What follows belongs to an exercise in optimizing a design on an open flow for small area, a short achievable clock period and few clock cycles; a production flow would make more cautious choices. RTL that was checked went through simulation tests only; none was proved equivalent to the original. The series may have gaps, and a smaller design here may also do less where the tests do not look. Function not checked in runs 1 to 7: the RTL went through the layout flow alone.

run_1/port_trees.png
The bar under the picture is 50 um long.
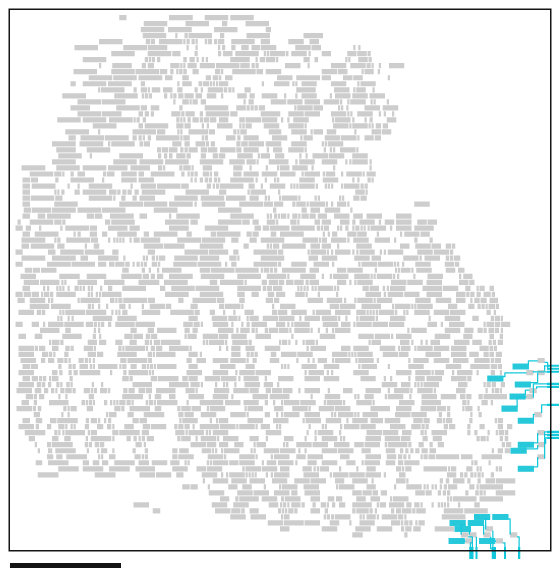
run_1/sizing.png
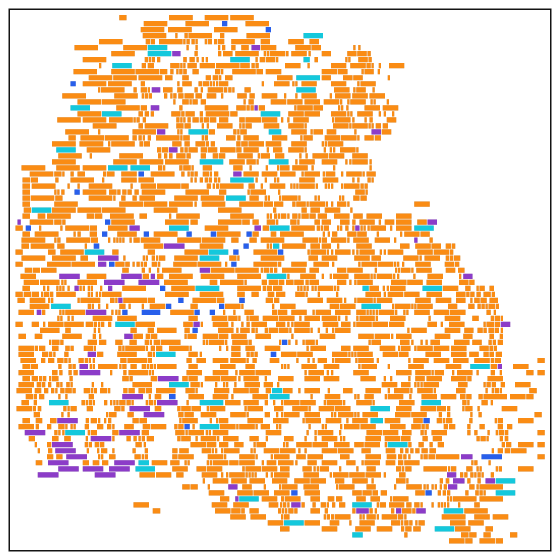
run_1/clock_wires.png
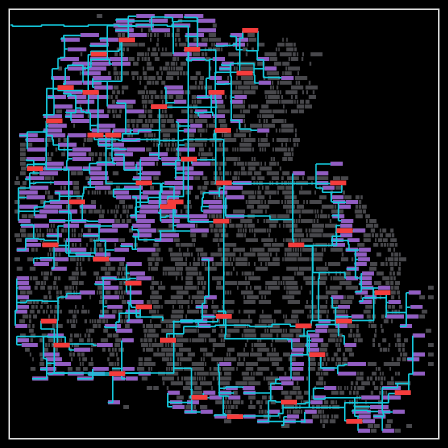
File: run.sh
#!/bin/bash
# synth_recipe.tcl (not shown) runs the flow's synth.tcl, then flattens the netlist and writes it again
# the make line also repeats each setting of config.mk as NAME=value (left out here)
make -C /OpenROAD-flow-scripts/flow DESIGN_CONFIG=/design/flow/config.mk WORK_HOME=/design/flow/orfs CLKGATE_MAP_FILE= SYNTH_SCRIPT=/design/flow/synth_recipe.tcl finish
File: config.mk
export PLATFORM = sky130hd
export DESIGN_NAME = milestone1
export DESIGN_NICKNAME = milestone1
export VERILOG_FILES = /design/flow/design.v
export SDC_FILE = /design/flow/constraint.sdc
export NUM_CORES = 4
export LEC_CHECK = 0
export CAP_MARGIN = 20
export CORE_MARGIN = 2
export CORE_UTILIZATION = 40
export SLEW_MARGIN = 20
File: constraint.sdc
create_clock -name core_clock -period 12.0 [get_ports {CLOCK_50_I}]
set_input_delay 2.4000 -clock core_clock [delete_from_list [all_inputs] [get_ports {CLOCK_50_I}]]
set_output_delay 2.4000 -clock core_clock [all_outputs]
set_load 0.01 [all_outputs]
File: design.v
module milestone1 (
	input  logic        CLOCK_50_I,
	input  logic        resetn,
	input  logic        ena,
	output logic        done,
	output logic [17:0] SRAM_address,
	output logic [15:0] SRAM_write_data,
	output logic        SRAM_we_n,
	input  logic [15:0] SRAM_read_data
);
logic        run;          
logic        wen;          
logic [9:0]  ph;           
logic [15:0] n;            
logic [6:0]  q;            
logic        q0, q1, q2;   
logic [16:0] waddr;        
logic start, act, finish;
assign start  = ena & ~run & ~done;
assign act    = run | start;
assign finish = run & ph[9] & (n == 16'd19200);
logic k157, k159, k1;      
logic k158, k0;            
logic odd;                 
logic sh;                  
logic wsel_rg, wsel_br;    
logic [7:0]  sr [0:11];    
logic [7:0]  pend_u, pend_v;
logic [8:0]  fa, fb, fc;   
logic [8:0]  ureg, vreg;   
logic [15:0] yword;
logic [7:0]  b0;           
logic [7:0] t0, t1, t2, t3, t4, t5;
always_comb begin
	t5 = k157 ? sr[2] : k158 ? sr[4] : k159 ? sr[6] : sr[0];
	t4 = k158 ? sr[4] : k159 ? sr[6] : sr[2];
	t3 = k159 ? sr[6] : sr[4];
	t2 = sr[6];
	t1 = k0 ? sr[6] : sr[8];
	t0 = k0 ? sr[6] : k1 ? sr[8] : sr[10];
end
logic ft_0;
logic ft_1;
logic ft_2;
logic ft_3;
logic ft_4;
logic ft_5;
logic ft_6;
logic ft_7;
logic ft_8;
logic ft_9;
logic ft_10;
logic ft_11;
logic ft_12;
logic ft_13;
logic ft_14;
logic ft_15;
logic ft_16;
logic ft_17;
logic ft_18;
logic ft_19;
logic ft_20;
logic ft_21;
logic ft_22;
logic ft_23;
logic ft_24;
logic ft_25;
logic ft_26;
logic ft_27;
logic ft_28;
logic ft_29;
logic ft_30;
logic ft_31;
logic ft_32;
logic ft_33;
logic ft_34;
logic ft_35;
logic ft_36;
logic ft_37;
logic ft_38;
logic ft_39;
logic ft_40;
logic ft_41;
logic ft_42;
logic ft_43;
logic ft_44;
logic ft_45;
logic ft_46;
logic ft_47;
logic ft_48;
logic ft_49;
logic ft_50;
logic ft_51;
logic ft_52;
logic ft_53;
logic ft_54;
logic ft_55;
logic ft_56;
logic ft_57;
logic ft_58;
logic ft_59;
logic ft_60;
logic ft_61;
logic ft_62;
logic ft_63;
logic ft_64;
logic ft_65;
logic ft_66;
logic ft_67;
logic ft_68;
logic ft_69;
logic ft_70;
logic ft_71;
logic ft_72;
logic ft_73;
logic ft_74;
logic ft_75;
logic ft_76;
logic ft_77;
logic ft_78;
logic ft_79;
logic ft_80;
logic ft_81;
logic ft_82;
logic ft_83;
logic ft_84;
logic ft_85;
logic ft_86;
logic ft_87;
logic ft_88;
logic ft_89;
logic ft_90;
logic ft_91;
logic ft_92;
logic ft_93;
logic ft_94;
logic ft_95;
logic ft_96;
logic ft_97;
logic ft_98;
logic ft_99;
logic ft_100;
logic ft_101;
logic ft_102;
logic ft_103;
logic ft_104;
logic ft_105;
logic ft_106;
logic ft_107;
logic ft_108;
logic ft_109;
logic ft_110;
logic ft_111;
logic ft_112;
logic ft_113;
logic ft_114;
logic ft_115;
logic ft_116;
logic ft_117;
logic ft_118;
logic ft_119;
logic ft_120;
logic ft_121;
logic ft_122;
logic ft_123;
logic ft_124;
logic ft_125;
logic ft_126;
logic ft_127;
logic ft_128;
logic ft_129;
logic ft_130;
logic ft_131;
logic ft_132;
logic ft_133;
logic ft_134;
logic ft_135;
logic ft_136;
logic ft_137;
logic ft_138;
logic ft_139;
logic ft_140;
logic ft_141;
logic ft_142;
logic ft_143;
assign ft_0 = fa[7] ^ fa[5];
assign ft_1 = fa[7] & fa[5];
assign ft_2 = fa[8] ^ fa[6];
assign ft_3 = fa[8] & fa[6];
assign ft_4 = fa[5] ^ fa[3];
assign ft_5 = fa[5] & fa[3];
assign ft_6 = fa[6] ^ fa[4] ^ fa[2];
assign ft_7 = (fa[6] & fa[4]) | (fa[6] & fa[2]) | (fa[4] & fa[2]);
assign ft_8 = ~fb[4] ^ fb[2] ^ ~fb[0];
assign ft_9 = (~fb[4] & fb[2]) | (~fb[4] & ~fb[0]) | (fb[2] & ~fb[0]);
assign ft_10 = fa[3] ^ ~fb[5] ^ fb[3];
assign ft_11 = (fa[3] & ~fb[5]) | (fa[3] & fb[3]) | (~fb[5] & fb[3]);
assign ft_12 = ~fb[1] ^ ~fc[7] ^ fc[2];
assign ft_13 = (~fb[1] & ~fc[7]) | (~fb[1] & fc[2]) | (~fc[7] & fc[2]);
assign ft_14 = fc[0] ^ 1'b1;
assign ft_15 = fc[0] & 1'b1;
assign ft_16 = fa[4] ^ ~fb[6] ^ fb[4];
assign ft_17 = (fa[4] & ~fb[6]) | (fa[4] & fb[4]) | (~fb[6] & fb[4]);
assign ft_18 = ~fb[2] ^ ~fc[8] ^ fc[3];
assign ft_19 = (~fb[2] & ~fc[8]) | (~fb[2] & fc[3]) | (~fc[8] & fc[3]);
assign ft_20 = fc[1] ^ ft_1 ^ ft_2;
assign ft_21 = (fc[1] & ft_1) | (fc[1] & ft_2) | (ft_1 & ft_2);
assign ft_22 = fa[7] ^ fa[5] ^ ~fb[7];
assign ft_23 = (fa[7] & fa[5]) | (fa[7] & ~fb[7]) | (fa[5] & ~fb[7]);
assign ft_24 = fb[5] ^ ~fb[3] ^ fc[4];
assign ft_25 = (fb[5] & ~fb[3]) | (fb[5] & fc[4]) | (~fb[3] & fc[4]);
assign ft_26 = fc[2] ^ 1'b1 ^ ft_3;
assign ft_27 = (fc[2] & 1'b1) | (fc[2] & ft_3) | (1'b1 & ft_3);
assign ft_28 = fa[8] ^ fa[6] ^ ~fb[8];
assign ft_29 = (fa[8] & fa[6]) | (fa[8] & ~fb[8]) | (fa[6] & ~fb[8]);
assign ft_30 = fb[6] ^ ~fb[4] ^ fc[5];
assign ft_31 = (fb[6] & ~fb[4]) | (fb[6] & fc[5]) | (~fb[4] & fc[5]);
assign ft_32 = fc[3] ^ 1'b1;
assign ft_33 = fc[3] & 1'b1;
assign ft_34 = fa[7] ^ fb[7] ^ ~fb[5];
assign ft_35 = (fa[7] & fb[7]) | (fa[7] & ~fb[5]) | (fb[7] & ~fb[5]);
assign ft_36 = fa[8] ^ fb[8];
assign ft_37 = fa[8] & fb[8];
assign ft_38 = fa[2] ^ fa[0];
assign ft_39 = fa[2] & fa[0];
assign ft_40 = fa[3] ^ fa[1];
assign ft_41 = fa[3] & fa[1];
assign ft_42 = fa[4] ^ fa[2] ^ fa[0];
assign ft_43 = (fa[4] & fa[2]) | (fa[4] & fa[0]) | (fa[2] & fa[0]);
assign ft_44 = ~fb[2] ^ fb[0];
assign ft_45 = ~fb[2] & fb[0];
assign ft_46 = fa[1] ^ ~fb[3] ^ fb[1];
assign ft_47 = (fa[1] & ~fb[3]) | (fa[1] & fb[1]) | (~fb[3] & fb[1]);
assign ft_48 = ~fc[5] ^ fc[0] ^ ft_4;
assign ft_49 = (~fc[5] & fc[0]) | (~fc[5] & ft_4) | (fc[0] & ft_4);
assign ft_50 = ~fc[6] ^ fc[1] ^ 1'b1;
assign ft_51 = (~fc[6] & fc[1]) | (~fc[6] & 1'b1) | (fc[1] & 1'b1);
assign ft_52 = ft_5 ^ ft_6 ^ ft_8;
assign ft_53 = (ft_5 & ft_6) | (ft_5 & ft_8) | (ft_6 & ft_8);
assign ft_54 = ft_0 ^ ft_7 ^ ft_9;
assign ft_55 = (ft_0 & ft_7) | (ft_0 & ft_9) | (ft_7 & ft_9);
assign ft_56 = ft_10 ^ ft_12 ^ ft_14;
assign ft_57 = (ft_10 & ft_12) | (ft_10 & ft_14) | (ft_12 & ft_14);
assign ft_58 = ft_11 ^ ft_13 ^ ft_15;
assign ft_59 = (ft_11 & ft_13) | (ft_11 & ft_15) | (ft_13 & ft_15);
assign ft_60 = ft_16 ^ ft_18 ^ ft_20;
assign ft_61 = (ft_16 & ft_18) | (ft_16 & ft_20) | (ft_18 & ft_20);
assign ft_62 = ft_17 ^ ft_19 ^ ft_21;
assign ft_63 = (ft_17 & ft_19) | (ft_17 & ft_21) | (ft_19 & ft_21);
assign ft_64 = ft_22 ^ ft_24 ^ ft_26;
assign ft_65 = (ft_22 & ft_24) | (ft_22 & ft_26) | (ft_24 & ft_26);
assign ft_66 = ft_23 ^ ft_25 ^ ft_27;
assign ft_67 = (ft_23 & ft_25) | (ft_23 & ft_27) | (ft_25 & ft_27);
assign ft_68 = ft_28 ^ ft_30 ^ ft_32;
assign ft_69 = (ft_28 & ft_30) | (ft_28 & ft_32) | (ft_30 & ft_32);
assign ft_70 = fc[6] ^ fc[4] ^ ft_29;
assign ft_71 = (fc[6] & fc[4]) | (fc[6] & ft_29) | (fc[4] & ft_29);
assign ft_72 = ft_31 ^ ft_33 ^ ft_34;
assign ft_73 = (ft_31 & ft_33) | (ft_31 & ft_34) | (ft_33 & ft_34);
assign ft_74 = ~fb[6] ^ fc[7] ^ fc[5];
assign ft_75 = (~fb[6] & fc[7]) | (~fb[6] & fc[5]) | (fc[7] & fc[5]);
assign ft_76 = 1'b1 ^ ft_35 ^ ft_36;
assign ft_77 = (1'b1 & ft_35) | (1'b1 & ft_36) | (ft_35 & ft_36);
assign ft_78 = ~fb[7] ^ fc[8] ^ fc[6];
assign ft_79 = (~fb[7] & fc[8]) | (~fb[7] & fc[6]) | (fc[8] & fc[6]);
assign ft_80 = 1'b1 ^ ft_37;
assign ft_81 = 1'b1 & ft_37;
assign ft_82 = ~fb[8] ^ fc[7];
assign ft_83 = ~fb[8] & fc[7];
assign ft_84 = ~fb[0] ^ ~fc[2];
assign ft_85 = ~fb[0] & ~fc[2];
assign ft_86 = ~fb[1] ^ ~fc[3] ^ ft_39;
assign ft_87 = (~fb[1] & ~fc[3]) | (~fb[1] & ft_39) | (~fc[3] & ft_39);
assign ft_88 = ~fc[4] ^ ft_41 ^ ft_42;
assign ft_89 = (~fc[4] & ft_41) | (~fc[4] & ft_42) | (ft_41 & ft_42);
assign ft_90 = ft_43 ^ ft_45 ^ ft_46;
assign ft_91 = (ft_43 & ft_45) | (ft_43 & ft_46) | (ft_45 & ft_46);
assign ft_92 = ft_47 ^ ft_49 ^ ft_50;
assign ft_93 = (ft_47 & ft_49) | (ft_47 & ft_50) | (ft_49 & ft_50);
assign ft_94 = ft_51 ^ ft_53 ^ ft_54;
assign ft_95 = (ft_51 & ft_53) | (ft_51 & ft_54) | (ft_53 & ft_54);
assign ft_96 = ft_55 ^ ft_57 ^ ft_58;
assign ft_97 = (ft_55 & ft_57) | (ft_55 & ft_58) | (ft_57 & ft_58);
assign ft_98 = ft_59 ^ ft_61 ^ ft_62;
assign ft_99 = (ft_59 & ft_61) | (ft_59 & ft_62) | (ft_61 & ft_62);
assign ft_100 = ft_63 ^ ft_65 ^ ft_66;
assign ft_101 = (ft_63 & ft_65) | (ft_63 & ft_66) | (ft_65 & ft_66);
assign ft_102 = ft_67 ^ ft_69 ^ ft_70;
assign ft_103 = (ft_67 & ft_69) | (ft_67 & ft_70) | (ft_69 & ft_70);
assign ft_104 = ft_71 ^ ft_73 ^ ft_74;
assign ft_105 = (ft_71 & ft_73) | (ft_71 & ft_74) | (ft_73 & ft_74);
assign ft_106 = ft_75 ^ ft_77 ^ ft_78;
assign ft_107 = (ft_75 & ft_77) | (ft_75 & ft_78) | (ft_77 & ft_78);
assign ft_108 = 1'b1 ^ ft_79 ^ ft_81;
assign ft_109 = (1'b1 & ft_79) | (1'b1 & ft_81) | (ft_79 & ft_81);
assign ft_110 = fc[8] ^ 1'b1;
assign ft_111 = fc[8] & 1'b1;
assign ft_112 = fa[0] ^ ~fc[0];
assign ft_113 = fa[0] & ~fc[0];
assign ft_114 = fa[1] ^ ~fc[1];
assign ft_115 = fa[1] & ~fc[1];
assign ft_116 = 1'b1 ^ ft_38 ^ ft_84;
assign ft_117 = (1'b1 & ft_38) | (1'b1 & ft_84) | (ft_38 & ft_84);
assign ft_118 = ft_40 ^ ft_85 ^ ft_86;
assign ft_119 = (ft_40 & ft_85) | (ft_40 & ft_86) | (ft_85 & ft_86);
assign ft_120 = ft_44 ^ ft_87 ^ ft_88;
assign ft_121 = (ft_44 & ft_87) | (ft_44 & ft_88) | (ft_87 & ft_88);
assign ft_122 = ft_48 ^ ft_89 ^ ft_90;
assign ft_123 = (ft_48 & ft_89) | (ft_48 & ft_90) | (ft_89 & ft_90);
assign ft_124 = ft_52 ^ ft_91 ^ ft_92;
assign ft_125 = (ft_52 & ft_91) | (ft_52 & ft_92) | (ft_91 & ft_92);
assign ft_126 = ft_56 ^ ft_93 ^ ft_94;
assign ft_127 = (ft_56 & ft_93) | (ft_56 & ft_94) | (ft_93 & ft_94);
assign ft_128 = ft_60 ^ ft_95 ^ ft_96;
assign ft_129 = (ft_60 & ft_95) | (ft_60 & ft_96) | (ft_95 & ft_96);
assign ft_130 = ft_64 ^ ft_97 ^ ft_98;
assign ft_131 = (ft_64 & ft_97) | (ft_64 & ft_98) | (ft_97 & ft_98);
assign ft_132 = ft_68 ^ ft_99 ^ ft_100;
assign ft_133 = (ft_68 & ft_99) | (ft_68 & ft_100) | (ft_99 & ft_100);
assign ft_134 = ft_72 ^ ft_101 ^ ft_102;
assign ft_135 = (ft_72 & ft_101) | (ft_72 & ft_102) | (ft_101 & ft_102);
assign ft_136 = ft_76 ^ ft_103 ^ ft_104;
assign ft_137 = (ft_76 & ft_103) | (ft_76 & ft_104) | (ft_103 & ft_104);
assign ft_138 = ft_80 ^ ft_105 ^ ft_106;
assign ft_139 = (ft_80 & ft_105) | (ft_80 & ft_106) | (ft_105 & ft_106);
assign ft_140 = ft_82 ^ ft_107 ^ ft_108;
assign ft_141 = (ft_82 & ft_107) | (ft_82 & ft_108) | (ft_107 & ft_108);
assign ft_142 = ft_83 ^ ft_109 ^ ft_110;
assign ft_143 = (ft_83 & ft_109) | (ft_83 & ft_110) | (ft_109 & ft_110);
logic [16:0] fsum;
assign fsum = {ft_111, ft_141, ft_139, ft_137, ft_135, ft_133, ft_131, ft_129, ft_127, ft_125, ft_123, ft_121, ft_119, ft_117, ft_115, ft_113, ft_112} + {ft_143, ft_142, ft_140, ft_138, ft_136, ft_134, ft_132, ft_130, ft_128, ft_126, ft_124, ft_122, ft_120, ft_118, ft_116, ft_114, 1'b1};
logic [7:0] yy;
logic [8:0] cu, cv;
assign yy = odd ? yword[7:0] : yword[15:8];
assign cu = odd ? ureg : {~sr[7][7], ~sr[7][7], sr[7][6:0]};
assign cv = odd ? vreg : {~sr[6][7], ~sr[6][7], sr[6][6:0]};
logic tr_0;
logic tr_1;
logic tr_2;
logic tr_3;
logic tr_4;
logic tr_5;
logic tr_6;
logic tr_7;
logic tr_8;
logic tr_9;
logic tr_10;
logic tr_11;
logic tr_12;
logic tr_13;
logic tr_14;
logic tr_15;
logic tr_16;
logic tr_17;
logic tr_18;
logic tr_19;
logic tr_20;
logic tr_21;
logic tr_22;
logic tr_23;
logic tr_24;
logic tr_25;
logic tr_26;
logic tr_27;
logic tr_28;
logic tr_29;
logic tr_30;
logic tr_31;
logic tr_32;
logic tr_33;
logic tr_34;
logic tr_35;
logic tr_36;
logic tr_37;
logic tr_38;
logic tr_39;
logic tr_40;
logic tr_41;
logic tr_42;
logic tr_43;
logic tr_44;
logic tr_45;
logic tr_46;
logic tr_47;
logic tr_48;
logic tr_49;
logic tr_50;
logic tr_51;
logic tr_52;
logic tr_53;
logic tr_54;
logic tr_55;
logic tr_56;
logic tr_57;
logic tr_58;
logic tr_59;
logic tr_60;
logic tr_61;
logic tr_62;
logic tr_63;
logic tr_64;
logic tr_65;
logic tr_66;
logic tr_67;
logic tr_68;
logic tr_69;
logic tr_70;
logic tr_71;
logic tr_72;
logic tr_73;
logic tr_74;
logic tr_75;
logic tr_76;
logic tr_77;
logic tr_78;
logic tr_79;
logic tr_80;
logic tr_81;
logic tr_82;
logic tr_83;
logic tr_84;
logic tr_85;
logic tr_86;
logic tr_87;
logic tr_88;
logic tr_89;
logic tr_90;
logic tr_91;
logic tr_92;
logic tr_93;
logic tr_94;
logic tr_95;
logic tr_96;
logic tr_97;
logic tr_98;
logic tr_99;
logic tr_100;
logic tr_101;
logic tr_102;
logic tr_103;
logic tr_104;
logic tr_105;
logic tr_106;
logic tr_107;
logic tr_108;
logic tr_109;
logic tr_110;
logic tr_111;
logic tr_112;
logic tr_113;
logic tr_114;
logic tr_115;
logic tr_116;
logic tr_117;
logic tr_118;
logic tr_119;
logic tr_120;
logic tr_121;
logic tr_122;
logic tr_123;
logic tr_124;
logic tr_125;
logic tr_126;
logic tr_127;
logic tr_128;
logic tr_129;
logic tr_130;
logic tr_131;
logic tr_132;
logic tr_133;
logic tr_134;
logic tr_135;
logic tr_136;
logic tr_137;
logic tr_138;
logic tr_139;
logic tr_140;
logic tr_141;
logic tr_142;
logic tr_143;
logic tr_144;
logic tr_145;
logic tr_146;
logic tr_147;
logic tr_148;
logic tr_149;
logic tr_150;
logic tr_151;
logic tr_152;
logic tr_153;
logic tr_154;
logic tr_155;
logic tr_156;
logic tr_157;
logic tr_158;
logic tr_159;
logic tr_160;
logic tr_161;
logic tr_162;
logic tr_163;
logic tr_164;
logic tr_165;
logic tr_166;
logic tr_167;
assign tr_0 = yy[5] ^ yy[3];
assign tr_1 = yy[5] & yy[3];
assign tr_2 = yy[6] ^ yy[4] ^ yy[2];
assign tr_3 = (yy[6] & yy[4]) | (yy[6] & yy[2]) | (yy[4] & yy[2]);
assign tr_4 = yy[7] ^ yy[5] ^ yy[3];
assign tr_5 = (yy[7] & yy[5]) | (yy[7] & yy[3]) | (yy[5] & yy[3]);
assign tr_6 = yy[0] ^ ~cv[5];
assign tr_7 = yy[0] & ~cv[5];
assign tr_8 = yy[6] ^ yy[4] ^ yy[1];
assign tr_9 = (yy[6] & yy[4]) | (yy[6] & yy[1]) | (yy[4] & yy[1]);
assign tr_10 = ~cv[6] ^ cv[4];
assign tr_11 = ~cv[6] & cv[4];
assign tr_12 = yy[7] ^ yy[5] ^ yy[2];
assign tr_13 = (yy[7] & yy[5]) | (yy[7] & yy[2]) | (yy[5] & yy[2]);
assign tr_14 = ~cv[7] ^ cv[5] ^ ~cv[3];
assign tr_15 = (~cv[7] & cv[5]) | (~cv[7] & ~cv[3]) | (cv[5] & ~cv[3]);
assign tr_16 = yy[6] ^ yy[3] ^ cv[8];
assign tr_17 = (yy[6] & yy[3]) | (yy[6] & cv[8]) | (yy[3] & cv[8]);
assign tr_18 = ~yy[4] ^ ~cv[6];
assign tr_19 = ~yy[4] & ~cv[6];
assign tr_20 = ~yy[5] ^ ~cv[7] ^ cv[5];
assign tr_21 = (~yy[5] & ~cv[7]) | (~yy[5] & cv[5]) | (~cv[7] & cv[5]);
assign tr_22 = ~yy[6] ^ cv[8] ^ cv[6];
assign tr_23 = (~yy[6] & cv[8]) | (~yy[6] & cv[6]) | (cv[8] & cv[6]);
assign tr_24 = cv[4] ^ cv[1];
assign tr_25 = cv[4] & cv[1];
assign tr_26 = ~yy[7] ^ yy[0] ^ cv[7];
assign tr_27 = (~yy[7] & yy[0]) | (~yy[7] & cv[7]) | (yy[0] & cv[7]);
assign tr_28 = cv[5] ^ cv[2] ^ 1'b1;
assign tr_29 = (cv[5] & cv[2]) | (cv[5] & 1'b1) | (cv[2] & 1'b1);
assign tr_30 = yy[1] ^ ~cv[8] ^ cv[6];
assign tr_31 = (yy[1] & ~cv[8]) | (yy[1] & cv[6]) | (~cv[8] & cv[6]);
assign tr_32 = cv[3] ^ 1'b1;
assign tr_33 = cv[3] & 1'b1;
assign tr_34 = yy[2] ^ yy[0] ^ cv[7];
assign tr_35 = (yy[2] & yy[0]) | (yy[2] & cv[7]) | (yy[0] & cv[7]);
assign tr_36 = cv[4] ^ ~cv[0] ^ 1'b1;
assign tr_37 = (cv[4] & ~cv[0]) | (cv[4] & 1'b1) | (~cv[0] & 1'b1);
assign tr_38 = yy[3] ^ yy[1] ^ ~cv[8];
assign tr_39 = (yy[3] & yy[1]) | (yy[3] & ~cv[8]) | (yy[1] & ~cv[8]);
assign tr_40 = cv[5] ^ ~cv[1];
assign tr_41 = cv[5] & ~cv[1];
assign tr_42 = yy[4] ^ yy[2] ^ yy[0];
assign tr_43 = (yy[4] & yy[2]) | (yy[4] & yy[0]) | (yy[2] & yy[0]);
assign tr_44 = cv[6] ^ ~cv[2] ^ cv[0];
assign tr_45 = (cv[6] & ~cv[2]) | (cv[6] & cv[0]) | (~cv[2] & cv[0]);
assign tr_46 = yy[1] ^ cv[7] ^ ~cv[3];
assign tr_47 = (yy[1] & cv[7]) | (yy[1] & ~cv[3]) | (cv[7] & ~cv[3]);
assign tr_48 = cv[1] ^ 1'b1 ^ tr_0;
assign tr_49 = (cv[1] & 1'b1) | (cv[1] & tr_0) | (1'b1 & tr_0);
assign tr_50 = ~cv[8] ^ ~cv[4] ^ cv[2];
assign tr_51 = (~cv[8] & ~cv[4]) | (~cv[8] & cv[2]) | (~cv[4] & cv[2]);
assign tr_52 = ~cv[0] ^ tr_1 ^ tr_2;
assign tr_53 = (~cv[0] & tr_1) | (~cv[0] & tr_2) | (tr_1 & tr_2);
assign tr_54 = cv[3] ^ ~cv[1] ^ 1'b1;
assign tr_55 = (cv[3] & ~cv[1]) | (cv[3] & 1'b1) | (~cv[1] & 1'b1);
assign tr_56 = tr_3 ^ tr_4 ^ tr_6;
assign tr_57 = (tr_3 & tr_4) | (tr_3 & tr_6) | (tr_4 & tr_6);
assign tr_58 = ~cv[2] ^ cv[0] ^ tr_5;
assign tr_59 = (~cv[2] & cv[0]) | (~cv[2] & tr_5) | (cv[0] & tr_5);
assign tr_60 = tr_7 ^ tr_8 ^ tr_10;
assign tr_61 = (tr_7 & tr_8) | (tr_7 & tr_10) | (tr_8 & tr_10);
assign tr_62 = cv[1] ^ 1'b1 ^ tr_9;
assign tr_63 = (cv[1] & 1'b1) | (cv[1] & tr_9) | (1'b1 & tr_9);
assign tr_64 = tr_11 ^ tr_12 ^ tr_14;
assign tr_65 = (tr_11 & tr_12) | (tr_11 & tr_14) | (tr_12 & tr_14);
assign tr_66 = cv[6] ^ ~cv[4] ^ cv[2];
assign tr_67 = (cv[6] & ~cv[4]) | (cv[6] & cv[2]) | (~cv[4] & cv[2]);
assign tr_68 = tr_13 ^ tr_15 ^ tr_16;
assign tr_69 = (tr_13 & tr_15) | (tr_13 & tr_16) | (tr_15 & tr_16);
assign tr_70 = yy[7] ^ yy[4] ^ cv[7];
assign tr_71 = (yy[7] & yy[4]) | (yy[7] & cv[7]) | (yy[4] & cv[7]);
assign tr_72 = ~cv[5] ^ cv[3] ^ tr_17;
assign tr_73 = (~cv[5] & cv[3]) | (~cv[5] & tr_17) | (cv[3] & tr_17);
assign tr_74 = yy[5] ^ ~cv[8] ^ ~cv[6];
assign tr_75 = (yy[5] & ~cv[8]) | (yy[5] & ~cv[6]) | (~cv[8] & ~cv[6]);
assign tr_76 = yy[6] ^ ~cv[7];
assign tr_77 = yy[6] & ~cv[7];
assign tr_78 = ~yy[0] ^ ~cv[2];
assign tr_79 = ~yy[0] & ~cv[2];
assign tr_80 = ~yy[1] ^ ~cv[3];
assign tr_81 = ~yy[1] & ~cv[3];
assign tr_82 = ~yy[2] ^ ~cv[4] ^ cv[2];
assign tr_83 = (~yy[2] & ~cv[4]) | (~yy[2] & cv[2]) | (~cv[4] & cv[2]);
assign tr_84 = ~yy[3] ^ ~cv[5] ^ cv[3];
assign tr_85 = (~yy[3] & ~cv[5]) | (~yy[3] & cv[3]) | (~cv[5] & cv[3]);
assign tr_86 = cv[4] ^ cv[2] ^ 1'b1;
assign tr_87 = (cv[4] & cv[2]) | (cv[4] & 1'b1) | (cv[2] & 1'b1);
assign tr_88 = cv[3] ^ cv[0] ^ tr_19;
assign tr_89 = (cv[3] & cv[0]) | (cv[3] & tr_19) | (cv[0] & tr_19);
assign tr_90 = 1'b1 ^ tr_21 ^ tr_22;
assign tr_91 = (1'b1 & tr_21) | (1'b1 & tr_22) | (tr_21 & tr_22);
assign tr_92 = tr_23 ^ tr_25 ^ tr_26;
assign tr_93 = (tr_23 & tr_25) | (tr_23 & tr_26) | (tr_25 & tr_26);
assign tr_94 = tr_27 ^ tr_29 ^ tr_30;
assign tr_95 = (tr_27 & tr_29) | (tr_27 & tr_30) | (tr_29 & tr_30);
assign tr_96 = tr_31 ^ tr_33 ^ tr_34;
assign tr_97 = (tr_31 & tr_33) | (tr_31 & tr_34) | (tr_33 & tr_34);
assign tr_98 = tr_35 ^ tr_37 ^ tr_38;
assign tr_99 = (tr_35 & tr_37) | (tr_35 & tr_38) | (tr_37 & tr_38);
assign tr_100 = tr_39 ^ tr_41 ^ tr_42;
assign tr_101 = (tr_39 & tr_41) | (tr_39 & tr_42) | (tr_41 & tr_42);
assign tr_102 = tr_43 ^ tr_45 ^ tr_46;
assign tr_103 = (tr_43 & tr_45) | (tr_43 & tr_46) | (tr_45 & tr_46);
assign tr_104 = tr_47 ^ tr_49 ^ tr_50;
assign tr_105 = (tr_47 & tr_49) | (tr_47 & tr_50) | (tr_49 & tr_50);
assign tr_106 = tr_51 ^ tr_53 ^ tr_54;
assign tr_107 = (tr_51 & tr_53) | (tr_51 & tr_54) | (tr_53 & tr_54);
assign tr_108 = tr_55 ^ tr_57 ^ tr_58;
assign tr_109 = (tr_55 & tr_57) | (tr_55 & tr_58) | (tr_57 & tr_58);
assign tr_110 = tr_59 ^ tr_61 ^ tr_62;
assign tr_111 = (tr_59 & tr_61) | (tr_59 & tr_62) | (tr_61 & tr_62);
assign tr_112 = tr_63 ^ tr_65 ^ tr_66;
assign tr_113 = (tr_63 & tr_65) | (tr_63 & tr_66) | (tr_65 & tr_66);
assign tr_114 = tr_67 ^ tr_69 ^ tr_70;
assign tr_115 = (tr_67 & tr_69) | (tr_67 & tr_70) | (tr_69 & tr_70);
assign tr_116 = cv[4] ^ tr_71 ^ tr_73;
assign tr_117 = (cv[4] & tr_71) | (cv[4] & tr_73) | (tr_71 & tr_73);
assign tr_118 = cv[5] ^ 1'b1 ^ tr_75;
assign tr_119 = (cv[5] & 1'b1) | (cv[5] & tr_75) | (1'b1 & tr_75);
assign tr_120 = yy[7] ^ cv[8] ^ cv[6];
assign tr_121 = (yy[7] & cv[8]) | (yy[7] & cv[6]) | (cv[8] & cv[6]);
assign tr_122 = cv[0] ^ 1'b1;
assign tr_123 = cv[0] & 1'b1;
assign tr_124 = cv[1] ^ tr_79 ^ tr_80;
assign tr_125 = (cv[1] & tr_79) | (cv[1] & tr_80) | (tr_79 & tr_80);
assign tr_126 = cv[0] ^ tr_81 ^ tr_82;
assign tr_127 = (cv[0] & tr_81) | (cv[0] & tr_82) | (tr_81 & tr_82);
assign tr_128 = cv[1] ^ tr_83 ^ tr_84;
assign tr_129 = (cv[1] & tr_83) | (cv[1] & tr_84) | (tr_83 & tr_84);
assign tr_130 = tr_18 ^ tr_85 ^ tr_86;
assign tr_131 = (tr_18 & tr_85) | (tr_18 & tr_86) | (tr_85 & tr_86);
assign tr_132 = tr_20 ^ tr_87 ^ tr_88;
assign tr_133 = (tr_20 & tr_87) | (tr_20 & tr_88) | (tr_87 & tr_88);
assign tr_134 = tr_24 ^ tr_89 ^ tr_90;
assign tr_135 = (tr_24 & tr_89) | (tr_24 & tr_90) | (tr_89 & tr_90);
assign tr_136 = tr_28 ^ tr_91 ^ tr_92;
assign tr_137 = (tr_28 & tr_91) | (tr_28 & tr_92) | (tr_91 & tr_92);
assign tr_138 = tr_32 ^ tr_93 ^ tr_94;
assign tr_139 = (tr_32 & tr_93) | (tr_32 & tr_94) | (tr_93 & tr_94);
assign tr_140 = tr_36 ^ tr_95 ^ tr_96;
assign tr_141 = (tr_36 & tr_95) | (tr_36 & tr_96) | (tr_95 & tr_96);
assign tr_142 = tr_40 ^ tr_97 ^ tr_98;
assign tr_143 = (tr_40 & tr_97) | (tr_40 & tr_98) | (tr_97 & tr_98);
assign tr_144 = tr_44 ^ tr_99 ^ tr_100;
assign tr_145 = (tr_44 & tr_99) | (tr_44 & tr_100) | (tr_99 & tr_100);
assign tr_146 = tr_48 ^ tr_101 ^ tr_102;
assign tr_147 = (tr_48 & tr_101) | (tr_48 & tr_102) | (tr_101 & tr_102);
assign tr_148 = tr_52 ^ tr_103 ^ tr_104;
assign tr_149 = (tr_52 & tr_103) | (tr_52 & tr_104) | (tr_103 & tr_104);
assign tr_150 = tr_56 ^ tr_105 ^ tr_106;
assign tr_151 = (tr_56 & tr_105) | (tr_56 & tr_106) | (tr_105 & tr_106);
assign tr_152 = tr_60 ^ tr_107 ^ tr_108;
assign tr_153 = (tr_60 & tr_107) | (tr_60 & tr_108) | (tr_107 & tr_108);
assign tr_154 = tr_64 ^ tr_109 ^ tr_110;
assign tr_155 = (tr_64 & tr_109) | (tr_64 & tr_110) | (tr_109 & tr_110);
assign tr_156 = tr_68 ^ tr_111 ^ tr_112;
assign tr_157 = (tr_68 & tr_111) | (tr_68 & tr_112) | (tr_111 & tr_112);
assign tr_158 = tr_72 ^ tr_113 ^ tr_114;
assign tr_159 = (tr_72 & tr_113) | (tr_72 & tr_114) | (tr_113 & tr_114);
assign tr_160 = tr_74 ^ tr_115 ^ tr_116;
assign tr_161 = (tr_74 & tr_115) | (tr_74 & tr_116) | (tr_115 & tr_116);
assign tr_162 = tr_76 ^ tr_117 ^ tr_118;
assign tr_163 = (tr_76 & tr_117) | (tr_76 & tr_118) | (tr_117 & tr_118);
assign tr_164 = tr_77 ^ tr_119 ^ tr_120;
assign tr_165 = (tr_77 & tr_119) | (tr_77 & tr_120) | (tr_119 & tr_120);
assign tr_166 = cv[7] ^ 1'b1 ^ tr_121;
assign tr_167 = (cv[7] & 1'b1) | (cv[7] & tr_121) | (1'b1 & tr_121);
logic [12:0] r_lo;
assign r_lo = {tr_139, tr_137, tr_135, tr_133, tr_131, tr_129, tr_127, tr_125, tr_123, tr_78, ~cv[1], ~cv[0]} + {tr_140, tr_138, tr_136, tr_134, tr_132, tr_130, tr_128, tr_126, tr_124, tr_122, 1'b0, 1'b1};
logic [14:0] ra_q, rb_q;
logic rc_q;
logic tg_0;
logic tg_1;
logic tg_2;
logic tg_3;
logic tg_4;
logic tg_5;
logic tg_6;
logic tg_7;
logic tg_8;
logic tg_9;
logic tg_10;
logic tg_11;
logic tg_12;
logic tg_13;
logic tg_14;
logic tg_15;
logic tg_16;
logic tg_17;
logic tg_18;
logic tg_19;
logic tg_20;
logic tg_21;
logic tg_22;
logic tg_23;
logic tg_24;
logic tg_25;
logic tg_26;
logic tg_27;
logic tg_28;
logic tg_29;
logic tg_30;
logic tg_31;
logic tg_32;
logic tg_33;
logic tg_34;
logic tg_35;
logic tg_36;
logic tg_37;
logic tg_38;
logic tg_39;
logic tg_40;
logic tg_41;
logic tg_42;
logic tg_43;
logic tg_44;
logic tg_45;
logic tg_46;
logic tg_47;
logic tg_48;
logic tg_49;
logic tg_50;
logic tg_51;
logic tg_52;
logic tg_53;
logic tg_54;
logic tg_55;
logic tg_56;
logic tg_57;
logic tg_58;
logic tg_59;
logic tg_60;
logic tg_61;
logic tg_62;
logic tg_63;
logic tg_64;
logic tg_65;
logic tg_66;
logic tg_67;
logic tg_68;
logic tg_69;
logic tg_70;
logic tg_71;
logic tg_72;
logic tg_73;
logic tg_74;
logic tg_75;
logic tg_76;
logic tg_77;
logic tg_78;
logic tg_79;
logic tg_80;
logic tg_81;
logic tg_82;
logic tg_83;
logic tg_84;
logic tg_85;
logic tg_86;
logic tg_87;
logic tg_88;
logic tg_89;
logic tg_90;
logic tg_91;
logic tg_92;
logic tg_93;
logic tg_94;
logic tg_95;
logic tg_96;
logic tg_97;
logic tg_98;
logic tg_99;
logic tg_100;
logic tg_101;
logic tg_102;
logic tg_103;
logic tg_104;
logic tg_105;
logic tg_106;
logic tg_107;
logic tg_108;
logic tg_109;
logic tg_110;
logic tg_111;
logic tg_112;
logic tg_113;
logic tg_114;
logic tg_115;
logic tg_116;
logic tg_117;
logic tg_118;
logic tg_119;
logic tg_120;
logic tg_121;
logic tg_122;
logic tg_123;
logic tg_124;
logic tg_125;
logic tg_126;
logic tg_127;
logic tg_128;
logic tg_129;
logic tg_130;
logic tg_131;
logic tg_132;
logic tg_133;
logic tg_134;
logic tg_135;
logic tg_136;
logic tg_137;
logic tg_138;
logic tg_139;
logic tg_140;
logic tg_141;
logic tg_142;
logic tg_143;
logic tg_144;
logic tg_145;
logic tg_146;
logic tg_147;
logic tg_148;
logic tg_149;
logic tg_150;
logic tg_151;
logic tg_152;
logic tg_153;
logic tg_154;
logic tg_155;
logic tg_156;
logic tg_157;
logic tg_158;
logic tg_159;
logic tg_160;
logic tg_161;
logic tg_162;
logic tg_163;
logic tg_164;
logic tg_165;
logic tg_166;
logic tg_167;
logic tg_168;
logic tg_169;
logic tg_170;
logic tg_171;
logic tg_172;
logic tg_173;
logic tg_174;
logic tg_175;
logic tg_176;
logic tg_177;
logic tg_178;
logic tg_179;
logic tg_180;
logic tg_181;
logic tg_182;
logic tg_183;
logic tg_184;
logic tg_185;
logic tg_186;
logic tg_187;
logic tg_188;
logic tg_189;
logic tg_190;
logic tg_191;
logic tg_192;
logic tg_193;
logic tg_194;
logic tg_195;
logic tg_196;
logic tg_197;
logic tg_198;
logic tg_199;
logic tg_200;
logic tg_201;
logic tg_202;
logic tg_203;
logic tg_204;
logic tg_205;
logic tg_206;
logic tg_207;
logic tg_208;
logic tg_209;
logic tg_210;
logic tg_211;
logic tg_212;
logic tg_213;
assign tg_0 = yy[7] ^ yy[5];
assign tg_1 = yy[7] & yy[5];
assign tg_2 = yy[6] ^ yy[4] ^ yy[1];
assign tg_3 = (yy[6] & yy[4]) | (yy[6] & yy[1]) | (yy[4] & yy[1]);
assign tg_4 = yy[7] ^ yy[5];
assign tg_5 = yy[7] & yy[5];
assign tg_6 = yy[4] ^ yy[2] ^ yy[0];
assign tg_7 = (yy[4] & yy[2]) | (yy[4] & yy[0]) | (yy[2] & yy[0]);
assign tg_8 = cu[8] ^ ~cu[3];
assign tg_9 = cu[8] & ~cu[3];
assign tg_10 = yy[5] ^ yy[3] ^ yy[1];
assign tg_11 = (yy[5] & yy[3]) | (yy[5] & yy[1]) | (yy[3] & yy[1]);
assign tg_12 = ~cu[4] ^ cu[1];
assign tg_13 = ~cu[4] & cu[1];
assign tg_14 = yy[6] ^ yy[4] ^ yy[2];
assign tg_15 = (yy[6] & yy[4]) | (yy[6] & yy[2]) | (yy[4] & yy[2]);
assign tg_16 = ~cu[5] ^ cu[2] ^ ~cu[0];
assign tg_17 = (~cu[5] & cu[2]) | (~cu[5] & ~cu[0]) | (cu[2] & ~cu[0]);
assign tg_18 = ~cv[3] ^ cv[1];
assign tg_19 = ~cv[3] & cv[1];
assign tg_20 = yy[3] ^ yy[0] ^ ~cu[6];
assign tg_21 = (yy[3] & yy[0]) | (yy[3] & ~cu[6]) | (yy[0] & ~cu[6]);
assign tg_22 = cu[3] ^ ~cu[1] ^ ~cv[4];
assign tg_23 = (cu[3] & ~cu[1]) | (cu[3] & ~cv[4]) | (~cu[1] & ~cv[4]);
assign tg_24 = cv[2] ^ ~cv[0] ^ tg_0;
assign tg_25 = (cv[2] & ~cv[0]) | (cv[2] & tg_0) | (~cv[0] & tg_0);
assign tg_26 = ~cu[7] ^ cu[4] ^ ~cu[2];
assign tg_27 = (~cu[7] & cu[4]) | (~cu[7] & ~cu[2]) | (cu[4] & ~cu[2]);
assign tg_28 = ~cv[5] ^ cv[3] ^ ~cv[1];
assign tg_29 = (~cv[5] & cv[3]) | (~cv[5] & ~cv[1]) | (cv[3] & ~cv[1]);
assign tg_30 = 1'b1 ^ tg_1 ^ tg_2;
assign tg_31 = (1'b1 & tg_1) | (1'b1 & tg_2) | (tg_1 & tg_2);
assign tg_32 = yy[2] ^ cu[8] ^ cu[5];
assign tg_33 = (yy[2] & cu[8]) | (yy[2] & cu[5]) | (cu[8] & cu[5]);
assign tg_34 = ~cu[3] ^ ~cv[6] ^ cv[4];
assign tg_35 = (~cu[3] & ~cv[6]) | (~cu[3] & cv[4]) | (~cv[6] & cv[4]);
assign tg_36 = ~cv[2] ^ tg_3 ^ tg_4;
assign tg_37 = (~cv[2] & tg_3) | (~cv[2] & tg_4) | (tg_3 & tg_4);
assign tg_38 = yy[6] ^ yy[3] ^ cu[6];
assign tg_39 = (yy[6] & yy[3]) | (yy[6] & cu[6]) | (yy[3] & cu[6]);
assign tg_40 = ~cu[4] ^ ~cv[7] ^ cv[5];
assign tg_41 = (~cu[4] & ~cv[7]) | (~cu[4] & cv[5]) | (~cv[7] & cv[5]);
assign tg_42 = ~cv[3] ^ 1'b1 ^ tg_5;
assign tg_43 = (~cv[3] & 1'b1) | (~cv[3] & tg_5) | (1'b1 & tg_5);
assign tg_44 = yy[7] ^ yy[4] ^ cu[7];
assign tg_45 = (yy[7] & yy[4]) | (yy[7] & cu[7]) | (yy[4] & cu[7]);
assign tg_46 = ~cu[5] ^ cv[8] ^ cv[6];
assign tg_47 = (~cu[5] & cv[8]) | (~cu[5] & cv[6]) | (cv[8] & cv[6]);
assign tg_48 = ~cv[4] ^ 1'b1;
assign tg_49 = ~cv[4] & 1'b1;
assign tg_50 = yy[5] ^ ~cu[8] ^ ~cu[6];
assign tg_51 = (yy[5] & ~cu[8]) | (yy[5] & ~cu[6]) | (~cu[8] & ~cu[6]);
assign tg_52 = cv[7] ^ ~cv[5];
assign tg_53 = cv[7] & ~cv[5];
assign tg_54 = yy[6] ^ ~cu[7];
assign tg_55 = yy[6] & ~cu[7];
assign tg_56 = ~yy[3] ^ cu[2];
assign tg_57 = ~yy[3] & cu[2];
assign tg_58 = ~yy[4] ^ cu[3] ^ ~cu[1];
assign tg_59 = (~yy[4] & cu[3]) | (~yy[4] & ~cu[1]) | (cu[3] & ~cu[1]);
assign tg_60 = ~yy[5] ^ cu[4] ^ ~cu[2];
assign tg_61 = (~yy[5] & cu[4]) | (~yy[5] & ~cu[2]) | (cu[4] & ~cu[2]);
assign tg_62 = ~cv[7] ^ ~cv[2];
assign tg_63 = ~cv[7] & ~cv[2];
assign tg_64 = ~yy[6] ^ cu[5] ^ ~cu[3];
assign tg_65 = (~yy[6] & cu[5]) | (~yy[6] & ~cu[3]) | (cu[5] & ~cu[3]);
assign tg_66 = cv[8] ^ ~cv[3] ^ 1'b1;
assign tg_67 = (cv[8] & ~cv[3]) | (cv[8] & 1'b1) | (~cv[3] & 1'b1);
assign tg_68 = ~yy[7] ^ yy[0] ^ cu[6];
assign tg_69 = (~yy[7] & yy[0]) | (~yy[7] & cu[6]) | (yy[0] & cu[6]);
assign tg_70 = ~cu[4] ^ ~cv[4] ^ 1'b1;
assign tg_71 = (~cu[4] & ~cv[4]) | (~cu[4] & 1'b1) | (~cv[4] & 1'b1);
assign tg_72 = yy[1] ^ cu[7] ^ ~cu[5];
assign tg_73 = (yy[1] & cu[7]) | (yy[1] & ~cu[5]) | (cu[7] & ~cu[5]);
assign tg_74 = ~cu[0] ^ ~cv[5] ^ 1'b1;
assign tg_75 = (~cu[0] & ~cv[5]) | (~cu[0] & 1'b1) | (~cv[5] & 1'b1);
assign tg_76 = yy[2] ^ yy[0] ^ ~cu[8];
assign tg_77 = (yy[2] & yy[0]) | (yy[2] & ~cu[8]) | (yy[0] & ~cu[8]);
assign tg_78 = ~cu[6] ^ ~cu[1] ^ ~cv[6];
assign tg_79 = (~cu[6] & ~cu[1]) | (~cu[6] & ~cv[6]) | (~cu[1] & ~cv[6]);
assign tg_80 = yy[3] ^ yy[1] ^ ~cu[7];
assign tg_81 = (yy[3] & yy[1]) | (yy[3] & ~cu[7]) | (yy[1] & ~cu[7]);
assign tg_82 = ~cu[2] ^ ~cv[7] ^ ~cv[0];
assign tg_83 = (~cu[2] & ~cv[7]) | (~cu[2] & ~cv[0]) | (~cv[7] & ~cv[0]);
assign tg_84 = cu[0] ^ cv[8] ^ ~cv[1];
assign tg_85 = (cu[0] & cv[8]) | (cu[0] & ~cv[1]) | (cv[8] & ~cv[1]);
assign tg_86 = 1'b1 ^ tg_6 ^ tg_8;
assign tg_87 = (1'b1 & tg_6) | (1'b1 & tg_8) | (tg_6 & tg_8);
assign tg_88 = ~cv[2] ^ cv[0] ^ tg_7;
assign tg_89 = (~cv[2] & cv[0]) | (~cv[2] & tg_7) | (cv[0] & tg_7);
assign tg_90 = tg_9 ^ tg_10 ^ tg_12;
assign tg_91 = (tg_9 & tg_10) | (tg_9 & tg_12) | (tg_10 & tg_12);
assign tg_92 = 1'b1 ^ tg_11 ^ tg_13;
assign tg_93 = (1'b1 & tg_11) | (1'b1 & tg_13) | (tg_11 & tg_13);
assign tg_94 = tg_14 ^ tg_16 ^ tg_18;
assign tg_95 = (tg_14 & tg_16) | (tg_14 & tg_18) | (tg_16 & tg_18);
assign tg_96 = tg_15 ^ tg_17 ^ tg_19;
assign tg_97 = (tg_15 & tg_17) | (tg_15 & tg_19) | (tg_17 & tg_19);
assign tg_98 = tg_20 ^ tg_22 ^ tg_24;
assign tg_99 = (tg_20 & tg_22) | (tg_20 & tg_24) | (tg_22 & tg_24);
assign tg_100 = tg_21 ^ tg_23 ^ tg_25;
assign tg_101 = (tg_21 & tg_23) | (tg_21 & tg_25) | (tg_23 & tg_25);
assign tg_102 = tg_26 ^ tg_28 ^ tg_30;
assign tg_103 = (tg_26 & tg_28) | (tg_26 & tg_30) | (tg_28 & tg_30);
assign tg_104 = tg_27 ^ tg_29 ^ tg_31;
assign tg_105 = (tg_27 & tg_29) | (tg_27 & tg_31) | (tg_29 & tg_31);
assign tg_106 = tg_32 ^ tg_34 ^ tg_36;
assign tg_107 = (tg_32 & tg_34) | (tg_32 & tg_36) | (tg_34 & tg_36);
assign tg_108 = tg_33 ^ tg_35 ^ tg_37;
assign tg_109 = (tg_33 & tg_35) | (tg_33 & tg_37) | (tg_35 & tg_37);
assign tg_110 = tg_38 ^ tg_40 ^ tg_42;
assign tg_111 = (tg_38 & tg_40) | (tg_38 & tg_42) | (tg_40 & tg_42);
assign tg_112 = tg_39 ^ tg_41 ^ tg_43;
assign tg_113 = (tg_39 & tg_41) | (tg_39 & tg_43) | (tg_41 & tg_43);
assign tg_114 = tg_44 ^ tg_46 ^ tg_48;
assign tg_115 = (tg_44 & tg_46) | (tg_44 & tg_48) | (tg_46 & tg_48);
assign tg_116 = 1'b1 ^ tg_45 ^ tg_47;
assign tg_117 = (1'b1 & tg_45) | (1'b1 & tg_47) | (tg_45 & tg_47);
assign tg_118 = tg_49 ^ tg_50 ^ tg_52;
assign tg_119 = (tg_49 & tg_50) | (tg_49 & tg_52) | (tg_50 & tg_52);
assign tg_120 = ~cv[8] ^ ~cv[6] ^ 1'b1;
assign tg_121 = (~cv[8] & ~cv[6]) | (~cv[8] & 1'b1) | (~cv[6] & 1'b1);
assign tg_122 = tg_51 ^ tg_53 ^ tg_54;
assign tg_123 = (tg_51 & tg_53) | (tg_51 & tg_54) | (tg_53 & tg_54);
assign tg_124 = yy[7] ^ cu[8] ^ ~cv[7];
assign tg_125 = (yy[7] & cu[8]) | (yy[7] & ~cv[7]) | (cu[8] & ~cv[7]);
assign tg_126 = 1'b1 ^ tg_55;
assign tg_127 = 1'b1 & tg_55;
assign tg_128 = ~cu[0] ^ ~cv[5];
assign tg_129 = ~cu[0] & ~cv[5];
assign tg_130 = ~cv[6] ^ ~cv[1] ^ tg_57;
assign tg_131 = (~cv[6] & ~cv[1]) | (~cv[6] & tg_57) | (~cv[1] & tg_57);
assign tg_132 = 1'b1 ^ tg_59 ^ tg_60;
assign tg_133 = (1'b1 & tg_59) | (1'b1 & tg_60) | (tg_59 & tg_60);
assign tg_134 = tg_61 ^ tg_63 ^ tg_64;
assign tg_135 = (tg_61 & tg_63) | (tg_61 & tg_64) | (tg_63 & tg_64);
assign tg_136 = tg_65 ^ tg_67 ^ tg_68;
assign tg_137 = (tg_65 & tg_67) | (tg_65 & tg_68) | (tg_67 & tg_68);
assign tg_138 = tg_69 ^ tg_71 ^ tg_72;
assign tg_139 = (tg_69 & tg_71) | (tg_69 & tg_72) | (tg_71 & tg_72);
assign tg_140 = tg_73 ^ tg_75 ^ tg_76;
assign tg_141 = (tg_73 & tg_75) | (tg_73 & tg_76) | (tg_75 & tg_76);
assign tg_142 = tg_77 ^ tg_79 ^ tg_80;
assign tg_143 = (tg_77 & tg_79) | (tg_77 & tg_80) | (tg_79 & tg_80);
assign tg_144 = tg_81 ^ tg_83 ^ tg_84;
assign tg_145 = (tg_81 & tg_83) | (tg_81 & tg_84) | (tg_83 & tg_84);
assign tg_146 = tg_85 ^ tg_87 ^ tg_88;
assign tg_147 = (tg_85 & tg_87) | (tg_85 & tg_88) | (tg_87 & tg_88);
assign tg_148 = tg_89 ^ tg_91 ^ tg_92;
assign tg_149 = (tg_89 & tg_91) | (tg_89 & tg_92) | (tg_91 & tg_92);
assign tg_150 = tg_93 ^ tg_95 ^ tg_96;
assign tg_151 = (tg_93 & tg_95) | (tg_93 & tg_96) | (tg_95 & tg_96);
assign tg_152 = tg_97 ^ tg_99 ^ tg_100;
assign tg_153 = (tg_97 & tg_99) | (tg_97 & tg_100) | (tg_99 & tg_100);
assign tg_154 = tg_101 ^ tg_103 ^ tg_104;
assign tg_155 = (tg_101 & tg_103) | (tg_101 & tg_104) | (tg_103 & tg_104);
assign tg_156 = tg_105 ^ tg_107 ^ tg_108;
assign tg_157 = (tg_105 & tg_107) | (tg_105 & tg_108) | (tg_107 & tg_108);
assign tg_158 = tg_109 ^ tg_111 ^ tg_112;
assign tg_159 = (tg_109 & tg_111) | (tg_109 & tg_112) | (tg_111 & tg_112);
assign tg_160 = tg_113 ^ tg_115 ^ tg_116;
assign tg_161 = (tg_113 & tg_115) | (tg_113 & tg_116) | (tg_115 & tg_116);
assign tg_162 = tg_117 ^ tg_119 ^ tg_120;
assign tg_163 = (tg_117 & tg_119) | (tg_117 & tg_120) | (tg_119 & tg_120);
assign tg_164 = tg_121 ^ tg_123 ^ tg_124;
assign tg_165 = (tg_121 & tg_123) | (tg_121 & tg_124) | (tg_123 & tg_124);
assign tg_166 = cv[8] ^ 1'b1 ^ tg_125;
assign tg_167 = (cv[8] & 1'b1) | (cv[8] & tg_125) | (1'b1 & tg_125);
assign tg_168 = ~yy[0] ^ ~cv[2];
assign tg_169 = ~yy[0] & ~cv[2];
assign tg_170 = ~yy[1] ^ cu[0] ^ ~cv[3];
assign tg_171 = (~yy[1] & cu[0]) | (~yy[1] & ~cv[3]) | (cu[0] & ~cv[3]);
assign tg_172 = ~yy[2] ^ cu[1] ^ ~cv[4];
assign tg_173 = (~yy[2] & cu[1]) | (~yy[2] & ~cv[4]) | (cu[1] & ~cv[4]);
assign tg_174 = ~cv[0] ^ tg_56 ^ tg_128;
assign tg_175 = (~cv[0] & tg_56) | (~cv[0] & tg_128) | (tg_56 & tg_128);
assign tg_176 = tg_58 ^ tg_129 ^ tg_130;
assign tg_177 = (tg_58 & tg_129) | (tg_58 & tg_130) | (tg_129 & tg_130);
assign tg_178 = tg_62 ^ tg_131 ^ tg_132;
assign tg_179 = (tg_62 & tg_131) | (tg_62 & tg_132) | (tg_131 & tg_132);
assign tg_180 = tg_66 ^ tg_133 ^ tg_134;
assign tg_181 = (tg_66 & tg_133) | (tg_66 & tg_134) | (tg_133 & tg_134);
assign tg_182 = tg_70 ^ tg_135 ^ tg_136;
assign tg_183 = (tg_70 & tg_135) | (tg_70 & tg_136) | (tg_135 & tg_136);
assign tg_184 = tg_74 ^ tg_137 ^ tg_138;
assign tg_185 = (tg_74 & tg_137) | (tg_74 & tg_138) | (tg_137 & tg_138);
assign tg_186 = tg_78 ^ tg_139 ^ tg_140;
assign tg_187 = (tg_78 & tg_139) | (tg_78 & tg_140) | (tg_139 & tg_140);
assign tg_188 = tg_82 ^ tg_141 ^ tg_142;
assign tg_189 = (tg_82 & tg_141) | (tg_82 & tg_142) | (tg_141 & tg_142);
assign tg_190 = tg_86 ^ tg_143 ^ tg_144;
assign tg_191 = (tg_86 & tg_143) | (tg_86 & tg_144) | (tg_143 & tg_144);
assign tg_192 = tg_90 ^ tg_145 ^ tg_146;
assign tg_193 = (tg_90 & tg_145) | (tg_90 & tg_146) | (tg_145 & tg_146);
assign tg_194 = tg_94 ^ tg_147 ^ tg_148;
assign tg_195 = (tg_94 & tg_147) | (tg_94 & tg_148) | (tg_147 & tg_148);
assign tg_196 = tg_98 ^ tg_149 ^ tg_150;
assign tg_197 = (tg_98 & tg_149) | (tg_98 & tg_150) | (tg_149 & tg_150);
assign tg_198 = tg_102 ^ tg_151 ^ tg_152;
assign tg_199 = (tg_102 & tg_151) | (tg_102 & tg_152) | (tg_151 & tg_152);
assign tg_200 = tg_106 ^ tg_153 ^ tg_154;
assign tg_201 = (tg_106 & tg_153) | (tg_106 & tg_154) | (tg_153 & tg_154);
assign tg_202 = tg_110 ^ tg_155 ^ tg_156;
assign tg_203 = (tg_110 & tg_155) | (tg_110 & tg_156) | (tg_155 & tg_156);
assign tg_204 = tg_114 ^ tg_157 ^ tg_158;
assign tg_205 = (tg_114 & tg_157) | (tg_114 & tg_158) | (tg_157 & tg_158);
assign tg_206 = tg_118 ^ tg_159 ^ tg_160;
assign tg_207 = (tg_118 & tg_159) | (tg_118 & tg_160) | (tg_159 & tg_160);
assign tg_208 = tg_122 ^ tg_161 ^ tg_162;
assign tg_209 = (tg_122 & tg_161) | (tg_122 & tg_162) | (tg_161 & tg_162);
assign tg_210 = tg_126 ^ tg_163 ^ tg_164;
assign tg_211 = (tg_126 & tg_163) | (tg_126 & tg_164) | (tg_163 & tg_164);
assign tg_212 = tg_127 ^ tg_165 ^ tg_166;
assign tg_213 = (tg_127 & tg_165) | (tg_127 & tg_166) | (tg_165 & tg_166);
logic [12:0] g_lo;
assign g_lo = {tg_185, tg_183, tg_181, tg_179, tg_177, tg_175, tg_173, tg_171, tg_169, tg_168, ~cv[1], ~cv[0]} + {tg_186, tg_184, tg_182, tg_180, tg_178, tg_176, tg_174, tg_172, tg_170, 1'b1, 1'b0, 1'b1};
logic [14:0] ga_q, gb_q;
logic gc_q;
logic tb_0;
logic tb_1;
logic tb_2;
logic tb_3;
logic tb_4;
logic tb_5;
logic tb_6;
logic tb_7;
logic tb_8;
logic tb_9;
logic tb_10;
logic tb_11;
logic tb_12;
logic tb_13;
logic tb_14;
logic tb_15;
logic tb_16;
logic tb_17;
logic tb_18;
logic tb_19;
logic tb_20;
logic tb_21;
logic tb_22;
logic tb_23;
logic tb_24;
logic tb_25;
logic tb_26;
logic tb_27;
logic tb_28;
logic tb_29;
logic tb_30;
logic tb_31;
logic tb_32;
logic tb_33;
logic tb_34;
logic tb_35;
logic tb_36;
logic tb_37;
logic tb_38;
logic tb_39;
logic tb_40;
logic tb_41;
logic tb_42;
logic tb_43;
logic tb_44;
logic tb_45;
logic tb_46;
logic tb_47;
logic tb_48;
logic tb_49;
logic tb_50;
logic tb_51;
logic tb_52;
logic tb_53;
logic tb_54;
logic tb_55;
logic tb_56;
logic tb_57;
logic tb_58;
logic tb_59;
logic tb_60;
logic tb_61;
logic tb_62;
logic tb_63;
logic tb_64;
logic tb_65;
logic tb_66;
logic tb_67;
logic tb_68;
logic tb_69;
logic tb_70;
logic tb_71;
logic tb_72;
logic tb_73;
logic tb_74;
logic tb_75;
logic tb_76;
logic tb_77;
logic tb_78;
logic tb_79;
logic tb_80;
logic tb_81;
logic tb_82;
logic tb_83;
logic tb_84;
logic tb_85;
logic tb_86;
logic tb_87;
logic tb_88;
logic tb_89;
logic tb_90;
logic tb_91;
logic tb_92;
logic tb_93;
logic tb_94;
logic tb_95;
logic tb_96;
logic tb_97;
logic tb_98;
logic tb_99;
logic tb_100;
logic tb_101;
logic tb_102;
logic tb_103;
logic tb_104;
logic tb_105;
logic tb_106;
logic tb_107;
logic tb_108;
logic tb_109;
logic tb_110;
logic tb_111;
logic tb_112;
logic tb_113;
logic tb_114;
logic tb_115;
logic tb_116;
logic tb_117;
logic tb_118;
logic tb_119;
logic tb_120;
logic tb_121;
logic tb_122;
logic tb_123;
logic tb_124;
logic tb_125;
logic tb_126;
logic tb_127;
logic tb_128;
logic tb_129;
logic tb_130;
logic tb_131;
logic tb_132;
logic tb_133;
logic tb_134;
logic tb_135;
logic tb_136;
logic tb_137;
logic tb_138;
logic tb_139;
assign tb_0 = yy[4] ^ yy[2];
assign tb_1 = yy[4] & yy[2];
assign tb_2 = ~yy[4] ^ ~cu[6];
assign tb_3 = ~yy[4] & ~cu[6];
assign tb_4 = ~yy[5] ^ ~cu[7] ^ ~cu[5];
assign tb_5 = (~yy[5] & ~cu[7]) | (~yy[5] & ~cu[5]) | (~cu[7] & ~cu[5]);
assign tb_6 = ~yy[6] ^ cu[8] ^ ~cu[6];
assign tb_7 = (~yy[6] & cu[8]) | (~yy[6] & ~cu[6]) | (cu[8] & ~cu[6]);
assign tb_8 = cu[3] ^ cu[1];
assign tb_9 = cu[3] & cu[1];
assign tb_10 = ~yy[7] ^ yy[0] ^ ~cu[7];
assign tb_11 = (~yy[7] & yy[0]) | (~yy[7] & ~cu[7]) | (yy[0] & ~cu[7]);
assign tb_12 = cu[4] ^ cu[2] ^ 1'b1;
assign tb_13 = (cu[4] & cu[2]) | (cu[4] & 1'b1) | (cu[2] & 1'b1);
assign tb_14 = yy[1] ^ cu[8] ^ cu[5];
assign tb_15 = (yy[1] & cu[8]) | (yy[1] & cu[5]) | (cu[8] & cu[5]);
assign tb_16 = cu[3] ^ cu[0] ^ 1'b1;
assign tb_17 = (cu[3] & cu[0]) | (cu[3] & 1'b1) | (cu[0] & 1'b1);
assign tb_18 = yy[2] ^ yy[0] ^ cu[6];
assign tb_19 = (yy[2] & yy[0]) | (yy[2] & cu[6]) | (yy[0] & cu[6]);
assign tb_20 = cu[4] ^ cu[1];
assign tb_21 = cu[4] & cu[1];
assign tb_22 = yy[3] ^ yy[1] ^ cu[7];
assign tb_23 = (yy[3] & yy[1]) | (yy[3] & cu[7]) | (yy[1] & cu[7]);
assign tb_24 = cu[5] ^ cu[2] ^ 1'b1;
assign tb_25 = (cu[5] & cu[2]) | (cu[5] & 1'b1) | (cu[2] & 1'b1);
assign tb_26 = yy[0] ^ ~cu[8] ^ cu[6];
assign tb_27 = (yy[0] & ~cu[8]) | (yy[0] & cu[6]) | (~cu[8] & cu[6]);
assign tb_28 = cu[3] ^ 1'b1 ^ tb_0;
assign tb_29 = (cu[3] & 1'b1) | (cu[3] & tb_0) | (1'b1 & tb_0);
assign tb_30 = yy[5] ^ yy[3] ^ yy[1];
assign tb_31 = (yy[5] & yy[3]) | (yy[5] & yy[1]) | (yy[3] & yy[1]);
assign tb_32 = cu[7] ^ cu[4] ^ tb_1;
assign tb_33 = (cu[7] & cu[4]) | (cu[7] & tb_1) | (cu[4] & tb_1);
assign tb_34 = yy[6] ^ yy[4] ^ yy[2];
assign tb_35 = (yy[6] & yy[4]) | (yy[6] & yy[2]) | (yy[4] & yy[2]);
assign tb_36 = ~cu[8] ^ cu[5] ^ 1'b1;
assign tb_37 = (~cu[8] & cu[5]) | (~cu[8] & 1'b1) | (cu[5] & 1'b1);
assign tb_38 = yy[7] ^ yy[5] ^ yy[3];
assign tb_39 = (yy[7] & yy[5]) | (yy[7] & yy[3]) | (yy[5] & yy[3]);
assign tb_40 = yy[0] ^ cu[6];
assign tb_41 = yy[0] & cu[6];
assign tb_42 = yy[6] ^ yy[4] ^ yy[1];
assign tb_43 = (yy[6] & yy[4]) | (yy[6] & yy[1]) | (yy[4] & yy[1]);
assign tb_44 = cu[7] ^ cu[0];
assign tb_45 = cu[7] & cu[0];
assign tb_46 = yy[7] ^ yy[5] ^ yy[2];
assign tb_47 = (yy[7] & yy[5]) | (yy[7] & yy[2]) | (yy[5] & yy[2]);
assign tb_48 = ~cu[8] ^ cu[1];
assign tb_49 = ~cu[8] & cu[1];
assign tb_50 = yy[6] ^ yy[3] ^ cu[2];
assign tb_51 = (yy[6] & yy[3]) | (yy[6] & cu[2]) | (yy[3] & cu[2]);
assign tb_52 = ~yy[1] ^ ~cu[3];
assign tb_53 = ~yy[1] & ~cu[3];
assign tb_54 = ~yy[2] ^ ~cu[4];
assign tb_55 = ~yy[2] & ~cu[4];
assign tb_56 = ~yy[3] ^ ~cu[5] ^ ~cu[3];
assign tb_57 = (~yy[3] & ~cu[5]) | (~yy[3] & ~cu[3]) | (~cu[5] & ~cu[3]);
assign tb_58 = ~cu[4] ^ cu[1] ^ 1'b1;
assign tb_59 = (~cu[4] & cu[1]) | (~cu[4] & 1'b1) | (cu[1] & 1'b1);
assign tb_60 = cu[2] ^ cu[0] ^ tb_3;
assign tb_61 = (cu[2] & cu[0]) | (cu[2] & tb_3) | (cu[0] & tb_3);
assign tb_62 = 1'b1 ^ tb_5 ^ tb_6;
assign tb_63 = (1'b1 & tb_5) | (1'b1 & tb_6) | (tb_5 & tb_6);
assign tb_64 = tb_7 ^ tb_9 ^ tb_10;
assign tb_65 = (tb_7 & tb_9) | (tb_7 & tb_10) | (tb_9 & tb_10);
assign tb_66 = tb_11 ^ tb_13 ^ tb_14;
assign tb_67 = (tb_11 & tb_13) | (tb_11 & tb_14) | (tb_13 & tb_14);
assign tb_68 = tb_15 ^ tb_17 ^ tb_18;
assign tb_69 = (tb_15 & tb_17) | (tb_15 & tb_18) | (tb_17 & tb_18);
assign tb_70 = tb_19 ^ tb_21 ^ tb_22;
assign tb_71 = (tb_19 & tb_21) | (tb_19 & tb_22) | (tb_21 & tb_22);
assign tb_72 = tb_23 ^ tb_25 ^ tb_26;
assign tb_73 = (tb_23 & tb_25) | (tb_23 & tb_26) | (tb_25 & tb_26);
assign tb_74 = tb_27 ^ tb_29 ^ tb_30;
assign tb_75 = (tb_27 & tb_29) | (tb_27 & tb_30) | (tb_29 & tb_30);
assign tb_76 = tb_31 ^ tb_33 ^ tb_34;
assign tb_77 = (tb_31 & tb_33) | (tb_31 & tb_34) | (tb_33 & tb_34);
assign tb_78 = tb_35 ^ tb_37 ^ tb_38;
assign tb_79 = (tb_35 & tb_37) | (tb_35 & tb_38) | (tb_37 & tb_38);
assign tb_80 = tb_39 ^ tb_41 ^ tb_42;
assign tb_81 = (tb_39 & tb_41) | (tb_39 & tb_42) | (tb_41 & tb_42);
assign tb_82 = tb_43 ^ tb_45 ^ tb_46;
assign tb_83 = (tb_43 & tb_45) | (tb_43 & tb_46) | (tb_45 & tb_46);
assign tb_84 = 1'b1 ^ tb_47 ^ tb_49;
assign tb_85 = (1'b1 & tb_47) | (1'b1 & tb_49) | (tb_47 & tb_49);
assign tb_86 = yy[7] ^ yy[4] ^ cu[3];
assign tb_87 = (yy[7] & yy[4]) | (yy[7] & cu[3]) | (yy[4] & cu[3]);
assign tb_88 = yy[5] ^ cu[4];
assign tb_89 = yy[5] & cu[4];
assign tb_90 = yy[6] ^ cu[5];
assign tb_91 = yy[6] & cu[5];
assign tb_92 = yy[7] ^ cu[6];
assign tb_93 = yy[7] & cu[6];
assign tb_94 = ~yy[0] ^ ~cu[2];
assign tb_95 = ~yy[0] & ~cu[2];
assign tb_96 = ~cu[1] ^ 1'b1 ^ tb_52;
assign tb_97 = (~cu[1] & 1'b1) | (~cu[1] & tb_52) | (1'b1 & tb_52);
assign tb_98 = ~cu[2] ^ tb_53 ^ tb_54;
assign tb_99 = (~cu[2] & tb_53) | (~cu[2] & tb_54) | (tb_53 & tb_54);
assign tb_100 = cu[0] ^ tb_55 ^ tb_56;
assign tb_101 = (cu[0] & tb_55) | (cu[0] & tb_56) | (tb_55 & tb_56);
assign tb_102 = tb_2 ^ tb_57 ^ tb_58;
assign tb_103 = (tb_2 & tb_57) | (tb_2 & tb_58) | (tb_57 & tb_58);
assign tb_104 = tb_4 ^ tb_59 ^ tb_60;
assign tb_105 = (tb_4 & tb_59) | (tb_4 & tb_60) | (tb_59 & tb_60);
assign tb_106 = tb_8 ^ tb_61 ^ tb_62;
assign tb_107 = (tb_8 & tb_61) | (tb_8 & tb_62) | (tb_61 & tb_62);
assign tb_108 = tb_12 ^ tb_63 ^ tb_64;
assign tb_109 = (tb_12 & tb_63) | (tb_12 & tb_64) | (tb_63 & tb_64);
assign tb_110 = tb_16 ^ tb_65 ^ tb_66;
assign tb_111 = (tb_16 & tb_65) | (tb_16 & tb_66) | (tb_65 & tb_66);
assign tb_112 = tb_20 ^ tb_67 ^ tb_68;
assign tb_113 = (tb_20 & tb_67) | (tb_20 & tb_68) | (tb_67 & tb_68);
assign tb_114 = tb_24 ^ tb_69 ^ tb_70;
assign tb_115 = (tb_24 & tb_69) | (tb_24 & tb_70) | (tb_69 & tb_70);
assign tb_116 = tb_28 ^ tb_71 ^ tb_72;
assign tb_117 = (tb_28 & tb_71) | (tb_28 & tb_72) | (tb_71 & tb_72);
assign tb_118 = tb_32 ^ tb_73 ^ tb_74;
assign tb_119 = (tb_32 & tb_73) | (tb_32 & tb_74) | (tb_73 & tb_74);
assign tb_120 = tb_36 ^ tb_75 ^ tb_76;
assign tb_121 = (tb_36 & tb_75) | (tb_36 & tb_76) | (tb_75 & tb_76);
assign tb_122 = tb_40 ^ tb_77 ^ tb_78;
assign tb_123 = (tb_40 & tb_77) | (tb_40 & tb_78) | (tb_77 & tb_78);
assign tb_124 = tb_44 ^ tb_79 ^ tb_80;
assign tb_125 = (tb_44 & tb_79) | (tb_44 & tb_80) | (tb_79 & tb_80);
assign tb_126 = tb_48 ^ tb_81 ^ tb_82;
assign tb_127 = (tb_48 & tb_81) | (tb_48 & tb_82) | (tb_81 & tb_82);
assign tb_128 = tb_50 ^ tb_83 ^ tb_84;
assign tb_129 = (tb_50 & tb_83) | (tb_50 & tb_84) | (tb_83 & tb_84);
assign tb_130 = tb_51 ^ tb_85 ^ tb_86;
assign tb_131 = (tb_51 & tb_85) | (tb_51 & tb_86) | (tb_85 & tb_86);
assign tb_132 = 1'b1 ^ tb_87 ^ tb_88;
assign tb_133 = (1'b1 & tb_87) | (1'b1 & tb_88) | (tb_87 & tb_88);
assign tb_134 = 1'b1 ^ tb_89 ^ tb_90;
assign tb_135 = (1'b1 & tb_89) | (1'b1 & tb_90) | (tb_89 & tb_90);
assign tb_136 = 1'b1 ^ tb_91 ^ tb_92;
assign tb_137 = (1'b1 & tb_91) | (1'b1 & tb_92) | (tb_91 & tb_92);
assign tb_138 = cu[7] ^ 1'b1 ^ tb_93;
assign tb_139 = (cu[7] & 1'b1) | (cu[7] & tb_93) | (1'b1 & tb_93);
logic [12:0] b_lo;
assign b_lo = {tb_111, tb_109, tb_107, tb_105, tb_103, tb_101, tb_99, tb_97, tb_95, ~cu[0], ~cu[1], ~cu[0]} + {tb_112, tb_110, tb_108, tb_106, tb_104, tb_102, tb_100, tb_98, tb_96, tb_94, 1'b0, 1'b1};
logic [14:0] ba_q, bb_q;
logic bc_q;
logic [14:0] r_hi;
assign r_hi = {1'b1, ra_q[13], ra_q[12], ra_q[11], ra_q[10], ra_q[9], ra_q[8], ra_q[7], ra_q[6], ra_q[5], ra_q[4], ra_q[3], ra_q[2], ra_q[1], ra_q[0]} + {1'b0, rb_q[13], rb_q[12], rb_q[11], rb_q[10], rb_q[9], rb_q[8], rb_q[7], rb_q[6], rb_q[5], rb_q[4], rb_q[3], rb_q[2], rb_q[1], rb_q[0]} + {14'd0, rc_q};
logic [14:0] g_hi;
assign g_hi = {1'b1, ga_q[13], ga_q[12], ga_q[11], ga_q[10], ga_q[9], ga_q[8], ga_q[7], ga_q[6], ga_q[5], ga_q[4], ga_q[3], ga_q[2], ga_q[1], ga_q[0]} + {1'b0, gb_q[13], gb_q[12], gb_q[11], gb_q[10], gb_q[9], gb_q[8], gb_q[7], gb_q[6], gb_q[5], gb_q[4], gb_q[3], gb_q[2], gb_q[1], gb_q[0]} + {14'd0, gc_q};
logic [14:0] b_hi;
assign b_hi = {1'b1, ba_q[13], ba_q[12], ba_q[11], ba_q[10], ba_q[9], ba_q[8], ba_q[7], ba_q[6], ba_q[5], ba_q[4], ba_q[3], ba_q[2], ba_q[1], ba_q[0]} + {1'b0, bb_q[13], bb_q[12], bb_q[11], bb_q[10], bb_q[9], bb_q[8], bb_q[7], bb_q[6], bb_q[5], bb_q[4], bb_q[3], bb_q[2], bb_q[1], bb_q[0]} + {14'd0, bc_q};
function automatic logic [7:0] clip(input logic [14:0] s);
	if (s[14])
		clip = 8'd0;
	else if (|s[13:12])
		clip = 8'd255;
	else
		clip = s[11:4];
endfunction
logic [7:0] cr, cg, cb;
assign cr = clip(r_hi);
assign cg = clip(g_hi);
assign cb = clip(b_hi);
always_ff @(posedge CLOCK_50_I or negedge resetn) begin
	if (~resetn) begin
		run       <= 1'b0;
		wen       <= 1'b0;
		done      <= 1'b0;
		ph        <= 10'b1000000000;
		n         <= 16'hFFFE;
		q         <= 7'd79;
		q0        <= 1'b0;
		q1        <= 1'b0;
		q2        <= 1'b0;
		waddr     <= 17'h03E00;
		SRAM_we_n <= 1'b1;
	end else if (act) begin
		ph <= {ph[8:0], ph[9]};
		if (start)
			run <= 1'b1;
		if (ph[9]) begin
			q  <= (q == 7'd79) ? 7'd0 : q + 7'd1;
			q0 <= (q == 7'd79);
			q1 <= q0;
			q2 <= q1;
		end
		if (ph[4])
			n <= n + 16'd1;
		if (ph[9] & ~n[15])
			wen <= 1'b1;
		SRAM_we_n <= ~(wen & (ph[2] | ph[3] | ph[4] | ph[6] | ph[7] | ph[8]));
		if (wen & (ph[2] | ph[3] | ph[4] | ph[6] | ph[7] | ph[8]))
			waddr <= waddr + 17'd1;
		if (finish) begin
			run  <= 1'b0;
			done <= 1'b1;
		end
	end
end
always_ff @(posedge CLOCK_50_I) begin
	k157    <= (ph[2] | ph[3]) & q0;
	k159    <= (ph[2] | ph[3]) & q1;
	k1      <= (ph[2] | ph[3]) & q2;
	k158    <= (ph[7] | ph[8]) & q0;
	k0      <= (ph[7] | ph[8]) & q1;
	odd     <= ph[5] | ph[6] | ph[1] | ph[2];
	sh      <= run & (ph[1] | ph[2] | ph[6] | ph[7]);
	wsel_rg <= ph[5] | ph[1];
	wsel_br <= ph[6] | ph[2];
	if (ph[9])
		SRAM_address <= 18'd38402 + {{2{n[15]}}, n};
	else if (ph[0])
		SRAM_address <= 18'd57602 + {{2{n[15]}}, n};
	else if (ph[1])
		SRAM_address <= {1'b0, n, 1'b1};
	else if (ph[5])
		SRAM_address <= {1'b0, n, 1'b0};
	else
		SRAM_address <= {1'b1, waddr};
	if (sh) begin
		sr[0] <= (ph[2] | ph[3]) ? SRAM_read_data[15:8] : ph[7] ? pend_u : pend_v;
		for (int i = 1; i < 12; i++)
			sr[i] <= sr[i-1];
	end
	if (ph[2])
		pend_u <= SRAM_read_data[7:0];
	if (ph[3])
		pend_v <= SRAM_read_data[7:0];
	fa <= {1'b0, t0} + {1'b0, t5};
	fb <= {1'b0, t1} + {1'b0, t4};
	fc <= {1'b0, t2} + {1'b0, t3};
	if (ph[4] | ph[9])
		ureg <= fsum[16:8];
	if (ph[5] | ph[0])
		vreg <= fsum[16:8];
	if (ph[4] | ph[8])
		yword <= SRAM_read_data;
	ra_q[0] <= tr_141;
	rb_q[0] <= tr_142;
	ra_q[1] <= tr_143;
	rb_q[1] <= tr_144;
	ra_q[2] <= tr_145;
	rb_q[2] <= tr_146;
	ra_q[3] <= tr_147;
	rb_q[3] <= tr_148;
	ra_q[4] <= tr_149;
	rb_q[4] <= tr_150;
	ra_q[5] <= tr_151;
	rb_q[5] <= tr_152;
	ra_q[6] <= tr_153;
	rb_q[6] <= tr_154;
	ra_q[7] <= tr_155;
	rb_q[7] <= tr_156;
	ra_q[8] <= tr_157;
	rb_q[8] <= tr_158;
	ra_q[9] <= tr_159;
	rb_q[9] <= tr_160;
	ra_q[10] <= tr_161;
	rb_q[10] <= tr_162;
	ra_q[11] <= tr_163;
	rb_q[11] <= tr_164;
	ra_q[12] <= tr_165;
	rb_q[12] <= tr_166;
	ra_q[13] <= ~cv[8];
	rb_q[13] <= tr_167;
	rc_q <= r_lo[12];
	ga_q[0] <= tg_187;
	gb_q[0] <= tg_188;
	ga_q[1] <= tg_189;
	gb_q[1] <= tg_190;
	ga_q[2] <= tg_191;
	gb_q[2] <= tg_192;
	ga_q[3] <= tg_193;
	gb_q[3] <= tg_194;
	ga_q[4] <= tg_195;
	gb_q[4] <= tg_196;
	ga_q[5] <= tg_197;
	gb_q[5] <= tg_198;
	ga_q[6] <= tg_199;
	gb_q[6] <= tg_200;
	ga_q[7] <= tg_201;
	gb_q[7] <= tg_202;
	ga_q[8] <= tg_203;
	gb_q[8] <= tg_204;
	ga_q[9] <= tg_205;
	gb_q[9] <= tg_206;
	ga_q[10] <= tg_207;
	gb_q[10] <= tg_208;
	ga_q[11] <= tg_209;
	gb_q[11] <= tg_210;
	ga_q[12] <= tg_211;
	gb_q[12] <= tg_212;
	ga_q[13] <= tg_167;
	gb_q[13] <= tg_213;
	gc_q <= g_lo[12];
	ba_q[0] <= tb_113;
	bb_q[0] <= tb_114;
	ba_q[1] <= tb_115;
	bb_q[1] <= tb_116;
	ba_q[2] <= tb_117;
	bb_q[2] <= tb_118;
	ba_q[3] <= tb_119;
	bb_q[3] <= tb_120;
	ba_q[4] <= tb_121;
	bb_q[4] <= tb_122;
	ba_q[5] <= tb_123;
	bb_q[5] <= tb_124;
	ba_q[6] <= tb_125;
	bb_q[6] <= tb_126;
	ba_q[7] <= tb_127;
	bb_q[7] <= tb_128;
	ba_q[8] <= tb_129;
	bb_q[8] <= tb_130;
	ba_q[9] <= tb_131;
	bb_q[9] <= tb_132;
	ba_q[10] <= tb_133;
	bb_q[10] <= tb_134;
	ba_q[11] <= tb_135;
	bb_q[11] <= tb_136;
	ba_q[12] <= tb_137;
	bb_q[12] <= tb_138;
	ba_q[13] <= ~cu[8];
	bb_q[13] <= tb_139;
	bc_q <= b_lo[12];
	if (wsel_rg)
		b0 <= cb;
	if (wsel_rg)
		SRAM_write_data <= {cr, cg};
	else if (wsel_br)
		SRAM_write_data <= {b0, cr};
	else
		SRAM_write_data <= {cg, cb};
end
endmodule
==> results.sh, run 1 <==
export IMPL_core_area_um2=57400
export IMPL_synth_simple_area_share_pct=6.92
export IMPL_multi_input_area_share_pct=47.3
export IMPL_dpl_worst_slack_ns=7.27
export IMPL_clk_pin_slew_worst_paths_ns=0.06
export IMPL_core_rowCount=88
export IMPL_crit_path_cell_trace="inv_1 > fa_1 > inv_1 > fa_1 > fa_1 > inv_1 > fa_1 > inv_1 > ha_1 > a2111oi_0 > o21ai_1 > o22ai_2 > o21ai_1 > a41o_1 > o41a_1 > a21oi_2 > xnor2_1"
export IMPL_nNetsFinal=2611
export IMPL_dieArea_um2=59600
export IMPL_finalCriticalPeriod_ns=4.74
export IMPL_highest_layer="met4"
export IMPL_cts_max_level=2
export IMPL_fmax_mhz=211
export IMPL_reg2reg_to="vreg[8]"
export IMPL_cts_tree="done"
export IMPL_hold_class="flop to flop"
export IMPL_syn_area_um2=23100
export IMPL_muxShareOfSynthArea_pct=2.84
export IMPL_arrival_ns=5.04
export IMPL_synth_distinct_cells=73
export IMPL_synth_avg_cell_area_um2=11.2
export IMPL_min_delay_start="sr[5][7]"
export IMPL_synthAdderAreaFrac_pct=31.7
export IMPL_crit_end="vreg[8]"
export IMPL_die_y_um=244
export IMPL_cap_violations=0
export IMPL_crit_reg2reg_launch="fa[2]"
export IMPL_hold_buffers=0
export IMPL_bufAreaShareNonClock_pct=2.86
export IMPL_slew_headroom_pct=31.0
export IMPL_required_ns=12.30
export IMPL_layout_commonest_cell="inv_1"
export IMPL_r2r_slack_ns=7.26
export IMPL_place_area_um2=24600
export IMPL_status="no timing/DRC/antenna violations"
export IMPL_synth_seq_cells=360
export IMPL_critical_path_depth=17
export IMPL_dpl_cell_count=2872
export IMPL_synth_common_cells="inv_1, fa_1, ha_1, dfxtp_1, edfxtp_1"
export IMPL_grt_use_met1_pct=24.9
export IMPL_cp_start_kind="flop"
export IMPL_met1Wirelength_um=24400
export IMPL_synthFlopType="dfxtp_1"
export IMPL_n_tap_cell=765
export IMPL_synth_edf_count=146
export IMPL_crit_start="fa[2]"
export IMPL_ys_seq_area_share_pct=39.0
export IMPL_viasPerCell=4.88
export IMPL_dr_pass1_iters=5
export IMPL_floorplan_initialDensity_pct=40.2
export IMPL_seq_share_pct=34.4
export IMPL_fin_cells=2950
export IMPL_seqCellArea_um2=8990
export IMPL_path_class="flop to flop"
-- port_trees.png (at the start) --
legend:
  SRAM_write_data:
    colour: cyan
    bits: 16
    direction: output
    edge: 9 right, 7 bottom
    end_cells: 16
    buffers: 16
    wire: 197 um
# port buffers: 54
IO Pins: 55

-- sizing.png (at the start) --
legend:
  x1 and smaller:
    colour: orange
    cells: 2024
    share: 93%
    most_used: inv_1
  x6 and larger:
    colour: cyan
    cells: 58
    share: 2.7%
    most_used: clkbuf_16
  x3 and x4:
    colour: blue
    cells: 36
    share: 1.6%
    most_used: buf_4
  x2:
    colour: purple
    cells: 67
    share: 3.1%
    most_used: dfstp_2
Layout area overhead: 13.1%
Setup WS post-layout: 7.26 ns

-- clock_wires.png (at the start) --
legend:
  clock wires:
    colour: cyan
    length: 5080 um
  clock-net drivers:
    colour: red
    count: 42
  flip-flops:
    colour: purple
    count: 360
routed clock nets: 43
Clk Latency, worst-skew pair: 0.58 ns
clock skew: 0.0315 ns

==> inputs of run 2 (changes only) <==
--- a/config.mk
+++ b/config.mk
@@ -7,2 +7,3 @@
 export LEC_CHECK = 0
+export ABC_CLOCK_PERIOD_IN_PS = 3500
 export CAP_MARGIN = 20
run_2/congestion_map.png
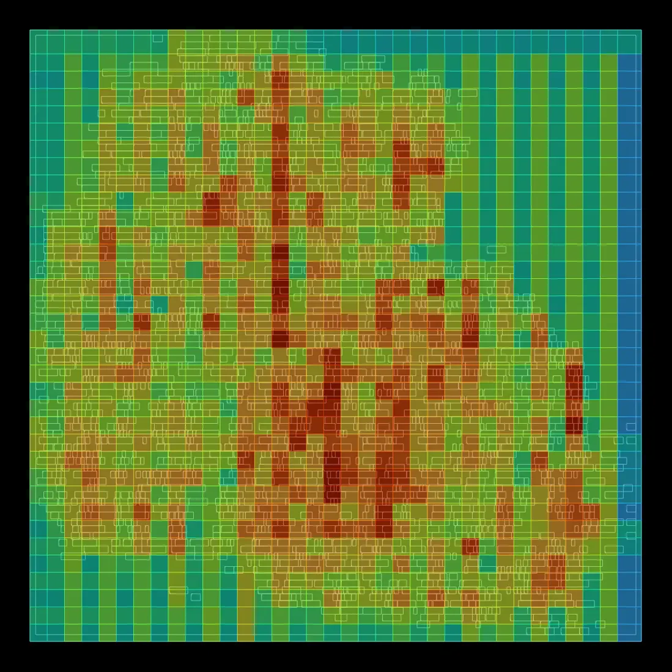
final core utilization: 45.5%
routing usage on met1: 24.9%
aggregate global-route resource usage: 18.3%
gr busiest metal: met2

run_2/ff_map.png
Other sequential cells in the stronger grey, the rest of the logic in the fainter grey.
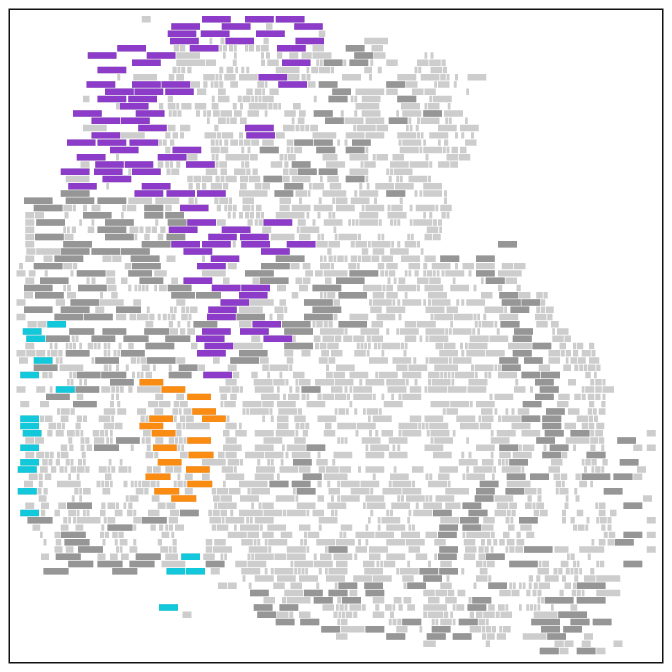
legend:
  waddr:
    colour: orange
    placed_flops: 17
  sr:
    colour: purple
    placed_flops: 88
  SRAM_address:
    colour: cyan
    placed_flops: 18
not coloured: 237

==> run 2 against run 1 <==
  * Utilization unchanged
  * Non-clock buffer count unchanged
  * First-iteration DRC count unchanged
  * Die area unchanged
  * Clock-buffer cell count unchanged
  * Clock skew unchanged
  * Routed wire length unchanged
  * Flip-flop and latch count unchanged
  * Critical endpoint unchanged
  * Synthesized area unchanged
==> results.sh, run 2 <==
export IMPL_r2r_slack_ns=7.26
export IMPL_dpl_worst_slack_ns=7.27
export IMPL_seqCellArea_um2=8990
export IMPL_arrival_ns=5.04
export IMPL_crit_start="fa[2]"
export IMPL_multi_input_area_share_pct=47.3
export IMPL_dr_pass1_iters=5
export IMPL_hold_buffers=0
export IMPL_area_growth_pct=13.1
export IMPL_cts_max_level=2
export IMPL_synth_edf_count=146
export IMPL_status="no timing/DRC/antenna violations"
export IMPL_core_area_um2=57400
export IMPL_seq_share_pct=34.4
export IMPL_fin_cells=2950
export IMPL_bufAreaShareNonClock_pct=2.86
export IMPL_floorplan_initialDensity_pct=40.2
export IMPL_io_buffers=54
export IMPL_crit_end="vreg[8]"
export IMPL_ys_seq_area_share_pct=39.0
export IMPL_place_area_um2=24600
export IMPL_synth_seq_cells=360
export IMPL_dpl_cell_count=2872
export IMPL_setup_slack_ns=7.26
export IMPL_clk_latency_ns=0.58
export IMPL_syn_area_um2=23100
export IMPL_ioPinCount=55
export IMPL_clock_skew_ns=0.0315
export IMPL_n_tap_cell=765
export IMPL_synth_distinct_cells=73
export IMPL_layout_commonest_cell="inv_1"
export IMPL_die_y_um=244
export IMPL_core_rowCount=88
export IMPL_slew_headroom_pct=31.0
export IMPL_dieArea_um2=59600
export IMPL_synth_common_cells="inv_1, fa_1, ha_1, dfxtp_1, edfxtp_1"
export IMPL_synth_simple_area_share_pct=6.92
export IMPL_viasPerCell=4.88
export IMPL_min_delay_start="sr[5][7]"
export IMPL_synth_avg_cell_area_um2=11.2
## Run 3: files that changed since run 2, shown whole
==> design.v <==
module milestone1 (
	input  logic        CLOCK_50_I,
	input  logic        resetn,
	input  logic        ena,
	output logic        done,
	output logic [17:0] SRAM_address,
	output logic [15:0] SRAM_write_data,
	output logic        SRAM_we_n,
	input  logic [15:0] SRAM_read_data
);
logic        run;          
logic        wen;          
logic [9:0]  ph;           
logic [15:0] n;            
logic [6:0]  q;            
logic        q0, q1, q2;   
logic [16:0] waddr;        
logic start, act, finish;
assign start  = ena & ~run & ~done;
assign act    = run | start;
assign finish = run & ph[9] & (n == 16'd19200);
logic k157, k159, k1;      
logic k158, k0;            
logic sh;                  
logic wsel_rg, wsel_br;    
logic [7:0]  sr [0:11];    
logic [7:0]  pend_u, pend_v;
logic [8:0]  fa, fb, fc;   
logic [8:0]  ureg;         
logic [7:0]  ylo;          
logic [7:0]  cy;           
logic [8:0]  cu, cv;       
logic [7:0]  b0;           
logic [7:0] t0, t1, t2, t3, t4, t5;
always_comb begin
	t5 = k157 ? sr[2] : k158 ? sr[4] : k159 ? sr[6] : sr[0];
	t4 = k158 ? sr[4] : k159 ? sr[6] : sr[2];
	t3 = k159 ? sr[6] : sr[4];
	t2 = sr[6];
	t1 = k0 ? sr[6] : sr[8];
	t0 = k0 ? sr[6] : k1 ? sr[8] : sr[10];
end
logic fs1;
logic fc2;
logic fs3;
logic fc4;
logic fs5;
logic fc6;
logic fs7;
logic fc8;
logic fs9;
logic fc10;
logic fs11;
logic fc12;
logic fs13;
logic fc14;
logic fs15;
logic fc16;
logic fs17;
logic fc18;
logic fs19;
logic fc20;
logic fs21;
logic fc22;
logic fs23;
logic fc24;
logic fs25;
logic fc26;
logic fs27;
logic fc28;
logic fs29;
logic fc30;
logic fs31;
logic fc32;
logic fs33;
logic fc34;
logic fs35;
logic fc36;
logic fs37;
logic fc38;
logic fs39;
logic fc40;
logic fs41;
logic fc42;
logic fs43;
logic fc44;
logic fs45;
logic fc46;
logic fs47;
logic fc48;
logic fs49;
logic fc50;
logic fs51;
logic fc52;
logic fs53;
logic fc54;
logic fs55;
logic fc56;
logic fs57;
logic fc58;
logic fs59;
logic fc60;
logic fs61;
logic fc62;
logic fs63;
logic fc64;
logic fs65;
logic fc66;
logic fs67;
logic fc68;
logic fs69;
logic fc70;
logic fs71;
logic fc72;
logic fs73;
logic fc74;
logic fs75;
logic fc76;
logic fs77;
logic fc78;
logic fs79;
logic fc80;
logic fs81;
logic fc82;
logic fs83;
logic fc84;
logic fs85;
logic fc86;
logic fs87;
logic fc88;
logic fs89;
logic fc90;
logic fs91;
logic fc92;
logic fs93;
logic fc94;
logic fs95;
logic fc96;
logic fs97;
logic fc98;
logic fs99;
logic fc100;
logic fs101;
logic fc102;
logic fs103;
logic fc104;
logic fs105;
logic fc106;
logic fs107;
logic fc108;
logic fs109;
logic fc110;
logic fs111;
logic fc112;
logic fs113;
logic fc114;
logic fs115;
logic fc116;
logic fs117;
logic fc118;
logic fs119;
logic fc120;
logic fs121;
logic fc122;
logic fs123;
logic fc124;
logic fs125;
logic fc126;
logic fs127;
logic fc128;
logic fs129;
logic fc130;
logic fs131;
logic fc132;
assign fs1 = 1'b1 ^ fa[0];
assign fc2 = 1'b1 & fa[0];
assign fs3 = fa[1] ^ ~fc[1];
assign fc4 = fa[1] & ~fc[1];
assign fs5 = 1'b1 ^ fa[2] ^ fa[0];
assign fc6 = (1'b1 & fa[2]) | (1'b1 & fa[0]) | (fa[2] & fa[0]);
assign fs7 = ~fb[0] ^ ~fc[2] ^ fc4;
assign fc8 = (~fb[0] & ~fc[2]) | (~fb[0] & fc4) | (~fc[2] & fc4);
assign fs9 = fa[3] ^ fa[1] ^ ~fb[1];
assign fc10 = (fa[3] & fa[1]) | (fa[3] & ~fb[1]) | (fa[1] & ~fb[1]);
assign fs11 = ~fc[3] ^ fc6 ^ fs9;
assign fc12 = (~fc[3] & fc6) | (~fc[3] & fs9) | (fc6 & fs9);
assign fs13 = fa[4] ^ fa[2] ^ fa[0];
assign fc14 = (fa[4] & fa[2]) | (fa[4] & fa[0]) | (fa[2] & fa[0]);
assign fs15 = ~fb[2] ^ fb[0] ^ ~fc[4];
assign fc16 = (~fb[2] & fb[0]) | (~fb[2] & ~fc[4]) | (fb[0] & ~fc[4]);
assign fs17 = fc10 ^ fs13 ^ fs15;
assign fc18 = (fc10 & fs13) | (fc10 & fs15) | (fs13 & fs15);
assign fs19 = fa[5] ^ fa[3] ^ fa[1];
assign fc20 = (fa[5] & fa[3]) | (fa[5] & fa[1]) | (fa[3] & fa[1]);
assign fs21 = ~fb[3] ^ fb[1] ^ ~fc[5];
assign fc22 = (~fb[3] & fb[1]) | (~fb[3] & ~fc[5]) | (fb[1] & ~fc[5]);
assign fs23 = fc[0] ^ fc14 ^ fc16;
assign fc24 = (fc[0] & fc14) | (fc[0] & fc16) | (fc14 & fc16);
assign fs25 = fs19 ^ fs21 ^ fc18;
assign fc26 = (fs19 & fs21) | (fs19 & fc18) | (fs21 & fc18);
assign fs27 = 1'b1 ^ fa[6] ^ fa[4];
assign fc28 = (1'b1 & fa[6]) | (1'b1 & fa[4]) | (fa[6] & fa[4]);
assign fs29 = fa[2] ^ ~fb[4] ^ fb[2];
assign fc30 = (fa[2] & ~fb[4]) | (fa[2] & fb[2]) | (~fb[4] & fb[2]);
assign fs31 = ~fb[0] ^ ~fc[6] ^ fc[1];
assign fc32 = (~fb[0] & ~fc[6]) | (~fb[0] & fc[1]) | (~fc[6] & fc[1]);
assign fs33 = fc20 ^ fc22 ^ fs27;
assign fc34 = (fc20 & fc22) | (fc20 & fs27) | (fc22 & fs27);
assign fs35 = fs29 ^ fs31 ^ fc24;
assign fc36 = (fs29 & fs31) | (fs29 & fc24) | (fs31 & fc24);
assign fs37 = fs33 ^ fc26;
assign fc38 = fs33 & fc26;
assign fs39 = 1'b1 ^ fa[7] ^ fa[5];
assign fc40 = (1'b1 & fa[7]) | (1'b1 & fa[5]) | (fa[7] & fa[5]);
assign fs41 = fa[3] ^ ~fb[5] ^ fb[3];
assign fc42 = (fa[3] & ~fb[5]) | (fa[3] & fb[3]) | (~fb[5] & fb[3]);
assign fs43 = ~fb[1] ^ ~fc[7] ^ fc[2];
assign fc44 = (~fb[1] & ~fc[7]) | (~fb[1] & fc[2]) | (~fc[7] & fc[2]);
assign fs45 = fc[0] ^ fc28 ^ fc30;
assign fc46 = (fc[0] & fc28) | (fc[0] & fc30) | (fc28 & fc30);
assign fs47 = fc32 ^ fs39 ^ fs41;
assign fc48 = (fc32 & fs39) | (fc32 & fs41) | (fs39 & fs41);
assign fs49 = fs43 ^ fc34 ^ fs45;
assign fc50 = (fs43 & fc34) | (fs43 & fs45) | (fc34 & fs45);
assign fs51 = fs47 ^ fc36 ^ fs49;
assign fc52 = (fs47 & fc36) | (fs47 & fs49) | (fc36 & fs49);
assign fs53 = fa[8] ^ fa[6] ^ fa[4];
assign fc54 = (fa[8] & fa[6]) | (fa[8] & fa[4]) | (fa[6] & fa[4]);
assign fs55 = ~fb[6] ^ fb[4] ^ ~fb[2];
assign fc56 = (~fb[6] & fb[4]) | (~fb[6] & ~fb[2]) | (fb[4] & ~fb[2]);
assign fs57 = ~fc[8] ^ fc[3] ^ fc[1];
assign fc58 = (~fc[8] & fc[3]) | (~fc[8] & fc[1]) | (fc[3] & fc[1]);
assign fs59 = fc40 ^ fc42 ^ fc44;
assign fc60 = (fc40 & fc42) | (fc40 & fc44) | (fc42 & fc44);
assign fs61 = fs53 ^ fs55 ^ fs57;
assign fc62 = (fs53 & fs55) | (fs53 & fs57) | (fs55 & fs57);
assign fs63 = fc46 ^ fc48 ^ fs59;
assign fc64 = (fc46 & fc48) | (fc46 & fs59) | (fc48 & fs59);
assign fs65 = fs61 ^ fc50 ^ fs63;
assign fc66 = (fs61 & fc50) | (fs61 & fs63) | (fc50 & fs63);
assign fs67 = 1'b1 ^ fa[7] ^ fa[5];
assign fc68 = (1'b1 & fa[7]) | (1'b1 & fa[5]) | (fa[7] & fa[5]);
assign fs69 = ~fb[7] ^ fb[5] ^ ~fb[3];
assign fc70 = (~fb[7] & fb[5]) | (~fb[7] & ~fb[3]) | (fb[5] & ~fb[3]);
assign fs71 = fc[4] ^ fc[2] ^ fc54;
assign fc72 = (fc[4] & fc[2]) | (fc[4] & fc54) | (fc[2] & fc54);
assign fs73 = fc56 ^ fc58 ^ fs67;
assign fc74 = (fc56 & fc58) | (fc56 & fs67) | (fc58 & fs67);
assign fs75 = fs69 ^ fc60 ^ fc62;
assign fc76 = (fs69 & fc60) | (fs69 & fc62) | (fc60 & fc62);
assign fs77 = fs71 ^ fs73 ^ fc64;
assign fc78 = (fs71 & fs73) | (fs71 & fc64) | (fs73 & fc64);
assign fs79 = fs75 ^ fc66;
assign fc80 = fs75 & fc66;
assign fs81 = 1'b1 ^ fa[8] ^ fa[6];
assign fc82 = (1'b1 & fa[8]) | (1'b1 & fa[6]) | (fa[8] & fa[6]);
assign fs83 = ~fb[8] ^ fb[6] ^ ~fb[4];
assign fc84 = (~fb[8] & fb[6]) | (~fb[8] & ~fb[4]) | (fb[6] & ~fb[4]);
assign fs85 = fc[5] ^ fc[3] ^ fc68;
assign fc86 = (fc[5] & fc[3]) | (fc[5] & fc68) | (fc[3] & fc68);
assign fs87 = fc70 ^ fs81 ^ fs83;
assign fc88 = (fc70 & fs81) | (fc70 & fs83) | (fs81 & fs83);
assign fs89 = fc72 ^ fc74 ^ fs85;
assign fc90 = (fc72 & fc74) | (fc72 & fs85) | (fc74 & fs85);
assign fs91 = fs87 ^ fc76 ^ fs89;
assign fc92 = (fs87 & fc76) | (fs87 & fs89) | (fc76 & fs89);
assign fs93 = fc78 ^ fs91;
assign fc94 = fc78 & fs91;
assign fs95 = fa[7] ^ fb[7] ^ ~fb[5];
assign fc96 = (fa[7] & fb[7]) | (fa[7] & ~fb[5]) | (fb[7] & ~fb[5]);
assign fs97 = fc[6] ^ fc[4] ^ fc82;
assign fc98 = (fc[6] & fc[4]) | (fc[6] & fc82) | (fc[4] & fc82);
assign fs99 = fc84 ^ fs95 ^ fc86;
assign fc100 = (fc84 & fs95) | (fc84 & fc86) | (fs95 & fc86);
assign fs101 = fc88 ^ fs97 ^ fc90;
assign fc102 = (fc88 & fs97) | (fc88 & fc90) | (fs97 & fc90);
assign fs103 = fs99 ^ fc92 ^ fs101;
assign fc104 = (fs99 & fc92) | (fs99 & fs101) | (fc92 & fs101);
assign fs105 = 1'b1 ^ fa[8] ^ fb[8];
assign fc106 = (1'b1 & fa[8]) | (1'b1 & fb[8]) | (fa[8] & fb[8]);
assign fs107 = ~fb[6] ^ fc[7] ^ fc[5];
assign fc108 = (~fb[6] & fc[7]) | (~fb[6] & fc[5]) | (fc[7] & fc[5]);
assign fs109 = fc96 ^ fs105 ^ fs107;
assign fc110 = (fc96 & fs105) | (fc96 & fs107) | (fs105 & fs107);
assign fs111 = fc98 ^ fs109 ^ fc100;
assign fc112 = (fc98 & fs109) | (fc98 & fc100) | (fs109 & fc100);
assign fs113 = fs111 ^ fc102;
assign fc114 = fs111 & fc102;
assign fs115 = 1'b1 ^ ~fb[7] ^ fc[8];
assign fc116 = (1'b1 & ~fb[7]) | (1'b1 & fc[8]) | (~fb[7] & fc[8]);
assign fs117 = fc[6] ^ fc106 ^ fc108;
assign fc118 = (fc[6] & fc106) | (fc[6] & fc108) | (fc106 & fc108);
assign fs119 = fs115 ^ fc110 ^ fs117;
assign fc120 = (fs115 & fc110) | (fs115 & fs117) | (fc110 & fs117);
assign fs121 = fs119 ^ fc112;
assign fc122 = fs119 & fc112;
assign fs123 = 1'b1 ^ ~fb[8] ^ fc[7];
assign fc124 = (1'b1 & ~fb[8]) | (1'b1 & fc[7]) | (~fb[8] & fc[7]);
assign fs125 = fc116 ^ fs123 ^ fc118;
assign fc126 = (fc116 & fs123) | (fc116 & fc118) | (fs123 & fc118);
assign fs127 = fc120 ^ fs125;
assign fc128 = fc120 & fs125;
assign fs129 = 1'b1 ^ fc[8] ^ fc124;
assign fc130 = (1'b1 & fc[8]) | (1'b1 & fc124) | (fc[8] & fc124);
assign fs131 = fs129 ^ fc126;
assign fc132 = fs129 & fc126;
logic [16:0] fsum;
assign fsum = {fc130, fs131, fs127, fs121, fs113, fc94, fc80, fs77, fc52, fc38, fs35, fs23, fc12, fc8, fs5, fc2, ~fc[0]} + {fc132, fc128, fc122, fc114, fc104, fs103, fs93, fs79, fs65, fs51, fs37, fs25, fs17, fs11, fs7, fs3, fs1};
logic ys1;
logic yc2;
logic ys3;
logic yc4;
logic ys5;
logic yc6;
logic ys7;
logic yc8;
logic ys9;
logic yc10;
logic ys11;
logic yc12;
logic ys13;
logic yc14;
logic ys15;
logic yc16;
logic ys17;
logic yc18;
logic ys19;
logic yc20;
logic ys21;
logic yc22;
logic ys23;
logic yc24;
logic ys25;
logic yc26;
logic ys27;
logic yc28;
logic ys29;
logic yc30;
logic ys31;
logic yc32;
logic ys33;
logic yc34;
logic ys35;
logic yc36;
logic ys37;
logic yc38;
logic ys39;
logic yc40;
logic rs41;
logic rc42;
logic rs43;
logic rc44;
logic rs45;
logic rc46;
logic rs47;
logic rc48;
logic rs49;
logic rc50;
logic rs51;
logic rc52;
logic rs53;
logic rc54;
logic rs55;
logic rc56;
logic rs57;
logic rc58;
logic rs59;
logic rc60;
logic rs61;
logic rc62;
logic rs63;
logic rc64;
logic rs65;
logic rc66;
logic rs67;
logic rc68;
logic rs69;
logic rc70;
logic rs71;
logic rc72;
logic rs73;
logic rc74;
logic rs75;
logic rc76;
logic rs77;
logic rc78;
logic rs79;
logic rc80;
logic rs81;
logic rc82;
logic rs83;
logic rc84;
logic rs85;
logic rc86;
logic rs87;
logic rc88;
logic rs89;
logic rc90;
logic rs91;
logic rc92;
logic rs93;
logic rc94;
logic rs95;
logic rc96;
logic rs97;
logic rc98;
logic rs99;
logic rc100;
logic rs101;
logic rc102;
logic rs103;
logic rc104;
logic rs105;
logic rc106;
logic rs107;
logic rc108;
logic rs109;
logic rc110;
logic rs111;
logic rc112;
logic rs113;
logic rc114;
logic rs115;
logic rc116;
logic rs117;
logic rc118;
logic rs119;
logic rc120;
logic rs121;
logic rc122;
logic rs123;
logic rc124;
logic rs125;
logic rc126;
logic rs127;
logic rc128;
logic rs129;
logic rc130;
logic rs131;
logic rc132;
logic rs133;
logic rc134;
logic rs135;
logic rc136;
logic rs137;
logic rc138;
logic rs139;
logic rc140;
logic rs141;
logic rc142;
logic rs143;
logic rc144;
logic rs145;
logic rc146;
logic rs147;
logic rc148;
logic rs149;
logic rc150;
logic rs151;
logic rc152;
logic rs153;
logic rc154;
logic rs155;
logic rc156;
logic rs157;
logic rc158;
logic rs159;
logic rc160;
logic rs161;
logic rc162;
logic rs163;
logic rc164;
logic rs165;
logic rc166;
logic rs167;
logic rc168;
logic rs169;
logic rc170;
logic rs171;
logic rc172;
logic rs173;
logic rc174;
logic rs175;
logic rc176;
logic rs177;
logic rc178;
logic rs179;
logic rc180;
logic rs181;
logic rc182;
logic rs183;
logic rc184;
logic rs185;
logic rc186;
logic rs187;
logic rc188;
logic rs189;
logic rc190;
logic rs191;
logic rc192;
logic rs193;
logic rc194;
logic rs195;
logic rc196;
logic rs197;
logic rc198;
logic rs199;
logic rc200;
logic rs201;
logic rc202;
logic rs203;
logic rc204;
logic rs205;
logic rc206;
logic rs207;
logic rc208;
logic gs209;
logic gc210;
logic gs211;
logic gc212;
logic gs213;
logic gc214;
logic gs215;
logic gc216;
logic gs217;
logic gc218;
logic gs219;
logic gc220;
logic gs221;
logic gc222;
logic gs223;
logic gc224;
logic gs225;
logic gc226;
logic gs227;
logic gc228;
logic gs229;
logic gc230;
logic gs231;
logic gc232;
logic gs233;
logic gc234;
logic gs235;
logic gc236;
logic gs237;
logic gc238;
logic gs239;
logic gc240;
logic gs241;
logic gc242;
logic gs243;
logic gc244;
logic gs245;
logic gc246;
logic gs247;
logic gc248;
logic gs249;
logic gc250;
logic gs251;
logic gc252;
logic gs253;
logic gc254;
logic gs255;
logic gc256;
logic gs257;
logic gc258;
logic gs259;
logic gc260;
logic gs261;
logic gc262;
logic gs263;
logic gc264;
logic gs265;
logic gc266;
logic gs267;
logic gc268;
logic gs269;
logic gc270;
logic gs271;
logic gc272;
logic gs273;
logic gc274;
logic gs275;
logic gc276;
logic gs277;
logic gc278;
logic gs279;
logic gc280;
logic gs281;
logic gc282;
logic gs283;
logic gc284;
logic gs285;
logic gc286;
logic gs287;
logic gc288;
logic gs289;
logic gc290;
logic gs291;
logic gc292;
logic gs293;
logic gc294;
logic gs295;
logic gc296;
logic gs297;
logic gc298;
logic gs299;
logic gc300;
logic gs301;
logic gc302;
logic gs303;
logic gc304;
logic gs305;
logic gc306;
logic gs307;
logic gc308;
logic gs309;
logic gc310;
logic gs311;
logic gc312;
logic gs313;
logic gc314;
logic gs315;
logic gc316;
logic gs317;
logic gc318;
logic gs319;
logic gc320;
logic gs321;
logic gc322;
logic gs323;
logic gc324;
logic gs325;
logic gc326;
logic gs327;
logic gc328;
logic gs329;
logic gc330;
logic gs331;
logic gc332;
logic gs333;
logic gc334;
logic gs335;
logic gc336;
logic gs337;
logic gc338;
logic gs339;
logic gc340;
logic gs341;
logic gc342;
logic gs343;
logic gc344;
logic gs345;
logic gc346;
logic gs347;
logic gc348;
logic gs349;
logic gc350;
logic gs351;
logic gc352;
logic gs353;
logic gc354;
logic gs355;
logic gc356;
logic gs357;
logic gc358;
logic gs359;
logic gc360;
logic gs361;
logic gc362;
logic gs363;
logic gc364;
logic gs365;
logic gc366;
logic gs367;
logic gc368;
logic gs369;
logic gc370;
logic gs371;
logic gc372;
logic gs373;
logic gc374;
logic gs375;
logic gc376;
logic gs377;
logic gc378;
logic gs379;
logic gc380;
logic gs381;
logic gc382;
logic gs383;
logic gc384;
logic gs385;
logic gc386;
logic gs387;
logic gc388;
logic gs389;
logic gc390;
logic gs391;
logic gc392;
logic gs393;
logic gc394;
logic gs395;
logic gc396;
logic gs397;
logic gc398;
logic bs399;
logic bc400;
logic bs401;
logic bc402;
logic bs403;
logic bc404;
logic bs405;
logic bc406;
logic bs407;
logic bc408;
logic bs409;
logic bc410;
logic bs411;
logic bc412;
logic bs413;
logic bc414;
logic bs415;
logic bc416;
logic bs417;
logic bc418;
logic bs419;
logic bc420;
logic bs421;
logic bc422;
logic bs423;
logic bc424;
logic bs425;
logic bc426;
logic bs427;
logic bc428;
logic bs429;
logic bc430;
logic bs431;
logic bc432;
logic bs433;
logic bc434;
logic bs435;
logic bc436;
logic bs437;
logic bc438;
logic bs439;
logic bc440;
logic bs441;
logic bc442;
logic bs443;
logic bc444;
logic bs445;
logic bc446;
logic bs447;
logic bc448;
logic bs449;
logic bc450;
logic bs451;
logic bc452;
logic bs453;
logic bc454;
logic bs455;
logic bc456;
logic bs457;
logic bc458;
logic bs459;
logic bc460;
logic bs461;
logic bc462;
logic bs463;
logic bc464;
logic bs465;
logic bc466;
logic bs467;
logic bc468;
logic bs469;
logic bc470;
logic bs471;
logic bc472;
logic bs473;
logic bc474;
logic bs475;
logic bc476;
logic bs477;
logic bc478;
logic bs479;
logic bc480;
logic bs481;
logic bc482;
logic bs483;
logic bc484;
logic bs485;
logic bc486;
logic bs487;
logic bc488;
logic bs489;
logic bc490;
logic bs491;
logic bc492;
logic bs493;
logic bc494;
logic bs495;
logic bc496;
logic bs497;
logic bc498;
logic bs499;
logic bc500;
logic bs501;
logic bc502;
logic bs503;
logic bc504;
logic bs505;
logic bc506;
logic bs507;
logic bc508;
logic bs509;
logic bc510;
logic bs511;
logic bc512;
logic bs513;
logic bc514;
logic bs515;
logic bc516;
logic bs517;
logic bc518;
logic bs519;
logic bc520;
logic bs521;
logic bc522;
logic bs523;
logic bc524;
logic bs525;
logic bc526;
logic bs527;
logic bc528;
logic bs529;
logic bc530;
logic bs531;
logic bc532;
logic bs533;
logic bc534;
logic bs535;
logic bc536;
logic bs537;
logic bc538;
logic bs539;
logic bc540;
assign ys1 = 1'b1 ^ cy[2];
assign yc2 = 1'b1 & cy[2];
assign ys3 = 1'b1 ^ cy[3] ^ cy[1];
assign yc4 = (1'b1 & cy[3]) | (1'b1 & cy[1]) | (cy[3] & cy[1]);
assign ys5 = cy[4] ^ cy[2] ^ cy[0];
assign yc6 = (cy[4] & cy[2]) | (cy[4] & cy[0]) | (cy[2] & cy[0]);
assign ys7 = 1'b1 ^ cy[5] ^ cy[3];
assign yc8 = (1'b1 & cy[5]) | (1'b1 & cy[3]) | (cy[5] & cy[3]);
assign ys9 = cy[1] ^ yc6;
assign yc10 = cy[1] & yc6;
assign ys11 = cy[6] ^ cy[4] ^ cy[2];
assign yc12 = (cy[6] & cy[4]) | (cy[6] & cy[2]) | (cy[4] & cy[2]);
assign ys13 = yc8 ^ ys11;
assign yc14 = yc8 & ys11;
assign ys15 = 1'b1 ^ cy[7] ^ cy[5];
assign yc16 = (1'b1 & cy[7]) | (1'b1 & cy[5]) | (cy[7] & cy[5]);
assign ys17 = cy[3] ^ cy[0] ^ yc12;
assign yc18 = (cy[3] & cy[0]) | (cy[3] & yc12) | (cy[0] & yc12);
assign ys19 = ys15 ^ yc14;
assign yc20 = ys15 & yc14;
assign ys21 = cy[6] ^ cy[4] ^ cy[1];
assign yc22 = (cy[6] & cy[4]) | (cy[6] & cy[1]) | (cy[4] & cy[1]);
assign ys23 = yc16 ^ ys21 ^ yc18;
assign yc24 = (yc16 & ys21) | (yc16 & yc18) | (ys21 & yc18);
assign ys25 = 1'b1 ^ cy[7] ^ cy[5];
assign yc26 = (1'b1 & cy[7]) | (1'b1 & cy[5]) | (cy[7] & cy[5]);
assign ys27 = cy[2] ^ yc22 ^ ys25;
assign yc28 = (cy[2] & yc22) | (cy[2] & ys25) | (yc22 & ys25);
assign ys29 = 1'b1 ^ cy[6] ^ cy[3];
assign yc30 = (1'b1 & cy[6]) | (1'b1 & cy[3]) | (cy[6] & cy[3]);
assign ys31 = yc26 ^ ys29;
assign yc32 = yc26 & ys29;
assign ys33 = cy[7] ^ cy[4] ^ yc30;
assign yc34 = (cy[7] & cy[4]) | (cy[7] & yc30) | (cy[4] & yc30);
assign ys35 = 1'b1 ^ cy[5];
assign yc36 = 1'b1 & cy[5];
assign ys37 = 1'b1 ^ cy[6];
assign yc38 = 1'b1 & cy[6];
assign ys39 = 1'b1 ^ cy[7];
assign yc40 = 1'b1 & cy[7];
assign rs41 = 1'b1 ^ ~cy[0] ^ ~cv[2];
assign rc42 = (1'b1 & ~cy[0]) | (1'b1 & ~cv[2]) | (~cy[0] & ~cv[2]);
assign rs43 = ~cy[1] ^ ~cv[3] ^ cv[1];
assign rc44 = (~cy[1] & ~cv[3]) | (~cy[1] & cv[1]) | (~cv[3] & cv[1]);
assign rs45 = ~cy[2] ^ ~cv[4] ^ cv[2];
assign rc46 = (~cy[2] & ~cv[4]) | (~cy[2] & cv[2]) | (~cv[4] & cv[2]);
assign rs47 = cv[0] ^ rc44;
assign rc48 = cv[0] & rc44;
assign rs49 = ~cy[3] ^ ~cv[5] ^ cv[3];
assign rc50 = (~cy[3] & ~cv[5]) | (~cy[3] & cv[3]) | (~cv[5] & cv[3]);
assign rs51 = cv[1] ^ rc46 ^ rs49;
assign rc52 = (cv[1] & rc46) | (cv[1] & rs49) | (rc46 & rs49);
assign rs53 = 1'b1 ^ ~cy[4] ^ ~cv[6];
assign rc54 = (1'b1 & ~cy[4]) | (1'b1 & ~cv[6]) | (~cy[4] & ~cv[6]);
assign rs55 = cv[4] ^ cv[2] ^ rc50;
assign rc56 = (cv[4] & cv[2]) | (cv[4] & rc50) | (cv[2] & rc50);
assign rs57 = rs53 ^ rc52;
assign rc58 = rs53 & rc52;
assign rs59 = ~cy[5] ^ ~cv[7] ^ cv[5];
assign rc60 = (~cy[5] & ~cv[7]) | (~cy[5] & cv[5]) | (~cv[7] & cv[5]);
assign rs61 = cv[3] ^ cv[0] ^ rc54;
assign rc62 = (cv[3] & cv[0]) | (cv[3] & rc54) | (cv[0] & rc54);
assign rs63 = rs59 ^ rc56 ^ rs61;
assign rc64 = (rs59 & rc56) | (rs59 & rs61) | (rc56 & rs61);
assign rs65 = 1'b1 ^ ~cy[6] ^ cv[8];
assign rc66 = (1'b1 & ~cy[6]) | (1'b1 & cv[8]) | (~cy[6] & cv[8]);
assign rs67 = cv[6] ^ cv[4] ^ cv[1];
assign rc68 = (cv[6] & cv[4]) | (cv[6] & cv[1]) | (cv[4] & cv[1]);
assign rs69 = rc60 ^ rs65 ^ rs67;
assign rc70 = (rc60 & rs65) | (rc60 & rs67) | (rs65 & rs67);
assign rs71 = rc62 ^ rs69;
assign rc72 = rc62 & rs69;
assign rs73 = 1'b1 ^ ~cy[7] ^ cy[0];
assign rc74 = (1'b1 & ~cy[7]) | (1'b1 & cy[0]) | (~cy[7] & cy[0]);
assign rs75 = cv[7] ^ cv[5] ^ cv[2];
assign rc76 = (cv[7] & cv[5]) | (cv[7] & cv[2]) | (cv[5] & cv[2]);
assign rs77 = rc66 ^ rc68 ^ rs73;
assign rc78 = (rc66 & rc68) | (rc66 & rs73) | (rc68 & rs73);
assign rs79 = rs75 ^ rc70 ^ rs77;
assign rc80 = (rs75 & rc70) | (rs75 & rs77) | (rc70 & rs77);
assign rs81 = 1'b1 ^ cy[1] ^ ~cv[8];
assign rc82 = (1'b1 & cy[1]) | (1'b1 & ~cv[8]) | (cy[1] & ~cv[8]);
assign rs83 = cv[6] ^ cv[3] ^ rc74;
assign rc84 = (cv[6] & cv[3]) | (cv[6] & rc74) | (cv[3] & rc74);
assign rs85 = rc76 ^ rs81 ^ rc78;
assign rc86 = (rc76 & rs81) | (rc76 & rc78) | (rs81 & rc78);
assign rs87 = rs83 ^ rc80;
assign rc88 = rs83 & rc80;
assign rs89 = cy[0] ^ cv[7] ^ cv[4];
assign rc90 = (cy[0] & cv[7]) | (cy[0] & cv[4]) | (cv[7] & cv[4]);
assign rs91 = ~cv[0] ^ ys1 ^ rc82;
assign rc92 = (~cv[0] & ys1) | (~cv[0] & rc82) | (ys1 & rc82);
assign rs93 = rs89 ^ rc84 ^ rs91;
assign rc94 = (rs89 & rc84) | (rs89 & rs91) | (rc84 & rs91);
assign rs95 = rc86 ^ rs93;
assign rc96 = rc86 & rs93;
assign rs97 = 1'b1 ^ ~cv[8] ^ cv[5];
assign rc98 = (1'b1 & ~cv[8]) | (1'b1 & cv[5]) | (~cv[8] & cv[5]);
assign rs99 = ~cv[1] ^ yc2 ^ rc90;
assign rc100 = (~cv[1] & yc2) | (~cv[1] & rc90) | (yc2 & rc90);
assign rs101 = ys3 ^ rs97 ^ rc92;
assign rc102 = (ys3 & rs97) | (ys3 & rc92) | (rs97 & rc92);
assign rs103 = rs99 ^ rc94 ^ rs101;
assign rc104 = (rs99 & rc94) | (rs99 & rs101) | (rc94 & rs101);
assign rs105 = 1'b1 ^ cv[6] ^ ~cv[2];
assign rc106 = (1'b1 & cv[6]) | (1'b1 & ~cv[2]) | (cv[6] & ~cv[2]);
assign rs107 = cv[0] ^ yc4 ^ rc98;
assign rc108 = (cv[0] & yc4) | (cv[0] & rc98) | (yc4 & rc98);
assign rs109 = ys5 ^ rs105 ^ rc100;
assign rc110 = (ys5 & rs105) | (ys5 & rc100) | (rs105 & rc100);
assign rs111 = rs107 ^ rc102 ^ rs109;
assign rc112 = (rs107 & rc102) | (rs107 & rs109) | (rc102 & rs109);
assign rs113 = 1'b1 ^ cv[7] ^ ~cv[3];
assign rc114 = (1'b1 & cv[7]) | (1'b1 & ~cv[3]) | (cv[7] & ~cv[3]);
assign rs115 = cv[1] ^ rc106 ^ ys7;
assign rc116 = (cv[1] & rc106) | (cv[1] & ys7) | (rc106 & ys7);
assign rs117 = rs113 ^ ys9 ^ rc108;
assign rc118 = (rs113 & ys9) | (rs113 & rc108) | (ys9 & rc108);
assign rs119 = rs115 ^ rc110 ^ rs117;
assign rc120 = (rs115 & rc110) | (rs115 & rs117) | (rc110 & rs117);
assign rs121 = 1'b1 ^ ~cv[8] ^ ~cv[4];
assign rc122 = (1'b1 & ~cv[8]) | (1'b1 & ~cv[4]) | (~cv[8] & ~cv[4]);
assign rs123 = cv[2] ^ ~cv[0] ^ rc114;
assign rc124 = (cv[2] & ~cv[0]) | (cv[2] & rc114) | (~cv[0] & rc114);
assign rs125 = rs121 ^ yc10 ^ ys13;
assign rc126 = (rs121 & yc10) | (rs121 & ys13) | (yc10 & ys13);
assign rs127 = rc116 ^ rs123 ^ rc118;
assign rc128 = (rc116 & rs123) | (rc116 & rc118) | (rs123 & rc118);
assign rs129 = rs125 ^ rs127;
assign rc130 = rs125 & rs127;
assign rs131 = 1'b1 ^ ~cv[5] ^ cv[3];
assign rc132 = (1'b1 & ~cv[5]) | (1'b1 & cv[3]) | (~cv[5] & cv[3]);
assign rs133 = ~cv[1] ^ rc122 ^ rs131;
assign rc134 = (~cv[1] & rc122) | (~cv[1] & rs131) | (rc122 & rs131);
assign rs135 = rc124 ^ ys17 ^ rs133;
assign rc136 = (rc124 & ys17) | (rc124 & rs133) | (ys17 & rs133);
assign rs137 = ys19 ^ rc126 ^ rs135;
assign rc138 = (ys19 & rc126) | (ys19 & rs135) | (rc126 & rs135);
assign rs139 = rc128 ^ rs137;
assign rc140 = rc128 & rs137;
assign rs141 = 1'b1 ^ ~cv[6] ^ cv[4];
assign rc142 = (1'b1 & ~cv[6]) | (1'b1 & cv[4]) | (~cv[6] & cv[4]);
assign rs143 = ~cv[2] ^ cv[0] ^ rc132;
assign rc144 = (~cv[2] & cv[0]) | (~cv[2] & rc132) | (cv[0] & rc132);
assign rs145 = rs141 ^ rc134 ^ rs143;
assign rc146 = (rs141 & rc134) | (rs141 & rs143) | (rc134 & rs143);
assign rs147 = yc20 ^ ys23 ^ rc136;
assign rc148 = (yc20 & ys23) | (yc20 & rc136) | (ys23 & rc136);
assign rs149 = rs145 ^ rc138 ^ rs147;
assign rc150 = (rs145 & rc138) | (rs145 & rs147) | (rc138 & rs147);
assign rs151 = 1'b1 ^ ~cv[7] ^ cv[5];
assign rc152 = (1'b1 & ~cv[7]) | (1'b1 & cv[5]) | (~cv[7] & cv[5]);
assign rs153 = ~cv[3] ^ cv[1] ^ rc142;
assign rc154 = (~cv[3] & cv[1]) | (~cv[3] & rc142) | (cv[1] & rc142);
assign rs155 = rs151 ^ rc144 ^ rs153;
assign rc156 = (rs151 & rc144) | (rs151 & rs153) | (rc144 & rs153);
assign rs157 = ys27 ^ yc24 ^ rc146;
assign rc158 = (ys27 & yc24) | (ys27 & rc146) | (yc24 & rc146);
assign rs159 = rs155 ^ rc148 ^ rs157;
assign rc160 = (rs155 & rc148) | (rs155 & rs157) | (rc148 & rs157);
assign rs161 = cv[8] ^ cv[6] ^ ~cv[4];
assign rc162 = (cv[8] & cv[6]) | (cv[8] & ~cv[4]) | (cv[6] & ~cv[4]);
assign rs163 = cv[2] ^ rc152 ^ rs161;
assign rc164 = (cv[2] & rc152) | (cv[2] & rs161) | (rc152 & rs161);
assign rs165 = ys31 ^ rc154 ^ yc28;
assign rc166 = (ys31 & rc154) | (ys31 & yc28) | (rc154 & yc28);
assign rs167 = rs163 ^ rc156 ^ rs165;
assign rc168 = (rs163 & rc156) | (rs163 & rs165) | (rc156 & rs165);
assign rs169 = rc158 ^ rs167;
assign rc170 = rc158 & rs167;
assign rs171 = 1'b1 ^ cv[7] ^ ~cv[5];
assign rc172 = (1'b1 & cv[7]) | (1'b1 & ~cv[5]) | (cv[7] & ~cv[5]);
assign rs173 = cv[3] ^ rc162 ^ rs171;
assign rc174 = (cv[3] & rc162) | (cv[3] & rs171) | (rc162 & rs171);
assign rs175 = yc32 ^ ys33 ^ rc164;
assign rc176 = (yc32 & ys33) | (yc32 & rc164) | (ys33 & rc164);
assign rs177 = rs173 ^ rc166 ^ rs175;
assign rc178 = (rs173 & rc166) | (rs173 & rs175) | (rc166 & rs175);
assign rs179 = rc168 ^ rs177;
assign rc180 = rc168 & rs177;
assign rs181 = ~cv[8] ^ ~cv[6] ^ cv[4];
assign rc182 = (~cv[8] & ~cv[6]) | (~cv[8] & cv[4]) | (~cv[6] & cv[4]);
assign rs183 = ys35 ^ rc172 ^ rs181;
assign rc184 = (ys35 & rc172) | (ys35 & rs181) | (rc172 & rs181);
assign rs185 = yc34 ^ rc174 ^ rs183;
assign rc186 = (yc34 & rc174) | (yc34 & rs183) | (rc174 & rs183);
assign rs187 = rc176 ^ rs185 ^ rc178;
assign rc188 = (rc176 & rs185) | (rc176 & rc178) | (rs185 & rc178);
assign rs189 = 1'b1 ^ ~cv[7] ^ cv[5];
assign rc190 = (1'b1 & ~cv[7]) | (1'b1 & cv[5]) | (~cv[7] & cv[5]);
assign rs191 = yc36 ^ ys37 ^ rc182;
assign rc192 = (yc36 & ys37) | (yc36 & rc182) | (ys37 & rc182);
assign rs193 = rs189 ^ rc184 ^ rs191;
assign rc194 = (rs189 & rc184) | (rs189 & rs191) | (rc184 & rs191);
assign rs195 = rc186 ^ rs193;
assign rc196 = rc186 & rs193;
assign rs197 = cv[8] ^ cv[6] ^ yc38;
assign rc198 = (cv[8] & cv[6]) | (cv[8] & yc38) | (cv[6] & yc38);
assign rs199 = ys39 ^ rc190 ^ rs197;
assign rc200 = (ys39 & rc190) | (ys39 & rs197) | (rc190 & rs197);
assign rs201 = rc192 ^ rs199 ^ rc194;
assign rc202 = (rc192 & rs199) | (rc192 & rc194) | (rs199 & rc194);
assign rs203 = cv[7] ^ yc40 ^ rc198;
assign rc204 = (cv[7] & yc40) | (cv[7] & rc198) | (yc40 & rc198);
assign rs205 = rc200 ^ rs203;
assign rc206 = rc200 & rs203;
assign rs207 = ~cv[8] ^ rc204;
assign rc208 = ~cv[8] & rc204;
logic [14:0] r_lo;
assign r_lo = {rc104, rc96, rc88, rs85, rc72, rs71, rc58, rs55, rc48, rs45, rc42, cv[0], ~cv[1], 1'b1} + {rs111, rs103, rs95, rs87, rs79, rc64, rs63, rs57, rs51, rs47, rs43, rs41, 1'b0, ~cv[0]};
logic [12:0] ra_q, rb_q;
logic rc_q;
assign gs209 = 1'b1 ^ ~cy[0];
assign gc210 = 1'b1 & ~cy[0];
assign gs211 = ~cy[1] ^ cu[0] ^ ~cv[3];
assign gc212 = (~cy[1] & cu[0]) | (~cy[1] & ~cv[3]) | (cu[0] & ~cv[3]);
assign gs213 = ~cy[2] ^ cu[1] ^ ~cv[4];
assign gc214 = (~cy[2] & cu[1]) | (~cy[2] & ~cv[4]) | (cu[1] & ~cv[4]);
assign gs215 = ~cy[3] ^ cu[2] ^ ~cu[0];
assign gc216 = (~cy[3] & cu[2]) | (~cy[3] & ~cu[0]) | (cu[2] & ~cu[0]);
assign gs217 = ~cv[5] ^ ~cv[0] ^ gc214;
assign gc218 = (~cv[5] & ~cv[0]) | (~cv[5] & gc214) | (~cv[0] & gc214);
assign gs219 = ~cy[4] ^ cu[3] ^ ~cu[1];
assign gc220 = (~cy[4] & cu[3]) | (~cy[4] & ~cu[1]) | (cu[3] & ~cu[1]);
assign gs221 = ~cv[6] ^ ~cv[1] ^ gc216;
assign gc222 = (~cv[6] & ~cv[1]) | (~cv[6] & gc216) | (~cv[1] & gc216);
assign gs223 = gs219 ^ gc218;
assign gc224 = gs219 & gc218;
assign gs225 = 1'b1 ^ ~cy[5] ^ cu[4];
assign gc226 = (1'b1 & ~cy[5]) | (1'b1 & cu[4]) | (~cy[5] & cu[4]);
assign gs227 = ~cu[2] ^ ~cv[7] ^ ~cv[2];
assign gc228 = (~cu[2] & ~cv[7]) | (~cu[2] & ~cv[2]) | (~cv[7] & ~cv[2]);
assign gs229 = gc220 ^ gs225 ^ gs227;
assign gc230 = (gc220 & gs225) | (gc220 & gs227) | (gs225 & gs227);
assign gs231 = gc222 ^ gs229;
assign gc232 = gc222 & gs229;
assign gs233 = 1'b1 ^ ~cy[6] ^ cu[5];
assign gc234 = (1'b1 & ~cy[6]) | (1'b1 & cu[5]) | (~cy[6] & cu[5]);
assign gs235 = ~cu[3] ^ cv[8] ^ ~cv[3];
assign gc236 = (~cu[3] & cv[8]) | (~cu[3] & ~cv[3]) | (cv[8] & ~cv[3]);
assign gs237 = gc226 ^ gc228 ^ gs233;
assign gc238 = (gc226 & gc228) | (gc226 & gs233) | (gc228 & gs233);
assign gs239 = gs235 ^ gc230 ^ gs237;
assign gc240 = (gs235 & gc230) | (gs235 & gs237) | (gc230 & gs237);
assign gs241 = 1'b1 ^ ~cy[7] ^ cy[0];
assign gc242 = (1'b1 & ~cy[7]) | (1'b1 & cy[0]) | (~cy[7] & cy[0]);
assign gs243 = cu[6] ^ ~cu[4] ^ ~cv[4];
assign gc244 = (cu[6] & ~cu[4]) | (cu[6] & ~cv[4]) | (~cu[4] & ~cv[4]);
assign gs245 = gc234 ^ gc236 ^ gs241;
assign gc246 = (gc234 & gc236) | (gc234 & gs241) | (gc236 & gs241);
assign gs247 = gs243 ^ gc238 ^ gs245;
assign gc248 = (gs243 & gc238) | (gs243 & gs245) | (gc238 & gs245);
assign gs249 = 1'b1 ^ cy[1] ^ cu[7];
assign gc250 = (1'b1 & cy[1]) | (1'b1 & cu[7]) | (cy[1] & cu[7]);
assign gs251 = ~cu[5] ^ ~cu[0] ^ ~cv[5];
assign gc252 = (~cu[5] & ~cu[0]) | (~cu[5] & ~cv[5]) | (~cu[0] & ~cv[5]);
assign gs253 = gc242 ^ gc244 ^ gs249;
assign gc254 = (gc242 & gc244) | (gc242 & gs249) | (gc244 & gs249);
assign gs255 = gs251 ^ gc246 ^ gs253;
assign gc256 = (gs251 & gc246) | (gs251 & gs253) | (gc246 & gs253);
assign gs257 = 1'b1 ^ cy[0] ^ ~cu[8];
assign gc258 = (1'b1 & cy[0]) | (1'b1 & ~cu[8]) | (cy[0] & ~cu[8]);
assign gs259 = ~cu[6] ^ ~cu[1] ^ ~cv[6];
assign gc260 = (~cu[6] & ~cu[1]) | (~cu[6] & ~cv[6]) | (~cu[1] & ~cv[6]);
assign gs261 = ys1 ^ gc250 ^ gc252;
assign gc262 = (ys1 & gc250) | (ys1 & gc252) | (gc250 & gc252);
assign gs263 = gs257 ^ gs259 ^ gc254;
assign gc264 = (gs257 & gs259) | (gs257 & gc254) | (gs259 & gc254);
assign gs265 = gs261 ^ gc256;
assign gc266 = gs261 & gc256;
assign gs267 = ~cu[7] ^ ~cu[2] ^ ~cv[7];
assign gc268 = (~cu[7] & ~cu[2]) | (~cu[7] & ~cv[7]) | (~cu[2] & ~cv[7]);
assign gs269 = ~cv[0] ^ yc2 ^ gc258;
assign gc270 = (~cv[0] & yc2) | (~cv[0] & gc258) | (yc2 & gc258);
assign gs271 = gc260 ^ ys3 ^ gs267;
assign gc272 = (gc260 & ys3) | (gc260 & gs267) | (ys3 & gs267);
assign gs273 = gc262 ^ gs269 ^ gs271;
assign gc274 = (gc262 & gs269) | (gc262 & gs271) | (gs269 & gs271);
assign gs275 = gc264 ^ gs273;
assign gc276 = gc264 & gs273;
assign gs277 = cu[8] ^ ~cu[3] ^ cu[0];
assign gc278 = (cu[8] & ~cu[3]) | (cu[8] & cu[0]) | (~cu[3] & cu[0]);
assign gs279 = cv[8] ^ ~cv[1] ^ yc4;
assign gc280 = (cv[8] & ~cv[1]) | (cv[8] & yc4) | (~cv[1] & yc4);
assign gs281 = gc268 ^ ys5 ^ gs277;
assign gc282 = (gc268 & ys5) | (gc268 & gs277) | (ys5 & gs277);
assign gs283 = gc270 ^ gc272 ^ gs279;
assign gc284 = (gc270 & gc272) | (gc270 & gs279) | (gc272 & gs279);
assign gs285 = gs281 ^ gc274 ^ gs283;
assign gc286 = (gs281 & gc274) | (gs281 & gs283) | (gc274 & gs283);
assign gs287 = 1'b1 ^ ~cu[4] ^ cu[1];
assign gc288 = (1'b1 & ~cu[4]) | (1'b1 & cu[1]) | (~cu[4] & cu[1]);
assign gs289 = ~cv[2] ^ cv[0] ^ gc278;
assign gc290 = (~cv[2] & cv[0]) | (~cv[2] & gc278) | (cv[0] & gc278);
assign gs291 = ys7 ^ gs287 ^ ys9;
assign gc292 = (ys7 & gs287) | (ys7 & ys9) | (gs287 & ys9);
assign gs293 = gc280 ^ gc282 ^ gs289;
assign gc294 = (gc280 & gc282) | (gc280 & gs289) | (gc282 & gs289);
assign gs295 = gs291 ^ gc284 ^ gs293;
assign gc296 = (gs291 & gc284) | (gs291 & gs293) | (gc284 & gs293);
assign gs297 = ~cu[5] ^ cu[2] ^ ~cu[0];
assign gc298 = (~cu[5] & cu[2]) | (~cu[5] & ~cu[0]) | (cu[2] & ~cu[0]);
assign gs299 = ~cv[3] ^ cv[1] ^ gc288;
assign gc300 = (~cv[3] & cv[1]) | (~cv[3] & gc288) | (cv[1] & gc288);
assign gs301 = gs297 ^ yc10 ^ ys13;
assign gc302 = (gs297 & yc10) | (gs297 & ys13) | (yc10 & ys13);
assign gs303 = gc290 ^ gs299 ^ gc292;
assign gc304 = (gc290 & gs299) | (gc290 & gc292) | (gs299 & gc292);
assign gs305 = gs301 ^ gc294 ^ gs303;
assign gc306 = (gs301 & gc294) | (gs301 & gs303) | (gc294 & gs303);
assign gs307 = 1'b1 ^ ~cu[6] ^ cu[3];
assign gc308 = (1'b1 & ~cu[6]) | (1'b1 & cu[3]) | (~cu[6] & cu[3]);
assign gs309 = ~cu[1] ^ ~cv[4] ^ cv[2];
assign gc310 = (~cu[1] & ~cv[4]) | (~cu[1] & cv[2]) | (~cv[4] & cv[2]);
assign gs311 = ~cv[0] ^ gc298 ^ gs307;
assign gc312 = (~cv[0] & gc298) | (~cv[0] & gs307) | (gc298 & gs307);
assign gs313 = gs309 ^ gc300 ^ ys17;
assign gc314 = (gs309 & gc300) | (gs309 & ys17) | (gc300 & ys17);
assign gs315 = gs311 ^ ys19 ^ gc302;
assign gc316 = (gs311 & ys19) | (gs311 & gc302) | (ys19 & gc302);
assign gs317 = gs313 ^ gc304 ^ gs315;
assign gc318 = (gs313 & gc304) | (gs313 & gs315) | (gc304 & gs315);
assign gs319 = ~cu[7] ^ cu[4] ^ ~cu[2];
assign gc320 = (~cu[7] & cu[4]) | (~cu[7] & ~cu[2]) | (cu[4] & ~cu[2]);
assign gs321 = ~cv[5] ^ cv[3] ^ ~cv[1];
assign gc322 = (~cv[5] & cv[3]) | (~cv[5] & ~cv[1]) | (cv[3] & ~cv[1]);
assign gs323 = gc308 ^ gc310 ^ gs319;
assign gc324 = (gc308 & gc310) | (gc308 & gs319) | (gc310 & gs319);
assign gs325 = gs321 ^ gc312 ^ yc20;
assign gc326 = (gs321 & gc312) | (gs321 & yc20) | (gc312 & yc20);
assign gs327 = gs323 ^ ys23 ^ gc314;
assign gc328 = (gs323 & ys23) | (gs323 & gc314) | (ys23 & gc314);
assign gs329 = gs325 ^ gc316 ^ gs327;
assign gc330 = (gs325 & gc316) | (gs325 & gs327) | (gc316 & gs327);
assign gs331 = 1'b1 ^ cu[8] ^ cu[5];
assign gc332 = (1'b1 & cu[8]) | (1'b1 & cu[5]) | (cu[8] & cu[5]);
assign gs333 = ~cu[3] ^ ~cv[6] ^ cv[4];
assign gc334 = (~cu[3] & ~cv[6]) | (~cu[3] & cv[4]) | (~cv[6] & cv[4]);
assign gs335 = ~cv[2] ^ gc320 ^ gc322;
assign gc336 = (~cv[2] & gc320) | (~cv[2] & gc322) | (gc320 & gc322);
assign gs337 = gs331 ^ gs333 ^ gc324;
assign gc338 = (gs331 & gs333) | (gs331 & gc324) | (gs333 & gc324);
assign gs339 = gs335 ^ ys27 ^ yc24;
assign gc340 = (gs335 & ys27) | (gs335 & yc24) | (ys27 & yc24);
assign gs341 = gc326 ^ gs337 ^ gs339;
assign gc342 = (gc326 & gs337) | (gc326 & gs339) | (gs337 & gs339);
assign gs343 = gc328 ^ gc330;
assign gc344 = gc328 & gc330;
assign gs345 = 1'b1 ^ cu[6] ^ ~cu[4];
assign gc346 = (1'b1 & cu[6]) | (1'b1 & ~cu[4]) | (cu[6] & ~cu[4]);
assign gs347 = ~cv[7] ^ cv[5] ^ ~cv[3];
assign gc348 = (~cv[7] & cv[5]) | (~cv[7] & ~cv[3]) | (cv[5] & ~cv[3]);
assign gs349 = gc332 ^ gc334 ^ gs345;
assign gc350 = (gc332 & gc334) | (gc332 & gs345) | (gc334 & gs345);
assign gs351 = gs347 ^ ys31 ^ gc336;
assign gc352 = (gs347 & ys31) | (gs347 & gc336) | (ys31 & gc336);
assign gs353 = yc28 ^ gs349 ^ gc338;
assign gc354 = (yc28 & gs349) | (yc28 & gc338) | (gs349 & gc338);
assign gs355 = gs351 ^ gc340 ^ gs353;
assign gc356 = (gs351 & gc340) | (gs351 & gs353) | (gc340 & gs353);
assign gs357 = gc342 ^ gs355;
assign gc358 = gc342 & gs355;
assign gs359 = cu[7] ^ ~cu[5] ^ cv[8];
assign gc360 = (cu[7] & ~cu[5]) | (cu[7] & cv[8]) | (~cu[5] & cv[8]);
assign gs361 = cv[6] ^ ~cv[4] ^ gc346;
assign gc362 = (cv[6] & ~cv[4]) | (cv[6] & gc346) | (~cv[4] & gc346);
assign gs363 = gc348 ^ gs359 ^ yc32;
assign gc364 = (gc348 & gs359) | (gc348 & yc32) | (gs359 & yc32);
assign gs365 = ys33 ^ gc350 ^ gs361;
assign gc366 = (ys33 & gc350) | (ys33 & gs361) | (gc350 & gs361);
assign gs367 = gs363 ^ gc352 ^ gs365;
assign gc368 = (gs363 & gc352) | (gs363 & gs365) | (gc352 & gs365);
assign gs369 = gc354 ^ gs367 ^ gc356;
assign gc370 = (gc354 & gs367) | (gc354 & gc356) | (gs367 & gc356);
assign gs371 = ~cu[8] ^ ~cu[6] ^ cv[7];
assign gc372 = (~cu[8] & ~cu[6]) | (~cu[8] & cv[7]) | (~cu[6] & cv[7]);
assign gs373 = ~cv[5] ^ ys35 ^ gc360;
assign gc374 = (~cv[5] & ys35) | (~cv[5] & gc360) | (ys35 & gc360);
assign gs375 = gs371 ^ yc34 ^ gc362;
assign gc376 = (gs371 & yc34) | (gs371 & gc362) | (yc34 & gc362);
assign gs377 = gs373 ^ gc364 ^ gc366;
assign gc378 = (gs373 & gc364) | (gs373 & gc366) | (gc364 & gc366);
assign gs379 = gs375 ^ gc368 ^ gs377;
assign gc380 = (gs375 & gc368) | (gs375 & gs377) | (gc368 & gs377);
assign gs381 = ~cu[7] ^ ~cv[8] ^ ~cv[6];
assign gc382 = (~cu[7] & ~cv[8]) | (~cu[7] & ~cv[6]) | (~cv[8] & ~cv[6]);
assign gs383 = yc36 ^ ys37 ^ gc372;
assign gc384 = (yc36 & ys37) | (yc36 & gc372) | (ys37 & gc372);
assign gs385 = gs381 ^ gc374 ^ gs383;
assign gc386 = (gs381 & gc374) | (gs381 & gs383) | (gc374 & gs383);
assign gs387 = gc376 ^ gs385 ^ gc378;
assign gc388 = (gc376 & gs385) | (gc376 & gc378) | (gs385 & gc378);
assign gs389 = cu[8] ^ ~cv[7] ^ yc38;
assign gc390 = (cu[8] & ~cv[7]) | (cu[8] & yc38) | (~cv[7] & yc38);
assign gs391 = ys39 ^ gc382 ^ gs389;
assign gc392 = (ys39 & gc382) | (ys39 & gs389) | (gc382 & gs389);
assign gs393 = gc384 ^ gs391 ^ gc386;
assign gc394 = (gc384 & gs391) | (gc384 & gc386) | (gs391 & gc386);
assign gs395 = 1'b1 ^ cv[8] ^ yc40;
assign gc396 = (1'b1 & cv[8]) | (1'b1 & yc40) | (cv[8] & yc40);
assign gs397 = gc390 ^ gs395 ^ gc392;
assign gc398 = (gc390 & gs395) | (gc390 & gc392) | (gs395 & gc392);
logic [14:0] g_lo;
assign g_lo = {gc276, gc266, gs263, gc248, gc240, gc232, gc224, gs221, gs215, gc212, gc210, ~cv[2], ~cv[1], 1'b1} + {gs285, gs275, gs265, gs255, gs247, gs239, gs231, gs223, gs217, gs213, gs211, gs209, 1'b0, ~cv[0]};
logic [12:0] ga_q, gb_q;
logic gc_q;
assign bs399 = ~cy[0] ^ ~cu[2];
assign bc400 = ~cy[0] & ~cu[2];
assign bs401 = 1'b1 ^ ~cy[1] ^ ~cu[3];
assign bc402 = (1'b1 & ~cy[1]) | (1'b1 & ~cu[3]) | (~cy[1] & ~cu[3]);
assign bs403 = ~cu[1] ^ bc400;
assign bc404 = ~cu[1] & bc400;
assign bs405 = ~cy[2] ^ ~cu[4] ^ ~cu[2];
assign bc406 = (~cy[2] & ~cu[4]) | (~cy[2] & ~cu[2]) | (~cu[4] & ~cu[2]);
assign bs407 = bc402 ^ bc404;
assign bc408 = bc402 & bc404;
assign bs409 = ~cy[3] ^ ~cu[5] ^ ~cu[3];
assign bc410 = (~cy[3] & ~cu[5]) | (~cy[3] & ~cu[3]) | (~cu[5] & ~cu[3]);
assign bs411 = cu[0] ^ bc406 ^ bs409;
assign bc412 = (cu[0] & bc406) | (cu[0] & bs409) | (bc406 & bs409);
assign bs413 = 1'b1 ^ ~cy[4] ^ ~cu[6];
assign bc414 = (1'b1 & ~cy[4]) | (1'b1 & ~cu[6]) | (~cy[4] & ~cu[6]);
assign bs415 = ~cu[4] ^ cu[1] ^ bc410;
assign bc416 = (~cu[4] & cu[1]) | (~cu[4] & bc410) | (cu[1] & bc410);
assign bs417 = bs413 ^ bc412;
assign bc418 = bs413 & bc412;
assign bs419 = ~cy[5] ^ ~cu[7] ^ ~cu[5];
assign bc420 = (~cy[5] & ~cu[7]) | (~cy[5] & ~cu[5]) | (~cu[7] & ~cu[5]);
assign bs421 = cu[2] ^ cu[0] ^ bc414;
assign bc422 = (cu[2] & cu[0]) | (cu[2] & bc414) | (cu[0] & bc414);
assign bs423 = bs419 ^ bc416 ^ bs421;
assign bc424 = (bs419 & bc416) | (bs419 & bs421) | (bc416 & bs421);
assign bs425 = 1'b1 ^ ~cy[6] ^ cu[8];
assign bc426 = (1'b1 & ~cy[6]) | (1'b1 & cu[8]) | (~cy[6] & cu[8]);
assign bs427 = ~cu[6] ^ cu[3] ^ cu[1];
assign bc428 = (~cu[6] & cu[3]) | (~cu[6] & cu[1]) | (cu[3] & cu[1]);
assign bs429 = bc420 ^ bs425 ^ bs427;
assign bc430 = (bc420 & bs425) | (bc420 & bs427) | (bs425 & bs427);
assign bs431 = bc422 ^ bs429;
assign bc432 = bc422 & bs429;
assign bs433 = 1'b1 ^ ~cy[7] ^ cy[0];
assign bc434 = (1'b1 & ~cy[7]) | (1'b1 & cy[0]) | (~cy[7] & cy[0]);
assign bs435 = ~cu[7] ^ cu[4] ^ cu[2];
assign bc436 = (~cu[7] & cu[4]) | (~cu[7] & cu[2]) | (cu[4] & cu[2]);
assign bs437 = bc426 ^ bc428 ^ bs433;
assign bc438 = (bc426 & bc428) | (bc426 & bs433) | (bc428 & bs433);
assign bs439 = bs435 ^ bc430 ^ bs437;
assign bc440 = (bs435 & bc430) | (bs435 & bs437) | (bc430 & bs437);
assign bs441 = 1'b1 ^ cy[1] ^ cu[8];
assign bc442 = (1'b1 & cy[1]) | (1'b1 & cu[8]) | (cy[1] & cu[8]);
assign bs443 = cu[5] ^ cu[3] ^ cu[0];
assign bc444 = (cu[5] & cu[3]) | (cu[5] & cu[0]) | (cu[3] & cu[0]);
assign bs445 = bc434 ^ bc436 ^ bs441;
assign bc446 = (bc434 & bc436) | (bc434 & bs441) | (bc436 & bs441);
assign bs447 = bs443 ^ bc438 ^ bs445;
assign bc448 = (bs443 & bc438) | (bs443 & bs445) | (bc438 & bs445);
assign bs449 = 1'b1 ^ cy[0] ^ cu[6];
assign bc450 = (1'b1 & cy[0]) | (1'b1 & cu[6]) | (cy[0] & cu[6]);
assign bs451 = cu[4] ^ cu[1] ^ ys1;
assign bc452 = (cu[4] & cu[1]) | (cu[4] & ys1) | (cu[1] & ys1);
assign bs453 = bc442 ^ bc444 ^ bs449;
assign bc454 = (bc442 & bc444) | (bc442 & bs449) | (bc444 & bs449);
assign bs455 = bs451 ^ bc446 ^ bs453;
assign bc456 = (bs451 & bc446) | (bs451 & bs453) | (bc446 & bs453);
assign bs457 = 1'b1 ^ cu[7] ^ cu[5];
assign bc458 = (1'b1 & cu[7]) | (1'b1 & cu[5]) | (cu[7] & cu[5]);
assign bs459 = cu[2] ^ yc2 ^ bc450;
assign bc460 = (cu[2] & yc2) | (cu[2] & bc450) | (yc2 & bc450);
assign bs461 = ys3 ^ bs457 ^ bc452;
assign bc462 = (ys3 & bs457) | (ys3 & bc452) | (bs457 & bc452);
assign bs463 = bc454 ^ bs459 ^ bs461;
assign bc464 = (bc454 & bs459) | (bc454 & bs461) | (bs459 & bs461);
assign bs465 = ~cu[8] ^ cu[6] ^ cu[3];
assign bc466 = (~cu[8] & cu[6]) | (~cu[8] & cu[3]) | (cu[6] & cu[3]);
assign bs467 = yc4 ^ bc458 ^ ys5;
assign bc468 = (yc4 & bc458) | (yc4 & ys5) | (bc458 & ys5);
assign bs469 = bs465 ^ bc460 ^ bs467;
assign bc470 = (bs465 & bc460) | (bs465 & bs467) | (bc460 & bs467);
assign bs471 = bc462 ^ bs469;
assign bc472 = bc462 & bs469;
assign bs473 = 1'b1 ^ cu[7] ^ cu[4];
assign bc474 = (1'b1 & cu[7]) | (1'b1 & cu[4]) | (cu[7] & cu[4]);
assign bs475 = bc466 ^ ys7 ^ bs473;
assign bc476 = (bc466 & ys7) | (bc466 & bs473) | (ys7 & bs473);
assign bs477 = ys9 ^ bc468 ^ bs475;
assign bc478 = (ys9 & bc468) | (ys9 & bs475) | (bc468 & bs475);
assign bs479 = bc470 ^ bs477;
assign bc480 = bc470 & bs477;
assign bs481 = ~cu[8] ^ cu[5] ^ bc474;
assign bc482 = (~cu[8] & cu[5]) | (~cu[8] & bc474) | (cu[5] & bc474);
assign bs483 = yc10 ^ ys13 ^ bc476;
assign bc484 = (yc10 & ys13) | (yc10 & bc476) | (ys13 & bc476);
assign bs485 = bs481 ^ bc478 ^ bs483;
assign bc486 = (bs481 & bc478) | (bs481 & bs483) | (bc478 & bs483);
assign bs487 = 1'b1 ^ cu[6] ^ bc482;
assign bc488 = (1'b1 & cu[6]) | (1'b1 & bc482) | (cu[6] & bc482);
assign bs489 = ys17 ^ ys19 ^ bc484;
assign bc490 = (ys17 & ys19) | (ys17 & bc484) | (ys19 & bc484);
assign bs491 = bs487 ^ bc486;
assign bc492 = bs487 & bc486;
assign bs493 = 1'b1 ^ cu[7] ^ cu[0];
assign bc494 = (1'b1 & cu[7]) | (1'b1 & cu[0]) | (cu[7] & cu[0]);
assign bs495 = bs493 ^ yc20 ^ bc488;
assign bc496 = (bs493 & yc20) | (bs493 & bc488) | (yc20 & bc488);
assign bs497 = ys23 ^ bs495 ^ bc490;
assign bc498 = (ys23 & bs495) | (ys23 & bc490) | (bs495 & bc490);
assign bs499 = ~cu[8] ^ cu[1] ^ bc494;
assign bc500 = (~cu[8] & cu[1]) | (~cu[8] & bc494) | (cu[1] & bc494);
assign bs501 = bs499 ^ ys27 ^ yc24;
assign bc502 = (bs499 & ys27) | (bs499 & yc24) | (ys27 & yc24);
assign bs503 = bc496 ^ bs501;
assign bc504 = bc496 & bs501;
assign bs505 = 1'b1 ^ cu[2] ^ ys31;
assign bc506 = (1'b1 & cu[2]) | (1'b1 & ys31) | (cu[2] & ys31);
assign bs507 = bc500 ^ yc28 ^ bs505;
assign bc508 = (bc500 & yc28) | (bc500 & bs505) | (yc28 & bs505);
assign bs509 = bc502 ^ bs507;
assign bc510 = bc502 & bs507;
assign bs511 = 1'b1 ^ cu[3] ^ yc32;
assign bc512 = (1'b1 & cu[3]) | (1'b1 & yc32) | (cu[3] & yc32);
assign bs513 = ys33 ^ bc506 ^ bs511;
assign bc514 = (ys33 & bc506) | (ys33 & bs511) | (bc506 & bs511);
assign bs515 = bc508 ^ bs513;
assign bc516 = bc508 & bs513;
assign bs517 = 1'b1 ^ cu[4] ^ ys35;
assign bc518 = (1'b1 & cu[4]) | (1'b1 & ys35) | (cu[4] & ys35);
assign bs519 = bs517 ^ yc34 ^ bc512;
assign bc520 = (bs517 & yc34) | (bs517 & bc512) | (yc34 & bc512);
assign bs521 = bc514 ^ bs519;
assign bc522 = bc514 & bs519;
assign bs523 = 1'b1 ^ cu[5] ^ yc36;
assign bc524 = (1'b1 & cu[5]) | (1'b1 & yc36) | (cu[5] & yc36);
assign bs525 = ys37 ^ bc518 ^ bs523;
assign bc526 = (ys37 & bc518) | (ys37 & bs523) | (bc518 & bs523);
assign bs527 = bs525 ^ bc520;
assign bc528 = bs525 & bc520;
assign bs529 = 1'b1 ^ cu[6] ^ yc38;
assign bc530 = (1'b1 & cu[6]) | (1'b1 & yc38) | (cu[6] & yc38);
assign bs531 = ys39 ^ bc524 ^ bs529;
assign bc532 = (ys39 & bc524) | (ys39 & bs529) | (bc524 & bs529);
assign bs533 = bc526 ^ bs531;
assign bc534 = bc526 & bs531;
assign bs535 = cu[7] ^ yc40 ^ bc530;
assign bc536 = (cu[7] & yc40) | (cu[7] & bc530) | (yc40 & bc530);
assign bs537 = bc532 ^ bs535;
assign bc538 = bc532 & bs535;
assign bs539 = ~cu[8] ^ bc536;
assign bc540 = ~cu[8] & bc536;
logic [14:0] b_lo;
assign b_lo = {bc464, bc456, bc448, bc440, bc432, bs431, bc418, bs415, bc408, bs405, bs401, ~cu[0], ~cu[1], 1'b1} + {bs471, bs463, bs455, bs447, bs439, bc424, bs423, bs417, bs411, bs407, bs403, bs399, 1'b0, ~cu[0]};
logic [12:0] ba_q, bb_q;
logic bc_q;
logic [12:0] r_hi;
assign r_hi = {1'b1, ra_q[11], ra_q[10], ra_q[9], ra_q[8], ra_q[7], ra_q[6], ra_q[5], ra_q[4], ra_q[3], ra_q[2], ra_q[1], ra_q[0]} + {rb_q[12], rb_q[11], rb_q[10], rb_q[9], rb_q[8], rb_q[7], rb_q[6], rb_q[5], rb_q[4], rb_q[3], rb_q[2], rb_q[1], rb_q[0]} + {12'd0, rc_q};
logic [12:0] g_hi;
assign g_hi = {1'b1, ga_q[11], ga_q[10], ga_q[9], ga_q[8], ga_q[7], ga_q[6], ga_q[5], ga_q[4], ga_q[3], ga_q[2], ga_q[1], ga_q[0]} + {1'b0, gb_q[11], gb_q[10], gb_q[9], gb_q[8], gb_q[7], gb_q[6], gb_q[5], gb_q[4], gb_q[3], gb_q[2], gb_q[1], gb_q[0]} + {12'd0, gc_q};
logic [12:0] b_hi;
assign b_hi = {1'b1, ba_q[11], ba_q[10], ba_q[9], ba_q[8], ba_q[7], ba_q[6], ba_q[5], ba_q[4], ba_q[3], ba_q[2], ba_q[1], ba_q[0]} + {bb_q[12], bb_q[11], bb_q[10], bb_q[9], bb_q[8], bb_q[7], bb_q[6], bb_q[5], bb_q[4], bb_q[3], bb_q[2], bb_q[1], bb_q[0]} + {12'd0, bc_q};
function automatic logic [7:0] clip(input logic [12:0] s);
	if (s[12])
		clip = 8'd0;
	else if (|s[11:10])
		clip = 8'd255;
	else
		clip = s[9:2];
endfunction
logic [7:0] cr, cg, cb;
assign cr = clip(r_hi);
assign cg = clip(g_hi);
assign cb = clip(b_hi);
always_ff @(posedge CLOCK_50_I or negedge resetn) begin
	if (~resetn) begin
		run       <= 1'b0;
		wen       <= 1'b0;
		done      <= 1'b0;
		ph        <= 10'b1000000000;
		n         <= 16'hFFFE;
		q         <= 7'd79;
		q0        <= 1'b0;
		q1        <= 1'b0;
		q2        <= 1'b0;
		waddr     <= 17'h03E00;
		SRAM_we_n <= 1'b1;
	end else if (act) begin
		ph <= {ph[8:0], ph[9]};
		if (start)
			run <= 1'b1;
		if (ph[9]) begin
			q  <= (q == 7'd79) ? 7'd0 : q + 7'd1;
			q0 <= (q == 7'd79);
			q1 <= q0;
			q2 <= q1;
		end
		if (ph[4])
			n <= n + 16'd1;
		if (ph[9] & ~n[15])
			wen <= 1'b1;
		SRAM_we_n <= ~(wen & (ph[2] | ph[3] | ph[4] | ph[6] | ph[7] | ph[8]));
		if (wen & (ph[2] | ph[3] | ph[4] | ph[6] | ph[7] | ph[8]))
			waddr <= waddr + 17'd1;
		if (finish) begin
			run  <= 1'b0;
			done <= 1'b1;
		end
	end
end
always_ff @(posedge CLOCK_50_I) begin
	k157    <= (ph[2] | ph[3]) & q0;
	k159    <= (ph[2] | ph[3]) & q1;
	k1      <= (ph[2] | ph[3]) & q2;
	k158    <= (ph[7] | ph[8] | ph[9]) & q0;
	k0      <= (ph[7] | ph[8] | ph[9]) & q1;
	sh      <= run & (ph[1] | ph[2] | ph[6] | ph[7]);
	wsel_rg <= ph[5] | ph[1];
	wsel_br <= ph[6] | ph[2];
	if (ph[9])
		SRAM_address <= 18'd38402 + {{2{n[15]}}, n};
	else if (ph[0])
		SRAM_address <= 18'd57602 + {{2{n[15]}}, n};
	else if (ph[1])
		SRAM_address <= {1'b0, n, 1'b1};
	else if (ph[5])
		SRAM_address <= {1'b0, n, 1'b0};
	else
		SRAM_address <= {1'b1, waddr};
	if (sh) begin
		sr[0] <= (ph[2] | ph[3]) ? SRAM_read_data[15:8] : ph[7] ? pend_u : pend_v;
		for (int i = 1; i < 12; i++)
			sr[i] <= sr[i-1];
	end
	if (ph[2])
		pend_u <= SRAM_read_data[7:0];
	if (ph[3])
		pend_v <= SRAM_read_data[7:0];
	fa <= {1'b0, t0} + {1'b0, t5};
	fb <= {1'b0, t1} + {1'b0, t4};
	fc <= {1'b0, t2} + {1'b0, t3};
	if (ph[4] | ph[9])
		ureg <= fsum[16:8];
	if (ph[4] | ph[8])
		ylo <= SRAM_read_data[7:0];
	if (ph[4] | ph[8])
		cy <= SRAM_read_data[15:8];
	else if (ph[5] | ph[1])
		cy <= ylo;
	if (ph[4] | ph[0]) begin
		cu <= {~sr[7][7], ~sr[7][7], sr[7][6:0]};
		cv <= {~sr[6][7], ~sr[6][7], sr[6][6:0]};
	end else if (ph[5] | ph[1]) begin
		cu <= ureg;
		cv <= fsum[16:8];
	end
	ra_q[0] <= rc112;
	rb_q[0] <= rs119;
	ra_q[1] <= rc120;
	rb_q[1] <= rs129;
	ra_q[2] <= rc130;
	rb_q[2] <= rs139;
	ra_q[3] <= rc140;
	rb_q[3] <= rs149;
	ra_q[4] <= rc150;
	rb_q[4] <= rs159;
	ra_q[5] <= rs169;
	rb_q[5] <= rc160;
	ra_q[6] <= rc170;
	rb_q[6] <= rs179;
	ra_q[7] <= rc180;
	rb_q[7] <= rs187;
	ra_q[8] <= rs195;
	rb_q[8] <= rc188;
	ra_q[9] <= rc196;
	rb_q[9] <= rs201;
	ra_q[10] <= rs205;
	rb_q[10] <= rc202;
	ra_q[11] <= rs207;
	rb_q[11] <= rc206;
	rb_q[12] <= rc208;
	rc_q <= r_lo[14];
	ga_q[0] <= gc286;
	gb_q[0] <= gs295;
	ga_q[1] <= gc296;
	gb_q[1] <= gs305;
	ga_q[2] <= gc306;
	gb_q[2] <= gs317;
	ga_q[3] <= gc318;
	gb_q[3] <= gs329;
	ga_q[4] <= gs341;
	gb_q[4] <= gs343;
	ga_q[5] <= gc344;
	gb_q[5] <= gs357;
	ga_q[6] <= gc358;
	gb_q[6] <= gs369;
	ga_q[7] <= gs379;
	gb_q[7] <= gc370;
	ga_q[8] <= gc380;
	gb_q[8] <= gs387;
	ga_q[9] <= gs393;
	gb_q[9] <= gc388;
	ga_q[10] <= gs397;
	gb_q[10] <= gc394;
	ga_q[11] <= gc396;
	gb_q[11] <= gc398;
	gc_q <= g_lo[14];
	ba_q[0] <= bc472;
	bb_q[0] <= bs479;
	ba_q[1] <= bc480;
	bb_q[1] <= bs485;
	ba_q[2] <= bs489;
	bb_q[2] <= bs491;
	ba_q[3] <= bc492;
	bb_q[3] <= bs497;
	ba_q[4] <= bs503;
	bb_q[4] <= bc498;
	ba_q[5] <= bc504;
	bb_q[5] <= bs509;
	ba_q[6] <= bc510;
	bb_q[6] <= bs515;
	ba_q[7] <= bs521;
	bb_q[7] <= bc516;
	ba_q[8] <= bs527;
	bb_q[8] <= bc522;
	ba_q[9] <= bs533;
	bb_q[9] <= bc528;
	ba_q[10] <= bs537;
	bb_q[10] <= bc534;
	ba_q[11] <= bs539;
	bb_q[11] <= bc538;
	bb_q[12] <= bc540;
	bc_q <= b_lo[14];
	if (wsel_rg)
		b0 <= cb;
	if (wsel_rg)
		SRAM_write_data <= {cr, cg};
	else if (wsel_br)
		SRAM_write_data <= {b0, cr};
	else
		SRAM_write_data <= {cg, cb};
end
endmodule
==> config.mk <==
export PLATFORM = sky130hd
export DESIGN_NAME = milestone1
export DESIGN_NICKNAME = milestone1
export VERILOG_FILES = /design/flow/design.v
export SDC_FILE = /design/flow/constraint.sdc
export NUM_CORES = 4
export LEC_CHECK = 0
export CAP_MARGIN = 20
export CORE_MARGIN = 2
export CORE_UTILIZATION = 40
export SLEW_MARGIN = 20
run_3/congestion_map.png
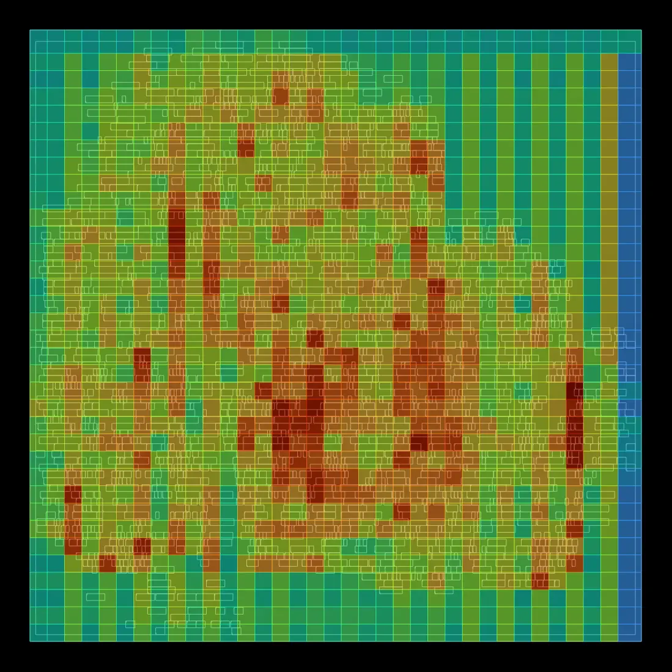
final core utilization: 45.5%
aggregate global-route resource usage: 17.8%
global routing usage on met2: 29.2%
drt wl/cell: 17.8 um
routing usage on met1: 24.5%

run_3/port_trees.png
The bar under the picture is 50 um long.
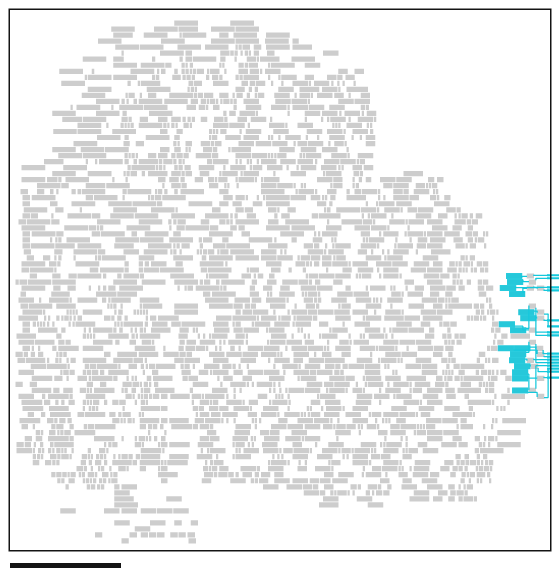
legend:
  SRAM_write_data:
    colour: cyan
    bits: 16
    direction: output
    edge: right
    end_cells: 16
    buffers: 16
    wire: 211 um

==> run 3 against run 2 <==
  * Synthesized cell count shrank 0.97%
  * Flip-flop and latch count decreased by 2
  * Final area shrank 1.3%
  * Worst setup slack worse by 0.059 ns
  * Final cell count shrank 1.8%
  * Clock-buffer cell count rose by 5
  * Non-clock buffer count decreased by 20
  * Largest cell class unchanged
==> results.sh, run 3 <==
export IMPL_ys_seq_area_share_pct=39.3
export IMPL_seq_share_pct=35.1
export IMPL_dpl_worst_slack_ns=7.19
export IMPL_viasPerCell=4.93
export IMPL_crit_end="cv[7]"
export IMPL_synth_distinct_cells=70
export IMPL_n_tap_cell=756
export IMPL_cap_violations=0
export IMPL_bufAreaShareNonClock_pct=2.33
export IMPL_critical_path_depth=17
export IMPL_status="no timing/DRC/antenna violations"
export IMPL_nNetsFinal=2574
export IMPL_fin_cells=2897
export IMPL_synth_simple_area_share_pct=7.50
export IMPL_cts_tree="done"
export IMPL_synthAdderAreaFrac_pct=31.8
export IMPL_area_growth_pct=11.9
export IMPL_r2r_slack_ns=7.21
export IMPL_synth_avg_cell_area_um2=11.3
export IMPL_path_class="flop to flop"
export IMPL_crit_start="fb[1]"
export IMPL_setup_slack_ns=7.21
export IMPL_synthFlopType="edfxtp_1"
export IMPL_arrival_ns=5.12
export IMPL_cts_max_level=2
export IMPL_hold_class="flop to flop"
export IMPL_required_ns=12.33
export IMPL_grt_busiest_layer="met2"
export IMPL_highest_layer="met4"
export IMPL_min_delay_start="sr[9][1]"
export IMPL_multi_input_area_share_pct=48.1
export IMPL_fmax_mhz=209
export IMPL_crit_path_cell_trace="inv_1 > fa_1 > fa_1 > inv_1 > fa_1 > fa_1 > inv_1 > ha_1 > ha_1 > nand3_1 > a21o_1 > o311ai_4 > o41ai_4 > o21ai_2 > a21oi_4 > xnor2_1 > o31a_1"
export IMPL_io_buffers=54
export IMPL_synth_common_cells="inv_1, fa_1, ha_1, edfxtp_1, dfxtp_1"
export IMPL_cp_start_kind="flop"
export IMPL_finalCriticalPeriod_ns=4.79
export IMPL_dr_pass1_iters=5
export IMPL_met1Wirelength_um=23700
export IMPL_clk_latency_ns=0.59
export IMPL_synth_seq_cells=358
export IMPL_ioPinCount=55
export IMPL_dieArea_um2=59500
export IMPL_clock_skew_ns=0.0482
export IMPL_muxShareOfSynthArea_pct=2.52
export IMPL_core_rowCount=87
export IMPL_clk_pin_slew_worst_paths_ns=0.06
run_3/clock_wires.png
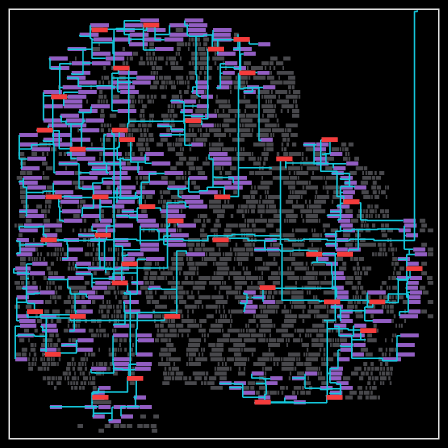

## Run 4: large edit since run 3, in outline
design.v: 1587 -> 1736 lines; modules unchanged: 0
  milestone1: edited, 1587 -> 1736 lines
run_4/clock_wires.png
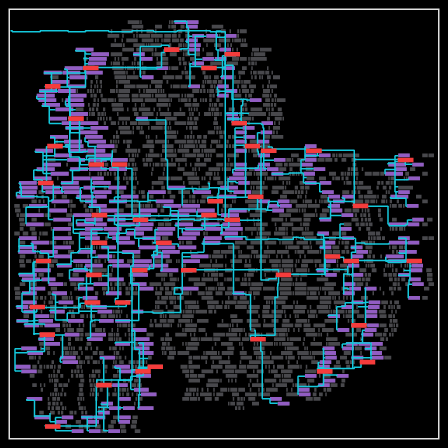
legend:
  clock wires:
    colour: cyan
    length: 5200 um
  flip-flops:
    colour: purple
    count: 372
  clock-net drivers:
    colour: red
    count: 44
routed clock nets: 45
flops lie: all over the die

run_4/ff_map.png
Other sequential cells in the stronger grey, the rest of the logic in the fainter grey.
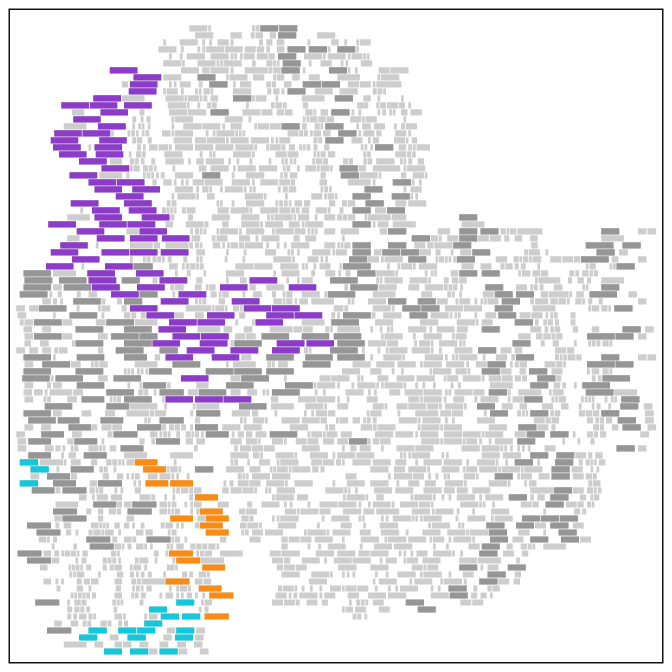
legend:
  waddr:
    colour: orange
    placed_flops: 17
  sr:
    colour: purple
    placed_flops: 88
  SRAM_address:
    colour: cyan
    placed_flops: 18

==> run 4 against run 3 <==
  * Routed wire length grew 8.5%
  * Register-to-register slack gained 0.49 ns
  * Critical path type unchanged
  * Hold slack gained 0.028 ns
==> results.sh, run 4 <==
export IMPL_synthAdderAreaFrac_pct=33.1
export IMPL_grt_use_met1_pct=23.9
export IMPL_nNetsFinal=2831
export IMPL_muxShareOfSynthArea_pct=2.44
export IMPL_synth_common_cells="inv_1, fa_1, ha_1, dfxtp_1, edfxtp_1"
export IMPL_finalCriticalPeriod_ns=4.31
export IMPL_hold_buffers=0
export IMPL_highest_layer="met4"
export IMPL_viasPerCell=4.88
export IMPL_multi_input_area_share_pct=48.9
export IMPL_floorplan_initialDensity_pct=40.4
export IMPL_n_tap_cell=837
export IMPL_cap_violations=0
export IMPL_cts_tree="done"
export IMPL_io_buffers=54
export IMPL_cp_start_kind="flop"
export IMPL_synth_edf_count=155
export IMPL_die_y_um=253
export IMPL_status="no timing/DRC/antenna violations"
export IMPL_clock_skew_ns=0.0216
export IMPL_dpl_worst_slack_ns=7.39
export IMPL_synth_seq_cells=372
export IMPL_area_growth_pct=12.0
export IMPL_required_ns=12.42
export IMPL_slew_headroom_pct=30.1
export IMPL_path_class="flop to flop"
export IMPL_seq_share_pct=33.5
export IMPL_synth_distinct_cells=71
export IMPL_layout_commonest_cell="inv_1"
export IMPL_crit_path_cell_trace="mux2i_1 > inv_1 > fa_1 > fa_1 > inv_1 > fa_1 > ha_1 > a21boi_1 > o21ai_0 > a21boi_1 > o21ai_0 > nor2b_1 > o311ai_1"
export IMPL_min_delay_start="sr[3][5]"
export IMPL_ioPinCount=55
export IMPL_clk_pin_slew_worst_paths_ns=0.06
export IMPL_use_met2_pct=30.4
export IMPL_dpl_cell_count=3106
export IMPL_synthFlopType="dfxtp_1"
export IMPL_core_rowCount=91
export IMPL_hold_class="flop to flop"
export IMPL_met1Wirelength_um=25400
export IMPL_grt_busiest_layer="met2"
export IMPL_ys_seq_area_share_pct=37.5
export IMPL_core_area_um2=61600
export IMPL_place_area_um2=26300
export IMPL_dr_pass1_iters=5
export IMPL_syn_area_um2=24900
export IMPL_synth_avg_cell_area_um2=11.0
export IMPL_dieArea_um2=64200
export IMPL_reg2reg_to="w4[10]"
export IMPL_critical_path_depth=13
export IMPL_arrival_ns=4.73
export IMPL_cts_max_level=2
export IMPL_fmax_mhz=232
export IMPL_crit_reg2reg_launch="k0"
run_4/port_trees.png
The bar under the picture is 100 um long.
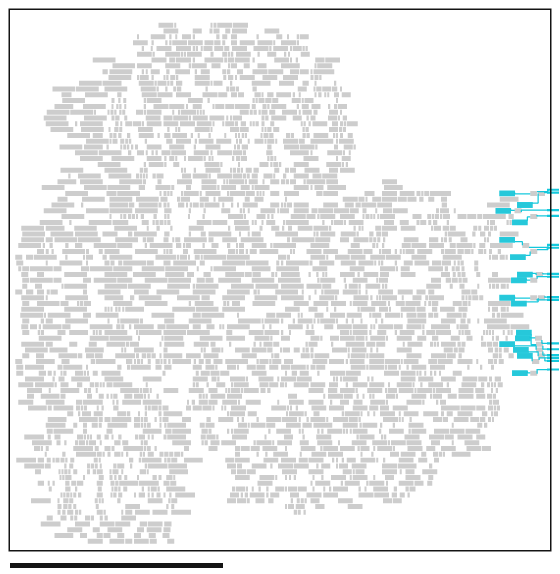

--- run 5: outline of the changes from run 4 ---
design.v: 1736 -> 1360 lines; modules unchanged: 0
  milestone1: edited, 1736 -> 1341 lines
  fa_cell: new, 10 lines
  ha_cell: new, 9 lines
==> module ha_cell as of run 5 <==
module ha_cell (
	input  logic a,
	input  logic b,
	output logic s,
	output logic co
);
assign s  = a ^ b;
assign co = a & b;
endmodule
==> module fa_cell as of run 5 <==
module fa_cell (
	input  logic a,
	input  logic b,
	input  logic c,
	output logic s,
	output logic co
);
assign s  = a ^ b ^ c;
assign co = (a & b) | (a & c) | (b & c);
endmodule
--- a/config.mk
+++ b/config.mk
@@ -10,2 +10,4 @@
 export CORE_UTILIZATION = 40
 export SLEW_MARGIN = 20
+export SYNTH_HIERARCHICAL = 1
+export SYNTH_MINIMUM_KEEP_SIZE = 0
run_5/port_trees.png
The bar under the picture is 50 um long.
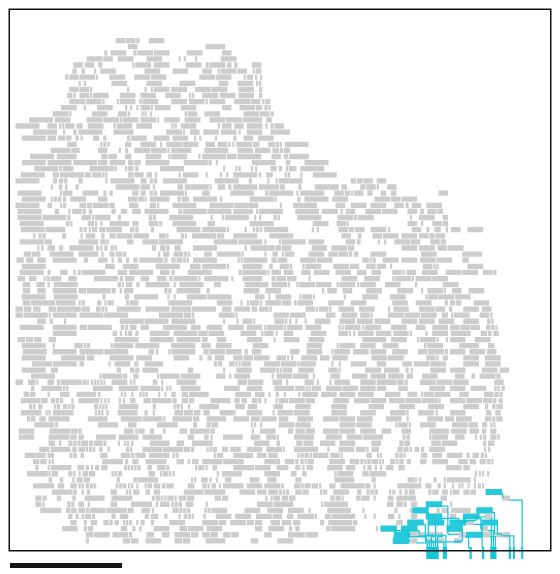
legend:
  SRAM_write_data:
    colour: cyan
    bits: 16
    direction: output
    edge: bottom
    end_cells: 16
    buffers: 16
    wire: 306 um

==> run 5 against run 4 <==
  * Die area fell by 9.7%
  * Worst setup slack lost 0.20 ns
  * Critical endpoint is now fa[7]
  * Flip-flop and latch count is 3 lower
  * Sequential share of layout area up 2.9 points
  * Highest routed layer unchanged
  * Global-route usage grew 0.15 points
==> results.sh, run 5 <==
export IMPL_fmax_mhz=222
export IMPL_crit_reg2reg_launch="cv[4]"
export IMPL_fin_cells=2728
export IMPL_place_area_um2=23800
export IMPL_wire_per_inst_um=18.6
export IMPL_synthAdderAreaFrac_pct=32.7
export IMPL_finalCriticalPeriod_ns=4.51
export IMPL_cts_tree="done"
export IMPL_cap_violations=0
export IMPL_synth_avg_cell_area_um2=11.9
export IMPL_fin_util_pct=45.6
export IMPL_seqCellArea_um2=9180
export IMPL_arrival_ns=4.99
export IMPL_use_met2_pct=29.9
export IMPL_synth_common_cells="fa_1, ha_1, inv_1, nand2_1, dfxtp_1"
export IMPL_crit_path_cell_trace="clkdlybuf4s50_1 > nor2_1 > a21oi_1 > nand2b_1 > nand2_1 > a21oi_1 > a21oi_1 > ha_1 > a21o_1 > a21oi_1 > o21bai_1 > a21oi_1 > o21bai_1 > a21oi_1 > xnor2_1"
export IMPL_synthFlopType="dfxtp_1"
export IMPL_hold_class="flop to flop"
export IMPL_syn_area_um2=22400
export IMPL_nNetsFinal=2410
export IMPL_min_delay_start="sr[4][3]"
export IMPL_synth_seq_cells=369
export IMPL_setup_slack_ns=7.49
export IMPL_status="no timing/DRC/antenna violations"
export IMPL_dpl_cell_count=2651
export IMPL_dr_pass1_iters=5
export IMPL_synth_edf_count=147
export IMPL_synth_distinct_cells=63
export IMPL_grt_busiest_layer="met2"
export IMPL_required_ns=12.48
export IMPL_multi_input_area_share_pct=49.0
export IMPL_crit_start="SRAM_read_data[9]"
export IMPL_muxShareOfSynthArea_pct=2.26
export IMPL_met1Wirelength_um=23200
export IMPL_layout_commonest_cell="fa_1"
export IMPL_floorplan_initialDensity_pct=40.5
export IMPL_slew_headroom_pct=30.2
export IMPL_gr_usage_all_layers_pct=18.2
export IMPL_critical_path_depth=15
export IMPL_die_y_um=241
export IMPL_hold_buffers=0
export IMPL_n_tap_cell=748
export IMPL_bufAreaShareNonClock_pct=2.24
export IMPL_core_area_um2=55300
export IMPL_ioPinCount=55
export IMPL_clock_skew_ns=0.0187
export IMPL_viasPerCell=5.09
export IMPL_r2r_slack_ns=8.10
export IMPL_seq_share_pct=36.4
export IMPL_grt_use_met1_pct=25.0
export IMPL_clk_pin_slew_worst_paths_ns=0.06
export IMPL_synth_simple_area_share_pct=7.92
run_5/ff_map.png
Other sequential cells in the stronger grey, the rest of the logic in the fainter grey.
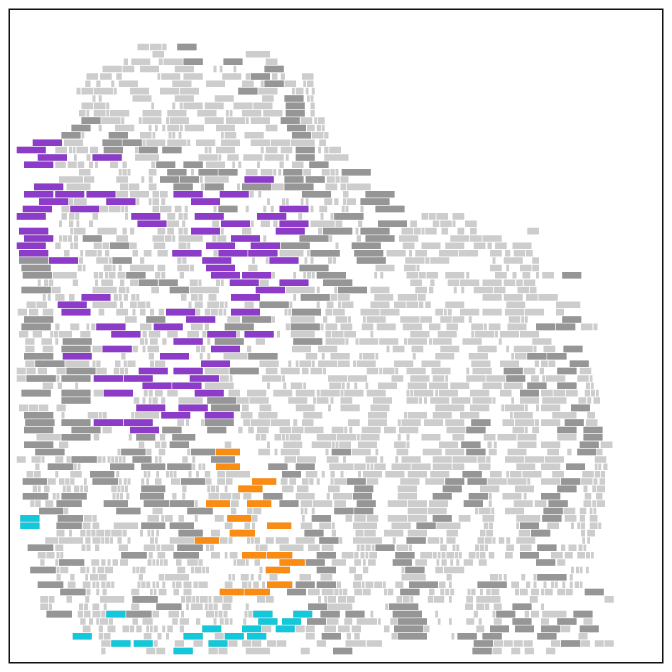
legend:
  sr:
    colour: purple
    placed_flops: 80
  SRAM_address:
    colour: cyan
    placed_flops: 18
  waddr:
    colour: orange
    placed_flops: 17
not coloured: 254

run_5/congestion_map.png
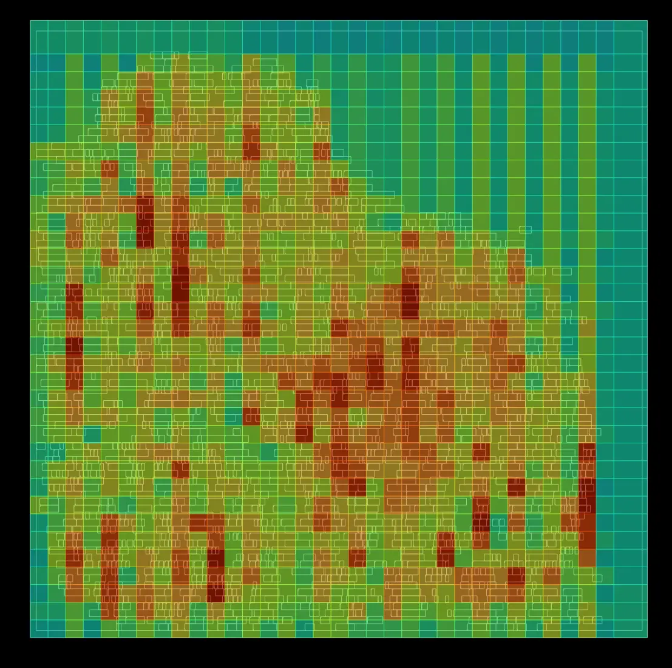

==> inputs of run 6 (changes only) <==
--- a/design.v
+++ b/design.v
@@ -10,2 +10,4 @@
 );
+logic        ena_q;        
+logic        we;           
 logic        run;          
@@ -18,5 +20,6 @@
 logic start, act, finish;
-assign start  = ena & ~run & ~done;
+assign start  = ena_q & ~run & ~done;
 assign act    = run | start;
 assign finish = run & ph[9] & (n == 16'd19200);
+assign SRAM_we_n = ~we;
 logic k157, k159, k1;      
@@ -24,2 +27,3 @@
 logic sh;                  
+logic fresh;               
 logic wsel_rg, wsel_br;    
@@ -41,5 +45,6 @@
 end
-logic [7:0] t0, t1, t2, t3, t4, t5;
+logic [7:0] t0, t1, t2, t3, t4, t5, t5_old;
 always_comb begin
-	t5 = k157 ? win[2] : k158 ? win[4] : k159 ? win[6] : win[0];
+	t5_old = k157 ? win[2] : k158 ? win[4] : k159 ? win[6] : ph[8] ? pend_u : pend_v;
+	t5 = fresh ? SRAM_read_data[15:8] : t5_old;
 	t4 = k158 ? win[4] : k159 ? win[6] : win[2];
@@ -1165,4 +1170,7 @@
 		waddr     <= 17'h03E00;
-		SRAM_we_n <= 1'b1;
-	end else if (act) begin
+		we        <= 1'b0;
+		ena_q     <= 1'b0;
+	end else begin
+		ena_q <= ena;
+		if (act) begin
 		ph <= {ph[8:0], ph[9]};
@@ -1180,3 +1188,3 @@
 			wen <= 1'b1;
-		SRAM_we_n <= ~(wen & (ph[2] | ph[3] | ph[4] | ph[6] | ph[7] | ph[8]));
+		we <= wen & (ph[2] | ph[3] | ph[4] | ph[6] | ph[7] | ph[8]);
 		if (wen & (ph[2] | ph[3] | ph[4] | ph[6] | ph[7] | ph[8]))
@@ -1187,2 +1195,3 @@
 		end
+		end
 	end
@@ -1196,2 +1205,3 @@
 	sh      <= run & (ph[1] | ph[2] | ph[7] | ph[8]);
+	fresh   <= (ph[1] | ph[2]) & ~q0 & ~q1;
 	wsel_rg <= ph[5] | ph[1];
==> flow/run.sh (new file) <==
#!/bin/bash
# Layout flow: the standard layout (standard.sh, with config.mk's settings),
# asking its timing repairs for a larger setup margin so that they also speed up
# paths that already meet the 12 ns clock.  make's output goes to flow.log; each
# ORFS step keeps its own log under orfs/logs/.
set -euo pipefail
bash standard.sh SETUP_SLACK_MARGIN=8.7 finish > flow.log 2>&1
==> standard.sh (new file) <==
#!/bin/bash
# synth_recipe.tcl (not shown) runs the flow's synth.tcl, then flattens the netlist and writes it again
# the make line also repeats each setting of config.mk as NAME=value (left out here)
make -C /OpenROAD-flow-scripts/flow DESIGN_CONFIG=/design/flow/config.mk WORK_HOME=/design/flow/orfs CLKGATE_MAP_FILE= SYNTH_SCRIPT=/design/flow/synth_recipe.tcl "${@:-finish}"
--- a/config.mk
+++ b/config.mk
@@ -9,3 +9,6 @@
 export CORE_MARGIN = 2
-export CORE_UTILIZATION = 40
+export CORE_UTILIZATION = 60
+export CTS_CLUSTER_DIAMETER = 100
+export CTS_CLUSTER_SIZE = 25
+export PLACE_DENSITY = 0.7
 export SLEW_MARGIN = 20
removed: run.sh
run_6/congestion_map.png
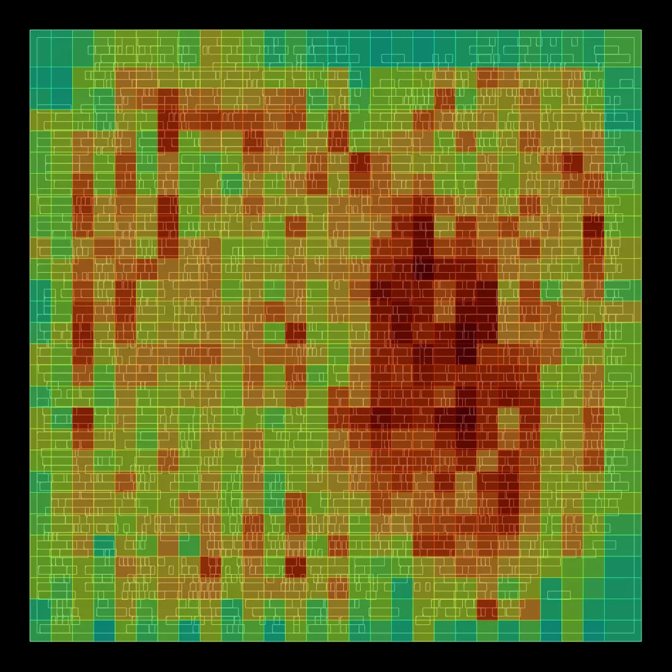
routing usage on met1: 35.5%
GR Layer Usage met3: 3.25%
global routing usage on met2: 46.6%
aggregate global-route resource usage: 27.4%

==> run 6 against run 5 <==
  * Clock skew barely moved
  * Utilization rose by 22 points
  * Critical endpoint is now fa[8]
  * Hold slack improved by 0.0082 ns
  * Final area barely moved
  * Routed wire length rose by 2.7%
  * Flip-flop and latch count rose by 2
  * Clock-buffer cell count fell by 33
  * Final cell count fell by 5.8%
  * Still clean
  * Via count rose by 4.1%
==> results.sh, run 6 <==
export IMPL_synth_avg_cell_area_um2=11.9
export IMPL_dieArea_um2=39300
export IMPL_cts_max_level=1
export IMPL_clock_skew_ns=0.0190
export IMPL_ys_seq_area_share_pct=40.7
export IMPL_seqCellArea_um2=9240
export IMPL_layout_commonest_cell="fa_1"
export IMPL_nNetsFinal=2511
export IMPL_finalCriticalPeriod_ns=3.54
export IMPL_clk_latency_ns=0.55
export IMPL_synthFlopType="dfxtp_1"
export IMPL_crit_start="SRAM_read_data[8]"
export IMPL_synth_distinct_cells=70
export IMPL_fmax_mhz=283
export IMPL_dr_pass1_iters=5
export IMPL_ioPinCount=55
export IMPL_status="no timing/DRC/antenna violations"
export IMPL_muxShareOfSynthArea_pct=3.54
export IMPL_viasPerCell=5.62
export IMPL_setup_slack_ns=8.46
export IMPL_dpl_worst_slack_ns=7.43
export IMPL_hold_buffers=0
export IMPL_cp_start_kind="input port"
export IMPL_reg2reg_to="gb_q[6]"
export IMPL_cts_tree="done"
export IMPL_place_area_um2=23800
export IMPL_crit_path_cell_trace="buf_8 > nand2_4 > o21ai_2 > ha_2 > fa_2 > a21oi_2 > nor2_1 > nor2_1 > o21bai_1 > a21oi_2 > nor2b_1 > o21ai_1 > nand2b_1"
export IMPL_multi_input_area_share_pct=50.3
export IMPL_hold_class="flop to flop"
export IMPL_cap_violations=0
export IMPL_wire_per_inst_um=20.3
export IMPL_floorplan_initialDensity_pct=60.6
export IMPL_grt_busiest_layer="met2"
export IMPL_die_y_um=198
run_6/ff_map.png
Other sequential cells in the stronger grey, the rest of the logic in the fainter grey.
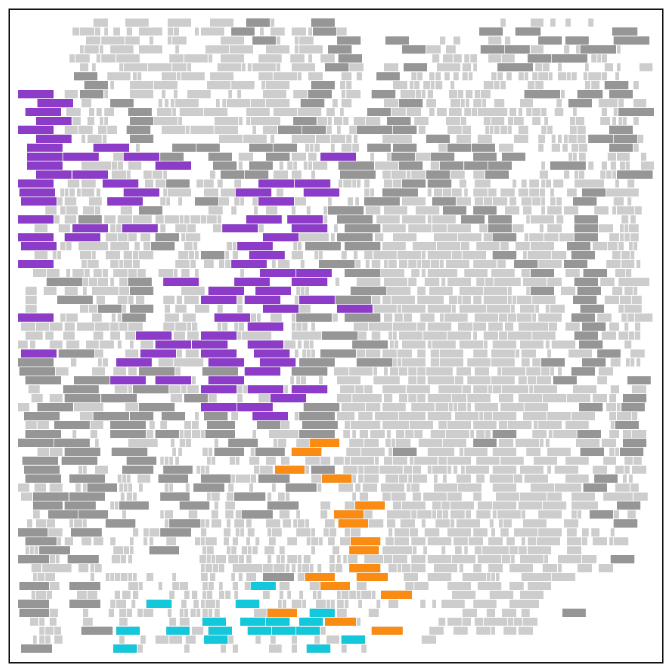
legend:
  sr:
    colour: purple
    placed_flops: 80
  SRAM_address:
    colour: cyan
    placed_flops: 18
  waddr:
    colour: orange
    placed_flops: 17
    where: bottom centre
not coloured: 256

run_6/sizing.png
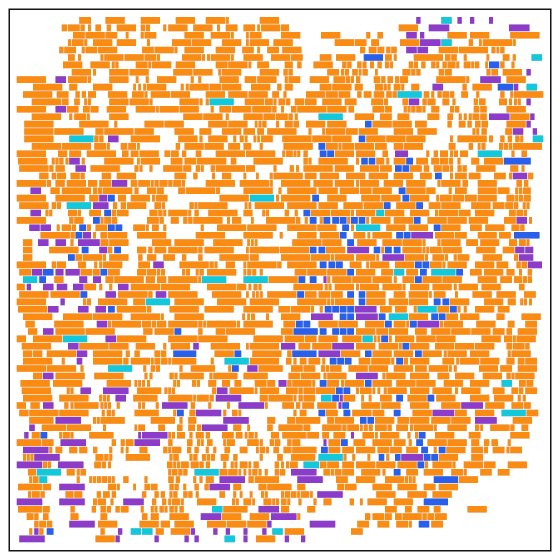

==> inputs of run 7 (changes only) <==
--- a/design.v
+++ b/design.v
@@ -10,3 +10,2 @@
 );
-logic        ena_q;        
 logic        we;           
@@ -20,3 +19,3 @@
 logic start, act, finish;
-assign start  = ena_q & ~run & ~done;
+assign start  = ena & ~run & ~done;
 assign act    = run | start;
@@ -31,3 +30,4 @@
 logic [7:0]  pend_u, pend_v;
-logic [8:0]  fa, fb, fc;   
+logic [7:0]  ft0, ft5;     
+logic [8:0]  fb, fc;       
 logic [8:0]  ureg;         
@@ -187,80 +187,143 @@
 logic fc132;
-assign fs1 = ~fa[0];
-assign fc2 = fa[0];
-ha_cell u_fs3 (.a(fa[1]), .b(~fc[1]), .s(fs3), .co(fc4));
-assign fs5 = ~(fa[2] ^ fa[0]);
-assign fc6 = fa[2] | fa[0];
-fa_cell u_fs7 (.a(~fb[0]), .b(~fc[2]), .c(fc4), .s(fs7), .co(fc8));
-fa_cell u_fs9 (.a(fa[3]), .b(fa[1]), .c(~fb[1]), .s(fs9), .co(fc10));
-fa_cell u_fs11 (.a(~fc[3]), .b(fc6), .c(fs9), .s(fs11), .co(fc12));
-fa_cell u_fs13 (.a(fa[4]), .b(fa[2]), .c(fa[0]), .s(fs13), .co(fc14));
-fa_cell u_fs15 (.a(~fb[2]), .b(fb[0]), .c(~fc[4]), .s(fs15), .co(fc16));
-fa_cell u_fs17 (.a(fc10), .b(fs13), .c(fs15), .s(fs17), .co(fc18));
-fa_cell u_fs19 (.a(fa[5]), .b(fa[3]), .c(fa[1]), .s(fs19), .co(fc20));
-fa_cell u_fs21 (.a(~fb[3]), .b(fb[1]), .c(~fc[5]), .s(fs21), .co(fc22));
-fa_cell u_fs23 (.a(fc[0]), .b(fc14), .c(fc16), .s(fs23), .co(fc24));
-fa_cell u_fs25 (.a(fs19), .b(fs21), .c(fc18), .s(fs25), .co(fc26));
-assign fs27 = ~(fa[6] ^ fa[4]);
-assign fc28 = fa[6] | fa[4];
-fa_cell u_fs29 (.a(fa[2]), .b(~fb[4]), .c(fb[2]), .s(fs29), .co(fc30));
-fa_cell u_fs31 (.a(~fb[0]), .b(~fc[6]), .c(fc[1]), .s(fs31), .co(fc32));
-fa_cell u_fs33 (.a(fc20), .b(fc22), .c(fs27), .s(fs33), .co(fc34));
-fa_cell u_fs35 (.a(fs29), .b(fs31), .c(fc24), .s(fs35), .co(fc36));
-ha_cell u_fs37 (.a(fs33), .b(fc26), .s(fs37), .co(fc38));
-assign fs39 = ~(fa[7] ^ fa[5]);
-assign fc40 = fa[7] | fa[5];
-fa_cell u_fs41 (.a(fa[3]), .b(~fb[5]), .c(fb[3]), .s(fs41), .co(fc42));
-fa_cell u_fs43 (.a(~fb[1]), .b(~fc[7]), .c(fc[2]), .s(fs43), .co(fc44));
-fa_cell u_fs45 (.a(fc[0]), .b(fc28), .c(fc30), .s(fs45), .co(fc46));
-fa_cell u_fs47 (.a(fc32), .b(fs39), .c(fs41), .s(fs47), .co(fc48));
-fa_cell u_fs49 (.a(fs43), .b(fc34), .c(fs45), .s(fs49), .co(fc50));
-fa_cell u_fs51 (.a(fs47), .b(fc36), .c(fs49), .s(fs51), .co(fc52));
-fa_cell u_fs53 (.a(fa[8]), .b(fa[6]), .c(fa[4]), .s(fs53), .co(fc54));
-fa_cell u_fs55 (.a(~fb[6]), .b(fb[4]), .c(~fb[2]), .s(fs55), .co(fc56));
-fa_cell u_fs57 (.a(~fc[8]), .b(fc[3]), .c(fc[1]), .s(fs57), .co(fc58));
-fa_cell u_fs59 (.a(fc40), .b(fc42), .c(fc44), .s(fs59), .co(fc60));
-fa_cell u_fs61 (.a(fs53), .b(fs55), .c(fs57), .s(fs61), .co(fc62));
-fa_cell u_fs63 (.a(fc46), .b(fc48), .c(fs59), .s(fs63), .co(fc64));
-fa_cell u_fs65 (.a(fs61), .b(fc50), .c(fs63), .s(fs65), .co(fc66));
-assign fs67 = ~(fa[7] ^ fa[5]);
-assign fc68 = fa[7] | fa[5];
-fa_cell u_fs69 (.a(~fb[7]), .b(fb[5]), .c(~fb[3]), .s(fs69), .co(fc70));
-fa_cell u_fs71 (.a(fc[4]), .b(fc[2]), .c(fc54), .s(fs71), .co(fc72));
-fa_cell u_fs73 (.a(fc56), .b(fc58), .c(fs67), .s(fs73), .co(fc74));
-fa_cell u_fs75 (.a(fs69), .b(fc60), .c(fc62), .s(fs75), .co(fc76));
-fa_cell u_fs77 (.a(fs71), .b(fs73), .c(fc64), .s(fs77), .co(fc78));
-ha_cell u_fs79 (.a(fs75), .b(fc66), .s(fs79), .co(fc80));
-assign fs81 = ~(fa[8] ^ fa[6]);
-assign fc82 = fa[8] | fa[6];
-fa_cell u_fs83 (.a(~fb[8]), .b(fb[6]), .c(~fb[4]), .s(fs83), .co(fc84));
-fa_cell u_fs85 (.a(fc[5]), .b(fc[3]), .c(fc68), .s(fs85), .co(fc86));
-fa_cell u_fs87 (.a(fc70), .b(fs81), .c(fs83), .s(fs87), .co(fc88));
-fa_cell u_fs89 (.a(fc72), .b(fc74), .c(fs85), .s(fs89), .co(fc90));
-fa_cell u_fs91 (.a(fs87), .b(fc76), .c(fs89), .s(fs91), .co(fc92));
-ha_cell u_fs93 (.a(fc78), .b(fs91), .s(fs93), .co(fc94));
-fa_cell u_fs95 (.a(fa[7]), .b(fb[7]), .c(~fb[5]), .s(fs95), .co(fc96));
-fa_cell u_fs97 (.a(fc[6]), .b(fc[4]), .c(fc82), .s(fs97), .co(fc98));
-fa_cell u_fs99 (.a(fc84), .b(fs95), .c(fc86), .s(fs99), .co(fc100));
-fa_cell u_fs101 (.a(fc88), .b(fs97), .c(fc90), .s(fs101), .co(fc102));
-fa_cell u_fs103 (.a(fs99), .b(fc92), .c(fs101), .s(fs103), .co(fc104));
-assign fs105 = ~(fa[8] ^ fb[8]);
-assign fc106 = fa[8] | fb[8];
-fa_cell u_fs107 (.a(~fb[6]), .b(fc[7]), .c(fc[5]), .s(fs107), .co(fc108));
-fa_cell u_fs109 (.a(fc96), .b(fs105), .c(fs107), .s(fs109), .co(fc110));
-fa_cell u_fs111 (.a(fc98), .b(fs109), .c(fc100), .s(fs111), .co(fc112));
-ha_cell u_fs113 (.a(fs111), .b(fc102), .s(fs113), .co(fc114));
-assign fs115 = ~(~fb[7] ^ fc[8]);
-assign fc116 = ~fb[7] | fc[8];
-fa_cell u_fs117 (.a(fc[6]), .b(fc106), .c(fc108), .s(fs117), .co(fc118));
-fa_cell u_fs119 (.a(fs115), .b(fc110), .c(fs117), .s(fs119), .co(fc120));
-ha_cell u_fs121 (.a(fs119), .b(fc112), .s(fs121), .co(fc122));
-assign fs123 = ~(~fb[8] ^ fc[7]);
-assign fc124 = ~fb[8] | fc[7];
-fa_cell u_fs125 (.a(fc116), .b(fs123), .c(fc118), .s(fs125), .co(fc126));
-ha_cell u_fs127 (.a(fc120), .b(fs125), .s(fs127), .co(fc128));
-assign fs129 = ~(fc[8] ^ fc124);
-assign fc130 = fc[8] | fc124;
-ha_cell u_fs131 (.a(fs129), .b(fc126), .s(fs131), .co(fc132));
+logic fs133;
+logic fc134;
+logic fs135;
+logic fc136;
+logic fs137;
+logic fc138;
+logic fs139;
+logic fc140;
+logic fs141;
+logic fc142;
+logic fs143;
+logic fc144;
+logic fs145;
+logic fc146;
+logic fs147;
+logic fc148;
+logic fs149;
+logic fc150;
+logic fs151;
+logic fc152;
+logic fs153;
+logic fc154;
+logic fs155;
+logic fc156;
+logic fs157;
+logic fc158;
+logic fs159;
+logic fc160;
+logic fs161;
+logic fc162;
+logic fs163;
+logic fc164;
+logic fs165;
+logic fc166;
+logic fs167;
+logic fc168;
+logic fs169;
+logic fc170;
+logic fs171;
+logic fc172;
+logic fs173;
+logic fc174;
+assign fs1 = ~(ft0[0] ^ ft5[0]);
+assign fc2 = ft0[0] | ft5[0];
+fa_cell u_fs3 (.a(ft0[1]), .b(ft5[1]), .c(~fc[1]), .s(fs3), .co(fc4));
+assign fs5 = ~(ft0[2] ^ ft0[0]);
+assign fc6 = ft0[2] | ft0[0];
+fa_cell u_fs7 (.a(ft5[2]), .b(ft5[0]), .c(~fb[0]), .s(fs7), .co(fc8));
+fa_cell u_fs9 (.a(~fc[2]), .b(fc4), .c(fs5), .s(fs9), .co(fc10));
+fa_cell u_fs11 (.a(ft0[3]), .b(ft0[1]), .c(ft5[3]), .s(fs11), .co(fc12));
+fa_cell u_fs13 (.a(ft5[1]), .b(~fb[1]), .c(~fc[3]), .s(fs13), .co(fc14));
+fa_cell u_fs15 (.a(fc6), .b(fc8), .c(fs11), .s(fs15), .co(fc16));
+ha_cell u_fs17 (.a(fs13), .b(fc10), .s(fs17), .co(fc18));
+fa_cell u_fs19 (.a(ft0[4]), .b(ft0[2]), .c(ft0[0]), .s(fs19), .co(fc20));
+fa_cell u_fs21 (.a(ft5[4]), .b(ft5[2]), .c(ft5[0]), .s(fs21), .co(fc22));
+fa_cell u_fs23 (.a(~fb[2]), .b(fb[0]), .c(~fc[4]), .s(fs23), .co(fc24));
+fa_cell u_fs25 (.a(fc12), .b(fc14), .c(fs19), .s(fs25), .co(fc26));
+fa_cell u_fs27 (.a(fs21), .b(fs23), .c(fc16), .s(fs27), .co(fc28));
+ha_cell u_fs29 (.a(fs25), .b(fc18), .s(fs29), .co(fc30));
+fa_cell u_fs31 (.a(ft0[5]), .b(ft0[3]), .c(ft0[1]), .s(fs31), .co(fc32));
+fa_cell u_fs33 (.a(ft5[5]), .b(ft5[3]), .c(ft5[1]), .s(fs33), .co(fc34));
+fa_cell u_fs35 (.a(~fb[3]), .b(fb[1]), .c(~fc[5]), .s(fs35), .co(fc36));
+fa_cell u_fs37 (.a(fc[0]), .b(fc20), .c(fc22), .s(fs37), .co(fc38));
+fa_cell u_fs39 (.a(fc24), .b(fs31), .c(fs33), .s(fs39), .co(fc40));
+fa_cell u_fs41 (.a(fs35), .b(fc26), .c(fs37), .s(fs41), .co(fc42));
+fa_cell u_fs43 (.a(fs39), .b(fc28), .c(fc30), .s(fs43), .co(fc44));
+assign fs45 = ~(ft0[6] ^ ft0[4]);
+assign fc46 = ft0[6] | ft0[4];
+fa_cell u_fs47 (.a(ft0[2]), .b(ft5[6]), .c(ft5[4]), .s(fs47), .co(fc48));
+fa_cell u_fs49 (.a(ft5[2]), .b(~fb[4]), .c(fb[2]), .s(fs49), .co(fc50));
+fa_cell u_fs51 (.a(~fb[0]), .b(~fc[6]), .c(fc[1]), .s(fs51), .co(fc52));
+fa_cell u_fs53 (.a(fc32), .b(fc34), .c(fc36), .s(fs53), .co(fc54));
+fa_cell u_fs55 (.a(fs45), .b(fs47), .c(fs49), .s(fs55), .co(fc56));
+fa_cell u_fs57 (.a(fs51), .b(fc38), .c(fc40), .s(fs57), .co(fc58));
+fa_cell u_fs59 (.a(fs53), .b(fs55), .c(fc42), .s(fs59), .co(fc60));
+ha_cell u_fs61 (.a(fs57), .b(fc44), .s(fs61), .co(fc62));
+assign fs63 = ~(ft0[7] ^ ft0[5]);
+assign fc64 = ft0[7] | ft0[5];
+fa_cell u_fs65 (.a(ft0[3]), .b(ft5[7]), .c(ft5[5]), .s(fs65), .co(fc66));
+fa_cell u_fs67 (.a(ft5[3]), .b(~fb[5]), .c(fb[3]), .s(fs67), .co(fc68));
+fa_cell u_fs69 (.a(~fb[1]), .b(~fc[7]), .c(fc[2]), .s(fs69), .co(fc70));
+fa_cell u_fs71 (.a(fc[0]), .b(fc46), .c(fc48), .s(fs71), .co(fc72));
+fa_cell u_fs73 (.a(fc50), .b(fc52), .c(fs63), .s(fs73), .co(fc74));
+fa_cell u_fs75 (.a(fs65), .b(fs67), .c(fs69), .s(fs75), .co(fc76));
+fa_cell u_fs77 (.a(fc54), .b(fc56), .c(fs71), .s(fs77), .co(fc78));
+fa_cell u_fs79 (.a(fs73), .b(fs75), .c(fc58), .s(fs79), .co(fc80));
+fa_cell u_fs81 (.a(fs77), .b(fc60), .c(fs79), .s(fs81), .co(fc82));
+fa_cell u_fs83 (.a(ft0[6]), .b(ft0[4]), .c(ft5[6]), .s(fs83), .co(fc84));
+fa_cell u_fs85 (.a(ft5[4]), .b(~fb[6]), .c(fb[4]), .s(fs85), .co(fc86));
+fa_cell u_fs87 (.a(~fb[2]), .b(~fc[8]), .c(fc[3]), .s(fs87), .co(fc88));
+fa_cell u_fs89 (.a(fc[1]), .b(fc64), .c(fc66), .s(fs89), .co(fc90));
+fa_cell u_fs91 (.a(fc68), .b(fc70), .c(fs83), .s(fs91), .co(fc92));
+fa_cell u_fs93 (.a(fs85), .b(fs87), .c(fc72), .s(fs93), .co(fc94));
+fa_cell u_fs95 (.a(fc74), .b(fc76), .c(fs89), .s(fs95), .co(fc96));
+fa_cell u_fs97 (.a(fs91), .b(fc78), .c(fs93), .s(fs97), .co(fc98));
+fa_cell u_fs99 (.a(fs95), .b(fc80), .c(fs97), .s(fs99), .co(fc100));
+assign fs101 = ~(ft0[7] ^ ft0[5]);
+assign fc102 = ft0[7] | ft0[5];
+fa_cell u_fs103 (.a(ft5[7]), .b(ft5[5]), .c(~fb[7]), .s(fs103), .co(fc104));
+fa_cell u_fs105 (.a(fb[5]), .b(~fb[3]), .c(fc[4]), .s(fs105), .co(fc106));
+fa_cell u_fs107 (.a(fc[2]), .b(fc84), .c(fc86), .s(fs107), .co(fc108));
+fa_cell u_fs109 (.a(fc88), .b(fs101), .c(fs103), .s(fs109), .co(fc110));
+fa_cell u_fs111 (.a(fs105), .b(fc90), .c(fc92), .s(fs111), .co(fc112));
+fa_cell u_fs113 (.a(fs107), .b(fs109), .c(fc94), .s(fs113), .co(fc114));
+fa_cell u_fs115 (.a(fc96), .b(fs111), .c(fs113), .s(fs115), .co(fc116));
+ha_cell u_fs117 (.a(fc98), .b(fc100), .s(fs117), .co(fc118));
+assign fs119 = ~(ft0[6] ^ ft5[6]);
+assign fc120 = ft0[6] | ft5[6];
+fa_cell u_fs121 (.a(~fb[8]), .b(fb[6]), .c(~fb[4]), .s(fs121), .co(fc122));
+fa_cell u_fs123 (.a(fc[5]), .b(fc[3]), .c(fc102), .s(fs123), .co(fc124));
+fa_cell u_fs125 (.a(fc104), .b(fc106), .c(fs119), .s(fs125), .co(fc126));
+fa_cell u_fs127 (.a(fs121), .b(fc108), .c(fc110), .s(fs127), .co(fc128));
+fa_cell u_fs129 (.a(fs123), .b(fs125), .c(fc112), .s(fs129), .co(fc130));
+fa_cell u_fs131 (.a(fs127), .b(fc114), .c(fs129), .s(fs131), .co(fc132));
+ha_cell u_fs133 (.a(fc116), .b(fs131), .s(fs133), .co(fc134));
+fa_cell u_fs135 (.a(ft0[7]), .b(ft5[7]), .c(fb[7]), .s(fs135), .co(fc136));
+fa_cell u_fs137 (.a(~fb[5]), .b(fc[6]), .c(fc[4]), .s(fs137), .co(fc138));
+fa_cell u_fs139 (.a(fc120), .b(fc122), .c(fs135), .s(fs139), .co(fc140));
+fa_cell u_fs141 (.a(fs137), .b(fc124), .c(fc126), .s(fs141), .co(fc142));
+fa_cell u_fs143 (.a(fs139), .b(fc128), .c(fs141), .s(fs143), .co(fc144));
+fa_cell u_fs145 (.a(fc130), .b(fs143), .c(fc132), .s(fs145), .co(fc146));
+assign fs147 = ~(fb[8] ^ ~fb[6]);
+assign fc148 = fb[8] | ~fb[6];
+fa_cell u_fs149 (.a(fc[7]), .b(fc[5]), .c(fc136), .s(fs149), .co(fc150));
+fa_cell u_fs151 (.a(fc138), .b(fs147), .c(fc140), .s(fs151), .co(fc152));
+fa_cell u_fs153 (.a(fs149), .b(fc142), .c(fs151), .s(fs153), .co(fc154));
+ha_cell u_fs155 (.a(fc144), .b(fs153), .s(fs155), .co(fc156));
+assign fs157 = ~(~fb[7] ^ fc[8]);
+assign fc158 = ~fb[7] | fc[8];
+fa_cell u_fs159 (.a(fc[6]), .b(fc148), .c(fs157), .s(fs159), .co(fc160));
+fa_cell u_fs161 (.a(fc150), .b(fs159), .c(fc152), .s(fs161), .co(fc162));
+ha_cell u_fs163 (.a(fc154), .b(fs161), .s(fs163), .co(fc164));
+assign fs165 = ~(~fb[8] ^ fc[7]);
+assign fc166 = ~fb[8] | fc[7];
+fa_cell u_fs167 (.a(fc158), .b(fs165), .c(fc160), .s(fs167), .co(fc168));
+ha_cell u_fs169 (.a(fs167), .b(fc162), .s(fs169), .co(fc170));
+assign fs171 = ~(fc[8] ^ fc166);
+assign fc172 = fc[8] | fc166;
+ha_cell u_fs173 (.a(fs171), .b(fc168), .s(fs173), .co(fc174));
 logic [8:0] f_lo;
-assign f_lo = {fc38, fs35, fs23, fc12, fc8, fs5, fc2, ~fc[0]} + {fs51, fs37, fs25, fs17, fs11, fs7, fs3, fs1};
+assign f_lo = {fc62, fs59, fs41, fs27, fs15, fs7, fc2, ~fc[0]} + {fs81, fs61, fs43, fs29, fs17, fs9, fs3, fs1};
 logic [8:0] fra, frb;
@@ -1171,6 +1234,3 @@
 		we        <= 1'b0;
-		ena_q     <= 1'b0;
-	end else begin
-		ena_q <= ena;
-		if (act) begin
+	end else if (act) begin
 		ph <= {ph[8:0], ph[9]};
@@ -1195,3 +1255,2 @@
 		end
-		end
 	end
@@ -1227,3 +1286,4 @@
 		pend_v <= SRAM_read_data[7:0];
-	fa <= {1'b0, t0} + {1'b0, t5};
+	ft0 <= t0;
+	ft5 <= t5;
 	fb <= {1'b0, t1} + {1'b0, t4};
@@ -1245,20 +1305,20 @@
 	end
-	fra[0] <= fc52;
-	frb[0] <= fs65;
-	fra[1] <= fs77;
-	frb[1] <= fs79;
-	fra[2] <= fc80;
-	frb[2] <= fs93;
-	fra[3] <= fc94;
-	frb[3] <= fs103;
-	fra[4] <= fs113;
-	frb[4] <= fc104;
-	fra[5] <= fs121;
-	frb[5] <= fc114;
-	fra[6] <= fs127;
-	frb[6] <= fc122;
-	fra[7] <= fs131;
-	frb[7] <= fc128;
-	fra[8] <= fc130;
-	frb[8] <= fc132;
+	fra[0] <= fc82;
+	frb[0] <= fs99;
+	fra[1] <= fs115;
+	frb[1] <= fs117;
+	fra[2] <= fc118;
+	frb[2] <= fs133;
+	fra[3] <= fc134;
+	frb[3] <= fs145;
+	fra[4] <= fs155;
+	frb[4] <= fc146;
+	fra[5] <= fs163;
+	frb[5] <= fc156;
+	fra[6] <= fs169;
+	frb[6] <= fc164;
+	fra[7] <= fs173;
+	frb[7] <= fc170;
+	fra[8] <= fc172;
+	frb[8] <= fc174;
 	frc <= f_lo[8];
==> run.sh (new file) <==
#!/bin/bash
# synth_recipe.tcl (not shown) runs the flow's synth.tcl, then flattens the netlist and writes it again
# the make line also repeats each setting of config.mk as NAME=value (left out here)
make -C /OpenROAD-flow-scripts/flow DESIGN_CONFIG=/design/flow/config.mk WORK_HOME=/design/flow/orfs CLKGATE_MAP_FILE= SYNTH_SCRIPT=/design/flow/synth_recipe.tcl finish
--- a/config.mk
+++ b/config.mk
@@ -9,6 +9,3 @@
 export CORE_MARGIN = 2
-export CORE_UTILIZATION = 60
-export CTS_CLUSTER_DIAMETER = 100
-export CTS_CLUSTER_SIZE = 25
-export PLACE_DENSITY = 0.7
+export CORE_UTILIZATION = 40
 export SLEW_MARGIN = 20
removed: flow/run.sh
removed: standard.sh
run_7/sizing.png
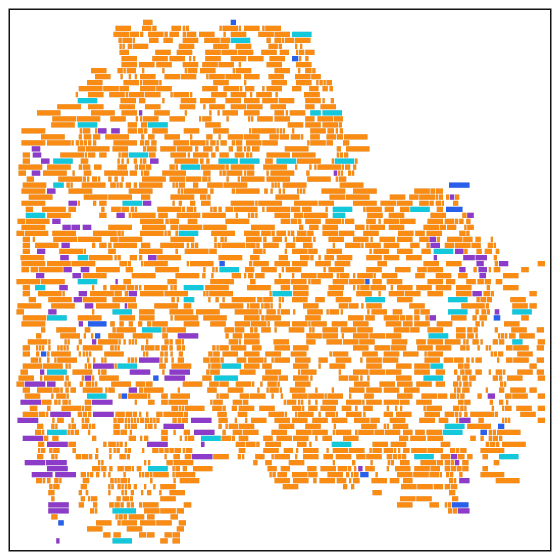
legend:
  x6 and larger:
    colour: cyan
    cells: 55
    share: 2.8%
    most_used: clkbuf_16
  x3 and x4:
    colour: blue
    cells: 17
    share: 0.86%
    most_used: buf_4
  x1 and smaller:
    colour: orange
    cells: 1823
    share: 92%
    most_used: fa_1
  x2:
    colour: purple
    cells: 90
    share: 4.5%
    most_used: mux2_2
Non-clk bufs: 59
post-route cell area: 25700 um2

==> run 7 against run 6 <==
  * Still clean on timing, DRC and antenna
  * Routed wire length down 1.7%
  * Worst setup slack worse by 0.63 ns
  * Utilization down 22 points
  * Critical path depth down 5
  * Critical endpoint is now waddr[15]
==> results.sh, run 7 <==
export IMPL_floorplan_initialDensity_pct=40.6
export IMPL_crit_start="ena"
export IMPL_ioPinCount=55
export IMPL_synth_seq_cells=377
export IMPL_io_buffers=54
export IMPL_area_growth_pct=12.0
export IMPL_wire_per_inst_um=18.7
export IMPL_finalCriticalPeriod_ns=4.17
export IMPL_bufAreaShareNonClock_pct=2.23
export IMPL_nNetsFinal=2427
export IMPL_synth_avg_cell_area_um2=12.2
export IMPL_syn_area_um2=23000
export IMPL_clk_pin_slew_worst_paths_ns=0.06
export IMPL_fin_cells=2741
export IMPL_cts_tree="done"
export IMPL_r2r_slack_ns=8.06
export IMPL_setup_slack_ns=7.83
export IMPL_die_y_um=244
export IMPL_layout_commonest_cell="fa_1"
export IMPL_critical_path_depth=8
export IMPL_seq_share_pct=36.3
export IMPL_crit_end="waddr[15]"
export IMPL_dpl_cell_count=2662
export IMPL_n_tap_cell=756
export IMPL_path_class="input port to flop"
export IMPL_gr_usage_met3_pct=2.76
export IMPL_place_area_um2=24300
export IMPL_clock_skew_ns=0.0395
export IMPL_dieArea_um2=59300
export IMPL_min_delay_start="sr[0][5]"
export IMPL_status="no timing/DRC/antenna violations"
export IMPL_viasPerCell=4.99
export IMPL_dr_pass1_iters=5
export IMPL_fmax_mhz=240
export IMPL_required_ns=12.45
export IMPL_met1Wirelength_um=23600
export IMPL_hold_class="flop to flop"
run_7/congestion_map.png
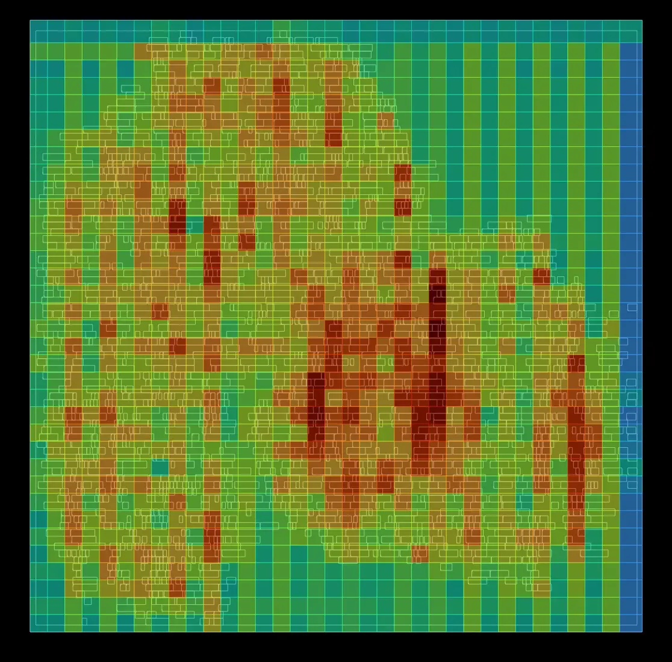
routing usage on met1: 24.5%
final core utilization: 45.4%

run_7/ff_map.png
Other sequential cells in the stronger grey, the rest of the logic in the fainter grey.
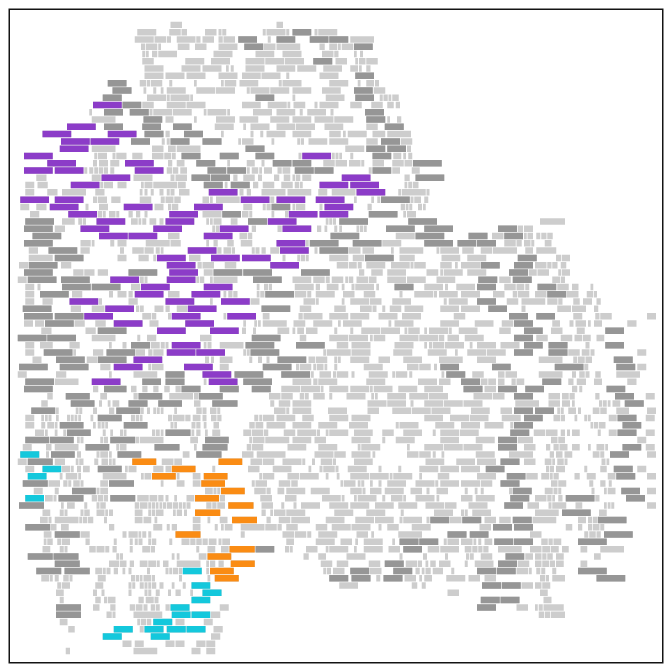

==> inputs of run 8 (changes only) <==
--- a/design.v
+++ b/design.v
@@ -10,2 +10,3 @@
 );
+logic        ena_q;        
 logic        we;           
@@ -19,3 +20,3 @@
 logic start, act, finish;
-assign start  = ena & ~run & ~done;
+assign start  = ena_q & ~run & ~done;
 assign act    = run | start;
@@ -1234,3 +1235,6 @@
 		we        <= 1'b0;
-	end else if (act) begin
+		ena_q     <= 1'b0;
+	end else begin
+		ena_q <= ena;
+		if (act) begin
 		ph <= {ph[8:0], ph[9]};
@@ -1255,2 +1259,3 @@
 		end
+		end
 	end
run_8/ff_map.png
Other sequential cells in the stronger grey, the rest of the logic in the fainter grey.
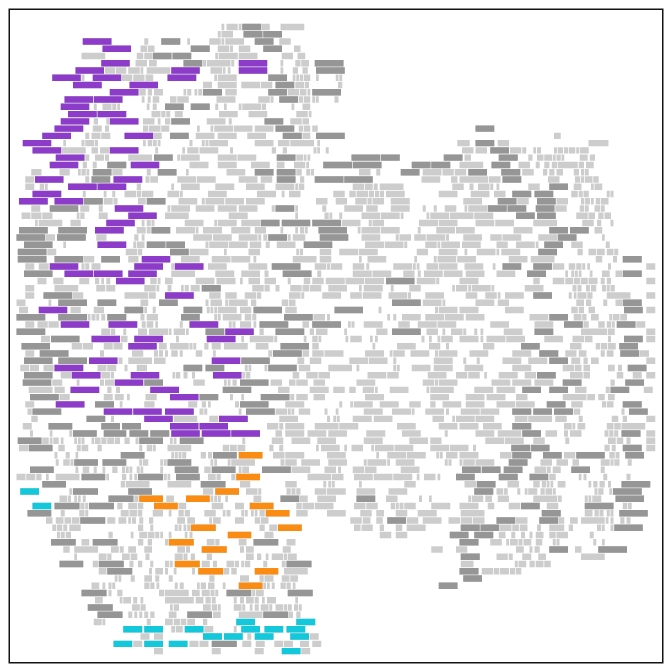
legend:
  waddr:
    colour: orange
    placed_flops: 17
  sr:
    colour: purple
    placed_flops: 80
  SRAM_address:
    colour: cyan
    placed_flops: 18
final core utilization: 45.1%
Sequential cell area: 9370 um2

==> run 8 against run 7 <==
  * Still clean on timing, DRC and antenna
  * Routed wire length rose by 4.9%
  * Critical path type is now flop to output port
  * Sequential share of layout area fell by 0.13 points
  * Register-to-register slack improved by 0.16 ns
  * Largest cell class unchanged
  * Non-clock buffer count rose by 2
  * Synthesized area rose by 0.69%
  * Final cell count rose by 0.99%
==> results.sh, run 8 <==
export IMPL_cp_start_kind="flop"
export IMPL_met1Wirelength_um=23700
export IMPL_dr_pass1_iters=4
export IMPL_core_area_um2=57400
export IMPL_n_tap_cell=765
export IMPL_muxShareOfSynthArea_pct=3.55
export IMPL_dpl_cell_count=2689
export IMPL_bufAreaShareNonClock_pct=2.27
export IMPL_dieArea_um2=59700
export IMPL_synth_edf_count=147
export IMPL_synth_seq_cells=378
export IMPL_cts_tree="done"
export IMPL_arrival_ns=1.55
export IMPL_crit_start="we"
export IMPL_area_growth_pct=12.0
export IMPL_ioPinCount=55
export IMPL_slew_headroom_pct=28.7
export IMPL_finalCriticalPeriod_ns=3.95
export IMPL_die_y_um=244
export IMPL_viasPerCell=5.02
export IMPL_crit_path_cell_trace="inv_1 > clkdlybuf4s50_1"
export IMPL_status="no timing/DRC/antenna violations"
Testbench counts for the RTL of run 8, summed over its fixed seeds: cycles 768,092.
run_8/congestion_map.png
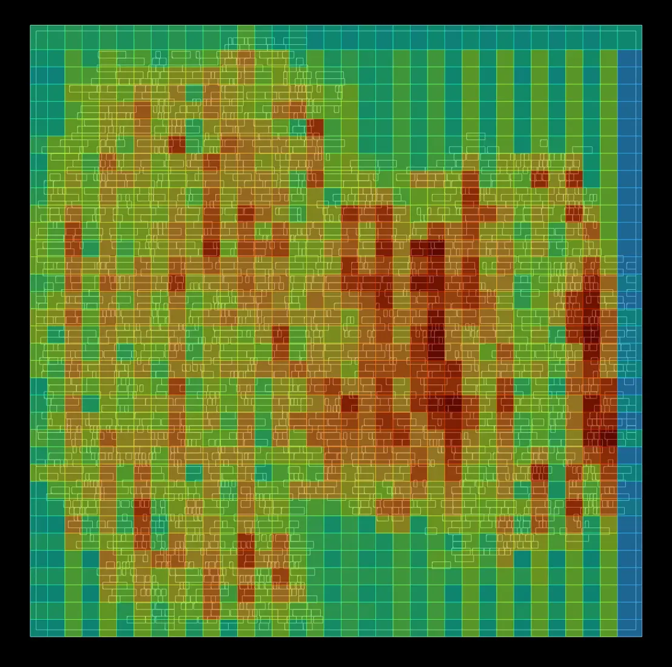
GR Layer Usage met3: 2.75%
routing usage on met1: 23.8%
global routing usage on met2: 31.6%

run_8/clock_wires.png
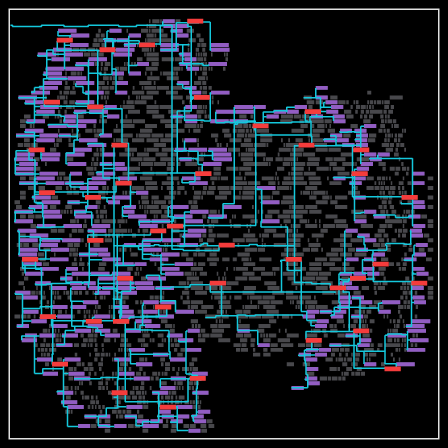

==> inputs of run 9 (changes only) <==
--- a/config.mk
+++ b/config.mk
@@ -9,3 +9,6 @@
 export CORE_MARGIN = 2
-export CORE_UTILIZATION = 40
+export CORE_UTILIZATION = 60
+export CTS_CLUSTER_DIAMETER = 100
+export CTS_CLUSTER_SIZE = 25
+export PLACE_DENSITY = 0.7
 export SLEW_MARGIN = 20
run_9/clock_wires.png
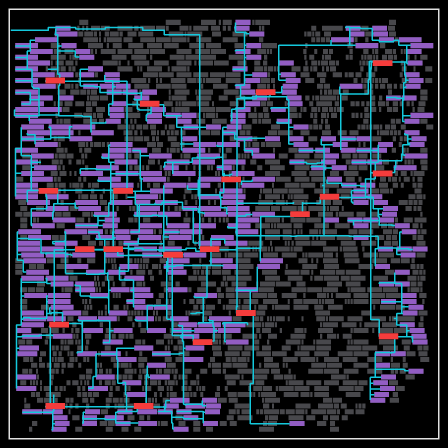
legend:
  flip-flops:
    colour: purple
    count: 378
  clock-net drivers:
    colour: red
    count: 20
  clock wires:
    colour: cyan
    length: 4120 um
routed clock nets: 21
flops lie: all over the die
clock skew: 0.0362 ns

run_9/congestion_map.png
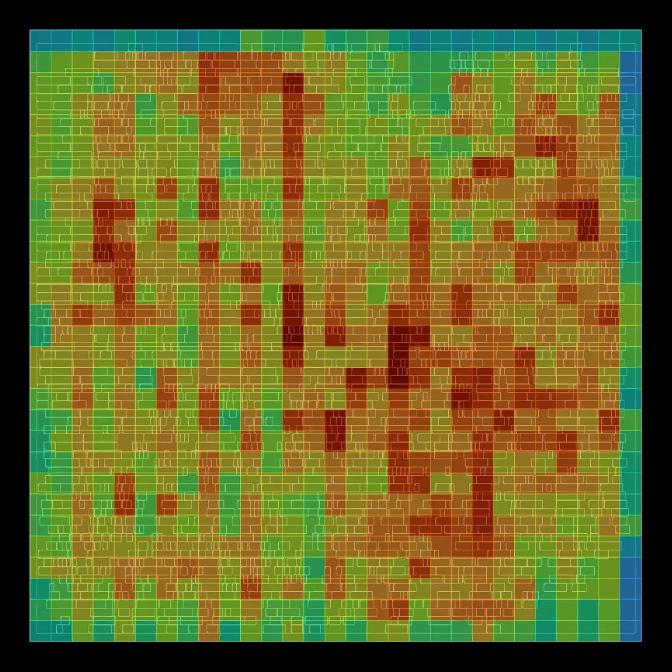
routing usage on met1: 36.1%
GR Layer Usage met3: 2.86%

==> run 9 against run 8 <==
  * Hold slack better by 0.018 ns
  * Still clean
  * Die area down 33%
  * Synthesized cell count unchanged
  * Utilization up 20 points
  * Non-clock buffer count down 1
  * Sequential share of layout area up 1.6 points
==> results.sh, run 9 <==
export IMPL_wire_per_inst_um=20.9
export IMPL_reg2reg_to="gb_q[6]"
export IMPL_core_rowCount=71
export IMPL_required_ns=9.60
export IMPL_crit_reg2reg_launch="cu[7]"
export IMPL_final_area_um2=24800
export IMPL_synth_distinct_cells=69
export IMPL_synth_edf_count=147
export IMPL_muxShareOfSynthArea_pct=3.55
export IMPL_hold_class="flop to flop"
export IMPL_ys_seq_area_share_pct=40.5
export IMPL_nNetsFinal=2421
export IMPL_multi_input_area_share_pct=51.8
export IMPL_cp_start_kind="flop"
export IMPL_gr_usage_all_layers_pct=26.8
export IMPL_met1Wirelength_um=22300
export IMPL_io_buffers=54
export IMPL_seqCellArea_um2=9370
export IMPL_path_class="flop to output port"
export IMPL_syn_area_um2=23100
export IMPL_slew_headroom_pct=31.9
export IMPL_ioPinCount=55
export IMPL_grt_busiest_layer="met2"
export IMPL_status="no timing/DRC/antenna violations"
export IMPL_area_growth_pct=7.30
export IMPL_hold_buffers=0
export IMPL_cap_violations=0
export IMPL_seq_share_pct=37.8
export IMPL_clk_pin_slew_worst_paths_ns=0.09
export IMPL_cts_max_level=1
export IMPL_crit_path_cell_trace="inv_1 > clkdlybuf4s50_1"
export IMPL_floorplan_initialDensity_pct=61.1
export IMPL_synth_simple_area_share_pct=7.18
export IMPL_fmax_mhz=255
export IMPL_min_delay_start="sr[4][7]"
export IMPL_synth_common_cells="fa_1, ha_1, inv_1, dfxtp_1, nand2_1"
export IMPL_setup_slack_ns=8.09
export IMPL_layout_commonest_cell="fa_1"
export IMPL_highest_layer="met4"
export IMPL_place_area_um2=24200
export IMPL_bufAreaShareNonClock_pct=2.34
export IMPL_dieArea_um2=40100
export IMPL_dpl_cell_count=2434
export IMPL_dr_pass1_iters=5
export IMPL_fin_cells=2470
export IMPL_crit_end="SRAM_we_n"
export IMPL_synth_seq_cells=378
export IMPL_clk_latency_ns=0.57
export IMPL_arrival_ns=1.51
export IMPL_synth_avg_cell_area_um2=12.1
export IMPL_use_met2_pct=46.1
export IMPL_dpl_worst_slack_ns=8.34
export IMPL_finalCriticalPeriod_ns=3.91
run_9/ff_map.png
Other sequential cells in the stronger grey, the rest of the logic in the fainter grey.
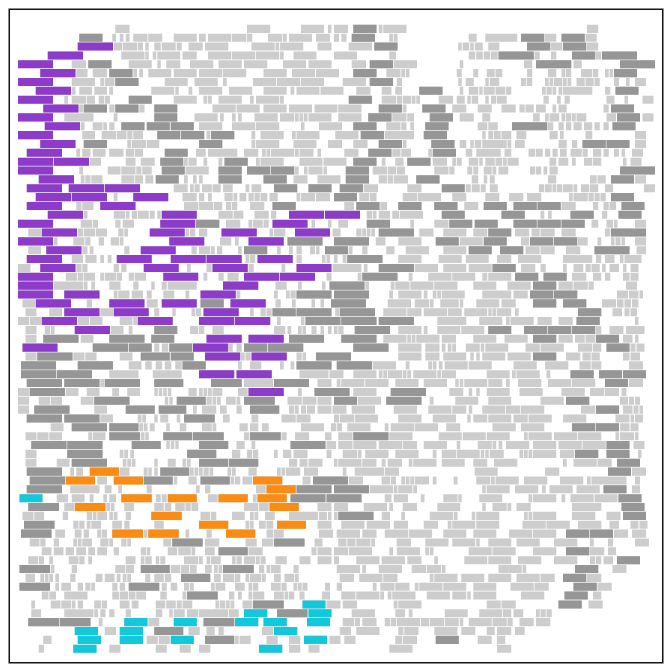

==> inputs of run 10 (changes only) <==
==> flow/run.sh (new file) <==
#!/bin/bash
# Layout flow: the standard layout (standard.sh, with config.mk's settings),
# asking its timing repairs for a larger setup margin so that they also speed up
# paths that already meet the 12 ns clock.  make's output goes to flow.log; each
# ORFS step keeps its own log under orfs/logs/.
set -euo pipefail
bash standard.sh SETUP_SLACK_MARGIN=8.5 finish > flow.log 2>&1
==> standard.sh (new file) <==
#!/bin/bash
# synth_recipe.tcl (not shown) runs the flow's synth.tcl, then flattens the netlist and writes it again
# the make line also repeats each setting of config.mk as NAME=value (left out here)
make -C /OpenROAD-flow-scripts/flow DESIGN_CONFIG=/design/flow/config.mk WORK_HOME=/design/flow/orfs CLKGATE_MAP_FILE= SYNTH_SCRIPT=/design/flow/synth_recipe.tcl "${@:-finish}"
removed: run.sh
run_10/ff_map.png
Other sequential cells in the stronger grey, the rest of the logic in the fainter grey.
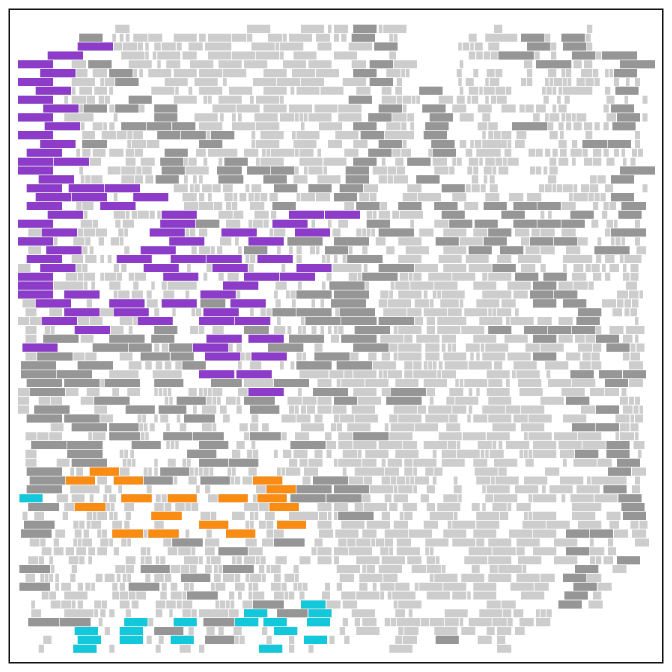
legend:
  SRAM_address:
    colour: cyan
    placed_flops: 18
  waddr:
    colour: orange
    placed_flops: 17
  sr:
    colour: purple
    placed_flops: 80
sequential share of cell area: 37.4%
Sequential cell area: 9380 um2

==> run 10 against run 9 <==
  * Final area grew 1.1%
  * Sequential share of layout area shrank 0.37 points
  * Via count grew 1.7%
  * Utilization grew 0.74 points
  * Global-route usage grew 0.30 points
  * Critical path depth grew 4
  * Synthesized cell count is the same
  * Die area is the same
  * Flip-flop and latch count is the same
  * Still clean on timing, DRC and antenna
  * Non-clock buffer count grew 55
==> results.sh, run 10 <==
export IMPL_status="no timing/DRC/antenna violations"
export IMPL_viasPerCell=5.60
export IMPL_fin_cells=2525
export IMPL_reg2reg_to="bb_q[3]"
export IMPL_die_y_um=200
export IMPL_dpl_cell_count=2434
export IMPL_grt_use_met1_pct=36.6
export IMPL_core_rowCount=71
export IMPL_synth_edf_count=147
export IMPL_synth_distinct_cells=69
export IMPL_fmax_mhz=284
export IMPL_r2r_slack_ns=8.48
export IMPL_core_area_um2=37800
export IMPL_critical_path_depth=6
export IMPL_setup_slack_ns=8.48
export IMPL_gr_usage_met3_pct=2.99
export IMPL_required_ns=12.42
export IMPL_buffers_excl_clock=115
export IMPL_n_tap_cell=511
export IMPL_synth_simple_area_share_pct=7.18
export IMPL_dr_pass1_iters=5
export IMPL_synth_seq_cells=378
export IMPL_ioPinCount=55
export IMPL_cts_max_level=1
export IMPL_crit_start="cu[8]"
export IMPL_dpl_worst_slack_ns=8.34
export IMPL_hold_class="flop to flop"
export IMPL_crit_reg2reg_launch="cu[8]"
export IMPL_clk_pin_slew_worst_paths_ns=0.11
export IMPL_place_area_um2=24200
export IMPL_crit_end="bb_q[3]"
export IMPL_arrival_ns=3.94
export IMPL_synthAdderAreaFrac_pct=33.0
export IMPL_use_met2_pct=46.3
export IMPL_syn_area_um2=23100
export IMPL_gr_usage_all_layers_pct=27.1
export IMPL_area_growth_pct=8.50
export IMPL_synth_common_cells="fa_1, ha_1, inv_1, dfxtp_1, nand2_1"
export IMPL_crit_path_cell_trace="clkinvlp_4 > fa_1 > fa_1 > fa_1 > fa_1 > fa_1"
export IMPL_muxShareOfSynthArea_pct=3.55
export IMPL_clock_skew_ns=0.0375
export IMPL_slew_headroom_pct=31.5
export IMPL_multi_input_area_share_pct=51.2
export IMPL_path_class="flop to flop"
export IMPL_cp_start_kind="flop"
export IMPL_dieArea_um2=40100
export IMPL_met1Wirelength_um=22600
export IMPL_cap_violations=0
export IMPL_highest_layer="met4"
export IMPL_nNetsFinal=2476
export IMPL_synth_avg_cell_area_um2=12.1
export IMPL_wire_per_inst_um=20.9
export IMPL_clk_latency_ns=0.57
run_10/port_trees.png
The bar under the picture is 50 um long.
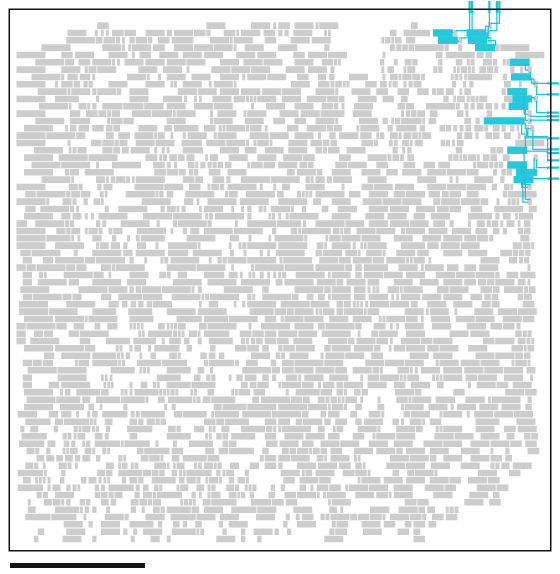
legend:
  SRAM_write_data:
    colour: cyan
    bits: 16
    direction: output
    edge: 11 right, 5 top
    end_cells: 16
    buffers: 16
    wire: 283 um

run_10/clock_wires.png
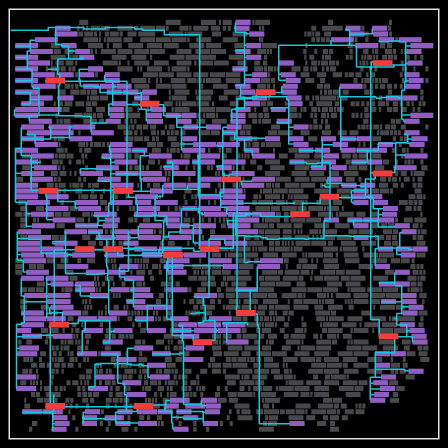

==> inputs of run 11 (changes only) <==
--- a/flow/run.sh
+++ b/flow/run.sh
@@ -6,2 +6,2 @@
 set -euo pipefail
-bash standard.sh SETUP_SLACK_MARGIN=8.5 finish > flow.log 2>&1
+bash standard.sh SETUP_SLACK_MARGIN=8.7 finish > flow.log 2>&1
run_11/clock_wires.png
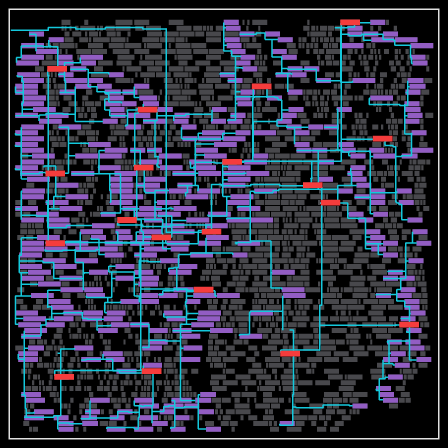
legend:
  flip-flops:
    colour: purple
    count: 378
  clock-net drivers:
    colour: red
    count: 19
  clock wires:
    colour: cyan
    length: 4150 um
routed clock nets: 20

==> run 11 against run 10 <==
  * Still clean
  * Synthesized cell count stayed put
  * Clock-buffer cell count is 1 higher
  * Utilization is 0.80 points higher
  * Sequential share of layout area is 0.36 points lower
  * Hold slack better by 0.0046 ns
  * Critical path type is now flop to output port
  * Largest cell class unchanged
  * Highest routed layer unchanged
==> results.sh, run 11 <==
export IMPL_area_growth_pct=9.81
export IMPL_path_class="flop to output port"
export IMPL_synth_simple_area_share_pct=7.18
export IMPL_cts_tree="done"
export IMPL_bufAreaShareNonClock_pct=4.29
export IMPL_die_y_um=200
export IMPL_hold_buffers=0
export IMPL_clk_pin_slew_worst_paths_ns=0.10
export IMPL_crit_path_cell_trace="inv_1 > buf_2"
export IMPL_dpl_worst_slack_ns=8.32
export IMPL_slew_headroom_pct=25.0
export IMPL_synth_edf_count=147
export IMPL_dpl_cell_count=2434
export IMPL_clock_skew_ns=0.0199
export IMPL_highest_layer="met4"
export IMPL_status="no timing/DRC/antenna violations"
export IMPL_ioPinCount=55
export IMPL_reg2reg_to="gb_q[6]"
export IMPL_ys_seq_area_share_pct=40.5
export IMPL_grt_use_met1_pct=36.7
export IMPL_place_area_um2=24200
export IMPL_critical_path_depth=2
export IMPL_n_tap_cell=511
export IMPL_grt_busiest_layer="met2"
export IMPL_viasPerCell=5.62
export IMPL_multi_input_area_share_pct=50.9
export IMPL_seqCellArea_um2=9400
export IMPL_r2r_slack_ns=8.73
export IMPL_syn_area_um2=23100
export IMPL_arrival_ns=1.09
export IMPL_hold_class="flop to flop"
export IMPL_synth_seq_cells=378
export IMPL_fin_cells=2548
export IMPL_min_delay_start="sr[0][4]"
export IMPL_core_rowCount=71
export IMPL_layout_commonest_cell="fa_1"
export IMPL_met1Wirelength_um=22700
export IMPL_cts_max_level=1
run_11/port_trees.png
The bar under the picture is 50 um long.
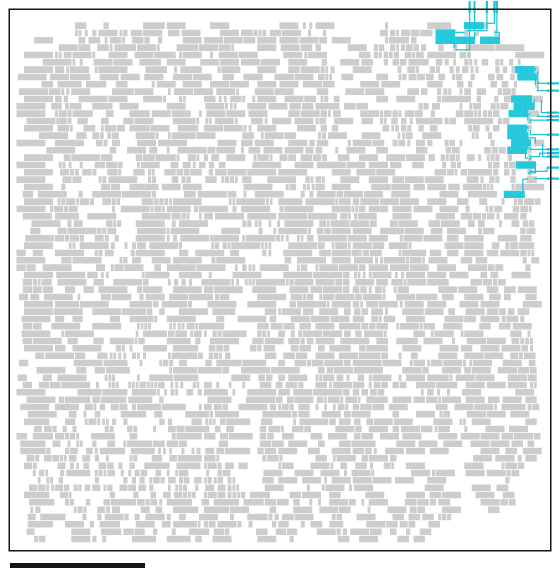
legend:
  SRAM_write_data:
    colour: cyan
    bits: 16
    direction: output
    edge: 11 right, 5 top
    end_cells: 16
    buffers: 16
    wire: 191 um

run_11/sizing.png
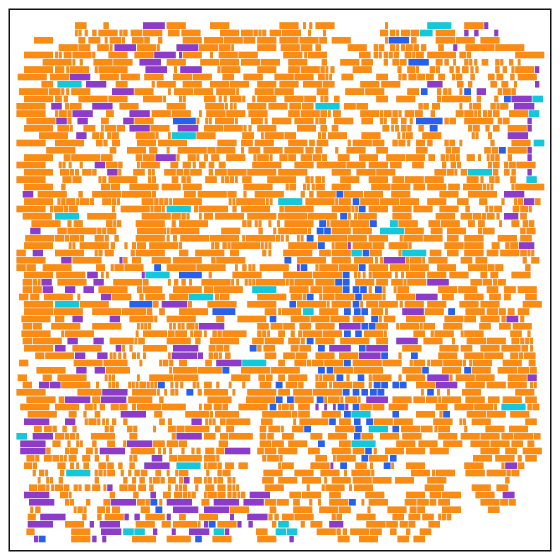

==> inputs of run 12 (changes only) <==
==> flow/run.sh (replaced) <==
#!/bin/bash
# Layout flow: the standard layout (standard.sh, with config.mk's settings),
# with buf_2 cells as the port buffers and a larger setup margin for the timing
# repairs, so that they also speed up paths that already meet the 12 ns clock.
# make's output goes to flow.log; each ORFS step keeps its own log under orfs/logs/.
set -euo pipefail
bash standard.sh "BUFFER_PORTS_ARGS=-buffer_cell sky130_fd_sc_hd__buf_2" SETUP_SLACK_MARGIN=8.55 finish > flow.log 2>&1
run_12/sizing.png
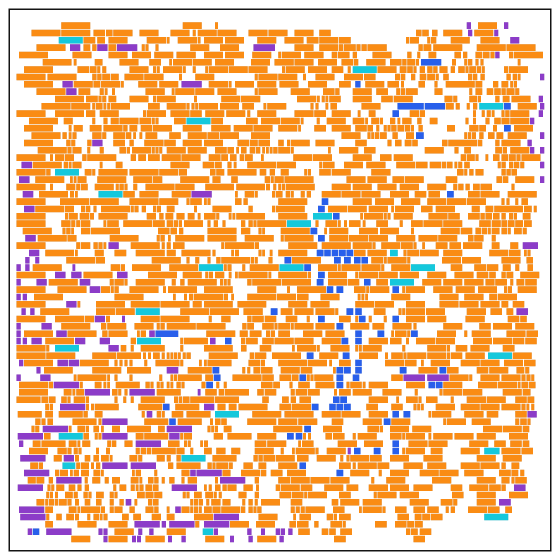
legend:
  x1 and smaller:
    colour: orange
    cells: 1777
    share: 88%
    most_used: fa_1
  x3 and x4:
    colour: blue
    cells: 83
    share: 4.1%
    most_used: buf_4
  x6 and larger:
    colour: cyan
    cells: 24
    share: 1.2%
    most_used: clkbuf_16
  x2:
    colour: purple
    cells: 134
    share: 6.6%
    most_used: buf_2

==> run 12 against run 11 <==
  * Still clean on timing, DRC and antenna
  * Die area unchanged
  * Synthesized area unchanged
  * Clock-buffer cell count decreased by 1
  * Fmax decreased by 1.3%
  * Flip-flop and latch count unchanged
  * Utilization decreased by 1.0 points
  * Non-clock buffer count decreased by 19
  * Critical path depth unchanged
  * Via count decreased by 0.84%
  * Critical endpoint unchanged
  * Largest cell class unchanged
==> results.sh, run 12 <==
export IMPL_crit_path_cell_trace="inv_2 > buf_6"
export IMPL_status="no timing/DRC/antenna violations"
export IMPL_crit_start="we"
export IMPL_grt_use_met1_pct=35.3
export IMPL_setup_slack_ns=8.46
export IMPL_layout_commonest_cell="fa_1"
export IMPL_ioPinCount=55
export IMPL_dr_pass1_iters=5
export IMPL_nNetsFinal=2481
export IMPL_final_area_um2=25000
export IMPL_crit_end="SRAM_we_n"
export IMPL_cap_violations=0
export IMPL_ys_seq_area_share_pct=40.5
export IMPL_clk_pin_slew_worst_paths_ns=0.10
export IMPL_dieArea_um2=40100
export IMPL_hold_buffers=0
export IMPL_fin_util_pct=66.0
export IMPL_dpl_worst_slack_ns=8.30
export IMPL_synth_avg_cell_area_um2=12.1
export IMPL_seq_share_pct=37.5
export IMPL_synth_seq_cells=378
export IMPL_seqCellArea_um2=9370
export IMPL_wire_per_inst_um=20.9
export IMPL_r2r_slack_ns=8.61
export IMPL_multi_input_area_share_pct=51.4
export IMPL_synthAdderAreaFrac_pct=33.0
export IMPL_required_ns=9.60
export IMPL_core_rowCount=71
export IMPL_core_area_um2=37800
export IMPL_buffers_excl_clock=121
export IMPL_area_growth_pct=8.11
export IMPL_place_area_um2=23900
export IMPL_muxShareOfSynthArea_pct=3.55
export IMPL_synth_distinct_cells=69
export IMPL_use_met2_pct=46.1
export IMPL_cp_start_kind="flop"
export IMPL_io_buffers=54
export IMPL_synth_edf_count=147
export IMPL_cts_tree="done"
export IMPL_finalCriticalPeriod_ns=3.54
run_12/clock_wires.png
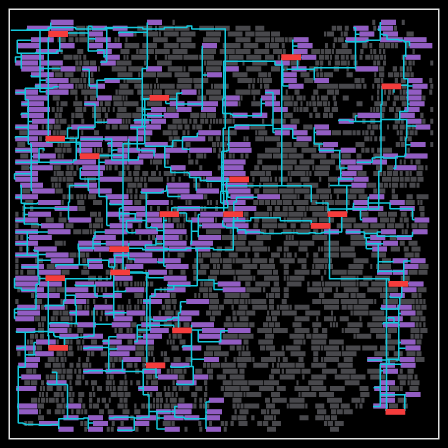
legend:
  flip-flops:
    colour: purple
    count: 378
  clock wires:
    colour: cyan
    length: 4170 um
  clock-net drivers:
    colour: red
    count: 19
routed clock nets: 20
flops lie: all over the die
Clk Latency, worst-skew pair: 0.55 ns
clock skew: 0.0253 ns


## Gallery

Cells by drive strength.
panel A
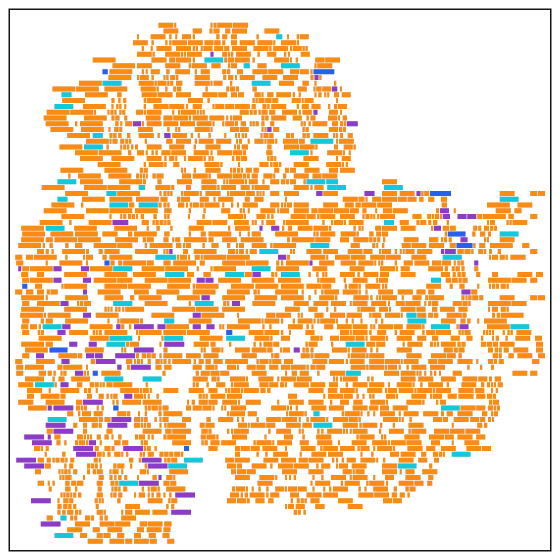
panel B
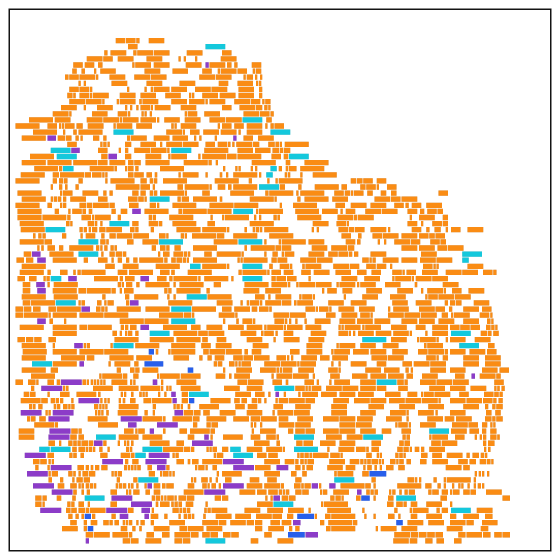
panel C
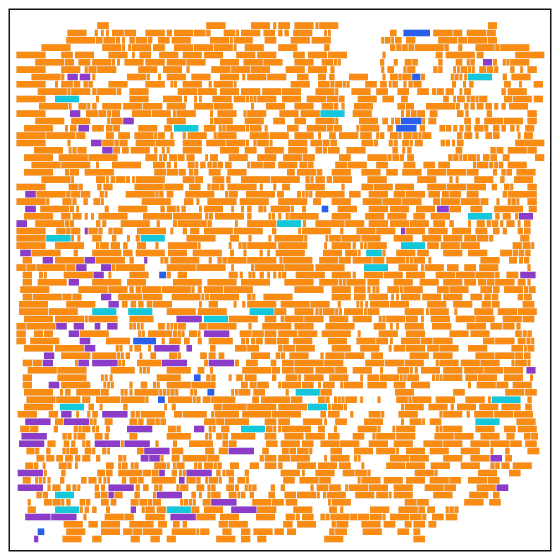
panel D
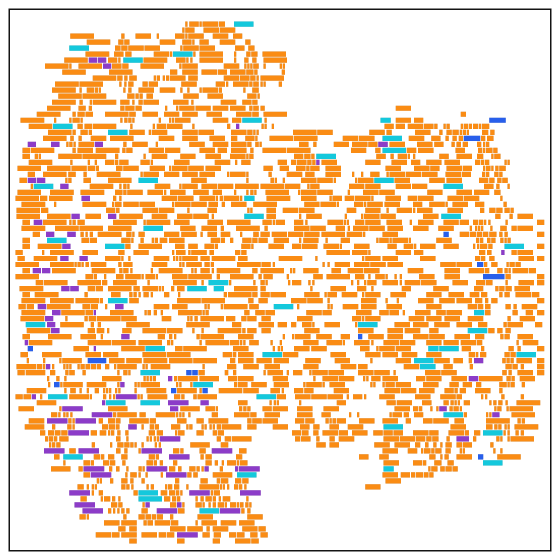
run 5 -> panel B
run 8 -> panel D
run 9 -> panel C
run 4 -> panel A


==> screenshots <==
Congestion heat map.
image #1
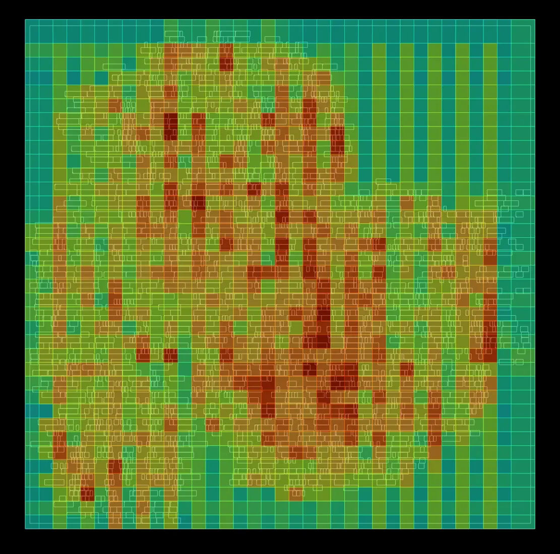
image #2
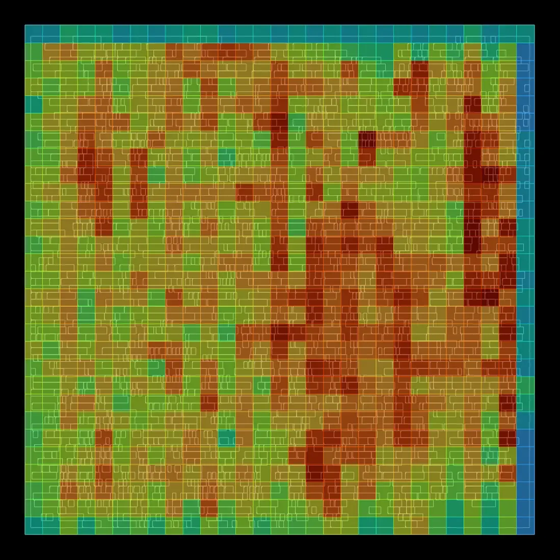
Of these, most wire per cell: image #2
Of these, highest utilization: image #2
| from | picture |
|---|---|
| run 12 | image #2 |
| run 4 | image #1 |

-- static timing again, ports no longer ideal --
The flow's constraints put no driver on any port. The routed layouts listed below were extracted and timed again, unchanged, in two steps. Step 1 (the two cells are an assumption about what drives the block):
set clk [get_ports {CLOCK_50_I}]
set_driving_cell -lib_cell sky130_fd_sc_hd__clkbuf_16 $clk
set_driving_cell -lib_cell sky130_fd_sc_hd__buf_2 [delete_from_list [all_inputs] $clk]
Step 2, shift: input delay + t, output delay - t, t = (earliest + latest rising clock arrival at the registers) / 2. This alone moves slack from input paths to output paths. Slacks: ideal / step 1 / step 2; pairs: ideal / step 1.
run | t (ns) | setup WS [ns] | hold slack, ns | worst slew at a driven data input, ns | cell pins on the clock port's net
run 1 | 0.625 | 7.264 / 7.264 / 7.257 | 0.418 / 0.418 / 0.418 | 0.06 | 1
run 2 | 0.625 | 7.264 / 7.264 / 7.257 | 0.418 / 0.418 / 0.418 | 0.06 | 1
run 3 | 0.622 | 7.206 / 7.206 / 7.206 | 0.389 / 0.389 / 0.389 | 0.03 | 1
run 4 | 0.625 | 7.691 / 7.691 / 7.691 | 0.417 / 0.417 / 0.417 | 0.03 | 1
run 5 | 0.609 | 7.494 / 7.525 / 6.915 | 0.416 / 0.416 / 0.416 | 0.04 | 1
run 6 | 0.595 | 8.461 / 8.429 / 7.879 | 0.424 / 0.424 / 0.424 | 0.05 | 1
run 7 | 0.629 | 7.829 / 7.870 / 7.241 | 0.415 / 0.415 / 0.415 | 0.04 | 1
run 8 | 0.635 | 8.054 / 7.995 / 8.218 | 0.408 / 0.408 / 0.408 | 0.04 | 1
run 9 | 0.607 | 8.086 / 8.027 / 8.313 | 0.425 / 0.425 / 0.425 | 0.04 | 1
run 10 | 0.607 | 8.485 / 8.444 / 8.428 | 0.422 / 0.422 / 0.422 | 0.04 | 1
run 11 | 0.594 | 8.506 / 8.450 / 8.436 | 0.427 / 0.427 / 0.427 | 0.03 | 1
run 12 | 0.592 | 8.461 / 8.405 / 8.611 | 0.420 / 0.420 / 0.420 | 0.03 | 1
After both steps every run listed still meets setup and hold. For run 7, which loses most, drivers alone change the setup slack by +0.041 ns; drivers and shift together by -0.588 ns.
